This is an optimization exercise on Yosys and OpenROAD, whose aim is small area, not a production implementation. RTL that was checked went through simulation tests only; none was proved equivalent to the original. The series may have gaps, and a smaller design here may also do less where the tests do not look. No functional check of the RTL was part of run 9. Power is estimated from default activity; no workload was simulated.

## flow/config.mk

```make
export PLATFORM = sky130hd
export DESIGN_NAME = game2048_core
export DESIGN_NICKNAME = game2048_core
export VERILOG_FILES = /design/flow/design.v
export SDC_FILE = /design/flow/constraint.sdc
export NUM_CORES = 4
export LEC_CHECK = 0
export CAP_MARGIN = 20
export CORE_MARGIN = 2
export CORE_UTILIZATION = 40
export SLEW_MARGIN = 20
```

## flow/run.sh

```bash
#!/bin/bash
# synth_recipe.tcl (not shown) runs the flow's synth.tcl, then flattens the netlist and writes it again
# the make line also repeats each setting of config.mk as NAME=value (left out here)
make -C /OpenROAD-flow-scripts/flow DESIGN_CONFIG=/design/flow/config.mk WORK_HOME=/design/flow/orfs CLKGATE_MAP_FILE= SYNTH_SCRIPT=/design/flow/synth_recipe.tcl finish
```

## flow/constraint.sdc

```tcl
create_clock -name core_clock -period 12.0 [get_ports {clk}]
set_input_delay 2.4000 -clock core_clock [delete_from_list [all_inputs] [get_ports {clk}]]
set_output_delay 2.4000 -clock core_clock [all_outputs]
set_load 0.01 [all_outputs]
```

## flow/design.v

```verilog
module box(data, enable, reset, clock, value);
	input enable, clock, reset;
	input [3:0] data;
	output reg [3:0] value;
	always @(posedge clock) 
	begin
		if(reset == 1'b1)
		begin
			value <= 4'b0000;
		end
		else if(enable)
		begin
			value <= data;
		end
	end
endmodule
module variable_counter(reset, CLOCK_50, outvalue);
    input reset;
    input CLOCK_50;
    output [3:0] outvalue;
    t_ff T0(  
       .enable(1'b1), 
       .clock(CLOCK_50), 
       .reset(reset),
       .q(outvalue)
       );
endmodule
module t_ff(enable, clock, reset, q);
    input enable, clock, reset;
    output reg [3:0] q;
    always @(posedge clock)
    begin
        if(reset == 1'b1)  
        begin
            q <= 4'b0000;
        end
        else if(q > 4'b1111)  
            q <= 0;
        else if(enable == 1'b1)  
            q <= q + 4'b0001;
    end
endmodule
module move (po1,po2,po3,po4,po5,po6,po7,po8,po9,po10,po11,po12,po13,po14,po15,po16,pq1,pq2,pq3,pq4,pq5,pq6,pq7,pq8,pq9,pq10,pq11,pq12,pq13,pq14,pq15,pq16, clock_inere, real_movemente, real_movemen_te, random_number_ine);
	input [3:0] po1,po2,po3,po4,po5,po6,po7,po8,po9,po10,po11,po12,po13,po14,po15,po16;
	input clock_inere;
	input [1:0] real_movemente;
	input real_movemen_te;
	input [3:0] random_number_ine;
	output [3:0] pq1,pq2,pq3,pq4,pq5,pq6,pq7,pq8,pq9,pq10,pq11,pq12,pq13,pq14,pq15,pq16;
	move_below mer1(po1,po2,po3,po4,po5,po6,po7,po8,po9,po10,po11,po12,po13,po14,po15,
	po16,pq1,pq2,pq3,pq4,pq5,pq6,pq7,pq8,pq9,pq10,pq11,pq12,pq13,pq14,pq15,pq16, clock_inere, real_movemente[1:0],real_movemen_te ,random_number_ine);
endmodule
module move_below(o1,o2,o3,o4,o5,o6,o7,o8,o9,o10,o11,o12,o13,o14,o15,o16,NSQ1,NSQ2,NSQ3,NSQ4,NSQ5,NSQ6,NSQ7,NSQ8,NSQ9,NSQ10,NSQ11,NSQ12,NSQ13,NSQ14,NSQ15,NSQ16, clock_iner, real_movement, real_movemen_t, random_number_in);
	input [3:0] o1,o2,o3,o4,o5,o6,o7,o8,o9,o10,o11,o12,o13,o14,o15,o16;
	wire [3:0] qt1,qt2,qt3,qt4,qt5,qt6,qt7,qt8,qt9,qt10,qt11,qt12,qt13,qt14,qt15,qt16;
	wire [3:0] q1,q2,q3,q4,q5,q6,q7,q8,q9,q10,q11,q12,q13,q14,q15,q16;
	reg [3:0] onu1, onu2, onu3, onu4, onu5, onu6, onu7, onu8, onu9, onu10, onu11, onu12, onu13, onu14, onu15, onu16;	
	output [3:0] NSQ1,NSQ2,NSQ3,NSQ4,NSQ5,NSQ6,NSQ7,NSQ8,NSQ9,NSQ10,NSQ11,NSQ12,NSQ13,NSQ14,NSQ15,NSQ16;
	input clock_iner;
	input [1:0] real_movement;
	input real_movemen_t;
	wire [1:0] muxer;
	input [3:0] random_number_in;
	move_final m1(o1,o2,o3,o4,o5,o6,o7,o8,o9,o10,o11,o12,o13,o14,o15,
	o16,qt1,qt2,qt3,qt4,qt5,qt6,qt7,qt8,qt9,qt10,qt11,qt12,qt13,qt14,qt15,qt16, clock_iner,real_movemen_t, real_movement[1:0]);
	state_final s1(.CLOCK_IN(clock_iner), .randomnumber_generated(random_number_in),.CONTROL(real_movemen_t), .SQ1(qt1), .SQ2(qt2),.SQ3(qt3),.SQ4(qt4),.SQ5(qt5),.SQ6(qt6),.SQ7(qt7),.SQ8(qt8),.SQ9(qt9),.SQ10(qt10),.SQ11(qt11),.SQ12(qt12),.SQ13(qt13),.SQ14(qt14),.SQ15(qt15),.SQ16(qt16), .NSQ1(q1),.NSQ2(q2),.NSQ3(q3),.NSQ4(q4),.NSQ5(q5),.NSQ6(q6),.NSQ7(q7),.NSQ8(q8),.NSQ9(q9),.NSQ10(q10),.NSQ11(q11),.NSQ12(q12),.NSQ13(q13),.NSQ14(q14),.NSQ15(q15),.NSQ16(q16), .mux_ind(muxer));
	always @(*)
		begin
			case(real_movemen_t)
				0:begin
					onu1 <= o1;
					onu2 <= o2;
					onu3 <= o3;
					onu4 <= o4;
					onu5 <= o5;
					onu6 <= o6;
					onu7 <= o7;
					onu8 <= o8;
					onu9 <= o9;
					onu10 <= o10;
					onu11 <= o11;
					onu12 <= o12;
					onu13 <= o13;
					onu14 <= o14;
					onu15 <= o15;
					onu16 <= o16;
					end
				1:begin
					onu1 <= q1;
					onu2 <= q2;
					onu3 <= q3;
					onu4 <= q4;
					onu5 <= q5;
					onu6 <= q6;
					onu7 <= q7;
					onu8 <= q8;
					onu9 <= q9;
					onu10 <= q10;
					onu11 <= q11;
					onu12 <= q12;
					onu13 <= q13;
					onu14 <= q14;
					onu15 <= q15;
					onu16 <= q16;
					end
				endcase
		end
	assign NSQ1= onu1;
	assign NSQ2 = onu2;
	assign NSQ3 = onu3;
	assign NSQ4 = onu4;
	assign NSQ5 = onu5;
	assign NSQ6 = onu6;
	assign NSQ7 = onu7;
	assign NSQ8= onu8;
	assign NSQ9= onu9;
	assign NSQ10= onu10;
	assign NSQ11= onu11;
	assign NSQ12= onu12;
	assign NSQ13= onu13;
	assign NSQ14= onu14;
	assign NSQ15= onu15;
	assign NSQ16= onu16;
endmodule
module move_final (SQ1, SQ2,SQ3,SQ4,SQ5,SQ6,SQ7,SQ8,SQ9,SQ10,SQ11,SQ12,SQ13,SQ14,SQ15,SQ16, NSQ1,NSQ2,NSQ3,NSQ4,NSQ5,NSQ6,NSQ7,NSQ8,NSQ9,NSQ10,NSQ11,NSQ12,NSQ13,NSQ14,NSQ15,NSQ16, CLOCK_IN, CONTROL,MOVER);
	input [3:0] SQ1, SQ2,SQ3,SQ4,SQ5,SQ6,SQ7,SQ8,SQ9,SQ10,SQ11,SQ12,SQ13,SQ14,SQ15,SQ16;
	wire [3:0] S1,S2,S3,S4,S5,S6,S7,S8,S9,S10,S11,S12,S13,S14,S15,S16;
	reg [3:0] onu1, onu2, onu3, onu4, onu5, onu6, onu7, onu8, onu9, onu10, onu11, onu12, onu13, onu14, onu15, onu16;
	output [3:0] NSQ1,NSQ2,NSQ3,NSQ4,NSQ5,NSQ6,NSQ7,NSQ8,NSQ9,NSQ10,NSQ11,NSQ12,NSQ13,NSQ14,NSQ15,NSQ16;
	input CONTROL;
	input CLOCK_IN;
	input [1:0]MOVER;
	move_up m1(.old_box1(SQ1),.old_box2(SQ2),.old_box3(SQ3),.old_box4(SQ4),.old_box5(SQ5),.old_box6(SQ6),.old_box7(SQ7),.old_box8(SQ8),.old_box9(SQ9),.old_box10(SQ10),.old_box11(SQ11),.old_box12(SQ12),.old_box13(SQ13),.old_box14(SQ14),.old_box15(SQ15),
	.old_box16(SQ16),.newbox1(S1), .newbox2(S2),.newbox3(S3),.newbox4(S4),.newbox5(S5),.newbox6(S6),.newbox7(S7),.newbox8(S8),.newbox9(S9),.newbox10(S10),.newbox11(S11),.newbox12(S12),.newbox13(S13),.newbox14(S14),.newbox15(S15),.newbox16(S16), .clock_in(CLOCK_IN), .movement(MOVER));
	always @(*)
		begin
			case(CONTROL)
				0:begin
					onu1 <= SQ1;
					onu2 <= SQ2;
					onu3 <= SQ3;
					onu4 <= SQ4;
					onu5 <= SQ5;
					onu6 <= SQ6;
					onu7 <= SQ7;
					onu8 <= SQ8;
					onu9 <= SQ9;
					onu10 <= SQ10;
					onu11 <= SQ11;
					onu12 <= SQ12;
					onu13 <= SQ13;
					onu14 <= SQ14;
					onu15 <= SQ15;
					onu16 <= SQ16;
					end
				1:begin
					onu1 <= S1;
					onu2 <= S2;
					onu3 <= S3;
					onu4 <= S4;
					onu5 <= S5;
					onu6 <= S6;
					onu7 <= S7;
					onu8 <= S8;
					onu9 <= S9;
					onu10 <= S10;
					onu11 <= S11;
					onu12 <= S12;
					onu13 <= S13;
					onu14 <= S14;
					onu15 <= S15;
					onu16 <= S16;
					end
				endcase
		end
	assign NSQ1= onu1;
	assign NSQ2 = onu2;
	assign NSQ3 = onu3;
	assign NSQ4 = onu4;
	assign NSQ5 = onu5;
	assign NSQ6 = onu6;
	assign NSQ7 = onu7;
	assign NSQ8= onu8;
	assign NSQ9= onu9;
	assign NSQ10= onu10;
	assign NSQ11= onu11;
	assign NSQ12= onu12;
	assign NSQ13= onu13;
	assign NSQ14= onu14;
	assign NSQ15= onu15;
	assign NSQ16= onu16;
endmodule
module move_up(old_box1,old_box2,old_box3,old_box4,old_box5,old_box6,old_box7,old_box8,old_box9,old_box10,old_box11,old_box12,old_box13,old_box14,old_box15,
	old_box16,newbox1, newbox2,newbox3,newbox4,newbox5,newbox6,newbox7,newbox8,newbox9,newbox10,newbox11,newbox12,newbox13,newbox14,newbox15,newbox16, clock_in, movement);
	input [3:0] old_box1,old_box2,old_box3,old_box4,old_box5,old_box6,old_box7,old_box8,old_box9,old_box10,old_box11,old_box12,old_box13,old_box14,old_box15,
	old_box16;
	input clock_in;
	input [1:0] movement;
	reg [3:0] newbo1, newbo2,newbo3,newbo4,newbo5,newbo6,newbo7,newbo8,newbo9,newbo10,newbo11,newbo12,newbo13,newbo14,newbo15,newbo16;
	output [3:0] newbox1, newbox2,newbox3,newbox4,newbox5,newbox6,newbox7,newbox8,newbox9,newbox10,newbox11,newbox12,newbox13,newbox14,newbox15,newbox16;
	wire [3:0] up1,up2,up3,up4,up5,up6,up7,up8,up9,up10,up11,up12,up13,up14,up15,up16, d1,d2, d3, d4, d5, d6, d7, d8, d9, d10,d11,d12,d13,d14,d15,d16,rt1,rt2,rt3,rt4,rt5,rt6,rt7,rt8,rt9,rt10;
	wire [3:0] rt11,rt12,rt13,rt14,rt15,rt16,l1,l2,l3,l4,l5,l6,l7,l8,l9,l10,l11,l12,l13,l14,l15,l16;
	wire [3:0] up_temp1,up_temp2,up_temp3,up_temp4,up_temp5,up_temp6,up_temp7,up_temp8,up_temp9,up_temp10,up_temp11,up_temp12,up_temp13,up_temp14,up_temp15,up_temp16;
	wire [3:0] d_temp1,d_temp2, d_temp3, d_temp4, d_temp5, d_temp6, d_temp7, d_temp8, d_temp9, d_temp10,d_temp11,d_temp12,d_temp13,d_temp14,d_temp15,d_temp16;
	wire [3:0] r_temp1,r_temp2,r_temp3,r_temp4,r_temp5,r_temp6,r_temp7,r_temp8,r_temp9,r_temp10;
	wire [3:0] r_temp11,r_temp12,r_temp13,r_temp14,r_temp15,r_temp16,l_temp1,l_temp2,l_temp3,l_temp4,l_temp5,l_temp6,l_temp7,l_temp8,l_temp9,l_temp10;
	wire [3:0] l_temp11,l_temp12,l_temp13,l_temp14,l_temp15,l_temp16;
	block_shifter firstrow_shift(.r1(old_box1), .r2(old_box2), .r3(old_box3), .r4(old_box4), .clock(clock_in), .b1(l1), .b2(l2),.b3(l3), .b4(l4));
	block_shifter secondrow_shift(.r1(old_box5), .r2(old_box6), .r3(old_box7), .r4(old_box8), .clock(clock_in), .b1(l5), .b2(l6),.b3(l7), .b4(l8));
	block_shifter thirdrow_shift(.r1(old_box9), .r2(old_box10), .r3(old_box11), .r4(old_box12), .clock(clock_in), .b1(l9), .b2(l10),.b3(l11), .b4(l12));
	block_shifter fourthrow_shift(.r1(old_box13), .r2(old_box14), .r3(old_box15), .r4(old_box16), .clock(clock_in), .b1(l13), .b2(l14),.b3(l15), .b4(l16));
	block_adder firstrow_adder(.r1(l1), .r2(l2), .r3(l3), .r4(l4),.clock(clock_in), .b1(l_temp1), .b2(l_temp2), .b3(l_temp3), .b4(l_temp4));
	block_adder secondrow_adder(.r1(l5), .r2(l6), .r3(l7), .r4(l8),.clock(clock_in), .b1(l_temp5), .b2(l_temp6), .b3(l_temp7), .b4(l_temp8));
	block_adder thirdrow_adder(.r1(l9), .r2(l10), .r3(l11), .r4(l12),.clock(clock_in), .b1(l_temp9), .b2(l_temp10), .b3(l_temp11), .b4(l_temp12));
	block_adder fourthrow_adder(.r1(l13), .r2(l14), .r3(l15), .r4(l16),.clock(clock_in), .b1(l_temp13), .b2(l_temp14), .b3(l_temp15), .b4(l_temp16));
	block_shifter firstrow_shift0(.r1(old_box4), .r2(old_box3), .r3(old_box2), .r4(old_box1), .clock(clock_in), .b1(rt1), .b2(rt2),.b3(rt3), .b4(rt4));
	block_shifter secondrow_shift1(.r1(old_box8), .r2(old_box7), .r3(old_box6), .r4(old_box5), .clock(clock_in), .b1(rt5), .b2(rt6),.b3(rt7), .b4(rt8));
	block_shifter thirdrow_shift2(.r1(old_box12), .r2(old_box11), .r3(old_box10), .r4(old_box9), .clock(clock_in), .b1(rt9), .b2(rt10),.b3(rt11), .b4(rt12));
	block_shifter fourthrow_shift3(.r1(old_box16), .r2(old_box15), .r3(old_box14), .r4(old_box13), .clock(clock_in), .b1(rt13), .b2(rt14),.b3(rt15), .b4(rt16));
	block_adder firstrow_adder0(.r1(rt1), .r2(rt2), .r3(rt3), .r4(rt4),.clock(clock_in), .b1(r_temp1), .b2(r_temp2), .b3(r_temp3), .b4(r_temp4));
	block_adder secondrow_adder1(.r1(rt5), .r2(rt6), .r3(rt7), .r4(rt8),.clock(clock_in), .b1(r_temp5), .b2(r_temp6), .b3(r_temp7), .b4(r_temp8));
	block_adder thirdrow_adder2(.r1(rt9), .r2(rt10), .r3(rt11), .r4(rt12),.clock(clock_in), .b1(r_temp9), .b2(r_temp10), .b3(r_temp11), .b4(r_temp12));
	block_adder fourthrow_adder3(.r1(rt13), .r2(rt14), .r3(rt15), .r4(rt16),.clock(clock_in), .b1(r_temp13), .b2(r_temp14), .b3(r_temp15), .b4(r_temp16));	
	block_shifter firstrow_shift4(.r1(old_box13), .r2(old_box9), .r3(old_box5), .r4(old_box1), .clock(clock_in), .b1(d1), .b2(d2),.b3(d3), .b4(d4));
	block_shifter secondrow_shift5(.r1(old_box14), .r2(old_box10), .r3(old_box6), .r4(old_box2), .clock(clock_in), .b1(d5), .b2(d6),.b3(d7), .b4(d8));
	block_shifter thirdrow_shift6(.r1(old_box15), .r2(old_box11), .r3(old_box7), .r4(old_box3), .clock(clock_in), .b1(d9), .b2(d10),.b3(d11), .b4(d12));
	block_shifter fourthrow_shift7(.r1(old_box16), .r2(old_box12), .r3(old_box8), .r4(old_box4), .clock(clock_in), .b1(d13), .b2(d14),.b3(d15), .b4(d16));
	block_adder firstrow_adder4(.r1(d1), .r2(d2), .r3(d3), .r4(d4),.clock(clock_in), .b1(d_temp1), .b2(d_temp2), .b3(d_temp3), .b4(d_temp4));
	block_adder secondrow_adder5(.r1(d5), .r2(d6), .r3(d7), .r4(d8),.clock(clock_in), .b1(d_temp5), .b2(d_temp6), .b3(d_temp7), .b4(d_temp8));
	block_adder thirdrow_adder6(.r1(d9), .r2(d10), .r3(d11), .r4(d12),.clock(clock_in), .b1(d_temp9), .b2(d_temp10), .b3(d_temp11), .b4(d_temp12));
	block_adder fourthrow_adder7(.r1(d13), .r2(d14), .r3(d15), .r4(d16),.clock(clock_in), .b1(d_temp13), .b2(d_temp14), .b3(d_temp15), .b4(d_temp16));	
	block_shifter firstrow_shift8(.r1(old_box1), .r2(old_box5), .r3(old_box9), .r4(old_box13), .clock(clock_in), .b1(up1), .b2(up2),.b3(up3), .b4(up4));
	block_shifter secondrow_shif9(.r1(old_box2), .r2(old_box6), .r3(old_box10), .r4(old_box14), .clock(clock_in), .b1(up5), .b2(up6),.b3(up7), .b4(up8));
	block_shifter thirdrow_shift10(.r1(old_box3), .r2(old_box7), .r3(old_box11), .r4(old_box15), .clock(clock_in), .b1(up9), .b2(up10),.b3(up11), .b4(up12));
	block_shifter fourthrow_shift11(.r1(old_box4), .r2(old_box8), .r3(old_box12), .r4(old_box16), .clock(clock_in), .b1(up13), .b2(up14),.b3(up15), .b4(up16));
	block_adder firstrow_adder8(.r1(up1), .r2(up2), .r3(up3), .r4(up4),.clock(clock_in), .b1(up_temp1), .b2(up_temp2), .b3(up_temp3), .b4(up_temp4));
	block_adder secondrow_adder9(.r1(up5), .r2(up6), .r3(up7), .r4(up8),.clock(clock_in), .b1(up_temp5), .b2(up_temp6), .b3(up_temp7), .b4(up_temp8));
	block_adder thirdrow_adder10(.r1(up9), .r2(up10), .r3(up11), .r4(up12),.clock(clock_in), .b1(up_temp9), .b2(up_temp10), .b3(up_temp11), .b4(up_temp12));
	block_adder fourthrow_adder11(.r1(up13), .r2(up14), .r3(up15), .r4(up16),.clock(clock_in), .b1(up_temp13), .b2(up_temp14), .b3(up_temp15), .b4(up_temp16));
	always @(*)
	begin
		case(movement)
			0: begin
				newbo1 <= l_temp1;
				newbo2 <= l_temp2;
				newbo3 <= l_temp3;
				newbo4 <= l_temp4;
				newbo5 <= l_temp5;
				newbo6 <= l_temp6;
				newbo7 <= l_temp7;
				newbo8 <= l_temp8;
				newbo9 <= l_temp9;
				newbo10 <= l_temp10;
				newbo11 <= l_temp11;
				newbo12 <= l_temp12;
				newbo13 <= l_temp13;
				newbo14 <= l_temp14;
				newbo15 <= l_temp15;
				newbo16 <= l_temp16;
				end
			1: begin
				newbo1<= r_temp4;
				newbo2 <= r_temp3;
				newbo3 <= r_temp2;
				newbo4 <= r_temp1;
				newbo5 <= r_temp8;
				newbo6 <= r_temp7;
				newbo7 <= r_temp6;
				newbo8 <= r_temp5;
				newbo9 <= r_temp12;
				newbo10 <= r_temp11;
				newbo11 <= r_temp10;
				newbo12 <= r_temp9;
				newbo13 <= r_temp16;
				newbo14 <= r_temp15;
				newbo15<= r_temp14;
				newbo16 <= r_temp13;
				end
			2: begin
				newbo13 <= d_temp1;
				newbo9 <= d_temp2;
				newbo5 <= d_temp3;
				newbo1 <= d_temp4;
				newbo14 <= d_temp5;
				newbo10 <= d_temp6;
				newbo6 <= d_temp7;
				newbo2 <= d_temp8;
				newbo15 <= d_temp9;
				newbo11 <= d_temp10;
				newbo7 <= d_temp11;
				newbo3 <= d_temp12;
				newbo16 <= d_temp13;
				newbo12 <= d_temp14;
				newbo8 <= d_temp15;
				newbo4 <= d_temp16;
				end
			3: begin
				newbo1 <= up_temp1;
				newbo2 <= up_temp5;
				newbo3 <= up_temp9;
				newbo4 <= up_temp13;
				newbo5 <= up_temp2;
				newbo6 <= up_temp6;
				newbo7 <= up_temp10;
				newbo8 <= up_temp14;
				newbo9 <= up_temp3;
				newbo10 <= up_temp7;
				newbo11 <= up_temp11;
				newbo12 <= up_temp15;
				newbo13 <= up_temp4;
				newbo14 <= up_temp8;
				newbo15 <= up_temp12;
				newbo16 <= up_temp16;
				end
		endcase
	end
	assign newbox1 = newbo1; 
	assign newbox2 = newbo2; 
	assign newbox3 = newbo3; 
	assign newbox4 = newbo4; 
	assign newbox5 = newbo5; 
	assign newbox6 = newbo6; 
	assign newbox7 = newbo7; 
	assign newbox8 = newbo8; 
	assign newbox9 = newbo9; 
	assign newbox10 = newbo10; 
	assign newbox11 = newbo11; 
	assign newbox12 = newbo12; 
	assign newbox13 = newbo13; 
	assign newbox14 = newbo14; 
	assign newbox15 = newbo15; 
	assign newbox16 = newbo16;
endmodule	
module block_shifter(r1, r2, r3, r4,clock, b1, b2, b3, b4);
	input [3:0] r1, r2, r3, r4;
	input clock;
	reg [3:0] new_box1, new_box2, new_box3, new_box4;
	output [3:0] b1, b2, b3, b4;
	always@(*)
		begin
			new_box1 <= r1;
			new_box2 <= r2;
			new_box3 <= r3;
			new_box4 <= r4;
			if ((r1 != 4'b0000 & r2 != 4'b0000 & r3 != 4'b0000 & r4 != 4'b0000)  
				| (r1 != 4'b0000 & r2 != 4'b0000 & r3 != 4'b0000 & r4 == 4'b0000)  
				| (r1 != 4'b0000 & r2 != 4'b0000 & r3 == 4'b0000 & r4 == 4'b0000)  
				| (r1 != 4'b0000 & r2 == 4'b0000 & r3 == 4'b0000 & r4 == 4'b0000)  
				| (r1 == 4'b0000 & r2 == 4'b0000 & r3 == 4'b0000 & r4 == 4'b0000)  
				)
				begin
				new_box1 <= r1;
				new_box2 <= r2;
				new_box3 <= r3;
				new_box4 <= r4;
				end
			else if (r1 == 4'b0000 & r2 == 4'b0000 & r3 == 4'b0000 & r4 != 4'b0000)  
				begin
				new_box1<= r4;
				new_box2<= 4'b0000;
				new_box3<= 4'b0000;
				new_box4<= 4'b0000;
				end
			else if (r1 == 4'b0000 & r2 == 4'b0000 & r3 != 4'b0000 & r4 == 4'b0000)  
				begin
				new_box1<= r3;
				new_box2<= 4'b0000;
				new_box3<= 4'b0000;
				new_box4<= 4'b0000;
				end
			else if (r1 == 4'b0000 & r2 == 4'b0000 & r3 != 4'b0000 & r4 != 4'b0000)  
				begin
				new_box1<= r3;
				new_box2<= r4;
				new_box3<= 4'b0000;
				new_box4<= 4'b0000;
				end
			else if (r1 == 4'b0000 & r2 != 4'b0000 & r3 == 4'b0000 & r4 == 4'b0000)  
				begin
				new_box1<= r2;
				new_box2<= 4'b0000;
				new_box3<= 4'b0000;
				new_box4<= 4'b0000;
				end
			else if (r1 == 4'b0000 & r2 != 4'b0000 & r3 == 4'b0000 & r4 != 4'b0000)  
				begin
				new_box1<= r2;
				new_box2<= r4;
				new_box3<= 4'b0000;
				new_box4<= 4'b0000;
				end	
			else if (r1 == 4'b0000 & r2 != 4'b0000 & r3 != 4'b0000 & r4 == 4'b0000)  
				begin
				new_box1<= r2;
				new_box2<= r3;
				new_box3<= 4'b0000;
				new_box4<= 4'b0000;
				end
			else if (r1 == 4'b0000 & r2 != 4'b0000 & r3 != 4'b0000 & r4 != 4'b0000)  
				begin
				new_box1<= r2;
				new_box2<= r3;
				new_box3<= r4;
				new_box4<= 4'b0000;
				end
			else if (r1 != 4'b0000 & r2 == 4'b0000 & r3 == 4'b0000 & r4 != 4'b0000)  
				begin
				new_box1<= r1;
				new_box2<= r4;
				new_box3<= 4'b0000;
				new_box4<= 4'b0000;
				end
			else if (r1 != 4'b0000 & r2 == 4'b0000 & r3 != 4'b0000 & r4 == 4'b0000)  
				begin
				new_box1<= r1;
				new_box2<= r3;
				new_box3<= 4'b0000;
				new_box4<= 4'b0000;
				end	
			else if (r1 != 4'b0000 & r2 == 4'b0000 & r3 != 4'b0000 & r4 != 4'b0000)  
				begin
				new_box1<= r1;
				new_box2<= r3;
				new_box3<= r4;
				new_box4<= 4'b0000;
				end
			else if (r1 != 4'b0000 & r2 != 4'b0000 & r3 == 4'b0000 & r4 != 4'b0000)  
				begin
				new_box1<= r1;
				new_box2<= r2;
				new_box3<= r4;
				new_box4<= 4'b0000;
				end
		end
		assign b1= new_box1;
		assign b2= new_box2;
		assign b3= new_box3;
		assign b4= new_box4;
endmodule
module block_adder(r1, r2, r3, r4,clock, b1, b2, b3, b4);
	input [3:0] r1, r2, r3, r4;
	input clock;
	reg [3:0] new_box1, new_box2, new_box3, new_box4;
	output [3:0] b1, b2, b3, b4;
	always@(*)
		begin
			new_box1 <= r1;
			new_box2 <= r2;
			new_box3 <= r3;
			new_box4 <= r4;
			if (r1 != 4'b0000 & r2 != 4'b0000 & r3 != 4'b0000 & r4 != 4'b0000)  
			begin
				if (r1==r2 & r3 == r4)   
					begin
					new_box1 <= r1+4'b0001;
					new_box2 <= r3+4'b0001;
					new_box3 <= 4'b0000;
					new_box4 <= 4'b0000;
					end
				else if (r1==r2 & r3!=r4)  
					begin
					new_box1 <= r1+4'b0001;
					new_box2 <= r3;
					new_box3 <= r4;
					new_box4 <= 4'b0000;
					end
				else if (r1!=r2 & r2!=r3 & r3!=r4 )  
					begin
					new_box1 <= r1;
					new_box2 <= r2;
					new_box3 <= r3;
					new_box4 <= r4;
					end
				else if (r1!=r2 & r2==r3)  
					begin
					new_box1 <= r1;
					new_box2 <= r2+4'b0001;
					new_box3 <= r4;
					new_box4 <= 4'b0000;
					end
				else if (r1!=r2 & r2!=r3 & r3==r4)  
					begin
					new_box1 <= r1;
					new_box2 <= r2;
					new_box3 <= r3+4'b0001;
					new_box4 <= 4'b0000;
					end
			end
			else if (r1 != 4'b0000 & r2 != 4'b0000 & r3 != 4'b0000 & r4 == 4'b0000)
			begin
				if (r1 == r2)  
					begin
					new_box1 <= r1+4'b0001;
					new_box2 <= r3;
					new_box3 <= 4'b0000;
					new_box4 <= 4'b0000;
					end
				else if (r1!=r2 & r2==r3)  
					begin
					new_box1 <= r1;
					new_box2 <= r2+4'b0001;
					new_box3 <= 4'b0000;
					new_box4 <= 4'b0000;
					end
				else if (r1!=r2 & r2!=r3)  
					begin
					new_box1 <= r1;
					new_box2 <= r2;
					new_box3 <= r3;
					new_box4 <= 4'b0000;
					end
			end
			else if (r1 != 4'b0000 & r2 != 4'b0000 & r3 == 4'b0000 & r4 == 4'b0000)
			begin
				if (r1 == r2)  
					begin
					new_box1 <= r1+4'b0001;
					new_box2 <= 4'b0000;
					new_box3 <= 4'b0000;
					new_box4 <= 4'b0000;
					end
				if (r1 != r2)  
					begin
					new_box1 <= r1;
					new_box2 <= r2;
					new_box3 <= 4'b0000;
					new_box4 <= 4'b0000;
					end
			end
			else if (r1 != 4'b0000 & r2 == 4'b0000 & r3 == 4'b0000 & r4 == 4'b0000)
			begin
				new_box1 <= r1;
				new_box2 <= 4'b0000;
				new_box3 <= 4'b0000;
				new_box4 <= 4'b0000;
			end
			else if (r1 == 4'b0000 & r2 == 4'b0000 & r3 == 4'b0000 & r4 == 4'b0000)
			begin
				new_box1 <= 4'b0000;
				new_box2 <= 4'b0000;
				new_box3 <= 4'b0000;
				new_box4 <= 4'b0000;
			end
		end
		assign b1= new_box1;
		assign b2= new_box2;
		assign b3= new_box3;
		assign b4= new_box4;
endmodule
module state_final (CLOCK_IN, randomnumber_generated,CONTROL, SQ1, SQ2,SQ3,SQ4,SQ5,SQ6,SQ7,SQ8,SQ9,SQ10,SQ11,SQ12,SQ13,SQ14,SQ15,SQ16, NSQ1,NSQ2,NSQ3,NSQ4,NSQ5,NSQ6,NSQ7,NSQ8,NSQ9,NSQ10,NSQ11,NSQ12,NSQ13,NSQ14,NSQ15,NSQ16, mux_ind);
	input [3:0] SQ1, SQ2,SQ3,SQ4,SQ5,SQ6,SQ7,SQ8,SQ9,SQ10,SQ11,SQ12,SQ13,SQ14,SQ15,SQ16;
	wire [3:0] S1,S2,S3,S4,S5,S6,S7,S8,S9,S10,S11,S12,S13,S14,S15,S16;
	reg [3:0] onu1, onu2, onu3, onu4, onu5, onu6, onu7, onu8, onu9, onu10, onu11, onu12, onu13, onu14, onu15, onu16;
	output [3:0] NSQ1,NSQ2,NSQ3,NSQ4,NSQ5,NSQ6,NSQ7,NSQ8,NSQ9,NSQ10,NSQ11,NSQ12,NSQ13,NSQ14,NSQ15,NSQ16;
	input CONTROL;
	input [3:0] randomnumber_generated;
	output [1:0] mux_ind;
	input CLOCK_IN;
	state_below statbel(.outvalue(randomnumber_generated), .b1(SQ1), .b2(SQ2),.b3(SQ3),.b4(SQ4),
	.b5(SQ5),.b6(SQ6),.b7(SQ7),.b8(SQ8),.b9(SQ9),.b10(SQ10),.b11(SQ11),.b12(SQ12),.b13(SQ13),.b14(SQ14),.b15(SQ15),
	.b16(SQ16),.bart1(S1), .bart2(S2),.bart3(S3),.bart4(S4),.bart5(S5),.bart6(S6),
	.bart7(S7),.bart8(S8),.bart9(S9),.bart10(S10),.bart11(S11),.bart12(S12),.bart13(S13),.bart14(S14),.bart15(S15),.bart16(S16), .select(mux_ind), .clock_inner(CLOCK_IN));
	always @(*)
		begin
			case(CONTROL)
				0:begin
					onu1 <= SQ1;
					onu2 <= SQ2;
					onu3 <= SQ3;
					onu4 <= SQ4;
					onu5 <= SQ5;
					onu6 <= SQ6;
					onu7 <= SQ7;
					onu8 <= SQ8;
					onu9 <= SQ9;
					onu10 <= SQ10;
					onu11 <= SQ11;
					onu12 <= SQ12;
					onu13 <= SQ13;
					onu14 <= SQ14;
					onu15 <= SQ15;
					onu16 <= SQ16;
					end
				1:begin
					onu1 <= S1;
					onu2 <= S2;
					onu3 <= S3;
					onu4 <= S4;
					onu5 <= S5;
					onu6 <= S6;
					onu7 <= S7;
					onu8 <= S8;
					onu9 <= S9;
					onu10 <= S10;
					onu11 <= S11;
					onu12 <= S12;
					onu13 <= S13;
					onu14 <= S14;
					onu15 <= S15;
					onu16 <= S16;
					end
				endcase
		end
	assign NSQ1= onu1;
	assign NSQ2 = onu2;
	assign NSQ3 = onu3;
	assign NSQ4 = onu4;
	assign NSQ5 = onu5;
	assign NSQ6 = onu6;
	assign NSQ7 = onu7;
	assign NSQ8= onu8;
	assign NSQ9= onu9;
	assign NSQ10= onu10;
	assign NSQ11= onu11;
	assign NSQ12= onu12;
	assign NSQ13= onu13;
	assign NSQ14= onu14;
	assign NSQ15= onu15;
	assign NSQ16= onu16;
endmodule
module state_below(clock_inner, outvalue, b1, b2, b3,b4,b5,b6,b7,b8,b9,b10,b11,b12,b13,b14, b15, b16,bart1, bart2,bart3,bart4,bart5,bart6,bart7,bart8,bart9,bart10,bart11,bart12,bart13,bart14,bart15,bart16, select);
	input [3:0] b1, b2, b3,b4,b5,b6,b7,b8,b9,b10,b11,b12,b13,b14, b15, b16;	
	wire [3:0] k1, k2, k3,k4,k5,k6,k7,k8,k9,k10,k11,k12,k13,k14, k15, k16;	
	wire [3:0] kr1, kr2, kr3,kr4,kr5,kr6,kr7,kr8,kr9,kr10,kr11,kr12,kr13,kr14, kr15, kr16;	
	wire mux_rand;
	wire mux_other;
	output [1:0] select;
	input [3:0] outvalue;
	reg [3:0] ror1, ror2,ror3,ror4,ror5,ror6,ror7,ror8,ror9,ror10,ror11,ror12,ror13,ror14,ror15,ror16;
	output [3:0] bart1, bart2,bart3,bart4,bart5,bart6,bart7,bart8,bart9,bart10,bart11,bart12,bart13,bart14,bart15,bart16;
	input clock_inner;
	random_number_grabber r0(.clock(clock_inner),.randombox(outvalue), .box1(b1), .box2(b2), .box3(b3),.box4(b4),.box5(b5),.box6(b6),.box7(b7),.box8(b8),.box9(b9),
	.box10(b10),.box11(b11),.box12(b12),.box13(b13),.box14(b14), .box15(b15), .box16(b16),.q1(k1),.q2(k2),.q3(k3),.q4(k4),.q5(k5),.q6(k6),.q7(k7),.q8(k8),.q9(k9),.q10(k10),.q11(k11),.q12(k12),.q13(k13),.q14(k14),.q15(k15),.q16(k16), .muxy(mux_rand));
	other_checker r1(.clock(clock_inner),.box1(b1), .box2(b2), .box3(b3),.box4(b4),.box5(b5),.box6(b6),.box7(b7),.box8(b8),.box9(b9),
	.box10(b10),.box11(b11),.box12(b12),.box13(b13),.box14(b14), .box15(b15), .box16(b16),.boxy1(kr1),.boxy2(kr2),.boxy3(kr3),.boxy4(kr4),.boxy5(kr5),.boxy6(kr6),.boxy7(kr7),.boxy8(kr8),.boxy9(kr9),.boxy10(kr10),.boxy11(kr11),.boxy12(kr12),.boxy13(kr13),.boxy14(kr14),.boxy15(kr15),.boxy16(kr16), .mux_other(mux_other));
	assign select = {mux_other, mux_rand};
	always@(*)
	begin
		case(select)
			0: begin
				ror1 <= b1;
				ror2 <= b2;
				ror3 <= b3;
				ror4 <= b4;
				ror5 <= b5;
				ror6 <= b6;
				ror7 <= b7;
				ror8 <= b8;
				ror9 <= b9;
				ror10 <= b10;
				ror11 <= b11;
				ror12 <= b12;
				ror13 <= b13;
				ror14 <= b14;
				ror15 <= b15;
				ror16 <= b16;
				end
			1: begin
				ror1 <= b1;
				ror2 <= b2;
				ror3 <= b3;
				ror4 <= b4;
				ror5 <= b5;
				ror6 <= b6;
				ror7 <= b7;
				ror8 <= b8;
				ror9 <= b9;
				ror10 <= b10;
				ror11 <= b11;
				ror12 <= b12;
				ror13 <= b13;
				ror14 <= b14;
				ror15 <= b15;
				ror16 <= b16;
				end
			2: begin
				ror1 <= kr1;
				ror2 <= kr2;
				ror3 <= kr3;
				ror4 <= kr4;
				ror5 <= kr5;
				ror6 <= kr6;
				ror7 <= kr7;
				ror8 <= kr8;
				ror9 <= kr9;
				ror10 <= kr10;
				ror11 <= kr11;
				ror12 <= kr12;
				ror13 <= kr13;
				ror14 <= kr14;
				ror15 <= kr15;
				ror16 <= kr16;
				end
			3: begin
				ror1 <= k1;
				ror2 <= k2;
				ror3 <= k3;
				ror4 <= k4;
				ror5 <= k5;
				ror6 <= k6;
				ror7 <= k7;
				ror8 <= k8;
				ror9 <= k9;
				ror10 <= k10;
				ror11 <= k11;
				ror12 <= k12;
				ror13 <= k13;
				ror14 <= k14;
				ror15 <= k15;
				ror16 <= k16;
				end
		endcase
	end
	assign bart1 = ror1;
	assign bart2 = ror2;
	assign bart3 = ror3;
	assign bart4 = ror4;
	assign bart5 = ror5;
	assign bart6 = ror6;
	assign bart7 = ror7;
	assign bart8 = ror8;
	assign bart9 = ror9;
	assign bart10 = ror10;
	assign bart11 = ror11;
	assign bart12 = ror12;
	assign bart13 = ror13;
	assign bart14 = ror14;
	assign bart15 = ror15;
	assign bart16 = ror16;
endmodule	
module random_number_grabber(clock, randombox,box1, box2, box3,box4,box5,box6,box7,box8,box9,box10,box11,box12,box13,box14, box15, box16, q1,q2,q3,q4,q5,q6,q7,q8,q9,q10,q11,q12,q13,q14,q15,q16, muxy);
	input [3:0] box1, box2, box3,box4,box5,box6,box7,box8,box9,box10,box11,box12,box13,box14, box15, box16;
	reg [3:0] qt1,qt2,qt3,qt4,qt5,qt6,qt7,qt8,qt9,qt10,qt11,qt12,qt13,qt14,qt15,qt16;
	output [3:0] q1,q2,q3,q4,q5,q6,q7,q8,q9,q10,q11,q12,q13,q14,q15,q16;
	reg q;
	input [3:0] randombox;
	output muxy;
	input clock;
	always@(*)
		begin
			case(randombox)
				0: begin
						if (box1 == 4'b0000)
						begin
							q = 1'b1;
							qt1 <= 4'b0001;
							qt2 <= box2;
							qt3 <= box3;
							qt4 <= box4;
							qt5 <= box5;
							qt6 <= box6;
							qt7 <= box7;
							qt8 <= box8;
							qt9 <= box9;
							qt10 <= box10;
							qt11 <= box11;
							qt12 <= box12;
							qt13 <= box13;
							qt14 <= box14;
							qt15 <= box15;
							qt16 <= box16;
						end
						else
						begin
						q <= 1'b0;
						qt1 <= box1;
						qt2 <= box2;
						qt3 <= box3;
						qt4 <= box4;
						qt5 <= box5;
						qt6 <= box6;
						qt7 <= box7;
						qt8 <= box8;
						qt9 <= box9;
						qt10 <= box10;
						qt11 <= box11;
						qt12 <= box12;
						qt13 <= box13;
						qt14 <= box14;
						qt15 <= box15;
						qt16 <= box16;
						end
					end
				1: begin
						if (box2 == 4'b0000)
						begin
							q <= 1'b1;
							qt1 <= box1;
							qt2 <= 4'b0001;
							qt3 <= box3;
							qt4 <= box4;
							qt5 <= box5;
							qt6 <= box6;
							qt7 <= box7;
							qt8 <= box8;
							qt9 <= box9;
							qt10 <= box10;
							qt11 <= box11;
							qt12 <= box12;
							qt13 <= box13;
							qt14 <= box14;
							qt15 <= box15;
							qt16 <= box16;
						end
						else
						begin
						q <= 1'b0;
						qt1 <= box1;
						qt2 <= box2;
						qt3 <= box3;
						qt4 <= box4;
						qt5 <= box5;
						qt6 <= box6;
						qt7 <= box7;
						qt8 <= box8;
						qt9 <= box9;
						qt10 <= box10;
						qt11 <= box11;
						qt12 <= box12;
						qt13 <= box13;
						qt14 <= box14;
						qt15 <= box15;
						qt16 <= box16;
						end
					end
				2: begin
						if (box3 == 4'b0000)
						begin
							q <= 1'b1;
							qt1 <= box1;
							qt2 <= box2;
							qt3 <= 4'b0001;
							qt4 <= box4;
							qt5 <= box5;
							qt6 <= box6;
							qt7 <= box7;
							qt8 <= box8;
							qt9 <= box9;
							qt10 <= box10;
							qt11 <= box11;
							qt12 <= box12;
							qt13 <= box13;
							qt14 <= box14;
							qt15 <= box15;
							qt16 <= box16;							
						end
						else
						begin
						q <= 1'b0;
						qt1 <= box1;
						qt2 <= box2;
						qt3 <= box3;
						qt4 <= box4;
						qt5 <= box5;
						qt6 <= box6;
						qt7 <= box7;
						qt8 <= box8;
						qt9 <= box9;
						qt10 <= box10;
						qt11 <= box11;
						qt12 <= box12;
						qt13 <= box13;
						qt14 <= box14;
						qt15 <= box15;
						qt16 <= box16;
						end
					end
				3: begin
						if (box4 == 4'b0000)
						begin
							q <= 1'b1;
							qt1 <= box1;
							qt2 <= box2;
							qt3 <= box3;
							qt4 <= 4'b0001;
							qt5 <= box5;
							qt6 <= box6;
							qt7 <= box7;
							qt8 <= box8;
							qt9 <= box9;
							qt10 <= box10;
							qt11 <= box11;
							qt12 <= box12;
							qt13 <= box13;
							qt14 <= box14;
							qt15 <= box15;
							qt16 <= box16;
						end
						else
						begin
						q <= 1'b0;
						qt1 <= box1;
						qt2 <= box2;
						qt3 <= box3;
						qt4 <= box4;
						qt5 <= box5;
						qt6 <= box6;
						qt7 <= box7;
						qt8 <= box8;
						qt9 <= box9;
						qt10 <= box10;
						qt11 <= box11;
						qt12 <= box12;
						qt13 <= box13;
						qt14 <= box14;
						qt15 <= box15;
						qt16 <= box16;
						end
					end
				4: begin
						if (box5 == 4'b0000)
						begin
							q <= 1'b1;
							qt1 <= box1;
							qt2 <= box2;
							qt3 <= box3;
							qt4 <= box4;
							qt5 <= 4'b0001;
							qt6 <= box6;
							qt7 <= box7;
							qt8 <= box8;
							qt9 <= box9;
							qt10 <= box10;
							qt11 <= box11;
							qt12 <= box12;
							qt13 <= box13;
							qt14 <= box14;
							qt15 <= box15;
							qt16 <= box16;
						end
						else
						begin
						q <= 1'b0;
						qt1 <= box1;
						qt2 <= box2;
						qt3 <= box3;
						qt4 <= box4;
						qt5 <= box5;
						qt6 <= box6;
						qt7 <= box7;
						qt8 <= box8;
						qt9 <= box9;
						qt10 <= box10;
						qt11 <= box11;
						qt12 <= box12;
						qt13 <= box13;
						qt14 <= box14;
						qt15 <= box15;
						qt16 <= box16;
						end
					end
				5: begin
						if (box6 == 4'b0000)
						begin
							q <= 1'b1;
							qt1 <= box1;
							qt2 <= box2;
							qt3 <= box3;
							qt4 <= box4;
							qt5 <= box5;
							qt6 <= 4'b0001;
							qt7 <= box7;
							qt8 <= box8;
							qt9 <= box9;
							qt10 <= box10;
							qt11 <= box11;
							qt12 <= box12;
							qt13 <= box13;
							qt14 <= box14;
							qt15 <= box15;
							qt16 <= box16;
						end
						else
						begin
						q <= 1'b0;
						qt1 <= box1;
						qt2 <= box2;
						qt3 <= box3;
						qt4 <= box4;
						qt5 <= box5;
						qt6 <= box6;
						qt7 <= box7;
						qt8 <= box8;
						qt9 <= box9;
						qt10 <= box10;
						qt11 <= box11;
						qt12 <= box12;
						qt13 <= box13;
						qt14 <= box14;
						qt15 <= box15;
						qt16 <= box16;
						end
					end
				6: begin
						if (box7 == 4'b0000)
						begin
							q <= 1'b1;
							qt1 <= box1;
							qt2 <= box2;
							qt3 <= box3;
							qt4 <= box4;
							qt5 <= box5;
							qt6 <= box6;
							qt7 <= 4'b0001;
							qt8 <= box8;
							qt9 <= box9;
							qt10 <= box10;
							qt11 <= box11;
							qt12 <= box12;
							qt13 <= box13;
							qt14 <= box14;
							qt15 <= box15;
							qt16 <= box16;
						end
						else
						begin
						q <= 1'b0;
						qt1 <= box1;
						qt2 <= box2;
						qt3 <= box3;
						qt4 <= box4;
						qt5 <= box5;
						qt6 <= box6;
						qt7 <= box7;
						qt8 <= box8;
						qt9 <= box9;
						qt10 <= box10;
						qt11 <= box11;
						qt12 <= box12;
						qt13 <= box13;
						qt14 <= box14;
						qt15 <= box15;
						qt16 <= box16;
						end
					end
				7: begin
						if (box8 == 4'b0000)
						begin
							q <= 1'b1;
							qt1 <= box1;
							qt2 <= box2;
							qt3 <= box3;
							qt4 <= box4;
							qt5 <= box5;
							qt6 <= box6;
							qt7 <= box7;
							qt8 <= 4'b0001;
							qt9 <= box9;
							qt10 <= box10;
							qt11 <= box11;
							qt12 <= box12;
							qt13 <= box13;
							qt14 <= box14;
							qt15 <= box15;
							qt16 <= box16;
						end
						else
						begin
						q <= 1'b0;
						qt1 <= box1;
						qt2 <= box2;
						qt3 <= box3;
						qt4 <= box4;
						qt5 <= box5;
						qt6 <= box6;
						qt7 <= box7;
						qt8 <= box8;
						qt9 <= box9;
						qt10 <= box10;
						qt11 <= box11;
						qt12 <= box12;
						qt13 <= box13;
						qt14 <= box14;
						qt15 <= box15;
						qt16 <= box16;
						end
					end
				8: begin
						if (box9 == 4'b0000)
						begin
							q <= 1'b1;
							qt1 <= box1;
							qt2 <= box2;
							qt3 <= box3;
							qt4 <= box4;
							qt5 <= box5;
							qt6 <= box6;
							qt7 <= box7;
							qt8 <= box8;
							qt9 <= 4'b0001;
							qt10 <= box10;
							qt11 <= box11;
							qt12 <= box12;
							qt13 <= box13;
							qt14 <= box14;
							qt15 <= box15;
							qt16 <= box16;
						end
						else
						begin
						q <= 1'b0;
						qt1 <= box1;
						qt2 <= box2;
						qt3 <= box3;
						qt4 <= box4;
						qt5 <= box5;
						qt6 <= box6;
						qt7 <= box7;
						qt8 <= box8;
						qt9 <= box9;
						qt10 <= box10;
						qt11 <= box11;
						qt12 <= box12;
						qt13 <= box13;
						qt14 <= box14;
						qt15 <= box15;
						qt16 <= box16;
						end
					end
				9: begin
						if (box10 == 4'b0000)
						begin
							q <= 1'b1;
							qt1 <= box1;
							qt2 <= box2;
							qt3 <= box3;
							qt4 <= box4;
							qt5 <= box5;
							qt6 <= box6;
							qt7 <= box7;
							qt8 <= box8;
							qt9 <= box9;
							qt10 <= 4'b0001;
							qt11 <= box11;
							qt12 <= box12;
							qt13 <= box13;
							qt14 <= box14;
							qt15 <= box15;
							qt16 <= box16;
						end
						else
						begin
						q <= 1'b0;
						qt1 <= box1;
						qt2 <= box2;
						qt3 <= box3;
						qt4 <= box4;
						qt5 <= box5;
						qt6 <= box6;
						qt7 <= box7;
						qt8 <= box8;
						qt9 <= box9;
						qt10 <= box10;
						qt11 <= box11;
						qt12 <= box12;
						qt13 <= box13;
						qt14 <= box14;
						qt15 <= box15;
						qt16 <= box16;
						end
					end
				10: begin
						if (box11 == 4'b0000)
						begin
							q <= 1'b1;
							qt1 <= box1;
							qt2 <= box2;
							qt3 <= box3;
							qt4 <= box4;
							qt5 <= box5;
							qt6 <= box6;
							qt7 <= box7;
							qt8 <= box8;
							qt9 <= box9;
							qt10 <= box10;
							qt11 <= 4'b0001;
							qt12 <= box12;
							qt13 <= box13;
							qt14 <= box14;
							qt15 <= box15;
							qt16 <= box16;
						end
						else
						begin
						q <= 1'b0;
						qt1 <= box1;
						qt2 <= box2;
						qt3 <= box3;
						qt4 <= box4;
						qt5 <= box5;
						qt6 <= box6;
						qt7 <= box7;
						qt8 <= box8;
						qt9 <= box9;
						qt10 <= box10;
						qt11 <= box11;
						qt12 <= box12;
						qt13 <= box13;
						qt14 <= box14;
						qt15 <= box15;
						qt16 <= box16;
						end
					end
				11: begin
						if (box12 == 4'b0000)
						begin
							q <= 1'b1;
							qt1 <= box1;
							qt2 <= box2;
							qt3 <= box3;
							qt4 <= box4;
							qt5 <= box5;
							qt6 <= box6;
							qt7 <= box7;
							qt8 <= box8;
							qt9 <= box9;
							qt10 <= box10;
							qt11 <= box11;
							qt12 <= 4'b0001;
							qt13 <= box13;
							qt14 <= box14;
							qt15 <= box15;
							qt16 <= box16;
						end
						else
						begin
						q <= 1'b0;
						qt1 <= box1;
						qt2 <= box2;
						qt3 <= box3;
						qt4 <= box4;
						qt5 <= box5;
						qt6 <= box6;
						qt7 <= box7;
						qt8 <= box8;
						qt9 <= box9;
						qt10 <= box10;
						qt11 <= box11;
						qt12 <= box12;
						qt13 <= box13;
						qt14 <= box14;
						qt15 <= box15;
						qt16 <= box16;
						end
					end
				12: begin
						if (box13 == 4'b0000)
						begin
							q <= 1'b1;
							qt1 <= box1;
							qt2 <= box2;
							qt3 <= box3;
							qt4 <= box4;
							qt5 <= box5;
							qt6 <= box6;
							qt7 <= box7;
							qt8 <= box8;
							qt9 <= box9;
							qt10 <= box10;
							qt11 <= box11;
							qt12 <= box12;
							qt13 <= 4'b0001;
							qt14 <= box14;
							qt15 <= box15;
							qt16 <= box16;
						end
						else
						begin
						q <= 1'b0;
						qt1 <= box1;
						qt2 <= box2;
						qt3 <= box3;
						qt4 <= box4;
						qt5 <= box5;
						qt6 <= box6;
						qt7 <= box7;
						qt8 <= box8;
						qt9 <= box9;
						qt10 <= box10;
						qt11 <= box11;
						qt12 <= box12;
						qt13 <= box13;
						qt14 <= box14;
						qt15 <= box15;
						qt16 <= box16;
						end
					end
				13: begin
						if (box14 == 4'b0000)
						begin
							q <= 1'b1;
							qt1 <= box1;
							qt2 <= box2;
							qt3 <= box3;
							qt4 <= box4;
							qt5 <= box5;
							qt6 <= box6;
							qt7 <= box7;
							qt8 <= box8;
							qt9 <= box9;
							qt10 <= box10;
							qt11 <= box11;
							qt12 <= box12;
							qt13 <= box13;
							qt14 <= 4'b0001;
							qt15 <= box15;
							qt16 <= box16;
						end
						else
						begin
						q <= 1'b0;
						qt1 <= box1;
						qt2 <= box2;
						qt3 <= box3;
						qt4 <= box4;
						qt5 <= box5;
						qt6 <= box6;
						qt7 <= box7;
						qt8 <= box8;
						qt9 <= box9;
						qt10 <= box10;
						qt11 <= box11;
						qt12 <= box12;
						qt13 <= box13;
						qt14 <= box14;
						qt15 <= box15;
						qt16 <= box16;
						end
					end
				14: begin
						if (box15 == 4'b0000)
						begin
							q <= 1'b1;
							qt1 <= box1;
							qt2 <= box2;
							qt3 <= box3;
							qt4 <= box4;
							qt5 <= box5;
							qt6 <= box6;
							qt7 <= box7;
							qt8 <= box8;
							qt9 <= box9;
							qt10 <= box10;
							qt11 <= box11;
							qt12 <= box12;
							qt13 <= box13;
							qt14 <= box14;
							qt15 <= 4'b0001;
							qt16 <= box16;
						end
						else
						begin
						q <= 1'b0;
						qt1 <= box1;
						qt2 <= box2;
						qt3 <= box3;
						qt4 <= box4;
						qt5 <= box5;
						qt6 <= box6;
						qt7 <= box7;
						qt8 <= box8;
						qt9 <= box9;
						qt10 <= box10;
						qt11 <= box11;
						qt12 <= box12;
						qt13 <= box13;
						qt14 <= box14;
						qt15 <= box15;
						qt16 <= box16;
						end
					end
				15: begin
						if (box16 == 4'b0000)
						begin
							q <= 1'b1;
							qt1 <= box1;
							qt2 <= box2;
							qt3 <= box3;
							qt4 <= box4;
							qt5 <= box5;
							qt6 <= box6;
							qt7 <= box7;
							qt8 <= box8;
							qt9 <= box9;
							qt10 <= box10;
							qt11 <= box11;
							qt12 <= box12;
							qt13 <= box13;
							qt14 <= box14;
							qt15 <= box15;
							qt16 <= 4'b0001;
						end
						else
						begin
						q <= 1'b0;
						qt1 <= box1;
						qt2 <= box2;
						qt3 <= box3;
						qt4 <= box4;
						qt5 <= box5;
						qt6 <= box6;
						qt7 <= box7;
						qt8 <= box8;
						qt9 <= box9;
						qt10 <= box10;
						qt11 <= box11;
						qt12 <= box12;
						qt13 <= box13;
						qt14 <= box14;
						qt15 <= box15;
						qt16 <= box16;
						end
					end
			endcase
		end
		assign muxy = q;
		assign q1=qt1;
		assign q2=qt2;
		assign q3=qt3;
		assign q4=qt4;
		assign q5=qt5;
		assign q6=qt6;
		assign q7=qt7;
		assign q8=qt8;
		assign q9=qt9;
		assign q10=qt10;
		assign q11=qt11;
		assign q12=qt12;
		assign q13=qt13;
		assign q14=qt14;
		assign q15=qt15;
		assign q16=qt16;
endmodule
module other_checker (box1,clock, box2, box3,box4,box5,box6,box7,box8,box9,box10,box11,box12,box13,box14, box15, box16,boxy1, boxy2, boxy3,boxy4,boxy5,boxy6,boxy7,boxy8,boxy9,boxy10,boxy11,boxy12,boxy13,boxy14, boxy15, boxy16, mux_other);
	input [3:0] box1, box2, box3,box4,box5,box6,box7,box8,box9,box10,box11,box12,box13,box14, box15, box16;
	reg [3:0] qt1,qt2,qt3,qt4,qt5,qt6,qt7,qt8,qt9,qt10,qt11,qt12,qt13,qt14,qt15,qt16;
	output [3:0] boxy1, boxy2, boxy3,boxy4,boxy5,boxy6,boxy7,boxy8,boxy9,boxy10,boxy11,boxy12,boxy13,boxy14, boxy15, boxy16;
	reg q;
	input clock;
	output mux_other;
	always@(*)
		begin
			if (box1 == 4'b0000)
			begin
				q <= 1'b1;
				qt1 <= 4'b0001;
				qt2 <= box2;
				qt3 <= box3;
				qt4 <= box4;
				qt5 <= box5;
				qt6 <= box6;
				qt7 <= box7;
				qt8 <= box8;
				qt9 <= box9;
				qt10 <= box10;
				qt11 <= box11;
				qt12 <= box12;
				qt13 <= box13;
				qt14 <= box14;
				qt15 <= box15;
				qt16 <= box16;
			end
			else if (box2 == 4'b0000)
			begin
				q <= 1'b1;
				qt1 <= box1;
				qt2 <= 4'b0001;
				qt3 <= box3;
				qt4 <= box4;
				qt5 <= box5;
				qt6 <= box6;
				qt7 <= box7;
				qt8 <= box8;
				qt9 <= box9;
				qt10 <= box10;
				qt11 <= box11;
				qt12 <= box12;
				qt13 <= box13;
				qt14 <= box14;
				qt15 <= box15;
				qt16 <= box16;
			end
			else if (box3 == 4'b0000)
			begin
				q <= 1'b1;
				qt1 <= box1;
				qt2 <= box2;
				qt3 <= 4'b0001;
				qt4 <= box4;
				qt5 <= box5;
				qt6 <= box6;
				qt7 <= box7;
				qt8 <= box8;
				qt9 <= box9;
				qt10 <= box10;
				qt11 <= box11;
				qt12 <= box12;
				qt13 <= box13;
				qt14 <= box14;
				qt15 <= box15;
				qt16 <= box16;
			end
			else if (box4 == 4'b0000)
			begin
				q <= 1'b1;
				qt1 <= box1;
				qt2 <= box2;
				qt3 <= box3;
				qt4 <= 4'b0001;
				qt5 <= box5;
				qt6 <= box6;
				qt7 <= box7;
				qt8 <= box8;
				qt9 <= box9;
				qt10 <= box10;
				qt11 <= box11;
				qt12 <= box12;
				qt13 <= box13;
				qt14 <= box14;
				qt15 <= box15;
				qt16 <= box16;
			end
			else if (box5 == 4'b0000)
			begin
				q <= 1'b1;
				qt1 <= box1;
				qt2 <= box2;
				qt3 <= box3;
				qt4 <= box4;
				qt5 <= 4'b0001;
				qt6 <= box6;
				qt7 <= box7;
				qt8 <= box8;
				qt9 <= box9;
				qt10 <= box10;
				qt11 <= box11;
				qt12 <= box12;
				qt13 <= box13;
				qt14 <= box14;
				qt15 <= box15;
				qt16 <= box16;
			end
			else if (box6 == 4'b0000)
			begin
				q <= 1'b1;
				qt1 <= box1;
				qt2 <= box2;
				qt3 <= box3;
				qt4 <= box4;
				qt5 <= box5;
				qt6 <= 4'b0001;
				qt7 <= box7;
				qt8 <= box8;
				qt9 <= box9;
				qt10 <= box10;
				qt11 <= box11;
				qt12 <= box12;
				qt13 <= box13;
				qt14 <= box14;
				qt15 <= box15;
				qt16 <= box16;
			end
			else if (box7 == 4'b0000)
			begin
				q <= 1'b1;
				qt1 <= box1;
				qt2 <= box2;
				qt3 <= box3;
				qt4 <= box4;
				qt5 <= box5;
				qt6 <= box6;
				qt7 <= 4'b0001;
				qt8 <= box8;
				qt9 <= box9;
				qt10 <= box10;
				qt11 <= box11;
				qt12 <= box12;
				qt13 <= box13;
				qt14 <= box14;
				qt15 <= box15;
				qt16 <= box16;
			end
			else if (box8 == 4'b0000)
			begin
				q <= 1'b1;
				qt1 <= box1;
				qt2 <= box2;
				qt3 <= box3;
				qt4 <= box4;
				qt5 <= box5;
				qt6 <= box6;
				qt7 <= box7;
				qt8 <= 4'b0001;
				qt9 <= box9;
				qt10 <= box10;
				qt11 <= box11;
				qt12 <= box12;
				qt13 <= box13;
				qt14 <= box14;
				qt15 <= box15;
				qt16 <= box16;
			end
			else if (box9 == 4'b0000)
			begin
				q <= 1'b1;
				qt1 <= box1;
				qt2 <= box2;
				qt3 <= box3;
				qt4 <= box4;
				qt5 <= box5;
				qt6 <= box6;
				qt7 <= box7;
				qt8 <= box8;
				qt9 <= 4'b0001;
				qt10 <= box10;
				qt11 <= box11;
				qt12 <= box12;
				qt13 <= box13;
				qt14 <= box14;
				qt15 <= box15;
				qt16 <= box16;
			end
			else if (box10 == 4'b0000)
			begin
				q <= 1'b1;
				qt1 <= box1;
				qt2 <= box2;
				qt3 <= box3;
				qt4 <= box4;
				qt5 <= box5;
				qt6 <= box6;
				qt7 <= box7;
				qt8 <= box8;
				qt9 <= box9;
				qt10 <= 4'b0001;
				qt11 <= box11;
				qt12 <= box12;
				qt13 <= box13;
				qt14 <= box14;
				qt15 <= box15;
				qt16 <= box16;
			end
			else if (box11 == 4'b0000)
			begin
				q <= 1'b1;
				qt1 <= box1;
				qt2 <= box2;
				qt3 <= box3;
				qt4 <= box4;
				qt5 <= box5;
				qt6 <= box6;
				qt7 <= box7;
				qt8 <= box8;
				qt9 <= box9;
				qt10 <= box10;
				qt11 <= 4'b0001;
				qt12 <= box12;
				qt13 <= box13;
				qt14 <= box14;
				qt15 <= box15;
				qt16 <= box16;
			end
			else if (box12 == 4'b0000)
			begin
				q <= 1'b1;
				qt1 <= box1;
				qt2 <= box2;
				qt3 <= box3;
				qt4 <= box4;
				qt5 <= box5;
				qt6 <= box6;
				qt7 <= box7;
				qt8 <= box8;
				qt9 <= box9;
				qt10 <= box10;
				qt11 <= box11;
				qt12 <= 4'b0001;
				qt13 <= box13;
				qt14 <= box14;
				qt15 <= box15;
				qt16 <= box16;
			end
			else if (box13 == 4'b0000)
			begin
				q <= 1'b1;
				qt1 <= box1;
				qt2 <= box2;
				qt3 <= box3;
				qt4 <= box4;
				qt5 <= box5;
				qt6 <= box6;
				qt7 <= box7;
				qt8 <= box8;
				qt9 <= box9;
				qt10 <= box10;
				qt11 <= box11;
				qt12 <= box12;
				qt13 <= 4'b0001;
				qt14 <= box14;
				qt15 <= box15;
				qt16 <= box16;
			end
			else if (box14 == 4'b0000)
			begin
				q <= 1'b1;
				qt1 <= box1;
				qt2 <= box2;
				qt3 <= box3;
				qt4 <= box4;
				qt5 <= box5;
				qt6 <= box6;
				qt7 <= box7;
				qt8 <= box8;
				qt9 <= box9;
				qt10 <= box10;
				qt11 <= box11;
				qt12 <= box12;
				qt13 <= box13;
				qt14 <= 4'b0001;
				qt15 <= box15;
				qt16 <= box16;
			end
			else if (box15 == 4'b0000)
			begin
				q <= 1'b1;
				qt1 <= box1;
				qt2 <= box2;
				qt3 <= box3;
				qt4 <= box4;
				qt5 <= box5;
				qt6 <= box6;
				qt7 <= box7;
				qt8 <= box8;
				qt9 <= box9;
				qt10 <= box10;
				qt11 <= box11;
				qt12 <= box12;
				qt13 <= box13;
				qt14 <= box14;
				qt15 <= 4'b0001;
				qt16 <= box16;
			end
			else if (box16 == 4'b0000)
			begin
				q <= 1'b1;
				qt1 <= box1;
				qt2 <= box2;
				qt3 <= box3;
				qt4 <= box4;
				qt5 <= box5;
				qt6 <= box6;
				qt7 <= box7;
				qt8 <= box8;
				qt9 <= box9;
				qt10 <= box10;
				qt11 <= box11;
				qt12 <= box12;
				qt13 <= box13;
				qt14 <= box14;
				qt15 <= box15;
				qt16 <= 4'b0001;
			end
			else 
			begin
				q <= 1'b0;
				qt1 <= box1;
				qt2 <= box2;
				qt3 <= box3;
				qt4 <= box4;
				qt5 <= box5;
				qt6 <= box6;
				qt7 <= box7;
				qt8 <= box8;
				qt9 <= box9;
				qt10 <= box10;
				qt11 <= box11;
				qt12 <= box12;
				qt13 <= box13;
				qt14 <= box14;
				qt15 <= box15;
				qt16 <= box16;
			end		
		end
		assign mux_other = q;
		assign boxy1=qt1;
		assign boxy2=qt2;
		assign boxy3=qt3;
		assign boxy4=qt4;
		assign boxy5=qt5;
		assign boxy6=qt6;
		assign boxy7=qt7;
		assign boxy8=qt8;
		assign boxy9=qt9;
		assign boxy10=qt10;
		assign boxy11=qt11;
		assign boxy12=qt12;
		assign boxy13=qt13;
		assign boxy14=qt14;
		assign boxy15=qt15;
		assign boxy16=qt16;
endmodule
module control(reset, start, clock, direction, oldvalues, update, newvalues, endstatus, current_state, next_state);
	input start, clock, reset;
	input [3:0] direction;
	input [16 * 4 - 1 : 0] oldvalues;
	output [16 * 4 - 1 : 0] newvalues;
	output update;  
	output reg [1:0] endstatus;  
	reg [3:0]  box1in, box2in, box3in, box4in, box5in, box6in, box7in, box8in, 
				box9in, box10in, box11in, box12in, box13in, box14in, box15in, box16in;
	wire [3:0]  box_move1in, box_move2in, box_move3in, box_move4in, box_move5in, box_move6in, box_move7in, box_move8in, 
				box_move9in, box_move10in, box_move11in, box_move12in, box_move13in, box_move14in, box_move15in, box_move16in; 
	wire [3:0] box1out, box2out, box3out, box4out, box5out, box6out, box7out, box8out, box9out, 
				box10out, box11out, box12out, box13out, box14out, box15out, box16out;  
	wire win, lose, clk;
	reg enable_move, enable_givenum;
	reg update_inside;
	wire [3:0] random1;
	reg [1:0] direction_bi;
	wire dir;
	assign dir = |direction;
	always@(posedge clock)
	begin
		case(direction)
			4'b0001:  
				begin direction_bi <= 2'b00; end
			4'b0010:  
				begin direction_bi <= 2'b01; end
			4'b0100:  
				begin direction_bi <= 2'b10; end
			4'b1000:  
				begin direction_bi <= 2'b11; end
			default:
				begin direction_bi <= 2'b00; end
		endcase
	end
	variable_counter v0(reset, clock, random1);
	assign win = ((box1out == 4'b1011) || (box2out == 4'b1011) || (box3out == 4'b1011 ) || ( box4out == 4'b1011 ) || 
			(box5out == 4'b1011 ) || ( box6out == 4'b1011 ) || ( box7out == 4'b1011 ) || ( box8out == 4'b1011 ) || 
			(box9out == 4'b1011 ) || ( box10out == 4'b1011 ) || ( box11out == 4'b1011 ) || ( box12out == 4'b1011 ) || 
			(box13out == 4'b1011 ) || ( box14out == 4'b1011 ) || ( box15out == 4'b1011 ) || ( box16out == 4'b1011));
	assign lose = ((box1out != 4'b0000) && (box2out != 4'b0000) && (box3out != 4'b0000 ) && ( box4out != 4'b0000 ) && 
			(box5out != 4'b0000 ) && ( box6out != 4'b0000 ) && ( box7out != 4'b0000 ) && ( box8out != 4'b0000 ) && 
			(box9out != 4'b0000 ) && ( box10out != 4'b0000 ) && ( box11out != 4'b0000 ) && ( box12out != 4'b0000 ) && 
			(box13out != 4'b0000 ) && ( box14out != 4'b0000 ) && ( box15out != 4'b0000 ) && ( box16out != 4'b0000) && 
			(box1out != box2out) && (box2out != box3out) && (box3out != box4out) && (box1out != box5out) && (box2out != box6out) &&
			(box3out != box7out) && (box4out != box8out) && (box5out != box6out) && (box6out != box7out) && (box7out != box8out) &&
			(box5out != box9out) && (box6out != box10out) && (box7out != box11out) && (box8out != box12out) && (box9out != box10out) &&
			(box10out != box11out) && (box11out != box12out) && (box9out != box13out) && (box10out != box14out) && (box11out != box15out) &&
			(box12out != box16out) && (box13out != box14out) && (box14out != box15out) && (box15out != box16out)); 
	assign {box1out, box2out, box3out, box4out, box5out, box6out, box7out, box8out, box9out, 
				box10out, box11out, box12out, box13out, box14out, box15out, box16out} = oldvalues;
	assign newvalues = {box1in, box2in, box3in, box4in, box5in, box6in, box7in, box8in, 
				box9in, box10in, box11in, box12in, box13in, box14in, box15in, box16in};
	output reg [2:0] current_state, next_state;  
	localparam  		INIT = 3'b101,
				INIT2 = 3'b001, 
				WAIT = 3'b011,
				MOVE = 3'b010,
				END = 3'b000;	
	always@(*)  
	begin
		casex(current_state)
			INIT: begin next_state = INIT2; end
			INIT2: begin next_state = start? INIT2: WAIT; end
			WAIT: 
			begin
			if(start)
				next_state = INIT2;
			else if(endstatus != 2'b00)
				next_state = END;
			else if(direction != 4'b0000) 
				next_state = MOVE;
			else
				next_state = WAIT;
			end
			MOVE: begin next_state = WAIT; end
			END: begin next_state = start? INIT: END; end
			default: next_state = INIT;
		endcase
	end
	always@(*)  
	begin
		update_inside <= 1'b0;
		enable_givenum <= 1'b0;
		enable_move <= 1'b0;
		box1in <= box1out;
		box2in <= box2out;
		box3in <= box3out;
		box4in <= box4out;
		box5in <= box5out;
		box6in <= box6out;
		box7in <= box7out;
		box8in <= box8out;
		box9in <= box9out;
		box10in <= box10out;
		box11in <= box11out;
		box12in <= box12out;
		box13in <= box13out;
		box14in <= box14out;
		box15in <= box15out;
		box16in <= box16out;
		case(current_state)
			INIT:
				begin
				if(reset | start) begin enable_givenum <= 1'b1; end
				else begin enable_givenum <= 1'b0; end
				box1in <= 4'b0000;
				box2in <= 4'b0000;
				box3in <= 4'b0000;
				box4in <= 4'b0000;
				box5in <= 4'b0000;
				box6in <= 4'b0000;
				box7in <= 4'b0000;
				box8in <= 4'b0000;
				box9in <= 4'b0000;
				box10in <= 4'b0000;
				box11in <= 4'b0000;
				box12in <= 4'b0000;
				box13in <= 4'b0000;
				box14in <= 4'b0000;
				box15in <= 4'b0000;
				box16in <= 4'b0000;
				update_inside <= 1'b1;
				end
			INIT2: 
				begin
				if (random1==4'b0000)
					begin
					enable_givenum <= 1'b1;
					enable_move <= 1'b0;
					box1in <= 4'b0000;
					box2in <= 4'b0000;
					box3in <= 4'b0000;
					box4in <= 4'b0000;
					box5in <= 4'b0001;
					box6in <= 4'b0000;
					box7in <= 4'b0001;
					box8in <= 4'b0000;
					box9in <= 4'b0000;
					box10in <= 4'b0000;
					box11in <= 4'b0000;
					box12in <= 4'b0000;
					box13in <= 4'b0000;
					box14in <= 4'b0000;
					box15in <= 4'b0000;
					box16in <= 4'b0000;
					end
				else if (random1 > 4'b1100)
					begin
					box1in <= 4'b0000;
					box2in <= 4'b0000;
					box3in <= 4'b0000;
					box4in <= 4'b0000;
					box5in <= 4'b0001;
					box6in <= 4'b0000;
					box7in <= 4'b0000;
					box8in <= 4'b0000;
					box9in <= 4'b0000;
					box10in <= 4'b0000;
					box11in <= 4'b0000;
					box12in <= 4'b0000;
					box13in <= 4'b0000;
					box14in <= 4'b0000;
					box15in <= 4'b0001;
					box16in <= 4'b0000;
					end
				else if (random1 > 4'b1010)
					begin
					box1in <= 4'b0000;
					box2in <= 4'b0000;
					box3in <= 4'b0000;
					box4in <= 4'b0000;
					box5in <= 4'b0000;
					box6in <= 4'b0000;
					box7in <= 4'b0000;
					box8in <= 4'b0001;
					box9in <= 4'b0000;
					box10in <= 4'b0000;
					box11in <= 4'b0000;
					box12in <= 4'b0000;
					box13in <= 4'b0000;
					box14in <= 4'b0001;
					box15in <= 4'b0000;
					box16in <= 4'b0000;
					end
				else if (random1 > 4'b1000)
					begin
					box1in <= 4'b0001;
					box2in <= 4'b0000;
					box3in <= 4'b0000;
					box4in <= 4'b0000;
					box5in <= 4'b0000;
					box6in <= 4'b0000;
					box7in <= 4'b0000;
					box8in <= 4'b0000;
					box9in <= 4'b0000;
					box10in <= 4'b0000;
					box11in <= 4'b0000;
					box12in <= 4'b0000;
					box13in <= 4'b0000;
					box14in <= 4'b0000;
					box15in <= 4'b0000;
					box16in <= 4'b0001;
					end
				else if (random1 > 4'b0110)
					begin
					box1in <= 4'b0001;
					box2in <= 4'b0000;
					box3in <= 4'b0000;
					box4in <= 4'b0000;
					box5in <= 4'b0000;
					box6in <= 4'b0000;
					box7in <= 4'b0000;
					box8in <= 4'b0000;
					box9in <= 4'b0000;
					box10in <= 4'b0000;
					box11in <= 4'b0000;
					box12in <= 4'b0000;
					box13in <= 4'b0000;
					box14in <= 4'b0000;
					box15in <= 4'b0000;
					box16in <= 4'b0001;
					end
				else if (random1 > 4'b0100)
					begin
					box1in <= 4'b0000;
					box2in <= 4'b0000;
					box3in <= 4'b0000;
					box4in <= 4'b0000;
					box5in <= 4'b0000;
					box6in <= 4'b0000;
					box7in <= 4'b0000;
					box8in <= 4'b0000;
					box9in <= 4'b0001;
					box10in <= 4'b0000;
					box11in <= 4'b0000;
					box12in <= 4'b0001;
					box13in <= 4'b0000;
					box14in <= 4'b0000;
					box15in <= 4'b0000;
					box16in <= 4'b0000;
					end
				else if (random1 > 4'b0010)
					begin
					box1in <= 4'b0000;
					box2in <= 4'b0001;
					box3in <= 4'b0000;
					box4in <= 4'b0001;
					box5in <= 4'b0000;
					box6in <= 4'b0000;
					box7in <= 4'b0000;
					box8in <= 4'b0000;
					box9in <= 4'b0000;
					box10in <= 4'b0000;
					box11in <= 4'b0000;
					box12in <= 4'b0000;
					box13in <= 4'b0000;
					box14in <= 4'b0000;
					box15in <= 4'b0000;
					box16in <= 4'b0000;
					end
				else
					begin
					box1in <= 4'b0000;
					box2in <= 4'b0000;
					box3in <= 4'b0000;
					box4in <= 4'b0000;
					box5in <= 4'b0000;
					box6in <= 4'b0000;
					box7in <= 4'b0000;
					box8in <= 4'b0001;
					box9in <= 4'b0000;
					box10in <= 4'b0001;
					box11in <= 4'b0000;
					box12in <= 4'b0000;
					box13in <= 4'b0000;
					box14in <= 4'b0000;
					box15in <= 4'b0000;
					box16in <= 4'b0000;
					end
					update_inside <= 1'b1;
				end			
			WAIT:
				begin
				enable_givenum <= 1'b0;
				enable_move <= 1'b0;	
				box1in <= box1out;
				box2in <= box2out;
				box3in <= box3out;
				box4in <= box4out;
				box5in <= box5out;
				box6in <= box6out;
				box7in <= box7out;
				box8in <= box8out;
				box9in <= box9out;
				box10in <= box10out;
				box11in <= box11out;
				box12in <= box12out;
				box13in <= box13out;
				box14in <= box14out;
				box15in <= box15out;
				box16in <= box16out;
				end
			MOVE: 
				begin
				enable_givenum <= 1'b0;
				enable_move <= 1'b1;
				box1in <= box_move1in;
				box2in <= box_move2in;
				box3in <= box_move3in;
				box4in <= box_move4in;
				box5in <= box_move5in;
				box6in <= box_move6in;
				box7in <= box_move7in;
				box8in <= box_move8in;
				box9in <= box_move9in;
				box10in <= box_move10in;
				box11in <= box_move11in;
				box12in <= box_move12in;
				box13in <= box_move13in;
				box14in <= box_move14in;
				box15in <= box_move15in;
				box16in <= box_move16in;
				update_inside <= 1'b1;
				end
		endcase
	end
	assign update = update_inside;
	clockdelay c1(clock, ~reset, 1'b1, clk);
	always@(posedge clock)
	begin
        if(start | reset)
			begin
            current_state <= INIT;
			end
        else
			begin
            current_state <= next_state;
			end
	end
	always@(*)  
	begin 
		if(win)
		begin
			endstatus <= 2'b01;
		end
		else if(lose)
		begin
			endstatus <= 2'b10;
		end
		else
		begin
			endstatus <= 2'b00;
		end
	end
	move mo(box1out, box2out, box3out, box4out, box5out, box6out, box7out, box8out, box9out, 
					box10out, box11out, box12out, box13out, box14out, box15out, box16out, box_move1in, box_move2in, box_move3in, box_move4in, box_move5in, box_move6in, box_move7in, 
					box_move8in, box_move9in, box_move10in, box_move11in, box_move12in, box_move13in, box_move14in, box_move15in, box_move16in, clock, direction_bi, enable_move, random1);
endmodule
module clockdelay(clock, reset_n, enable, clk);
	input clock, reset_n, enable;
	output reg clk;
	reg  	q;
	always @(posedge clock) begin
		if(reset_n == 1'b0)
			q <= 0;
		else if (enable == 1'b1)
		begin
		  if (q == 1)
			  q <= 0;
		  else
			  q <= q + 1'b1;
		end
   end
    always@(*)
    begin
		clk <= (q == 1)? 1'b1: 1'b0;
    end
endmodule
module game2048_core(clk, reset, start, direction, board, endstatus, state);
	input clk, reset, start;
	input [3:0] direction;              
	output [63:0] board;                
	output [1:0] endstatus;             
	output [2:0] state;
	wire reset_boxes, enable;
	wire [16 * 4 - 1 : 0] newvalues;
	wire [16 * 4 - 1 : 0] oldvalues;
	wire [3:0] box1in, box2in, box3in, box4in, box5in, box6in, box7in, box8in, box9in, box10in, box11in, box12in, box13in, box14in, box15in, box16in;
	wire [3:0] box1out, box2out, box3out, box4out, box5out, box6out, box7out, box8out, box9out, box10out, box11out, box12out, box13out, box14out, box15out, box16out;
	wire [2:0] n_state;
	assign reset_boxes = start | reset;
	box	b1(box1in, enable, reset_boxes, clk, box1out);
	box	b2(box2in, enable, reset_boxes, clk, box2out);
	box	b3(box3in, enable, reset_boxes, clk, box3out);
	box	b4(box4in, enable, reset_boxes, clk, box4out);
	box	b5(box5in, enable, reset_boxes, clk, box5out);
	box	b6(box6in, enable, reset_boxes, clk, box6out);
	box	b7(box7in, enable, reset_boxes, clk, box7out);
	box	b8(box8in, enable, reset_boxes, clk, box8out);
	box	b9(box9in, enable, reset_boxes, clk, box9out);
	box	b10(box10in, enable, reset_boxes, clk, box10out);
	box	b11(box11in, enable, reset_boxes, clk, box11out);
	box	b12(box12in, enable, reset_boxes, clk, box12out);
	box	b13(box13in, enable, reset_boxes, clk, box13out);
	box	b14(box14in, enable, reset_boxes, clk, box14out);
	box	b15(box15in, enable, reset_boxes, clk, box15out);
	box	b16(box16in, enable, reset_boxes, clk, box16out);
	assign {box1in, box2in, box3in, box4in, box5in, box6in, box7in, box8in, box9in, box10in, box11in, box12in, box13in, box14in, box15in, box16in} = newvalues;
	assign oldvalues = {box1out, box2out, box3out, box4out, box5out, box6out, box7out, box8out, box9out, box10out, box11out, box12out, box13out, box14out, box15out, box16out};
	control c0(reset, start, clk, direction, oldvalues, enable, newvalues, endstatus, state, n_state);
	assign board = oldvalues;
endmodule
```

run_1/met4.png
(2 px per µm) Supply wires on this layer in grey.
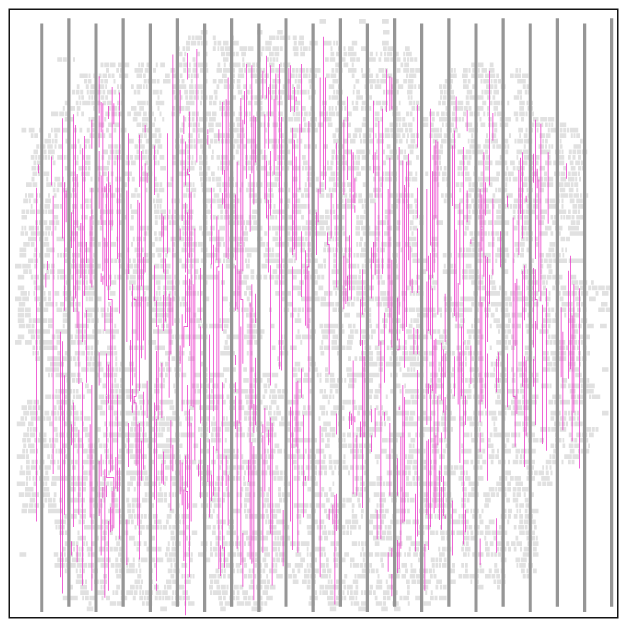
longest straight run	167 µm
wire length on this layer	17,000 µm
Routed Wire Length: 208 mm
DR vias: 49,210

run_1/final_ir_drop.png
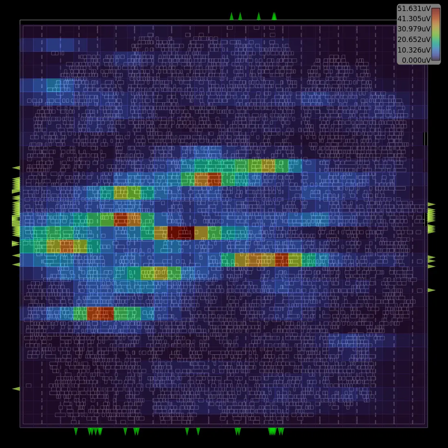
Net Switching: 421 µW
Int Pwr: 524 µW
Tot Pwr: 945 µW

==> out/summary.txt, run 1 <==
CTS tree: built
Fin Setup TNS: 0 ps
number of synthesized flops with an enable pin: 0
warning count from the yosys run: 13
Final Slew Violations: 0
status: no timing/DRC/antenna violations
final setup violation count: 0
Synth Register Bits: 73
gate count after technology mapping: 5,513
die area: 92,100 µm²
Setup Skew: 15.3 ps
placed cells: 6,412
Startpoint Class: register
Hold Crit Start: c0.current_state[0]
Worst Hold Class: register to register
share of layout cells above drive strength 1: 8.80%
Worst Path Buf+Inv: 1
Yosys cell types: 132
DRC: 0
worst flop-to-flop path startpoint: b7.value[1]
worst-path fanout max: 65
VDD IR max: 78.1 µV
most numerous cell in the Yosys netlist: nand2_1
Crit path max-delay family: simple AND/OR/NAND/NOR gates
GR Overflow Total: 0
max frequency: 113 MHz
1st-iter DRT viols: 8,901
initial antenna violation count: 11
routability congestion estimate: 1.09
Setup crit end: b2.value[0]
top cell type's share of synthesized area: 5.60%
Pre-antenna DRT Iters: 7
Starting Density: 40.5%
Net Count, Synth: 5,620
Worst-Skew Late Latency: 390 ps
ys async rst share: 0%
Leakage: 0.0127 µW
Root Buffer: clkbuf_16
mean routed wirelength per cell: 32.4 µm
gr usage total: 43.0%
crit path DAT: 9120 ps
synth top area cells: nand2_1, a21oi_1, xnor2_1, nor2_1, nand3_1
hold slack: 546 ps
CP endpoint kind: register
Syn Std Cell Area: 35,900 µm²
register area: 1470 µm²
first-pass GRT wire length: 301 mm
CTS HTree Levels: 3
worst-margin pin slew: 1310 ps
run_1/pins.png
(1.5 px per µm) Pins as bars across the die edge, other pins in grey.
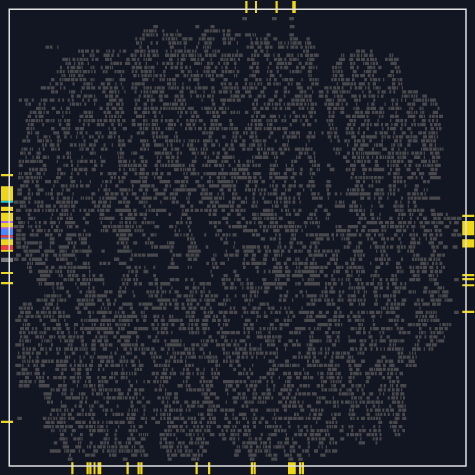
colour	port	pins	direction	edge
purple	endstatus	2	output	west
yellow	board	64	output	23 west, 20 south, 16 east, 5 north
cyan	clk	1	input	west
red	state	3	output	west
blue	direction	4	input	west
all pins by edge	35 west, 20 south, 16 east, 5 north
Die Y: 304 µm
Die X-Extent: 304 µm
port bufs: 75

-- run 1: cell families after synthesis --
| group | count (synthesis) | share of synthesized area [%] |
|---|---|---|
| AND/OR/NAND/NOR | 2174 | 31.4 |
| AO/OA/AOI/OAI | 2064 | 41.5 |
| buffers and inverters | 701 | 9.21 |
| XOR/XNOR | 289 | 7.12 |
| adder cells (fa/ha/maj) | 107 | 3.68 |
| multiplexers | 105 | 3.04 |
| flip-flops | 73 | 4.07 |
-- run 1: area by class of cell --
cell class,count,area share [%]
clock buffer,9,0.604
timing repair buffer,256,5.65
clock inverter,7,0.272
multi-input combinational,4739,83.8
tap,1165,3.91
sequential,73,3.93
antenna,4,0.0268
inverter,180,1.81
-- run 1: routing by layer --
metal / vias to the layer above / track usage (%) / share of wire (%)
met5: - / 0.0518 / 0.040
met4: 12 / 28.3 / 8.1
met3: 904 / 13.0 / 14
met2: 4138 / 61.8 / 40
met1: 23208 / 55.1 / 37
li1: 20948 / - / -
-- run 1: where the power goes --
part	switching, µW	internal (µW)	leakage [µW]
clock network	141	184	0.000153
logic	275	95.1	0.0120
registers	4.50	244	0.000591
total	421	524	0.0127
-- run 1: worst reg2reg max path, cell delays in order (launching register included) --
cell and delay [ps]:
dfxtp_1 700, or4_2 800, buf_4 360, xnor2_1 810
a21boi_0 230, o2111ai_2 510, xor2_1 130, a21oi_1 880
nand4_1 410, or3_1 440, and3_1 260, a32oi_1 590
nor3_1 150, a31oi_1 600, nand4bb_1 440, nand4b_4 330
or4_1 670, nand2_1 140, nor2_1 70, a22o_1 220
-- run 1: cell usage in the layout, fill, tap and decap left out, drive strengths merged, types with 66 or more instances in the layout --
master,synthesis,routed
xnor2,196,196
buf,304,181
mux2i,72,72
ha,100,100
a31oi,133,133
o22ai,79,79
o211ai,124,124
nor2,432,432
nor4,123,123
a211oi,97,97
nand2,537,537
o21ai,341,341
nor3,231,231
and3,66,66
nand4,162,162
xor2,93,93
nand3,299,299
clkdlybuf4s50,0,75
o31ai,79,79
dfxtp,73,73
a21oi,388,388
inv,169,172
-- run 1: metrics by stage --
stage	instance area [µm²]	utilization, %
final	37300	42.1
after global routing	37300	42.1
after CTS	37300	42.0
after detailed placement	36900	41.7
after global placement	36900	41.6
after floorplan	35900	-
--- run 2 (changed files replaced; the others as in run 1) ---
==> flow/design.v <==
module game2048_core(clk, reset, start, direction, board, endstatus, state);
	input clk, reset, start;
	input [3:0] direction;              
	output [63:0] board;                
	output [1:0] endstatus;             
	output [2:0] state;
	localparam INIT = 3'b101, INIT2 = 3'b001, WAIT = 3'b011, MOVE = 3'b010, END = 3'b000;
	reg [63:0] b;
	reg [2:0] st;
	reg [3:0] cnt;
	reg [1:0] dir;
	assign board = b;
	assign state = st;
	wire clr = reset | start;
	wire mv = (st == MOVE);
	function [3:0] tile(input [63:0] x, input integer r, input integer c);
		tile = x[63 - 16 * r - 4 * c -: 4];
	endfunction
	wire gl = ~mv | (dir == 2'd0);
	wire gr = mv & (dir == 2'd1);
	wire gd = mv & (dir == 2'd2);
	wire gu = mv & (dir == 2'd3);
	wire [15:0] lin [0:3];
	wire [15:0] lout [0:3];
	wire [2:0] leq [0:3];
	genvar u, p, r, c;
	generate for (u = 0; u < 4; u = u + 1) begin : g_u
		for (p = 0; p < 4; p = p + 1) begin : g_p
			assign lin[u][15 - 4 * p -: 4] =
				({4{gl}} & tile(b, u, p)) | ({4{gr}} & tile(b, 3 - u, 3 - p)) |
				({4{gu}} & tile(b, p, u)) | ({4{gd}} & tile(b, 3 - p, 3 - u));
		end
		line u_line(.i(lin[u]), .hold(~mv), .o(lout[u]), .eq(leq[u]));
	end endgenerate
	wire sl = ~clr & gl, sr = ~clr & gr, sd = ~clr & gd, su = ~clr & gu;
	wire [3:0] nt [0:15];
	generate for (r = 0; r < 4; r = r + 1) begin : g_r
		for (c = 0; c < 4; c = c + 1) begin : g_c
			assign nt[4 * r + c] =
				({4{sl}} & lout[r][15 - 4 * c -: 4]) | ({4{sr}} & lout[3 - r][15 - 4 * (3 - c) -: 4]) |
				({4{su}} & lout[c][15 - 4 * r -: 4]) | ({4{sd}} & lout[3 - c][15 - 4 * (3 - r) -: 4]);
		end
	end endgenerate
	wire go = mv & ~clr;
	reg [15:0] e, dec, put;
	reg hit, seen;
	integer i;
	always @(*) begin
		for (i = 0; i < 16; i = i + 1) begin
			e[i] = ~|nt[i];
			dec[i] = (cnt == i);
		end
		hit = |(e & dec);
		seen = 1'b0;
		for (i = 0; i < 16; i = i + 1) begin
			put[i] = go & e[i] & (dec[i] | (~hit & ~seen));
			seen = seen | e[i];
		end
	end
	reg [15:0] op;
	always @(*) begin
		op = 16'd0;
		if (cnt == 4'd0) begin op[4] = 1'b1; op[6] = 1'b1; end
		else if (cnt > 4'd12) begin op[4] = 1'b1; op[14] = 1'b1; end
		else if (cnt > 4'd10) begin op[7] = 1'b1; op[13] = 1'b1; end
		else if (cnt > 4'd6) begin op[0] = 1'b1; op[15] = 1'b1; end
		else if (cnt > 4'd4) begin op[8] = 1'b1; op[11] = 1'b1; end
		else if (cnt > 4'd2) begin op[1] = 1'b1; op[3] = 1'b1; end
		else begin op[7] = 1'b1; op[9] = 1'b1; end
	end
	wire ini = (st == INIT2) & ~clr;
	wire [63:0] nb;
	genvar k;
	generate for (k = 0; k < 16; k = k + 1) begin : g_nb
		assign nb[63 - 4 * k -: 4] = {nt[k][3:1], nt[k][0] | put[k] | (ini & op[k])};
	end endgenerate
	reg win, full, pair;
	always @(*) begin
		win = 1'b0;
		full = 1'b1;
		pair = 1'b0;
		for (i = 0; i < 16; i = i + 1) begin
			win = win | (b[63 - 4 * i -: 4] == 4'd11);
			full = full & (b[63 - 4 * i -: 4] != 4'd0);
		end
		for (i = 0; i < 12; i = i + 1)
			pair = pair | (b[63 - 4 * i -: 4] == b[47 - 4 * i -: 4]);
		for (i = 0; i < 4; i = i + 1)
			pair = pair | (|leq[i]);
	end
	assign endstatus = mv ? 2'b00 : win ? 2'b01 : (full & ~pair) ? 2'b10 : 2'b00;
	always @(posedge clk) begin
		cnt <= reset ? 4'd0 : cnt + 4'd1;
		dir[0] <= (direction == 4'b0010) | (direction == 4'b1000);
		dir[1] <= (direction == 4'b0100) | (direction == 4'b1000);
		b <= nb;
		if (clr)
			st <= INIT;
		else case (st)
			INIT: st <= INIT2;
			INIT2: st <= WAIT;
			WAIT: st <= (endstatus != 2'b00) ? END : (direction != 4'b0000) ? MOVE : WAIT;
			MOVE: st <= WAIT;
			END: st <= END;
			default: st <= INIT;
		endcase
	end
endmodule
module line(i, hold, o, eq);
	input [15:0] i;
	input hold;
	output [15:0] o;
	output [2:0] eq;
	wire [3:0] a0 = i[15:12], a1 = i[11:8], a2 = i[7:4], a3 = i[3:0];
	wire z0 = hold | (|a0), z1 = hold | (|a1), z2 = hold | (|a2);
	wire one = (z0 ^ z1 ^ z2) & ~(z0 & z1 & z2);    
	wire all3 = z0 & z1 & z2;
	wire two = ~one & ~all3 & (z0 | z1 | z2);       
	wire [3:0] t0 = z0 ? a0 : z1 ? a1 : z2 ? a2 : a3;
	wire [3:0] t1 = ({4{z0 & z1}} & a1) | ({4{z2 & (z0 ^ z1)}} & a2) | ({4{one}} & a3);
	wire [3:0] t2 = ({4{all3}} & a2) | ({4{two}} & a3);
	wire [3:0] t3 = {4{all3}} & a3;
	assign eq = {t0 == t1, t1 == t2, t2 == t3};
	wire m0 = ~hold & (|t1) & eq[2];
	wire m1 = ~hold & ~m0 & (|t2) & eq[1];
	wire m2 = ~hold & ~m1 & (|t3) & eq[0];
	wire [3:0] o0 = t0 + m0;
	wire [3:0] o1 = (m0 ? t2 : t1) + (m0 ? m2 : m1);
	wire [3:0] o2 = (m0 | m1) ? (m2 ? 4'd0 : t3) : t2 + m2;
	wire [3:0] o3 = (m0 | m1 | m2) ? 4'd0 : t3;
	assign o = {o0, o1, o2, o3};
endmodule
==> flow/config.mk <==
export PLATFORM = sky130hd
export DESIGN_NAME = game2048_core
export DESIGN_NICKNAME = game2048_core
export VERILOG_FILES = /design/flow/design.v
export SDC_FILE = /design/flow/constraint.sdc
export NUM_CORES = 4
export LEC_CHECK = 0
export ABC_AREA = 1
export CAP_MARGIN = 20
export CORE_MARGIN = 2
export CORE_UTILIZATION = 70
export SLEW_MARGIN = 20
run_2/pins.png
(4 px per µm) Pins as bars across the die edge, other pins in grey.
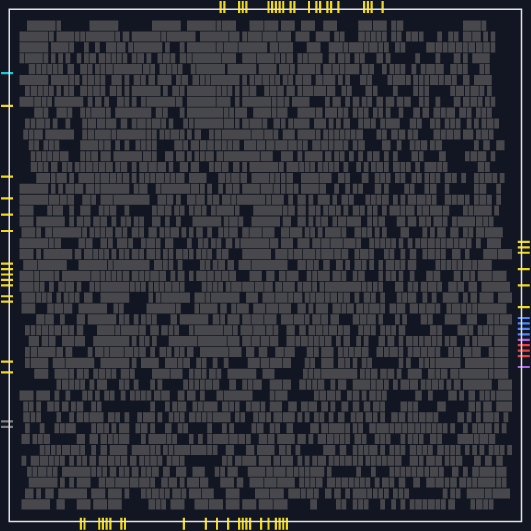
Die X-Extent: 128 µm
Die Y: 128 µm

run_2/final_ir_drop.png
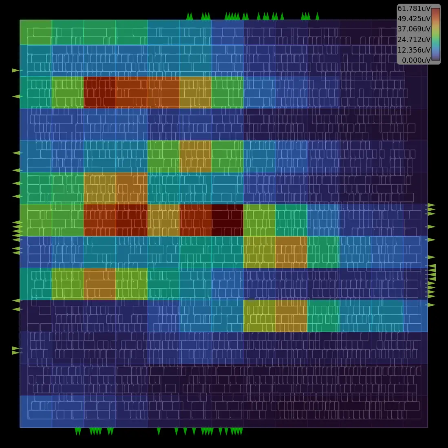
pwr/cell area: 47.8 nW/µm²
Tot Pwr: 553 µW

==> run 2 against run 1 <==
  * Sequential share of layout area up 8.7 points
  * Design area is 69% lower
  * Highest routed layer unchanged
  * Cell count decreased by 66%
  * First-iteration DRC count is 62% lower
  * Critical endpoint is now endstatus[1]
  * Sequential power about the same
==> out/summary.txt, run 2 <==
# diodes: 0
top cell type's share of synthesized area: 19.7%
initial antenna violation count: 2
Synth Area in Adders: 4.68%
Root Buffer: clkbuf_16
Final Util: 76.8%
Leakage: 0.00559 µW
gate count after technology mapping: 1,960
max reg flops: 64
final setup violation count: 0
routability congestion estimate: 1.18
worst-margin pin slew: 1150 ps
Worst Hold Class: register to register
Crit path max-delay family: simple AND/OR/NAND/NOR gates
Hold Crit Start: cnt[0]
most frequent cells in the layout: nand2_1, nand3_1, inv_1
combinational family with the most area after synthesis: simple AND/OR/NAND/NOR gates
die area: 16,300 µm²
1st-iter DRT viols: 3,346
Routed Wire Length: 45.4 mm
mean routed wirelength per cell: 20.9 µm
crit path DAT: 6270 ps
most common cell after layout, fill and taps aside: nand2_1
first-pass GRT wire length: 68.6 mm
ys async rst share: 0%
Starting Density: 70.9%
gr usage total: 54.3%
Final Slew Violations: 0
multiplexer area fraction after synthesis: 0%
Fin Setup TNS: 0 ps
Net Count, Synth: 2,007
most numerous cell in the Yosys netlist: nand2_1
hold slack: 524 ps
status: no timing/DRC/antenna violations
Synth Area in XOR/XNOR: 5.24%
DR vias: 14,320
CTS tree: built
worst flop-to-flop path startpoint: st[2]
number of synthesized flops with an enable pin: 0
simple logic cell fraction of the synthesized area: 52.3%
share of layout cells above drive strength 1: 5.41%
DRC: 0
CTS HTree Levels: 3
Setup Skew: 7.57 ps
VDD IR max: 69.7 µV
==> run 2: cell count changes in the layout (fill, tap and decap cells not counted), sizes merged, moves of 81 or more <==
cell,change
nor4,-99
a211oi,-96
xnor2,-144
a21oi,-339
o211ai,-121
nand4,-82
o21ai,-266
nor2,-167
a31oi,-115
xor2,-81
nor3,-212
buf,-174
==> run 2: final cells by class <==
class / count / area share, %
Multi-Input combinational cell: 1555 / 67.9
Sequential cell: 73 / 12.6
Inverter: 252 / 8.18
Timing Repair Buffer: 82 / 6.94
Tap cell: 188 / 2.03
Clock buffer: 10 / 1.98
Clock inverter: 6 / 0.367
==> run 2: how the worst max path moves through the flow <==
| stage | endpoint | cells after the start | start |
|---|---|---|---|
| after floorplan | endstatus[1] | 26 | st[2] |
| after global placement | endstatus[1] | 24 | st[2] |
| after detailed placement | endstatus[1] | 22 | st[2] |
| after CTS | endstatus[1] | 23 | st[2] |
| after global routing | endstatus[1] | 23 | st[2] |
| final | endstatus[1] | 23 | st[2] |
==> run 2: kinds of logic (layout without fill, tap and decap cells) <==
kind of cell	after synthesis	in the layout
AO/OA/AOI/OAI	205	205
XOR/XNOR	64	64
flip-flops	73	73
adder cells (fa/ha/maj)	40	40
AND/OR/NAND/NOR	1246	1246
buffers and inverters	332	350
==> run 2: worst reg2reg max path: cells and delay by family (launching register included) <==
family / cells / cell delay, ps
AOI/OAI and AO/OA: 2 / 750
adders and majority gates: 4 / 1020
buffers and inverters: 7 / 1450
DFF: 1 / 350
and+or+nand+nor: 25 / 4170
==> run 2: routing by layer <==
layer	vias to the layer above	track usage, %	share of wire (%)
met3	378	24.3	18
li1	6434	-	-
met2	1346	75.0	38
met4	2	36.4	9.6
met1	6160	67.3	34
met5	-	0.619	0.10
==> run 2: report_power, final <==
| group | total, µW | switching, µW | internal [µW] |
|---|---|---|---|
| Clock | 259 | 119 | 141 |
| Combinational | 45.0 | 32.2 | 12.9 |
| Sequential | 249 | 4.89 | 244 |
| Total | 553 | 156 | 398 |
==> run 2: stage by stage <==
| stage | instance area (µm²) | std cells | setup WS, ps | total power, µW |
|---|---|---|---|---|
| after floorplan | 10700 | 1960 | 6280 | 280 |
| after global placement | 11300 | 2150 | 4220 | 295 |
| after detailed placement | 11300 | 2150 | 4070 | 296 |
| after CTS | 11600 | 2166 | 3690 | 545 |
| after global routing | 11600 | 2166 | 3020 | 562 |
| final | 11600 | 2166 | 3330 | 553 |
==> run 3: a larger rewrite; changed files in full <==
removed: flow/run.sh
==> flow/design.v <==
module game2048_core(clk, reset, start, direction, board, endstatus, state);
	input clk, reset, start;
	input [3:0] direction;              
	output [63:0] board;                
	output [1:0] endstatus;             
	output [2:0] state;
	localparam INIT = 3'b101, INIT2 = 3'b001, WAIT = 3'b011, MOVE = 3'b010, END = 3'b000;
	reg [63:0] b;
	reg [2:0] st;
	reg [3:0] cnt;
	reg [1:0] dir;
	assign board = b;
	assign state = st;
	wire clr = reset | start;
	wire mv = (st == MOVE);
	function [3:0] tile(input [63:0] x, input integer r, input integer c);
		tile = x[63 - 16 * r - 4 * c -: 4];
	endfunction
	wire gl = ~mv | (dir == 2'd0);
	wire gr = mv & (dir == 2'd1);
	wire gd = mv & (dir == 2'd2);
	wire gu = mv & (dir == 2'd3);
	wire [15:0] lin [0:3];
	wire [15:0] lout [0:3];
	wire [2:0] leq [0:3];
	wire [3:0] lfull;
	genvar u, p, r, c;
	generate for (u = 0; u < 4; u = u + 1) begin : g_u
		for (p = 0; p < 4; p = p + 1) begin : g_p
			assign lin[u][15 - 4 * p -: 4] =
				({4{gl}} & tile(b, u, p)) | ({4{gr}} & tile(b, 3 - u, 3 - p)) |
				({4{gu}} & tile(b, p, u)) | ({4{gd}} & tile(b, 3 - p, 3 - u));
		end
		line u_line(.i(lin[u]), .hold(~mv), .o(lout[u]), .eq(leq[u]), .full(lfull[u]));
	end endgenerate
	wire sl = ~clr & gl, sr = ~clr & gr, sd = ~clr & gd, su = ~clr & gu;
	wire [3:0] nt [0:15];
	generate for (r = 0; r < 4; r = r + 1) begin : g_r
		for (c = 0; c < 4; c = c + 1) begin : g_c
			assign nt[4 * r + c] =
				({4{sl}} & lout[r][15 - 4 * c -: 4]) | ({4{sr}} & lout[3 - r][15 - 4 * (3 - c) -: 4]) |
				({4{su}} & lout[c][15 - 4 * r -: 4]) | ({4{sd}} & lout[3 - c][15 - 4 * (3 - r) -: 4]);
		end
	end endgenerate
	wire go = mv & ~clr;
	reg [15:0] e, dec, put;
	reg hit, seen;
	integer i;
	always @(*) begin
		for (i = 0; i < 16; i = i + 1) begin
			e[i] = ~|nt[i];
			dec[i] = (cnt == i);
		end
		hit = |(e & dec);
		seen = 1'b0;
		for (i = 0; i < 16; i = i + 1) begin
			put[i] = go & e[i] & (dec[i] | (~hit & ~seen));
			seen = seen | e[i];
		end
	end
	reg [15:0] op;
	always @(*) begin
		op = 16'd0;
		if (cnt == 4'd0) begin op[4] = 1'b1; op[6] = 1'b1; end
		else if (cnt > 4'd12) begin op[4] = 1'b1; op[14] = 1'b1; end
		else if (cnt > 4'd10) begin op[7] = 1'b1; op[13] = 1'b1; end
		else if (cnt > 4'd6) begin op[0] = 1'b1; op[15] = 1'b1; end
		else if (cnt > 4'd4) begin op[8] = 1'b1; op[11] = 1'b1; end
		else if (cnt > 4'd2) begin op[1] = 1'b1; op[3] = 1'b1; end
		else begin op[7] = 1'b1; op[9] = 1'b1; end
	end
	wire ini = (st == INIT2) & ~clr;
	wire [63:0] nb;
	genvar k;
	generate for (k = 0; k < 16; k = k + 1) begin : g_nb
		assign nb[63 - 4 * k -: 4] = {nt[k][3:1], nt[k][0] | put[k] | (ini & op[k])};
	end endgenerate
	reg win, pair;
	always @(*) begin
		win = 1'b0;
		pair = 1'b0;
		for (i = 0; i < 16; i = i + 1)
			win = win | (b[63 - 4 * i] & b[61 - 4 * i] & b[60 - 4 * i]);
		for (i = 0; i < 12; i = i + 1)
			pair = pair | (b[63 - 4 * i -: 4] == b[47 - 4 * i -: 4]);
		for (i = 0; i < 4; i = i + 1)
			pair = pair | (|leq[i]);
	end
	assign endstatus = mv ? 2'b00 : win ? 2'b01 : ((&lfull) & ~pair) ? 2'b10 : 2'b00;
	always @(posedge clk) begin
		cnt <= reset ? 4'd0 : cnt + 4'd1;
		dir[0] <= (direction == 4'b0010) | (direction == 4'b1000);
		dir[1] <= (direction == 4'b0100) | (direction == 4'b1000);
		b <= nb;
		if (clr)
			st <= INIT;
		else case (st)
			INIT: st <= INIT2;
			INIT2: st <= WAIT;
			WAIT: st <= (endstatus != 2'b00) ? END : (direction != 4'b0000) ? MOVE : WAIT;
			MOVE: st <= WAIT;
			END: st <= END;
			default: st <= INIT;
		endcase
	end
endmodule
module line(i, hold, o, eq, full);
	input [15:0] i;
	input hold;
	output [15:0] o;
	output [2:0] eq;
	output full;
	wire [3:0] a0 = i[15:12], a1 = i[11:8], a2 = i[7:4], a3 = i[3:0];
	wire z0 = |a0, z1 = |a1, z2 = |a2, z3 = |a3;
	wire y1 = hold | z1, y2 = hold | z2;
	wire [3:0] s1 = y1 ? a1 : y2 ? a2 : a3;
	wire [3:0] s2 = y2 ? a2 : a3;
	wire E0 = a0 == s1, E1 = a1 == s2, E2 = a2 == a3;
	assign eq = {E0, E1, E2};
	assign full = z0 & z1 & z2 & z3;
	wire h0 = ~hold & z0 & E0;
	wire h1 = ~hold & z1 & ~h0 & E1;
	wire c2 = (h0 & ~z1) | h1;
	wire h2 = ~hold & z2 & ~c2 & E2;
	wire k0 = hold | z0;
	wire k1 = hold | (z1 & ~h0);
	wire k2 = hold | (z2 & ~c2);
	wire k3 = ~((h0 & ~z1 & ~z2) | (h1 & ~z2) | h2);
	wire [3:0] v0 = a0 + h0, v1 = a1 + h1, v2 = a2 + h2, v3 = a3;
	wire [1:0] p1 = k0, p2 = k0 + k1, p3 = k0 + k1 + k2;
	wire [3:0] o0 = v0 | ({4{~k0}} & v1) | ({4{~k0 & ~k1}} & v2) | ({4{~k0 & ~k1 & ~k2}} & v3);
	wire [3:0] o1 = ({4{k1 & p1 == 1}} & v1) | ({4{k2 & p2 == 1}} & v2) | ({4{k3 & p3 == 1}} & v3);
	wire [3:0] o2 = ({4{k2 & p2 == 2}} & v2) | ({4{k3 & p3 == 2}} & v3);
	wire [3:0] o3 = {4{k3 & p3 == 3}} & v3;
	assign o = {o0, o1, o2, o3};
endmodule
==> flow/flow/run.sh <==
#!/bin/bash
# Layout flow: the standard synthesis with an area-oriented ABC script
# (flow/synth.tcl, flow/area.abc), then the standard flow's own layout (standard.sh)
# from the synthesised netlist to finish, with buf_1 cells as the port
# buffers. Each tool's output goes to a log
# file in the work folder.
set -euo pipefail
W=$(pwd)
export MY_ABC_SCRIPT="$W/flow/area.abc"
# every port still gets its own buffer, a buf_1 (the output load is 0.01 pF)
export BUFFER_PORTS_ARGS="-buffer_cell sky130_fd_sc_hd__buf_1"
make -C "$FLOW_HOME" DESIGN_CONFIG="$W/config.mk" WORK_HOME="$W/orfs" CLKGATE_MAP_FILE= \
  SYNTH_SCRIPT="$W/flow/synth.tcl" synth > "$W/synth.log" 2>&1
bash "$W/standard.sh" > "$W/layout.log" 2>&1
==> flow/flow/area.abc <==
strash; &get -n; &fraig -x; &put; scorr; dc2; strash; &get -n; &dch -f; &put; amap; topo
==> flow/flow/synth.tcl <==
# The standard synthesis script (synth_recipe.tcl), except that ABC maps
# the logic with flow/area.abc (an area-oriented script using amap) instead
# of ORFS's script. Every other ABC argument (liberty, dont_use cells,
# constraints) is kept, and the registers are mapped before ABC runs, so they
# are the standard synthesis's.
proc synth {args} { yosys synth -nofsm -noshare {*}$args }
proc abc {args} {
  set out {}
  set skip 0
  foreach a $args {
    if {$skip} { set skip 0; continue }
    if {$a eq "-script"} { set skip 1; continue }
    lappend out $a
  }
  yosys abc -script $::env(MY_ABC_SCRIPT) {*}$out
}
source $::env(SCRIPTS_DIR)/synth.tcl
# left out here: clear keep_hierarchy, flatten, clean up, hide names made inside functions, write 1_2_yosys.v
==> flow/standard.sh <==
#!/bin/bash
# synth_recipe.tcl (not shown) runs the flow's synth.tcl, then flattens the netlist and writes it again
# the make line also repeats each setting of config.mk as NAME=value (left out here)
make -C /OpenROAD-flow-scripts/flow DESIGN_CONFIG=/design/flow/config.mk WORK_HOME=/design/flow/orfs CLKGATE_MAP_FILE= SYNTH_SCRIPT=/design/flow/synth_recipe.tcl "${@:-finish}"
==> flow/config.mk <==
export PLATFORM = sky130hd
export DESIGN_NAME = game2048_core
export DESIGN_NICKNAME = game2048_core
export VERILOG_FILES = /design/flow/design.v
export SDC_FILE = /design/flow/constraint.sdc
export NUM_CORES = 4
export LEC_CHECK = 0
export ABC_AREA = 1
export CAP_MARGIN = 20
export CORE_MARGIN = 2
export CORE_UTILIZATION = 45
export SLEW_MARGIN = 20
run_3/zoom.png
Window x 52 to 82, y 52 to 82 µm. Cells in grey, sequential cells in the stronger grey; small squares are vias.
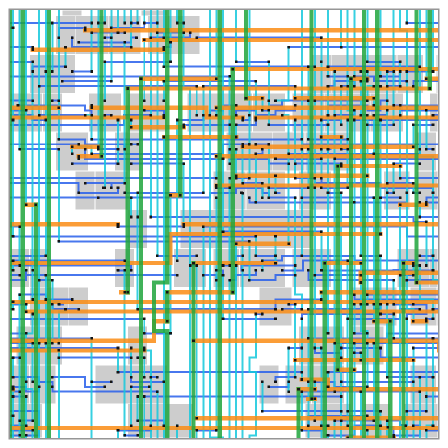
colour	layer
orange	met3
cyan	met2
green	met4
blue	met1
most frequent	o22ai_1 (16), clkinv_1 (9), nor2_1 (6)
cells with their middle in the window	65
sequential cells in the window	0

run_3/final_ir_drop.png
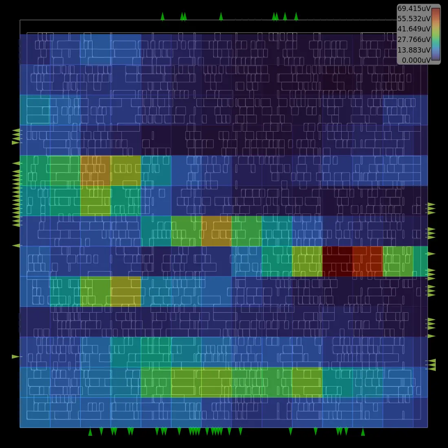
Int Pwr: 419 µW
Tot Pwr: 570 µW

==> run 3 against run 2 <==
  * Still clean
  * Clock power rose by 12%
  * Design area fell by 24%
  * Largest power group unchanged
  * First-iteration DRC count fell by 54%
  * Setup slack got worse by 2300 ps
  * Sequential share of layout area rose by 4.0 points
==> out/summary.txt, run 3 <==
post-synthesis compound-gate area fraction: 40.0%
crit path DAT: 11,260 ps
max reg flops: 64
most frequent cells in the layout: clkinv_1, o22ai_1, nor2_1
mean routed wirelength per cell: 25.9 µm
Net Count, Synth: 1,215
routability congestion estimate: 1.07
worst-path fanout max: 24
synth top area cells: dfxtp_1, o22ai_1, clkinv_1, nor2_1, ha_1
DRC: 0
Setup Skew: 8.92 ps
worst-margin pin slew: 1130 ps
VDD IR max: 66.0 µV
Startpoint Class: register
max frequency: 90.9 MHz
top cell type's share of synthesized area: 19.0%
simple logic cell fraction of the synthesized area: 23.8%
gate count after technology mapping: 1,168
Routed Wire Length: 38.9 mm
port bufs: 75
CTS tree: built
Worst Hold Class: register to register
Final Util: 52.8%
ys async rst share: 0%
Leakage: 0.00287 µW
CP endpoint kind: register
gr usage total: 42.5%
final setup violation count: 0
DR vias: 10,435
first-pass GRT wire length: 57.7 mm
Worst-Skew Late Latency: 360 ps
status: no timing/DRC/antenna violations
Root Buffer: clkbuf_16
CTS HTree Levels: 3
die area: 18,200 µm²
worst flop-to-flop path startpoint: st[1]
Synth Area in XOR/XNOR: 0.228%
Fin Setup TNS: 0 ps
pwr/cell area: 64.8 nW/µm²
most numerous cell in the Yosys netlist: clkinv_1
Die Y: 135 µm
DR top layer: met5
Pre-antenna DRT Iters: 18
share of layout cells above drive strength 1: 3.81%
met1 wire length: 14.8 mm
Yosys cell types: 47
Hold Crit Start: cnt[0]
Synth Register Bits: 73
GR Overflow Total: 0
Synth Area in Adders: 6.89%
Final Slew Violations: 0
run 3: cell count changes after synthesis, sizes merged, moves of 21 or more:
cell / previous run / this run
a221oi: 2 / 23
buf: 37 / 0
nor2: 265 / 161
inv: 247 / 0
nor4: 24 / 52
nand4: 80 / 11
clkbuf: 43 / 0
clkinv: 5 / 206
nand3: 258 / 26
o221ai: 0 / 31
nand2: 585 / 53
o22ai: 34 / 164
o22a: 0 / 25
xnor2: 52 / 1
run 3: repair_timing:
item	CTS	global route
hold endpoints to repair	0	0
gates resized for setup	0	2
endpoints found under the setup margin	0	2
run 3: logic make-up (layout without fill, tap and decap cells):
family | Yosys count | after routing
xor gates and xnor gates | 2 | 2
AOI/OAI and AO/OA | 460 | 460
adders and majority gates | 40 | 40
buffers and inverters | 206 | 323
DFF | 73 | 73
and+or+nand+nor | 387 | 387
run 3: per-stage QoR:
stage,setup slack [ps],std cells,instance area (µm²),hold WS [ps],power (µW)
2_1_floorplan,1260,1168,7690,421,273
3_3_place_gp,1250,1489,8460,441,284
3_5_place_dp,1060,1489,8460,452,284
4_1_cts,986,1505,8770,468,569
5_1_grt,195,1505,8790,484,585
6_report,995,1505,8790,462,570
run 3: cell type report:
cell class              count  area [µm²]
multi-input cells         889        5500
clock inverters             7        85.1
flip-flops and latches     73        1460
fillers                  1757        7850
clock buffers               9         225
repair buffers            101         477
well taps                 220         275
inverters                 206         773
run 3: worst max-delay path: cells and delay by family, from the launching register on:
kind                       cells  cell delay (ps)
and+or+nand+nor               18             5360
AOI/OAI and AO/OA             12             3200
buffers and inverters          8             1480
adders and majority gates      1              520
DFF                            1              350
run 3: worst max-delay path by stage:
stage	startpoint	to
2_1_floorplan	st[1]	b[0]
3_3_place_gp	st[1]	b[0]
3_5_place_dp	st[1]	b[0]
4_1_cts	st[1]	b[0]
5_1_grt	st[1]	b[0]
6_report	st[1]	b[0]
run 3: routing by layer:
metal / global-route usage, % / vias up
met1: 53.4 / 4705
met5: 0 / -
met2: 64.4 / 795
met3: 11.6 / 188
li1: - / 4743
met4: 26.5 / 4
run 3: power breakdown:
part / switching [µW] / internal, µW
clock network: 124 / 165
logic: 23.9 / 9.01
registers: 3.38 / 244
total: 151 / 419
==> inputs of run 4 (changes only) <==
--- a/flow/design.v
+++ b/flow/design.v
@@ -112,2 +112,5 @@
 	output full;
+	function [3:0] inc(input [3:0] x, input c);
+		inc = {x[3] | (c & x[2] & x[1] & x[0]), x[2] ^ (c & x[1] & x[0]), x[1] ^ (c & x[0]), x[0] ^ c};
+	endfunction
 	wire [3:0] a0 = i[15:12], a1 = i[11:8], a2 = i[7:4], a3 = i[3:0];
@@ -128,3 +131,3 @@
 	wire k3 = ~((h0 & ~z1 & ~z2) | (h1 & ~z2) | h2);
-	wire [3:0] v0 = a0 + h0, v1 = a1 + h1, v2 = a2 + h2, v3 = a3;
+	wire [3:0] v0 = inc(a0, h0), v1 = inc(a1, h1), v2 = inc(a2, h2), v3 = a3;
 	wire [1:0] p1 = k0, p2 = k0 + k1, p3 = k0 + k1 + k2;
--- a/flow/flow/run.sh
+++ b/flow/flow/run.sh
@@ -4,3 +4,3 @@
 # from the synthesised netlist to finish, with buf_1 cells as the port
-# buffers. Each tool's output goes to a log
+# buffers and a clock tree of clkbuf_8 cells. Each tool's output goes to a log
 # file in the work folder.
@@ -11,2 +11,4 @@
 export BUFFER_PORTS_ARGS="-buffer_cell sky130_fd_sc_hd__buf_1"
+# clock tree of clkbuf_8 cells, without dummy loads
+export CTS_ARGS="-sink_clustering_enable -repair_clock_nets -buf_list sky130_fd_sc_hd__clkbuf_8 -root_buf sky130_fd_sc_hd__clkbuf_8 -dont_use_dummy_load"
 make -C "$FLOW_HOME" DESIGN_CONFIG="$W/config.mk" WORK_HOME="$W/orfs" CLKGATE_MAP_FILE= \
run_4/zoom.png
Window x 52 to 82, y 52 to 82 µm. Cells in grey, sequential cells in the stronger grey; small squares are vias.
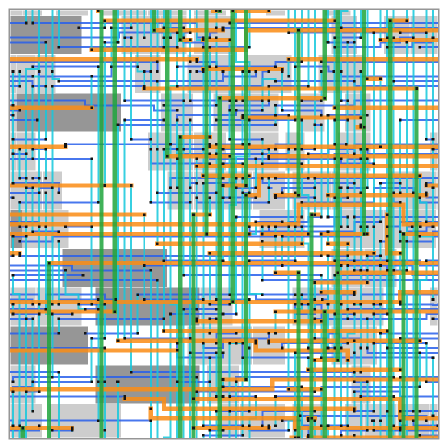

run_4/final_ir_drop.png
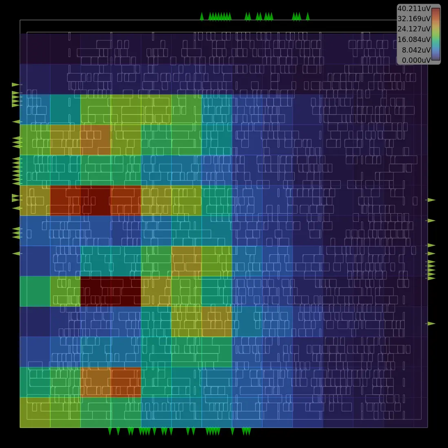
Net Switching: 110 µW
Int Pwr: 321 µW

==> run 4 against run 3 <==
  * Cell count up 1.0%
  * Utilization decreased by 1.7 points
  * Sequential power is essentially flat
  * Critical endpoint unchanged
  * Setup slack gained 400 ps
  * Combinational power rose by 2%
  * Clock skew increased by 10 ps
  * Still clean on timing, DRC and antenna
==> out/summary.txt, run 4 <==
Die Y: 135 µm
worst-path fanout max: 26
DRC: 0
most numerous cell in the Yosys netlist: clkinv_1
Routed Wire Length: 38.9 mm
Final Slew Violations: 0
Net Count, Synth: 1,232
top cell type's share of synthesized area: 19.1%
FILL cells: 1,763
Worst Hold Class: register to register
gate count after technology mapping: 1,197
Setup Skew: 19.4 ps
1st-iter DRT viols: 2,138
Place WS: 1850 ps
Worst-Skew Late Latency: 360 ps
final setup violation count: 0
GR Overflow Total: 0
Fin Setup TNS: 0 ps
CP endpoint kind: register
status: no timing/DRC/antenna violations
routability congestion estimate: 1.13
register area: 1460 µm²
port bufs: 75
Leakage: 0.00256 µW
VDD IR max: 70.2 µV
Root Buffer: clkbuf_8
Yosys cell types: 45
number of synthesized flops with an enable pin: 0
area of the multi-input gates: 5450 µm²
initial antenna violation count: 1
die area: 18,100 µm²
max reg flops: 64
Die X-Extent: 135 µm
-- run 4: changes by cell type after synthesis, moves of 12 or more --
cell / delta
nor3_1: +23
nand2_1: +18
nor4_1: +15
o22ai_1: +14
a222oi_1: -13
ha_1: -12
-- run 4: routing by layer --
layer / share of wire [%] / vias to the layer above / track usage [%]
li1: - / 4783 / -
met2: 40 / 955 / 61.8
met1: 38 / 4922 / 55.3
met3: 15 / 227 / 11.8
met5: 0.087 / - / 0
met4: 6.8 / 2 / 23.2
-- run 4: cell type report --
cell class | count | share of cell area [%]
well taps | 220 | 3.23
clock buffers | 9 | 1.45
repair buffers | 94 | 4.98
flip-flops and latches | 73 | 17.2
multi-input cells | 915 | 64.0
inverters | 209 | 9.21
-- run 4: critical path, delay by kind of cell (launching register included) --
| family | cells | cell delay, ps |
|---|---|---|
| AND/OR/NAND/NOR | 22 | 6490 |
| AO/OA/AOI/OAI | 9 | 1870 |
| flip-flops | 1 | 360 |
| buffers and inverters | 6 | 1220 |
| adder cells (fa/ha/maj) | 1 | 500 |
-- run 4: logic make-up after synthesis --
logic type,Yosys count,share of synthesized area (%)
flops,73,19.1
fa+ha+maj,28,4.96
buf+inv,209,10.2
simple gates,440,27.2
xor+xnor,2,0.228
compound gates,445,38.3
-- run 4: path summary, 6_finish.rpt --
path,start,endpoint,slack [ps],cells after the start
max,st[1],b[0],1400,38
min,cnt[0],cnt[0],500,1
max reg2reg,st[1],b[0],1400,38
min reg2reg,cnt[0],cnt[0],500,1
-- run 4: per-stage QoR --
stage	instances	hold WS (ps)	power [µW]
finish	1520	501	430
global route	1520	551	443
CTS	1520	507	429
detailed placement	1511	491	285
global placement	1511	475	286
floorplan	1197	444	273
-- run 4: where the power goes --
group | internal, µW | leakage (µW) | switching [µW]
Clock | 66.9 | 0.0000647 | 82.1
Sequential | 244 | 0.000589 | 3.46
Combinational | 9.40 | 0.00191 | 24.2
==> inputs of run 5 (changes only) <==
==> flow/flow/area.abc (replaced) <==
strash; &get -n; &fraig -x; &put; scorr; dc2; dc2; dc2; strash; &get -n; &dch -f; &put; amap -F 20 -A 50 -C 1000; topo
--- a/flow/config.mk
+++ b/flow/config.mk
@@ -11,2 +11,3 @@
 export CORE_UTILIZATION = 45
+export GPL_TIMING_DRIVEN = 0
 export SLEW_MARGIN = 20
run_5/drive_strength.png
(3 px per µm)
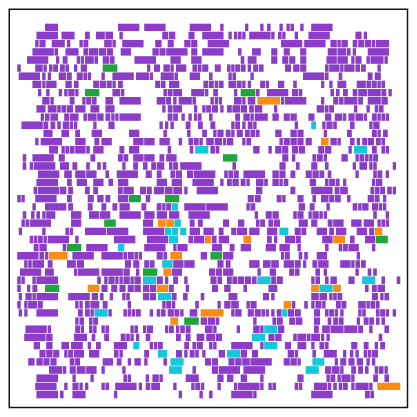
colour	size	cells	share
purple	drive 1 or less	1,153	95%
cyan	drive 2	29	2.4%
orange	drive 3 to 4	19	1.6%
green	drive 6 and up	13	1.1%
Signal buffers: 89
final worst slack: 405 ps
Area Growth Syn to Fin: 13.8%
design area: 8420 µm²

run_5/final_ir_drop.png
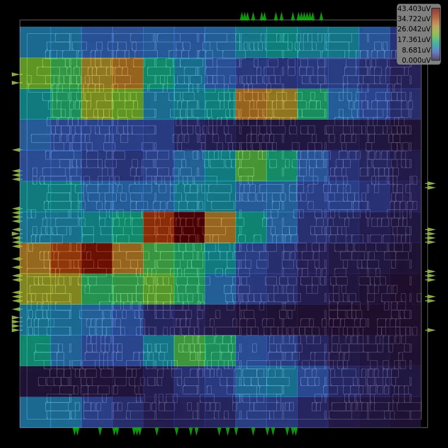
Net Switching: 115 µW
pwr/cell area: 51.7 nW/µm²
Tot Pwr: 435 µW

==> run 5 against run 4 <==
  * Die area down 3.4%
  * Combinational power down 4%
  * Setup slack worse by 990 ps
  * Clock power up 4%
  * Design area down 1.1%
  * Non-clock buffer count down 5
  * Flip-flop and latch count unchanged
  * Global-route usage down 1.8 points
  * First-iteration DRC count down 1.6%
  * Clock skew up 5.2 ps
  * Largest cell class unchanged
==> out/summary.txt, run 5 <==
Syn Std Cell Area: 7400 µm²
# diodes: 0
Final Slew Violations: 0
most numerous cell in the Yosys netlist: clkinv_1
Final Util: 52.6%
Fin Setup TNS: 0 ps
first-pass GRT wire length: 53.8 mm
status: no timing/DRC/antenna violations
routability congestion estimate: 1.04
Reg2Reg Depth: 36
FILL cells: 1,722
DR vias: 10,301
Setup Skew: 24.6 ps
warning count from the yosys run: 2
worst-margin pin slew: 1160 ps
die area: 17,500 µm²
Synth Register Bits: 73
Routed Wire Length: 36.9 mm
Leakage: 0.00254 µW
mean routed wirelength per cell: 25.8 µm
VDD IR max: 76.7 µV
Root Buffer: clkbuf_8
Place WS: -3700 ps
Starting Density: 46.3%
Worst-Skew Late Latency: 380 ps
Worst Setup SP: dir[1]
CTS tree: built
grt met2 use: 58.6%
met1 global-route usage: 51.6%
Die X-Extent: 132 µm
most frequent cells in the layout: clkinv_1, nor2_1, o21ai_0
initial antenna violation count: 0
worst-path fanout max: 13
Net Count, Synth: 1,150
max reg flops: 64
register area: 1460 µm²
GR Overflow Total: 0
CTS HTree Levels: 3
share of layout cells above drive strength 1: 5.02%
crit path DAT: 11,860 ps
CP endpoint kind: register
gate count after technology mapping: 1,115
ys async rst share: 0%
flop2flop setup slack: 400 ps
gr busiest metal: met2
final setup violation count: 0
1st-iter DRT viols: 2,104
reg2reg end: b[0]
DRC: 0
area of the multi-input gates: 5440 µm²
GR Layer Usage met3: 15.6%
number of synthesized flops with an enable pin: 0
most common cell after layout, fill and taps aside: clkinv_1
synth top area cells: dfxtp_1, a222oi_1, clkinv_1, o22ai_1, o21ai_0
port bufs: 75
Startpoint Class: register
max frequency: 86.2 MHz
-- run 5: worst max-delay path: cells and delay by family, from the launching register on --
kind	cells	cell delay [ps]
fa+ha+maj	1	530
buf+inv	6	1650
simple gates	18	5490
flops	1	490
compound gates	11	3340
-- run 5: per-layer routing --
layer / part of all wire [%] / up-vias
li1: - / 4611
met1: 38 / 4687
met2: 40 / 836
met3: 16 / 167
met4: 5.9 / 0
met5: 0 / -
-- run 5: through the flow --
step	cells	cell area, µm²
2_1_floorplan	1115	7400
3_3_place_gp	1406	7950
3_5_place_dp	1410	8030
4_1_cts	1423	8310
5_1_grt	1430	8420
6_report	1430	8420
-- run 5: cell type report --
type | count | area share, %
multi-input combinational | 852 | 64.6
sequential | 73 | 17.3
inverter | 190 | 8.60
timing repair buffer | 89 | 4.69
tap | 216 | 3.21
clock buffer | 9 | 1.47
timing repair inverter | 1 | 0.0446
-- run 5: kinds of logic after synthesis --
family	count (synthesis)	synth area share, %
AOI/OAI and AO/OA	479	43.4
xor gates and xnor gates	1	0.118
adders and majority gates	28	5.14
buffers and inverters	190	9.63
DFF	73	19.7
and+or+nand+nor	344	22.0
-- run 5: power by group --
| part | total (µW) | internal (µW) | switching [µW] |
|---|---|---|---|
| Combinational | 32.3 | 9.02 | 23.3 |
| Clock | 155 | 67.0 | 88.1 |
| Sequential | 248 | 244 | 3.58 |
| Total | 435 | 320 | 115 |
-- run 5: worst min-delay path by stage --
stage          startpoint  endpoint  depth (start not counted)
2_1_floorplan      cnt[0]    cnt[0]                          1
3_3_place_gp       cnt[0]    cnt[0]                          1
3_5_place_dp       cnt[0]    cnt[0]                          1
4_1_cts            cnt[0]    cnt[0]                          1
5_1_grt            cnt[0]    cnt[0]                          1
6_report           cnt[0]    cnt[0]                          1
-- run 5: what timing repair did --
action                                 in CTS  in global routing
pin swaps                                   2                  4
cloned                                      1                  0
setup endpoints to repair                  17                  8
buffers inserted                            3                  6
endpoints found under the hold margin       0                  0
resized for setup                          28                 25
==> inputs of run 6 (changes only) <==
--- a/flow/config.mk
+++ b/flow/config.mk
@@ -11,3 +11,2 @@
 export CORE_UTILIZATION = 45
-export GPL_TIMING_DRIVEN = 0
 export SLEW_MARGIN = 20
run_6/pins.png
(4 px per µm) Pins as bars across the die edge, other pins in grey.
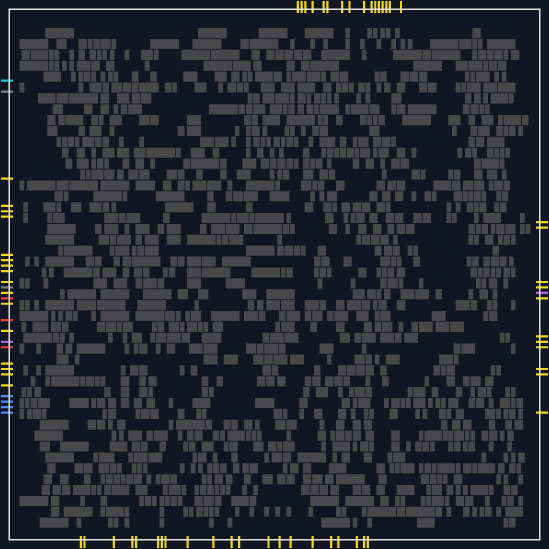
colour	port	pins	direction	edge
yellow	board	64	output	21 south, 16 west, 16 north, 11 east
red	state	3	output	west
cyan	clk	1	input	west
blue	direction	4	input	west
purple	endstatus	2	output	1 east, 1 west
all pins by edge	27 west, 21 south, 16 north, 12 east
Die Y: 132 µm
Die X-Extent: 132 µm

run_6/zoom.png
Window x 51 to 81, y 51 to 81 µm. Cells in grey, sequential cells in the stronger grey; small squares are vias.
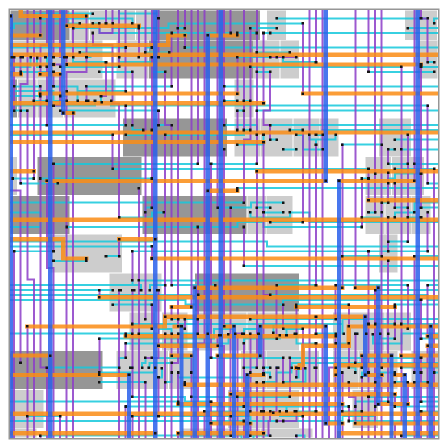
colour	layer
blue	met4
orange	met3
cyan	met1
purple	met2
most frequent	o21ai_0 (10), a222oi_1 (9), dfxtp_1 (9)
netlist names of flops here include	b (9)
cells with their middle in the window	56
sequential cells in the window	9

==> run 6 against run 5 <==
  * Largest cell class unchanged
  * Cell count grew 0.42%
  * Design area shrank 1.4%
  * Sequential share of layout area grew 0.24 points
  * Largest power group unchanged
==> out/summary.txt, run 6 <==
most numerous cell in the Yosys netlist: clkinv_1
worst-path fanout max: 29
Worst-Skew Late Latency: 380 ps
FILL cells: 1,721
Startpoint Class: register
max reg flops: 64
GR Overflow Total: 0
CTS HTree Levels: 3
combinational power share: 7.3%
Net Switching: 118 µW
worst hold endpoint: cnt[0]
# diodes: 0
reg2reg end: b[8]
synth top area cells: dfxtp_1, a222oi_1, clkinv_1, o22ai_1, o21ai_0
flop2flop setup slack: 760 ps
mean routed wirelength per cell: 26.6 µm
initial antenna violation count: 0
1st-iter DRT viols: 2,320
Routed Wire Length: 38.2 mm
max frequency: 88.9 MHz
Yosys cell types: 44
Tot Pwr: 438 µW
DR vias: 10,476
Hold Crit Start: cnt[0]
Clk pwr share: 36.2%
VDD IR max: 81.8 µV
status: no timing/DRC/antenna violations
gate count after technology mapping: 1,115
pwr/cell area: 52.7 nW/µm²
Pre-antenna DRT Iters: 14
Final Util: 51.9%
number of synthesized flops with an enable pin: 0
run 6: worst register-to-register path: cells and delay by family (launching register included):
| kind | cells | cell delay (ps) |
|---|---|---|
| flip-flops | 1 | 400 |
| adder cells (fa/ha/maj) | 1 | 500 |
| XOR/XNOR | 1 | 170 |
| buffers and inverters | 10 | 1950 |
| AND/OR/NAND/NOR | 19 | 4720 |
| AO/OA/AOI/OAI | 12 | 3410 |
run 6: worst max-delay path by stage:
| stage | endpoint | start | cells past startpoint |
|---|---|---|---|
| 2_1_floorplan | b[0] | st[1] | 42 |
| 3_3_place_gp | b[0] | st[2] | 42 |
| 3_5_place_dp | b[0] | st[2] | 45 |
| 4_1_cts | b[0] | st[1] | 44 |
| 5_1_grt | b[0] | st[2] | 42 |
| 6_report | b[8] | st[1] | 43 |
run 6: cell families after synthesis:
group / after synthesis / synth area share (%)
AOI/OAI and AO/OA: 479 / 43.4
and+or+nand+nor: 344 / 22.0
buffers and inverters: 190 / 9.63
DFF: 73 / 19.7
adders and majority gates: 28 / 5.14
xor gates and xnor gates: 1 / 0.118
run 6: power by group through the flow:
| stage | clock, µW | sequential (µW) | combinational [µW] |
|---|---|---|---|
| 2_1_floorplan | 0 | 252 | 19.8 |
| 3_3_place_gp | 0 | 253 | 31.2 |
| 3_5_place_dp | 0 | 253 | 30.3 |
| 4_1_cts | 158 | 247 | 30.5 |
| 5_1_grt | 167 | 248 | 34.4 |
| 6_report | 159 | 247 | 32.0 |
run 6: area by class of cell:
type | instances | area, µm² | area share [%]
repair buffers | 96 | 443 | 5.33
well taps | 216 | 270 | 3.25
multi-input cells | 852 | 5290 | 63.7
flip-flops and latches | 73 | 1460 | 17.6
clock buffers | 9 | 124 | 1.49
inverters | 190 | 717 | 8.63
run 6: through the flow:
stage               std cells  worst slack [ps]  instance area [µm²]
floorplan                1115               778                 7400
global placement         1426               680                 8110
detailed placement       1427               739                 8120
finish                   1436               755                 8310
CTS                      1436               700                 8240
global route             1436              9.34                 8310
run 6: metal layers:
layer	routed length [µm]	vias to the layer above	global-route usage (%)	share of wire (%)
met5	0	-	0	0
met4	2460	0	22.1	6.4
met3	5400	188	12.2	14
met2	15600	899	61.2	41
met1	14800	4780	55.6	39
li1	-	4609	-	-
==> inputs of run 7 (changes only) <==
--- a/flow/config.mk
+++ b/flow/config.mk
@@ -8,5 +8,5 @@
 export ABC_AREA = 1
-export CAP_MARGIN = 20
+export CAP_MARGIN = 5
 export CORE_MARGIN = 2
 export CORE_UTILIZATION = 45
-export SLEW_MARGIN = 20
+export SLEW_MARGIN = 5
run_7/met4.png
(4 px per µm) Supply wires on this layer in grey.
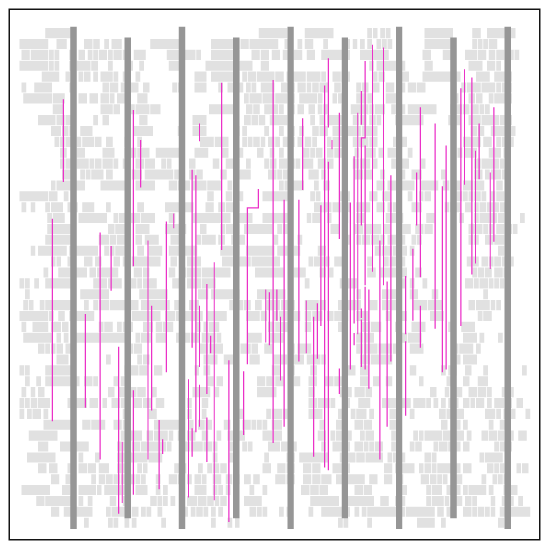
nets with wire on the layer	69
wire length on this layer	2,470 µm
main direction	vertical
share of all routed wire	6.5%
longest straight run	95.2 µm
Routed Wire Length: 38.1 mm
DR vias: 10,372

run_7/drive_strength.png
(3 px per µm)
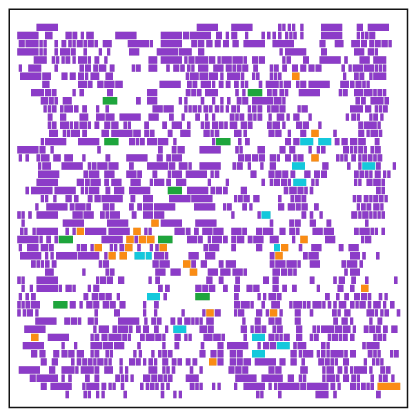
colour	size	cells	share
purple	drive 1 or less	1,174	96%
cyan	drive 2	14	1.1%
orange	drive 3 to 4	25	2.0%
green	drive 6 and up	9	0.74%
Area Growth Syn to Fin: 12.8%
Signal buffers: 98
final worst slack: 693 ps

==> run 7 against run 6 <==
  * Utilization grew 0.25 points
  * Design area rose by 0.48%
  * Clock skew hardly changed
  * Global-route usage shrank 0.20 points
  * Via count fell by 0.99%
  * Power shrank 0.45%
  * Register-to-register slack worse by 60 ps
  * Die area unchanged
  * Non-clock buffer count is 2 higher
  * Cell count increased by 0.21%
  * Critical path depth decreased by 2
  * Synthesized cell count did not move
  * Critical endpoint is now b[0]
  * Largest cell class unchanged
  * Largest power group unchanged
==> out/summary.txt, run 7 <==
Synth Register Bits: 73
Worst Path Buf+Inv: 9
most numerous cell in the Yosys netlist: clkinv_1
share of layout cells above drive strength 1: 3.93%
Die Y: 132 µm
Worst Hold Class: register to register
Pre-antenna DRT Iters: 13
GR Overflow Total: 0
worst-path fanout max: 16
Yosys cell types: 44
synth top area cells: dfxtp_1, a222oi_1, clkinv_1, o22ai_1, o21ai_0
Worst-Skew Late Latency: 370 ps
ys async rst share: 0%
most frequent cells in the layout: clkinv_1, nor2_1, o21ai_0
gr usage total: 41.7%
DRC: 0
reg2reg end: b[0]
placed cells: 1,426
port bufs: 75
Crit path max-delay family: simple AND/OR/NAND/NOR gates
first-pass GRT wire length: 56.0 mm
worst hold endpoint: cnt[0]
hold path depth: 1
gate count after technology mapping: 1,115
Syn Std Cell Area: 7400 µm²
Setup Skew: 21.1 ps
Starting Density: 46.3%
Die X-Extent: 132 µm
Reg2Reg Depth: 41
pwr/cell area: 52.2 nW/µm²
warning count from the yosys run: 2
initial antenna violation count: 0
CTS HTree Levels: 3
status: no timing/DRC/antenna violations
Tot Pwr: 436 µW
max reg flops: 64
CTS tree: built
routability congestion estimate: 1.10
CP endpoint kind: register
final setup violation count: 0
number of synthesized flops with an enable pin: 0
worst flop-to-flop path startpoint: st[1]
mean routed wirelength per cell: 26.5 µm
Net Count, Synth: 1,150
==> run 7: where the power goes <==
group          leakage (µW)  total [µW]  switching [µW]  internal, µW
combinational       0.00188        32.1            23.1          8.97
sequential         0.000589         247            3.29           244
clock             0.0000647         157            89.5          67.0
total               0.00253         436             116           320
==> run 7: through the flow <==
step                      setup slack, ps  setup TNS, ps  hold WS (ps)  utilization [%]
after floorplan                       778              0           455                -
after global placement                680              0           499             50.7
after detailed placement              663              0           514             50.7
after CTS                             593              0           530             51.5
after global routing                -17.8          -17.8           561             52.2
final                                 693              0           522             52.2
==> run 7: kinds of logic after synthesis <==
logic type	share of synthesized area, %
and+or+nand+nor	22.0
adders and majority gates	5.14
DFF	19.7
buffers and inverters	9.63
xor gates and xnor gates	0.118
AOI/OAI and AO/OA	43.4
==> run 7: cell type report <==
type | instances | area (µm²)
timing repair buffer | 98 | 454
antenna | 1 | 2.50
sequential | 73 | 1460
fill | 1734 | 7650
clock buffer | 9 | 124
tap | 216 | 270
inverter | 190 | 717
multi-input combinational | 852 | 5320
==> run 7: worst max-delay path by stage <==
| stage | startpoint | endpoint | slack [ps] | cells after the start |
|---|---|---|---|---|
| 3_3_place_gp | st[2] | b[0] | 680 | 42 |
| 2_1_floorplan | st[1] | b[0] | 780 | 42 |
| 6_report | st[1] | b[0] | 690 | 41 |
| 4_1_cts | st[2] | b[0] | 590 | 45 |
| 3_5_place_dp | st[2] | b[0] | 660 | 42 |
| 5_1_grt | st[1] | b[0] | -20 | 41 |
==> run 7: what timing repair did <==
action                                  in CTS  in global routing
gates resized for setup                      0                 21
endpoints found under the setup margin       0                  5
setup buffers                                0                  3
endpoints found under the hold margin        0                  0
==> run 7: per-layer routing <==
layer  global-route usage [%]  part of all wire, %  vias up  wire length (µm)
li1                         -                    -     4623                 -
met1                     55.3                   37     4639             14300
met2                     60.3                   41      932             15500
met3                     12.3                   16      178              5920
met4                     23.2                  6.5        0              2470
met5                        0                    0        -                 0
==> inputs of run 8 (changes only) <==
--- a/flow/flow/run.sh
+++ b/flow/flow/run.sh
@@ -12,3 +12,3 @@
 # clock tree of clkbuf_8 cells, without dummy loads
-export CTS_ARGS="-sink_clustering_enable -repair_clock_nets -buf_list sky130_fd_sc_hd__clkbuf_8 -root_buf sky130_fd_sc_hd__clkbuf_8 -dont_use_dummy_load"
+export CTS_ARGS="-sink_clustering_enable -repair_clock_nets -buf_list sky130_fd_sc_hd__clkbuf_8 -root_buf sky130_fd_sc_hd__clkbuf_8 -dont_use_dummy_load -sink_clustering_size 30 -sink_clustering_max_diameter 300"
 make -C "$FLOW_HOME" DESIGN_CONFIG="$W/config.mk" WORK_HOME="$W/orfs" CLKGATE_MAP_FILE= \
--- a/flow/config.mk
+++ b/flow/config.mk
@@ -8,5 +8,5 @@
 export ABC_AREA = 1
-export CAP_MARGIN = 5
+export CAP_MARGIN = 20
 export CORE_MARGIN = 2
 export CORE_UTILIZATION = 45
-export SLEW_MARGIN = 5
+export SLEW_MARGIN = 20
run_8/met4.png
(4 px per µm) Supply wires on this layer in grey.
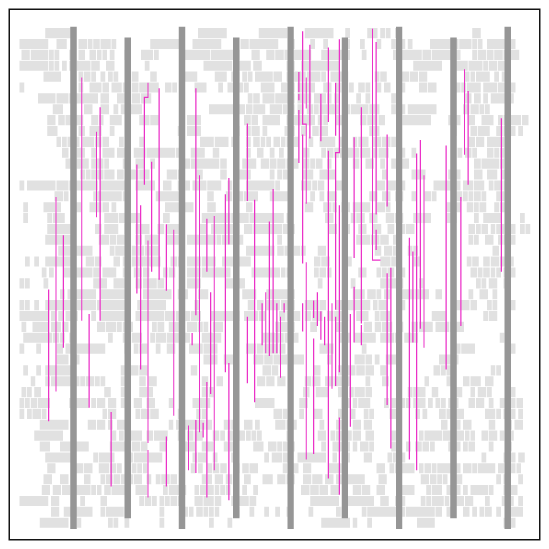
main direction	vertical
nets with wire on the layer	74
DR vias: 10,476
Routed Wire Length: 38.2 mm

run_8/final_ir_drop.png
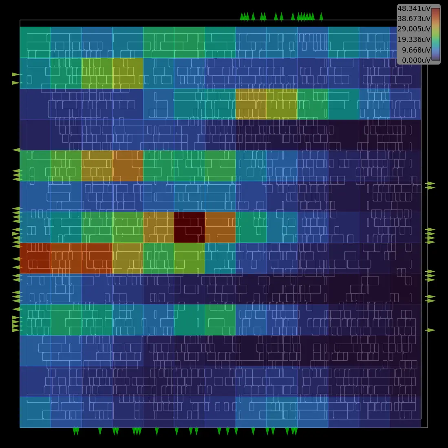
Int Pwr: 320 µW
Net Switching: 118 µW
Tot Pwr: 438 µW
pwr/cell area: 52.7 nW/µm²

==> run 8 against run 7 <==
  * Still clean on timing, DRC and antenna
  * Global-route usage grew 0.20 points
  * Non-clock buffer count fell by 2
  * Via count increased by 1.0%
  * Power up 0.45%
  * Sequential power barely moved
  * Wire length up 0.28%
==> out/summary.txt, run 8 <==
port bufs: 75
ys async rst share: 0%
Die X-Extent: 132 µm
FILL cells: 1,721
Yosys cell types: 44
gate count after technology mapping: 1,115
Reg2Reg Depth: 43
post-synthesis compound-gate area fraction: 43.4%
Area Growth Syn to Fin: 12.2%
worst-margin pin slew: 1030 ps
Leakage: 0.00252 µW
Place WS: 739 ps
worst-path fanout max: 29
Final Util: 51.9%
fin cells: 1,436
Fin Setup TNS: 0 ps
DRC: 0
number of synthesized flops with an enable pin: 0
initial antenna violation count: 0
warning count from the yosys run: 2
hold slack: 535 ps
die area: 17,500 µm²
Setup Skew: 20.7 ps
Worst Path Buf+Inv: 10
gr usage total: 41.9%
Net Count, Synth: 1,150
most numerous cell in the Yosys netlist: clkinv_1
routability congestion estimate: 1.10
most common cell after layout, fill and taps aside: clkinv_1
most frequent cells in the layout: clkinv_1, nor2_1, o21ai_0
crit path DAT: 11,510 ps
Syn Std Cell Area: 7400 µm²
multiplexer area fraction after synthesis: 0%
synth top area cells: dfxtp_1, a222oi_1, clkinv_1, o22ai_1, o21ai_0
Worst Hold Class: register to register
status: no timing/DRC/antenna violations
Synth Area in Adders: 5.14%
Starting Density: 46.3%
worst hold endpoint: cnt[0]
# diodes: 0
first-pass GRT wire length: 55.8 mm
simple logic cell fraction of the synthesized area: 22.0%
worst flop-to-flop path startpoint: st[1]
combinational family with the most area after synthesis: compound AO/OA/AOI/OAI gates
placed cells: 1,427
Pre-antenna DRT Iters: 14
share of layout cells above drive strength 1: 3.61%
final worst slack: 755 ps
Final Slew Violations: 0
Startpoint Class: register
top cell type's share of synthesized area: 19.7%
Worst-Skew Late Latency: 380 ps
Synth Register Bits: 73
CP endpoint kind: register
1st-iter DRT viols: 2,320
==> run 8: what timing repair did <==
item,4_1_cts,5_1_grt
gates resized for setup,0,17
endpoints found under the setup margin,0,5
setup buffers,0,0
==> run 8: per-stage QoR <==
stage / total power, µW / cell area, µm²
after detailed placement: 283 / 8120
after floorplan: 272 / 7400
after global placement: 284 / 8110
after CTS: 436 / 8240
after global routing: 449 / 8310
final: 438 / 8310
==> run 8: worst max path at each step <==
| stage | to | slack, ps | cells past startpoint |
|---|---|---|---|
| 2_1_floorplan | b[0] | 780 | 42 |
| 3_5_place_dp | b[0] | 740 | 45 |
| 3_3_place_gp | b[0] | 680 | 42 |
| 5_1_grt | b[0] | 9 | 42 |
| 4_1_cts | b[0] | 700 | 44 |
| 6_report | b[8] | 760 | 43 |
==> run 8: cell type report <==
class | count | area share (%)
Multi-Input combinational cell | 852 | 63.7
Sequential cell | 73 | 17.6
Timing Repair Buffer | 96 | 5.33
Inverter | 190 | 8.63
Clock buffer | 9 | 1.49
Tap cell | 216 | 3.25
==> run 8: kinds of logic (layout without fill, tap and decap cells) <==
group,Yosys count,after routing
AO/OA/AOI/OAI,479,479
XOR/XNOR,1,1
adder cells (fa/ha/maj),28,28
buffers and inverters,190,295
flip-flops,73,73
AND/OR/NAND/NOR,344,344
==> run 8: power breakdown <==
part / leakage [µW] / total, µW / switching, µW / internal [µW]
Clock: 0.0000647 / 159 / 91.6 / 67.0
Sequential: 0.000589 / 247 / 3.36 / 244
Combinational: 0.00187 / 32.0 / 23.0 / 8.97
Total: 0.00252 / 438 / 118 / 320
==> run 8: layer usage <==
layer	up-vias	GRT usage (%)	share of wire, %
li1	4609	-	-
met1	4780	55.6	39
met2	899	61.2	41
met3	188	12.2	14
met4	0	22.1	6.4
met5	-	0	0
==> inputs of run 9 (changes only) <==
--- a/flow/design.v
+++ b/flow/design.v
@@ -45,4 +45,5 @@
 	wire go = mv & ~clr;
-	reg [15:0] e, dec, put;
-	reg hit, seen;
+	reg [15:0] e, dec, put, seen;
+	reg [3:0] rany, rseen;
+	reg hit;
 	integer i;
@@ -54,7 +55,8 @@
 		hit = |(e & dec);
-		seen = 1'b0;
-		for (i = 0; i < 16; i = i + 1) begin
-			put[i] = go & e[i] & (dec[i] | (~hit & ~seen));
-			seen = seen | e[i];
-		end
+		for (i = 0; i < 4; i = i + 1) rany[i] = |e[4 * i +: 4];
+		rseen = {|rany[2:0], |rany[1:0], rany[0], 1'b0};
+		for (i = 0; i < 16; i = i + 1)
+			seen[i] = rseen[i / 4] | ((i % 4 > 0) & e[i - i % 4]) | ((i % 4 > 1) & e[i - i % 4 + 1]) | ((i % 4 > 2) & e[i - i % 4 + 2]);
+		for (i = 0; i < 16; i = i + 1)
+			put[i] = go & e[i] & (dec[i] | (~hit & ~seen[i]));
 	end
--- a/flow/flow/run.sh
+++ b/flow/flow/run.sh
@@ -12,3 +12,3 @@
 # clock tree of clkbuf_8 cells, without dummy loads
-export CTS_ARGS="-sink_clustering_enable -repair_clock_nets -buf_list sky130_fd_sc_hd__clkbuf_8 -root_buf sky130_fd_sc_hd__clkbuf_8 -dont_use_dummy_load -sink_clustering_size 30 -sink_clustering_max_diameter 300"
+export CTS_ARGS="-sink_clustering_enable -repair_clock_nets -buf_list sky130_fd_sc_hd__clkbuf_8 -root_buf sky130_fd_sc_hd__clkbuf_8 -dont_use_dummy_load"
 make -C "$FLOW_HOME" DESIGN_CONFIG="$W/config.mk" WORK_HOME="$W/orfs" CLKGATE_MAP_FILE= \
run_9/met4.png
(4 px per µm) Supply wires on this layer in grey.
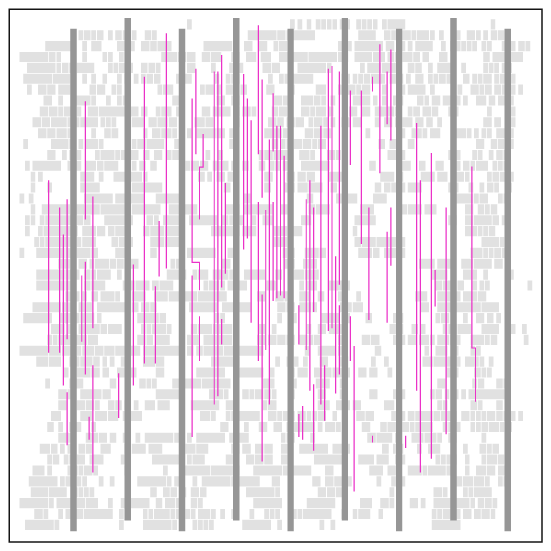
Routed Wire Length: 39.4 mm
DR vias: 10,453

run_9/pins.png
(4 px per µm) Pins as bars across the die edge, other pins in grey.
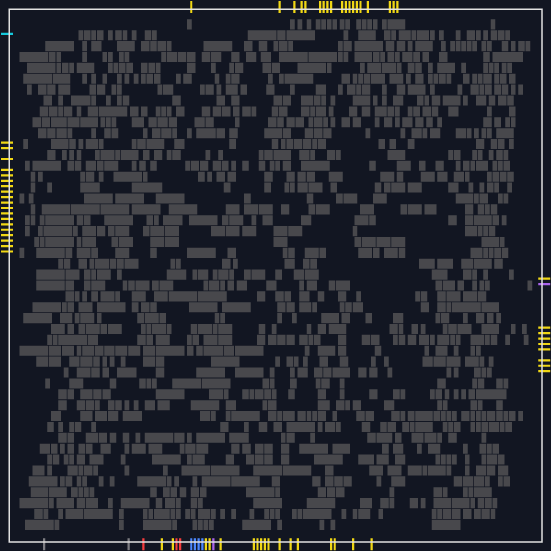
Die X-Extent: 133 µm
Die Y: 133 µm

==> run 9 against run 8 <==
  * First-iteration DRC count is 2.4% lower
  * Maximum frequency is 0.26% lower
  * Non-clock buffer count is 2 higher
  * Register-to-register slack worse by 30 ps
  * Critical path type unchanged
  * Die area is 0.82% higher
  * Via count is 0.22% lower
  * Combinational power is 7.5% higher
  * Wire length is 3.1% higher
  * Clock power is 6% lower
==> out/summary.txt, run 9 <==
status: no timing/DRC/antenna violations
Net Switching: 111 µW
Synth Register Bits: 73
warning count from the yosys run: 2
combinational power share: 8.0%
max reg flops: 64
CTS HTree Levels: 3
Starting Density: 45.5%
worst-path fanout max: 17
P_comb: 34.4 µW
number of synthesized flops with an enable pin: 0
worst-margin pin slew: 1190 ps
Syn Std Cell Area: 7460 µm²
max frequency: 88.7 MHz
CP endpoint kind: register
1st-iter DRT viols: 2,264
Worst Hold Class: register to register
GR Overflow Total: 0
initial antenna violation count: 1
Yosys cell types: 48
Pwr top: sequential cells
most common cell after layout, fill and taps aside: clkinv_1
port bufs: 75
mean routed wirelength per cell: 27.2 µm
first-pass GRT wire length: 57.1 mm
DRC: 0
P_seq: 248 µW
Leakage: 0.00259 µW
Root Buffer: clkbuf_8
VDD IR max: 52.3 µV
Setup Skew: 42.6 ps
# diodes: 0
ys async rst share: 0%
CTS tree: built
Net Count, Synth: 1,157
hold slack: 545 ps
## run 9: cell count changes in the layout (fill, tap and decap cells not counted), moves of 5 or more
| cell | before | now |
|---|---|---|
| nor2_4 | 0 | 5 |
| nor2_1 | 125 | 113 |
| or4_1 | 5 | 10 |
| a21oi_1 | 61 | 48 |
| clkinv_1 | 189 | 209 |
| o22ai_2 | 3 | 9 |
| nor4_1 | 49 | 36 |
## run 9: repair_timing
| action | in CTS | in global routing |
|---|---|---|
| resized for setup | 0 | 41 |
| setup endpoints to repair | 0 | 5 |
| buffers inserted | 0 | 3 |
## run 9: cells by family (layout without fill, tap and decap cells)
family,Yosys count,count (layout),share of synthesized area [%]
AND/OR/NAND/NOR,336,336,21.4
AO/OA/AOI/OAI,475,475,43.4
buffers and inverters,210,317,10.6
adder cells (fa/ha/maj),28,28,5.10
flip-flops,73,73,19.6
## run 9: per-stage QoR
step | cells | utilization [%] | worst slack (ps) | power, µW | setup TNS, ps
global route | 1449 | 52.1 | -8.13 | 443 | -8.13
CTS | 1446 | 50.6 | 477 | 431 | 0
detailed placement | 1437 | 49.8 | 540 | 285 | 0
floorplan | 1122 | - | 824 | 273 | 0
global placement | 1437 | 49.8 | 565 | 286 | 0
finish | 1449 | 52.1 | 726 | 433 | 0
## run 9: critical path: cells and delay by family, from the launching register on
family / cells / cell delay (ps)
adder cells (fa/ha/maj): 1 / 490
AND/OR/NAND/NOR: 20 / 5200
flip-flops: 1 / 310
buffers and inverters: 12 / 2420
AO/OA/AOI/OAI: 12 / 2740
## run 9: layout make-up
class	count	area (µm²)	share of cell area, %
Sequential cell	73	1460	17.1
Timing Repair Buffer	98	467	5.46
Clock buffer	9	124	1.45
Inverter	210	792	9.27
Multi-Input combinational cell	839	5430	63.5
Tap cell	220	275	3.22
## run 9: final timing paths
kind / from / endpoint / cells after the start
worst min-delay path: cnt[2] / cnt[2] / 1
worst max-delay path: st[2] / b[0] / 45
worst max register to register: st[2] / b[0] / 45
worst min register to register: cnt[2] / cnt[2] / 1
## run 9: metal layers
layer  GRT usage [%]  wire [µm]  vias to the layer above
li1                -          -                     4642
met1            57.3      15000                     4802
met2            63.0      16200                      851
met3            11.3       5710                      158
met4            22.6       2490                        0
met5               0          0                        -
==> inputs of run 10 (changes only) <==
--- a/flow/design.v
+++ b/flow/design.v
@@ -45,5 +45,4 @@
 	wire go = mv & ~clr;
-	reg [15:0] e, dec, put, seen;
-	reg [3:0] rany, rseen;
-	reg hit;
+	reg [15:0] e, dec, put;
+	reg hit, seen;
 	integer i;
@@ -55,8 +54,7 @@
 		hit = |(e & dec);
-		for (i = 0; i < 4; i = i + 1) rany[i] = |e[4 * i +: 4];
-		rseen = {|rany[2:0], |rany[1:0], rany[0], 1'b0};
-		for (i = 0; i < 16; i = i + 1)
-			seen[i] = rseen[i / 4] | ((i % 4 > 0) & e[i - i % 4]) | ((i % 4 > 1) & e[i - i % 4 + 1]) | ((i % 4 > 2) & e[i - i % 4 + 2]);
-		for (i = 0; i < 16; i = i + 1)
-			put[i] = go & e[i] & (dec[i] | (~hit & ~seen[i]));
+		seen = 1'b0;
+		for (i = 0; i < 16; i = i + 1) begin
+			put[i] = go & e[i] & (dec[i] | (~hit & ~seen));
+			seen = seen | e[i];
+		end
 	end
--- a/flow/flow/run.sh
+++ b/flow/flow/run.sh
@@ -4,3 +4,3 @@
 # from the synthesised netlist to finish, with buf_1 cells as the port
-# buffers and a clock tree of clkbuf_8 cells. Each tool's output goes to a log
+# buffers and a small clock tree (clkbuf_4 cells under a clkbuf_8 root). Each tool's output goes to a log
 # file in the work folder.
@@ -11,4 +11,4 @@
 export BUFFER_PORTS_ARGS="-buffer_cell sky130_fd_sc_hd__buf_1"
-# clock tree of clkbuf_8 cells, without dummy loads
-export CTS_ARGS="-sink_clustering_enable -repair_clock_nets -buf_list sky130_fd_sc_hd__clkbuf_8 -root_buf sky130_fd_sc_hd__clkbuf_8 -dont_use_dummy_load"
+# clock tree of clkbuf_4 cells under a clkbuf_8 root, without dummy loads
+export CTS_ARGS="-sink_clustering_enable -repair_clock_nets -buf_list sky130_fd_sc_hd__clkbuf_4 -root_buf sky130_fd_sc_hd__clkbuf_8 -dont_use_dummy_load"
 make -C "$FLOW_HOME" DESIGN_CONFIG="$W/config.mk" WORK_HOME="$W/orfs" CLKGATE_MAP_FILE= \
--- a/flow/config.mk
+++ b/flow/config.mk
@@ -10,3 +10,3 @@
 export CORE_MARGIN = 2
-export CORE_UTILIZATION = 45
+export CORE_UTILIZATION = 38
 export SLEW_MARGIN = 20
run_10/final_ir_drop.png
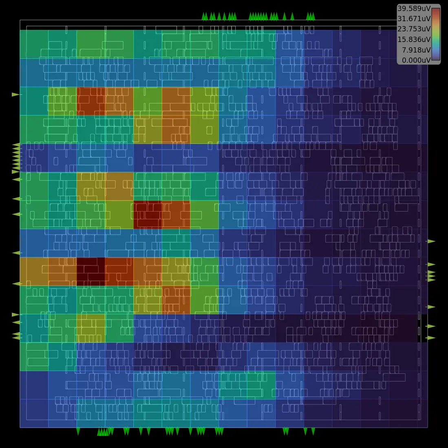
Int Pwr: 321 µW
Net Switching: 116 µW
pwr/cell area: 51.5 nW/µm²

run_10/zoom.png
Window x 57 to 87, y 57 to 87 µm. Cells in grey, sequential cells in the stronger grey; small squares are vias.
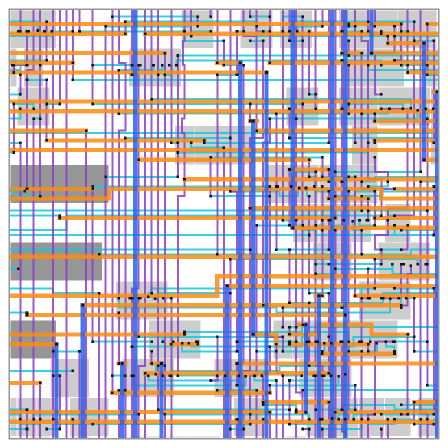
colour	layer
blue	met4
purple	met2
orange	met3
cyan	met1
netlist names of flops here include	b (2)
sequential cells in the window	2
most frequent	a222oi_1 (15), o21ai_0 (7), a31oi_1 (5)
cells with their middle in the window	45

==> run 10 against run 9 <==
  * Worst hold slack got worse by 35 ps
  * Sequential power barely moved
  * Critical path depth is 1 lower
  * Wire length increased by 1.2%
  * Synthesized cell count down 0.62%
  * Design area is 0.69% lower
  * Maximum frequency is 1.0% higher
  * Combinational power fell by 2%
  * Global-route usage decreased by 5.2 points
  * Largest cell class unchanged
  * Highest routed layer unchanged
==> out/summary.txt, run 10 <==
port bufs: 75
most numerous cell in the Yosys netlist: clkinv_1
GR Overflow Total: 0
Worst Path Buf+Inv: 8
status: no timing/DRC/antenna violations
DR top layer: met4
met1 global-route usage: 50.9%
final setup violation count: 0
routability congestion estimate: 1.10
worst-margin pin slew: 1150 ps
Setup crit end: b[0]
Worst path depth: 44
die area: 20,600 µm²
sequential power share: 56.7%
crit path DAT: 11,410 ps
gr busiest metal: met2
gr usage total: 37.6%
hold slack: 509 ps
Routed Wire Length: 39.9 mm
Clk pwr share: 35.6%
share of layout cells above drive strength 1: 4.65%
ys async rst share: 0%
CP endpoint kind: register
routed wl met3: 5.53 mm
flop2flop setup slack: 840 ps
Die X-Extent: 144 µm
Syn Std Cell Area: 7400 µm²
DRC: 0
number of synthesized flops with an enable pin: 0
VDD IR max: 50.1 µV
Worst-Skew Late Latency: 370 ps
run 10: cell count changes in the layout (fill, tap and decap cells not counted), moves of 4 or more:
cell,delta
clkinv_1,-20
a21oi_1,+13
nor2_1,+12
nor4_1,+12
buf_4,+5
or4_1,-5
nor2_4,-4
o21ai_0,+4
run 10: worst min-delay path by stage:
stage / startpoint / endpoint / slack (ps) / depth (start not counted)
floorplan: cnt[0] / cnt[0] / 460 / 1
global placement: cnt[0] / cnt[0] / 490 / 1
detailed placement: cnt[0] / cnt[0] / 500 / 1
CTS: cnt[0] / cnt[0] / 510 / 1
global route: cnt[0] / cnt[0] / 560 / 1
finish: cnt[0] / cnt[0] / 510 / 1
run 10: logic make-up (layout without fill, tap and decap cells):
kind of cell / Yosys count / after routing / share of synthesized area [%]
simple gates: 344 / 344 / 22.0
other cells: 0 / 1 / 0
flops: 73 / 73 / 19.7
buf+inv: 190 / 302 / 9.63
fa+ha+maj: 28 / 28 / 5.14
compound gates: 479 / 479 / 43.4
xor+xnor: 1 / 1 / 0.118
run 10: cell type report:
class | instances | area, µm² | share of cell area (%)
flip-flops and latches | 73 | 1460 | 17.2
repair buffers | 103 | 495 | 5.84
well taps | 265 | 332 | 3.91
diodes | 1 | 2.50 | 0.0295
clock buffers | 9 | 124 | 1.46
inverters | 190 | 717 | 8.45
multi-input cells | 852 | 5350 | 63.1
run 10: through the flow:
stage	setup slack [ps]	area [µm²]	util, %	cells
after floorplan	778	7400	-	1115
after global placement	565	8200	42.6	1479
after detailed placement	581	8210	42.6	1480
after CTS	484	8340	43.3	1489
after global routing	73.3	8480	44.0	1492
final	838	8490	44.0	1493
run 10: worst register-to-register path, delay by kind of cell (launching register included):
kind	cells	cell delay, ps
flip-flops	1	320
AND/OR/NAND/NOR	22	5590
buffers and inverters	8	1450
adder cells (fa/ha/maj)	1	490
AO/OA/AOI/OAI	13	3220
run 10: power groups by stage:
stage	clock, µW	sequential (µW)	combinational [µW]
6_report	156	248	33.6
3_3_place_gp	0	253	31.8
3_5_place_dp	0	253	31.5
4_1_cts	155	247	31.7
5_1_grt	163	248	36.2
2_1_floorplan	0	252	19.8
run 10: timing repair:
item | 4_1_cts | 5_1_grt
setup buffers | 0 | 3
gates resized for setup | 0 | 27
endpoints found under the setup margin | 0 | 7
==> inputs of run 11 (changes only) <==
--- a/flow/design.v
+++ b/flow/design.v
@@ -90,3 +90,3 @@
 	always @(posedge clk) begin
-		cnt <= reset ? 4'd0 : cnt + 4'd1;
+		cnt <= reset ? 4'd0 : {cnt[3] ^ (&cnt[2:0]), cnt[2] ^ (&cnt[1:0]), cnt[1] ^ cnt[0], ~cnt[0]};
 		dir[0] <= (direction == 4'b0010) | (direction == 4'b1000);
@@ -132,7 +132,8 @@
 	wire [3:0] v0 = inc(a0, h0), v1 = inc(a1, h1), v2 = inc(a2, h2), v3 = a3;
-	wire [1:0] p1 = k0, p2 = k0 + k1, p3 = k0 + k1 + k2;
+	wire b2o = k0 ^ k1, b2t = k0 & k1;
+	wire b3o = (b2o & ~k2) | (~k0 & ~k1 & k2), b3t = (b2t & ~k2) | (b2o & k2), b3h = b2t & k2;
 	wire [3:0] o0 = v0 | ({4{~k0}} & v1) | ({4{~k0 & ~k1}} & v2) | ({4{~k0 & ~k1 & ~k2}} & v3);
-	wire [3:0] o1 = ({4{k1 & p1 == 1}} & v1) | ({4{k2 & p2 == 1}} & v2) | ({4{k3 & p3 == 1}} & v3);
-	wire [3:0] o2 = ({4{k2 & p2 == 2}} & v2) | ({4{k3 & p3 == 2}} & v3);
-	wire [3:0] o3 = {4{k3 & p3 == 3}} & v3;
+	wire [3:0] o1 = ({4{k1 & k0}} & v1) | ({4{k2 & b2o}} & v2) | ({4{k3 & b3o}} & v3);
+	wire [3:0] o2 = ({4{k2 & b2t}} & v2) | ({4{k3 & b3t}} & v3);
+	wire [3:0] o3 = {4{k3 & b3h}} & v3;
 	assign o = {o0, o1, o2, o3};
==> flow/flow/run.sh (replaced) <==
#!/bin/bash
# Layout flow: the standard synthesis with an area-oriented ABC script
# (flow/synth.tcl, flow/area.abc), then the standard flow's own layout (standard.sh)
# from the synthesised netlist to finish, with buf_1 cells as the port
# buffers and a clock tree of clkbuf_8 cells. Each tool's output goes to a log
# file in the work folder.
set -euo pipefail
W=$(pwd)
export MY_ABC_SCRIPT="$W/flow/area.abc"
# every port still gets its own buffer, a buf_1 (the output load is 0.01 pF)
export BUFFER_PORTS_ARGS="-buffer_cell sky130_fd_sc_hd__buf_1"
# clock tree of clkbuf_8 cells, without dummy loads
export CTS_ARGS="-sink_clustering_enable -repair_clock_nets -buf_list sky130_fd_sc_hd__clkbuf_8 -root_buf sky130_fd_sc_hd__clkbuf_8 -dont_use_dummy_load"
# ADDER_MAP_FILE is left empty so that ABC maps the adders' logic too
make -C "$FLOW_HOME" DESIGN_CONFIG="$W/config.mk" WORK_HOME="$W/orfs" CLKGATE_MAP_FILE= \
  ADDER_MAP_FILE= SYNTH_SCRIPT="$W/flow/synth.tcl" synth > "$W/synth.log" 2>&1
bash "$W/standard.sh" > "$W/layout.log" 2>&1
==> flow/flow/area.abc (replaced) <==
strash; &get -n; &fraig -x; &put; scorr; dc2; dc2; dc2; strash; &get -n; &dch -f; &put; amap -F 20 -A 50 -C 1000; topo; strash; dch -f; amap -F 20 -A 50 -C 1000 -Q 0.05; topo
--- a/flow/config.mk
+++ b/flow/config.mk
@@ -10,3 +10,3 @@
 export CORE_MARGIN = 2
-export CORE_UTILIZATION = 38
+export CORE_UTILIZATION = 40
 export SLEW_MARGIN = 20
run_11/zoom.png
Window x 54 to 84, y 54 to 84 µm. Cells in grey, sequential cells in the stronger grey; small squares are vias.
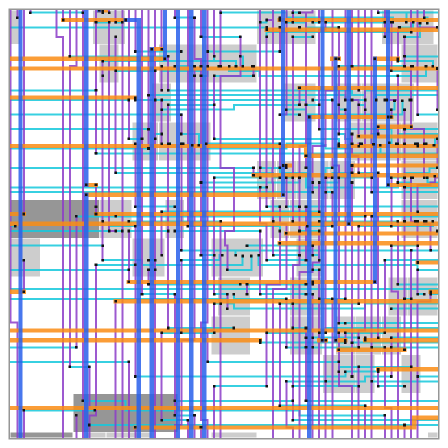
colour	layer
purple	met2
cyan	met1
blue	met4
orange	met3
sequential cells in the window	2
most frequent	clkinv_1 (11), a222oi_1 (10), o22ai_1 (5)
cells with their middle in the window	44
netlist names of flops here include	b (2)

run_11/met4.png
(4 px per µm) Supply wires on this layer in grey.
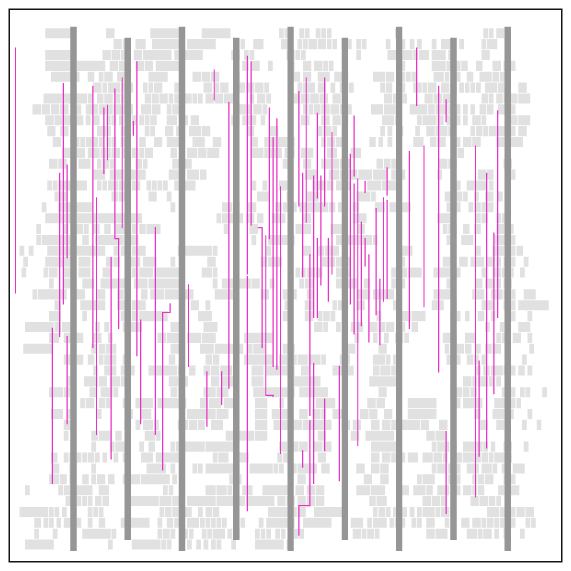
main direction	vertical
longest straight run	87.7 µm
Routed Wire Length: 39.6 mm
DR vias: 10,109

==> run 11 against run 10 <==
  * Clock power about the same
  * Sequential share of layout area increased by 0.80 points
  * Highest routed layer unchanged
  * Via count decreased by 2.9%
  * Register-to-register slack improved by 220 ps
  * Flip-flop and latch count unchanged
  * Critical path depth decreased by 3
  * Largest power group unchanged
==> out/summary.txt, run 11 <==
routed wl met3: 5.53 mm
Die X-Extent: 138 µm
worst-margin pin slew: 1130 ps
Area Growth Syn to Fin: 13.4%
Final Slew Violations: 0
gr usage total: 41.3%
Hold Crit Start: cnt[0]
CTS tree: built
final setup violation count: 0
met2 WL: 16.3 mm
ys async rst share: 0%
port bufs: 75
Starting Density: 41.1%
Tot Pwr: 432 µW
met1 wire length: 15.2 mm
top cell type's share of synthesized area: 20.4%
post-synthesis compound-gate area fraction: 46.8%
first-pass GRT wire length: 57.2 mm
status: no timing/DRC/antenna violations
Die Y: 138 µm
VDD IR max: 60.5 µV
multiplexer area fraction after synthesis: 0%
routability congestion estimate: 1.10
Net Count, Synth: 1,054
initial antenna violation count: 1
placed cells: 1,372
Final Util: 46.6%
CTS HTree Levels: 3
worst flop-to-flop path startpoint: st[2]
Fin Setup TNS: 0 ps
worst-path fanout max: 16
Worst-Skew Late Latency: 380 ps
Worst Setup SP: st[2]
max frequency: 91.4 MHz
GR Overflow Total: 0
worst hold endpoint: cnt[0]
1st-iter DRT viols: 1,871
crit path DAT: 11,200 ps
run 11: final cells by class:
cell class                      instances  area (µm²)
Sequential cell                        73        1460
Inverter                              182         683
Clock buffer                            9         124
Fill cell                            1854        9310
Timing Repair Buffer                  101         477
Tap cell                              225         282
Multi-Input combinational cell        792        5080
run 11: what timing repair did:
action	in CTS	in global routing
buffers inserted	0	0
resized for setup	0	10
endpoints found under the setup margin	0	6
endpoints found under the hold margin	0	0
run 11: per-layer routing:
| layer | global-route usage (%) | vias to the layer above |
|---|---|---|
| li1 | - | 4473 |
| met1 | 54.8 | 4673 |
| met2 | 61.1 | 804 |
| met3 | 10.3 | 159 |
| met4 | 22.9 | 0 |
| met5 | 0 | - |
run 11: kinds of logic (layout without fill, tap and decap cells):
logic type | count (synthesis) | in the layout
AO/OA/AOI/OAI | 471 | 471
AND/OR/NAND/NOR | 301 | 301
buffers and inverters | 182 | 292
flip-flops | 73 | 73
XOR/XNOR | 20 | 20
run 11: through the flow:
stage / hold WS (ps) / worst slack [ps]
after global routing: 484 / 62.0
after detailed placement: 435 / 630
final: 450 / 1060
after CTS: 456 / 558
after floorplan: 414 / 1060
after global placement: 428 / 255
run 11: how the worst max path moves through the flow:
stage                       to  slack [ps]  cells past startpoint
after floorplan           b[0]        1060                     45
after global placement    b[0]         260                     43
after detailed placement  b[0]         630                     42
after CTS                 b[0]         560                     42
after global routing      b[0]          60                     46
final                     b[0]        1060                     41
run 11: worst max-delay path, delay by kind of cell (launching register included):
| kind | cells | cell delay [ps] |
|---|---|---|
| flops | 1 | 320 |
| compound gates | 13 | 3750 |
| buf+inv | 6 | 1400 |
| simple gates | 22 | 5360 |
run 11: where the power goes:
group          switching (µW)  internal, µW
Sequential               2.64           244
Clock                    87.6          66.9
Combinational            22.4          8.50
Total                     113           320
==> inputs of run 12 (changes only) <==
==> flow/flow/area.abc (replaced) <==
strash; &get -n; &fraig -x; &put; scorr; dc2; dc2; dc2; strash; &get -n; &dch -f; &put; amap -F 20 -A 50 -C 1000; topo; strash; dch -f; amap -F 20 -A 50 -C 1000; topo
run_12/drive_strength.png
(3 px per µm)
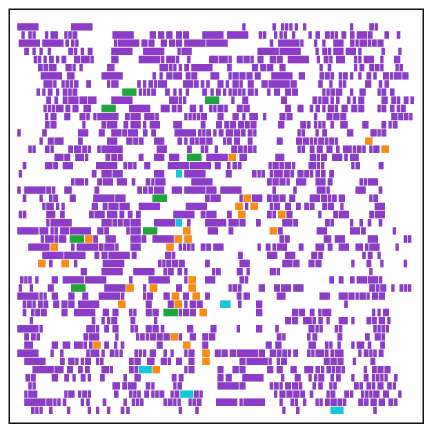
colour	size	cells	share
orange	drive 3 to 4	32	2.6%
cyan	drive 2	6	0.48%
purple	drive 1 or less	1,191	96%
green	drive 6 and up	9	0.73%
Signal buffers: 107
design area: 8090 µm²

run_12/final_ir_drop.png
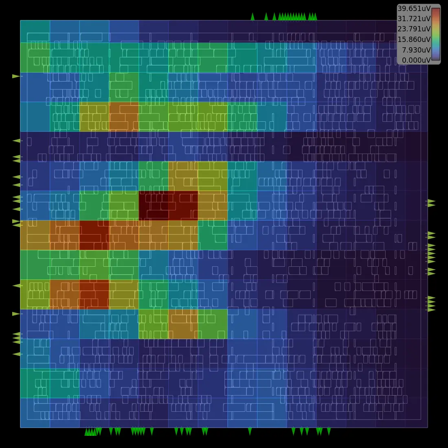
Int Pwr: 320 µW
pwr/cell area: 52.9 nW/µm²
Tot Pwr: 428 µW

==> run 12 against run 11 <==
  * Synthesized cell count is 7.2% higher
  * Sequential share of layout area hardly changed
  * Combinational power hardly changed
  * Die area is 0.27% lower
  * Still clean on timing, DRC and antenna
  * Sequential power hardly changed
  * Clock power is 3% lower
  * Register-to-register slack worse by 330 ps
  * Cell count is 5.9% higher
  * Area after synthesis is 0.28% lower
  * Power is 0.93% lower
  * Maximum frequency is 3.0% lower
  * Utilization hardly changed
  * Critical endpoint unchanged
==> out/summary.txt, run 12 <==
initial antenna violation count: 0
warning count from the yosys run: 2
mean routed wirelength per cell: 27.4 µm
Worst Hold Class: register to register
status: no timing/DRC/antenna violations
CTS HTree Levels: 3
CP endpoint kind: register
Root Buffer: clkbuf_8
Fin Setup TNS: 0 ps
routability congestion estimate: 1.11
final setup violation count: 0
Routed Wire Length: 40.1 mm
number of synthesized flops with an enable pin: 0
Die X-Extent: 138 µm
worst-path fanout max: 16
VDD IR max: 54.5 µV
Crit path max-delay family: simple AND/OR/NAND/NOR gates
# diodes: 0
Yosys cell types: 41
register area: 1460 µm²
Final Util: 46.6%
1st-iter DRT viols: 2,219
Worst-Skew Late Latency: 350 ps
gr usage total: 41.7%
DRC: 0
Syn Std Cell Area: 7130 µm²
max frequency: 88.7 MHz
die area: 18,900 µm²
Worst Path Buf+Inv: 7
top cell type's share of synthesized area: 20.5%
hold slack: 449 ps
Setup Skew: 19.4 ps
worst-margin pin slew: 1170 ps
Synth Register Bits: 73
==> run 12: kinds of logic after synthesis <==
family                    share of synthesized area [%]
AOI/OAI and AO/OA                                  44.3
xor gates and xnor gates                          0.246
buffers and inverters                              9.74
DFF                                                20.5
and+or+nand+nor                                    25.2
==> run 12: per-layer routing <==
layer / part of all wire, % / vias to the layer above / GRT usage [%]
li1: - / 4657 / -
met1: 39 / 4788 / 55.6
met2: 41 / 870 / 61.4
met3: 14 / 176 / 11.4
met4: 6.1 / 0 / 20.9
met5: 0 / - / 0
==> run 12: path summary, 6_finish.rpt <==
path	startpoint	slack, ps	cells after the start	end
worst max-delay path	st[2]	730	42	b[0]
worst min register to register	cnt[0]	450	1	cnt[0]
worst max register to register	st[2]	730	42	b[0]
worst min-delay path	cnt[0]	450	1	cnt[0]
==> run 12: layout make-up <==
class	instances	area share [%]
tap	225	3.48
sequential	73	18.1
inverter	185	8.58
timing repair buffer	107	6.45
multi-input combinational	864	61.9
clock buffer	9	1.53
==> run 12: where the power goes <==
part	internal, µW	total, µW	switching (µW)	leakage, µW
combinational	8.53	30.7	22.2	0.00177
clock	67.0	150	82.9	0.0000647
sequential	244	248	3.45	0.000589
total	320	428	109	0.00242
==> run 12: stage by stage <==
| step | instance area [µm²] | instances | setup slack [ps] |
|---|---|---|---|
| finish | 8090 | 1463 | 728 |
| global route | 8090 | 1463 | 1.06 |
| CTS | 8070 | 1463 | 934 |
| detailed placement | 7950 | 1454 | 1010 |
| floorplan | 7130 | 1122 | 1110 |
| global placement | 7940 | 1454 | 999 |

==> notes/layouts.md <==
Pictures saved along the way, in no particular order.

The metal 4 layer.
(4 px per µm) Supply wires on this layer in grey.
Plate I
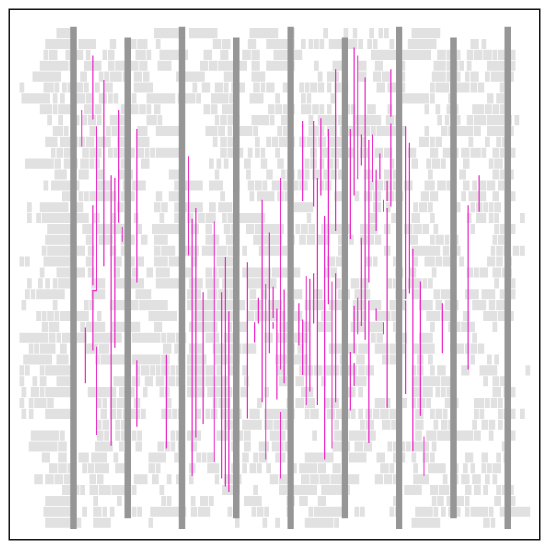
Plate II
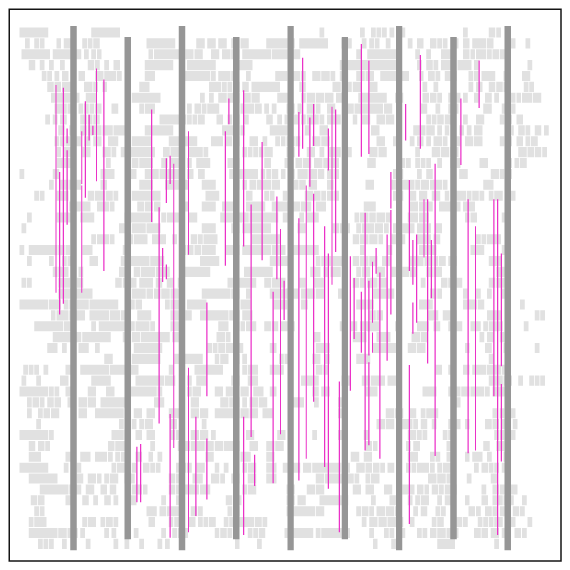
Plate III
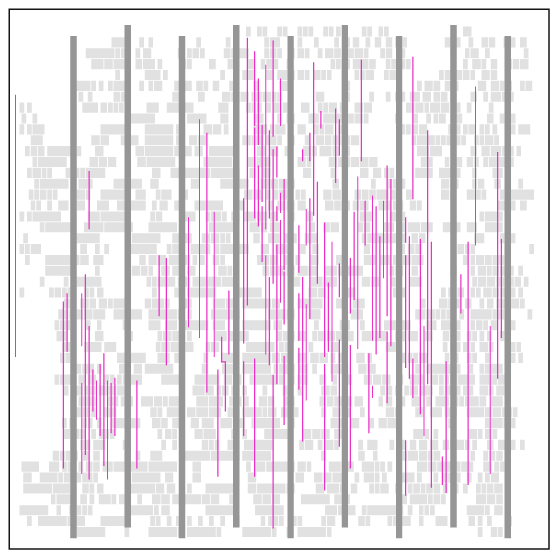
Plate IV
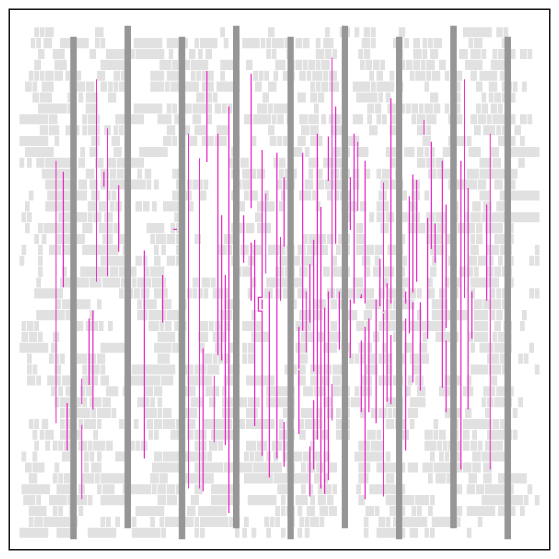
Plate V
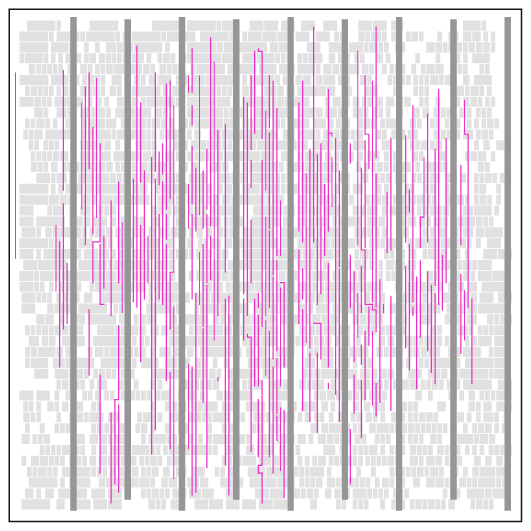
run 12: Plate II
run 3: Plate IV
run 2: Plate V
run 5: Plate I
run 4: Plate III

Key to Plate III:
nets with wire on the layer	90
longest straight run	66.6 µm
wire length on this layer	2,630 µm
main direction	vertical


==> screenshots <==
Cell sizes after repair.
(3 px per µm)
(a)
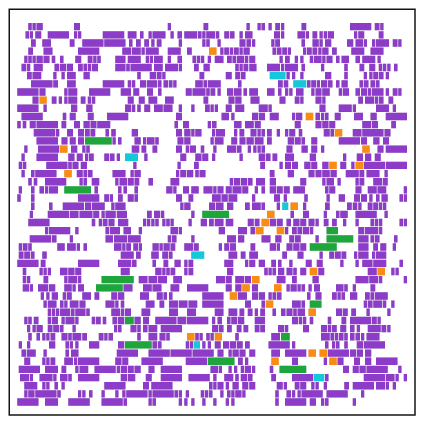
(b)
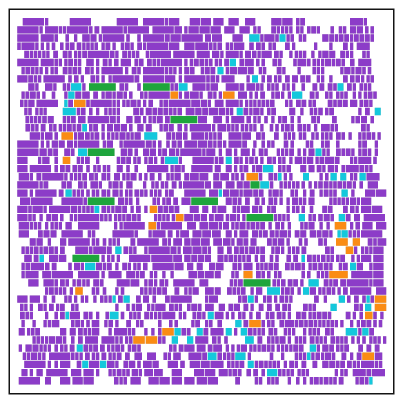
(c)
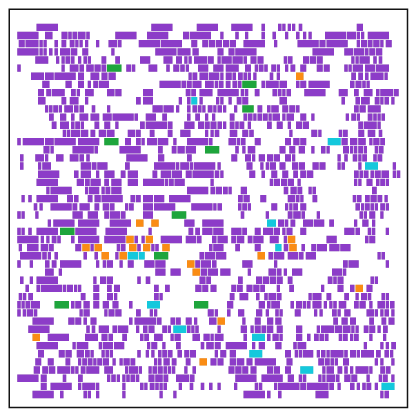
(d)
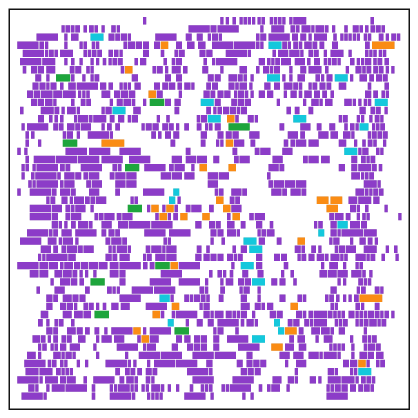
(e)
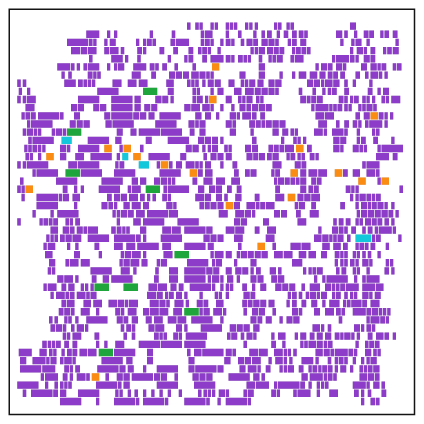
(f)
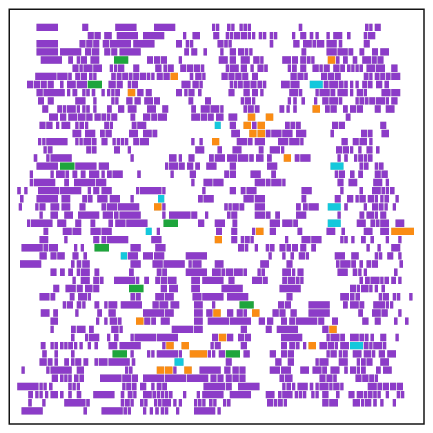
- run 9 = (d)
- run 8 = (c)
- run 11 = (f)
- run 2 = (b)
- run 4 = (e)
- run 3 = (a)
Of these, most cells: (b)

## re-timing with driven ports
No port has a modelled driver above. Below, the same layouts with a new extraction and two added sets of constraints. Step 1 assumes that a clkbuf_16 drives the clock port and a buf_2 every other input. Step 2 times the ports against the registers' clock, not the clock port: input delays grow and output delays shrink by t, the midpoint of the rising clock arrivals with the driver on. Slacks: no drivers / after step 1 / after step 2; pairs: no drivers / after step 1.
run	t, ns	setup WS [ns]	clock arrival spread, ns	worst register clock-pin slew, ns	worst slew at a driven data input, ns
run 1	0.440	3.176 / 3.176 / 3.176	0.015 / 0.015	0.08 / 0.08	0.03
run 2	0.393	3.334 / 3.288 / 3.681	0.007 / 0.008	0.06 / 0.06	0.04
run 3	0.397	0.995 / 0.995 / 0.995	0.010 / 0.010	0.07 / 0.07	0.03
run 4	0.388	1.399 / 1.399 / 1.399	0.020 / 0.019	0.08 / 0.08	0.03
run 5	0.402	0.405 / 0.405 / 0.405	0.025 / 0.024	0.08 / 0.08	0.03
run 6	0.410	0.755 / 0.755 / 0.755	0.021 / 0.021	0.08 / 0.08	0.03
run 7	0.398	0.693 / 0.693 / 0.693	0.022 / 0.021	0.08 / 0.08	0.03
run 8	0.410	0.755 / 0.755 / 0.755	0.021 / 0.021	0.08 / 0.08	0.03
run 9	0.392	0.726 / 0.726 / 0.726	0.043 / 0.043	0.10 / 0.10	0.03
run 10	0.392	0.838 / 0.838 / 0.838	0.027 / 0.027	0.09 / 0.09	0.04
run 11	0.395	1.061 / 1.061 / 1.061	0.032 / 0.032	0.09 / 0.09	0.03
run 12	0.382	0.728 / 0.728 / 0.728	0.019 / 0.020	0.08 / 0.08	0.04
After both steps setup and hold are still met in every run listed.
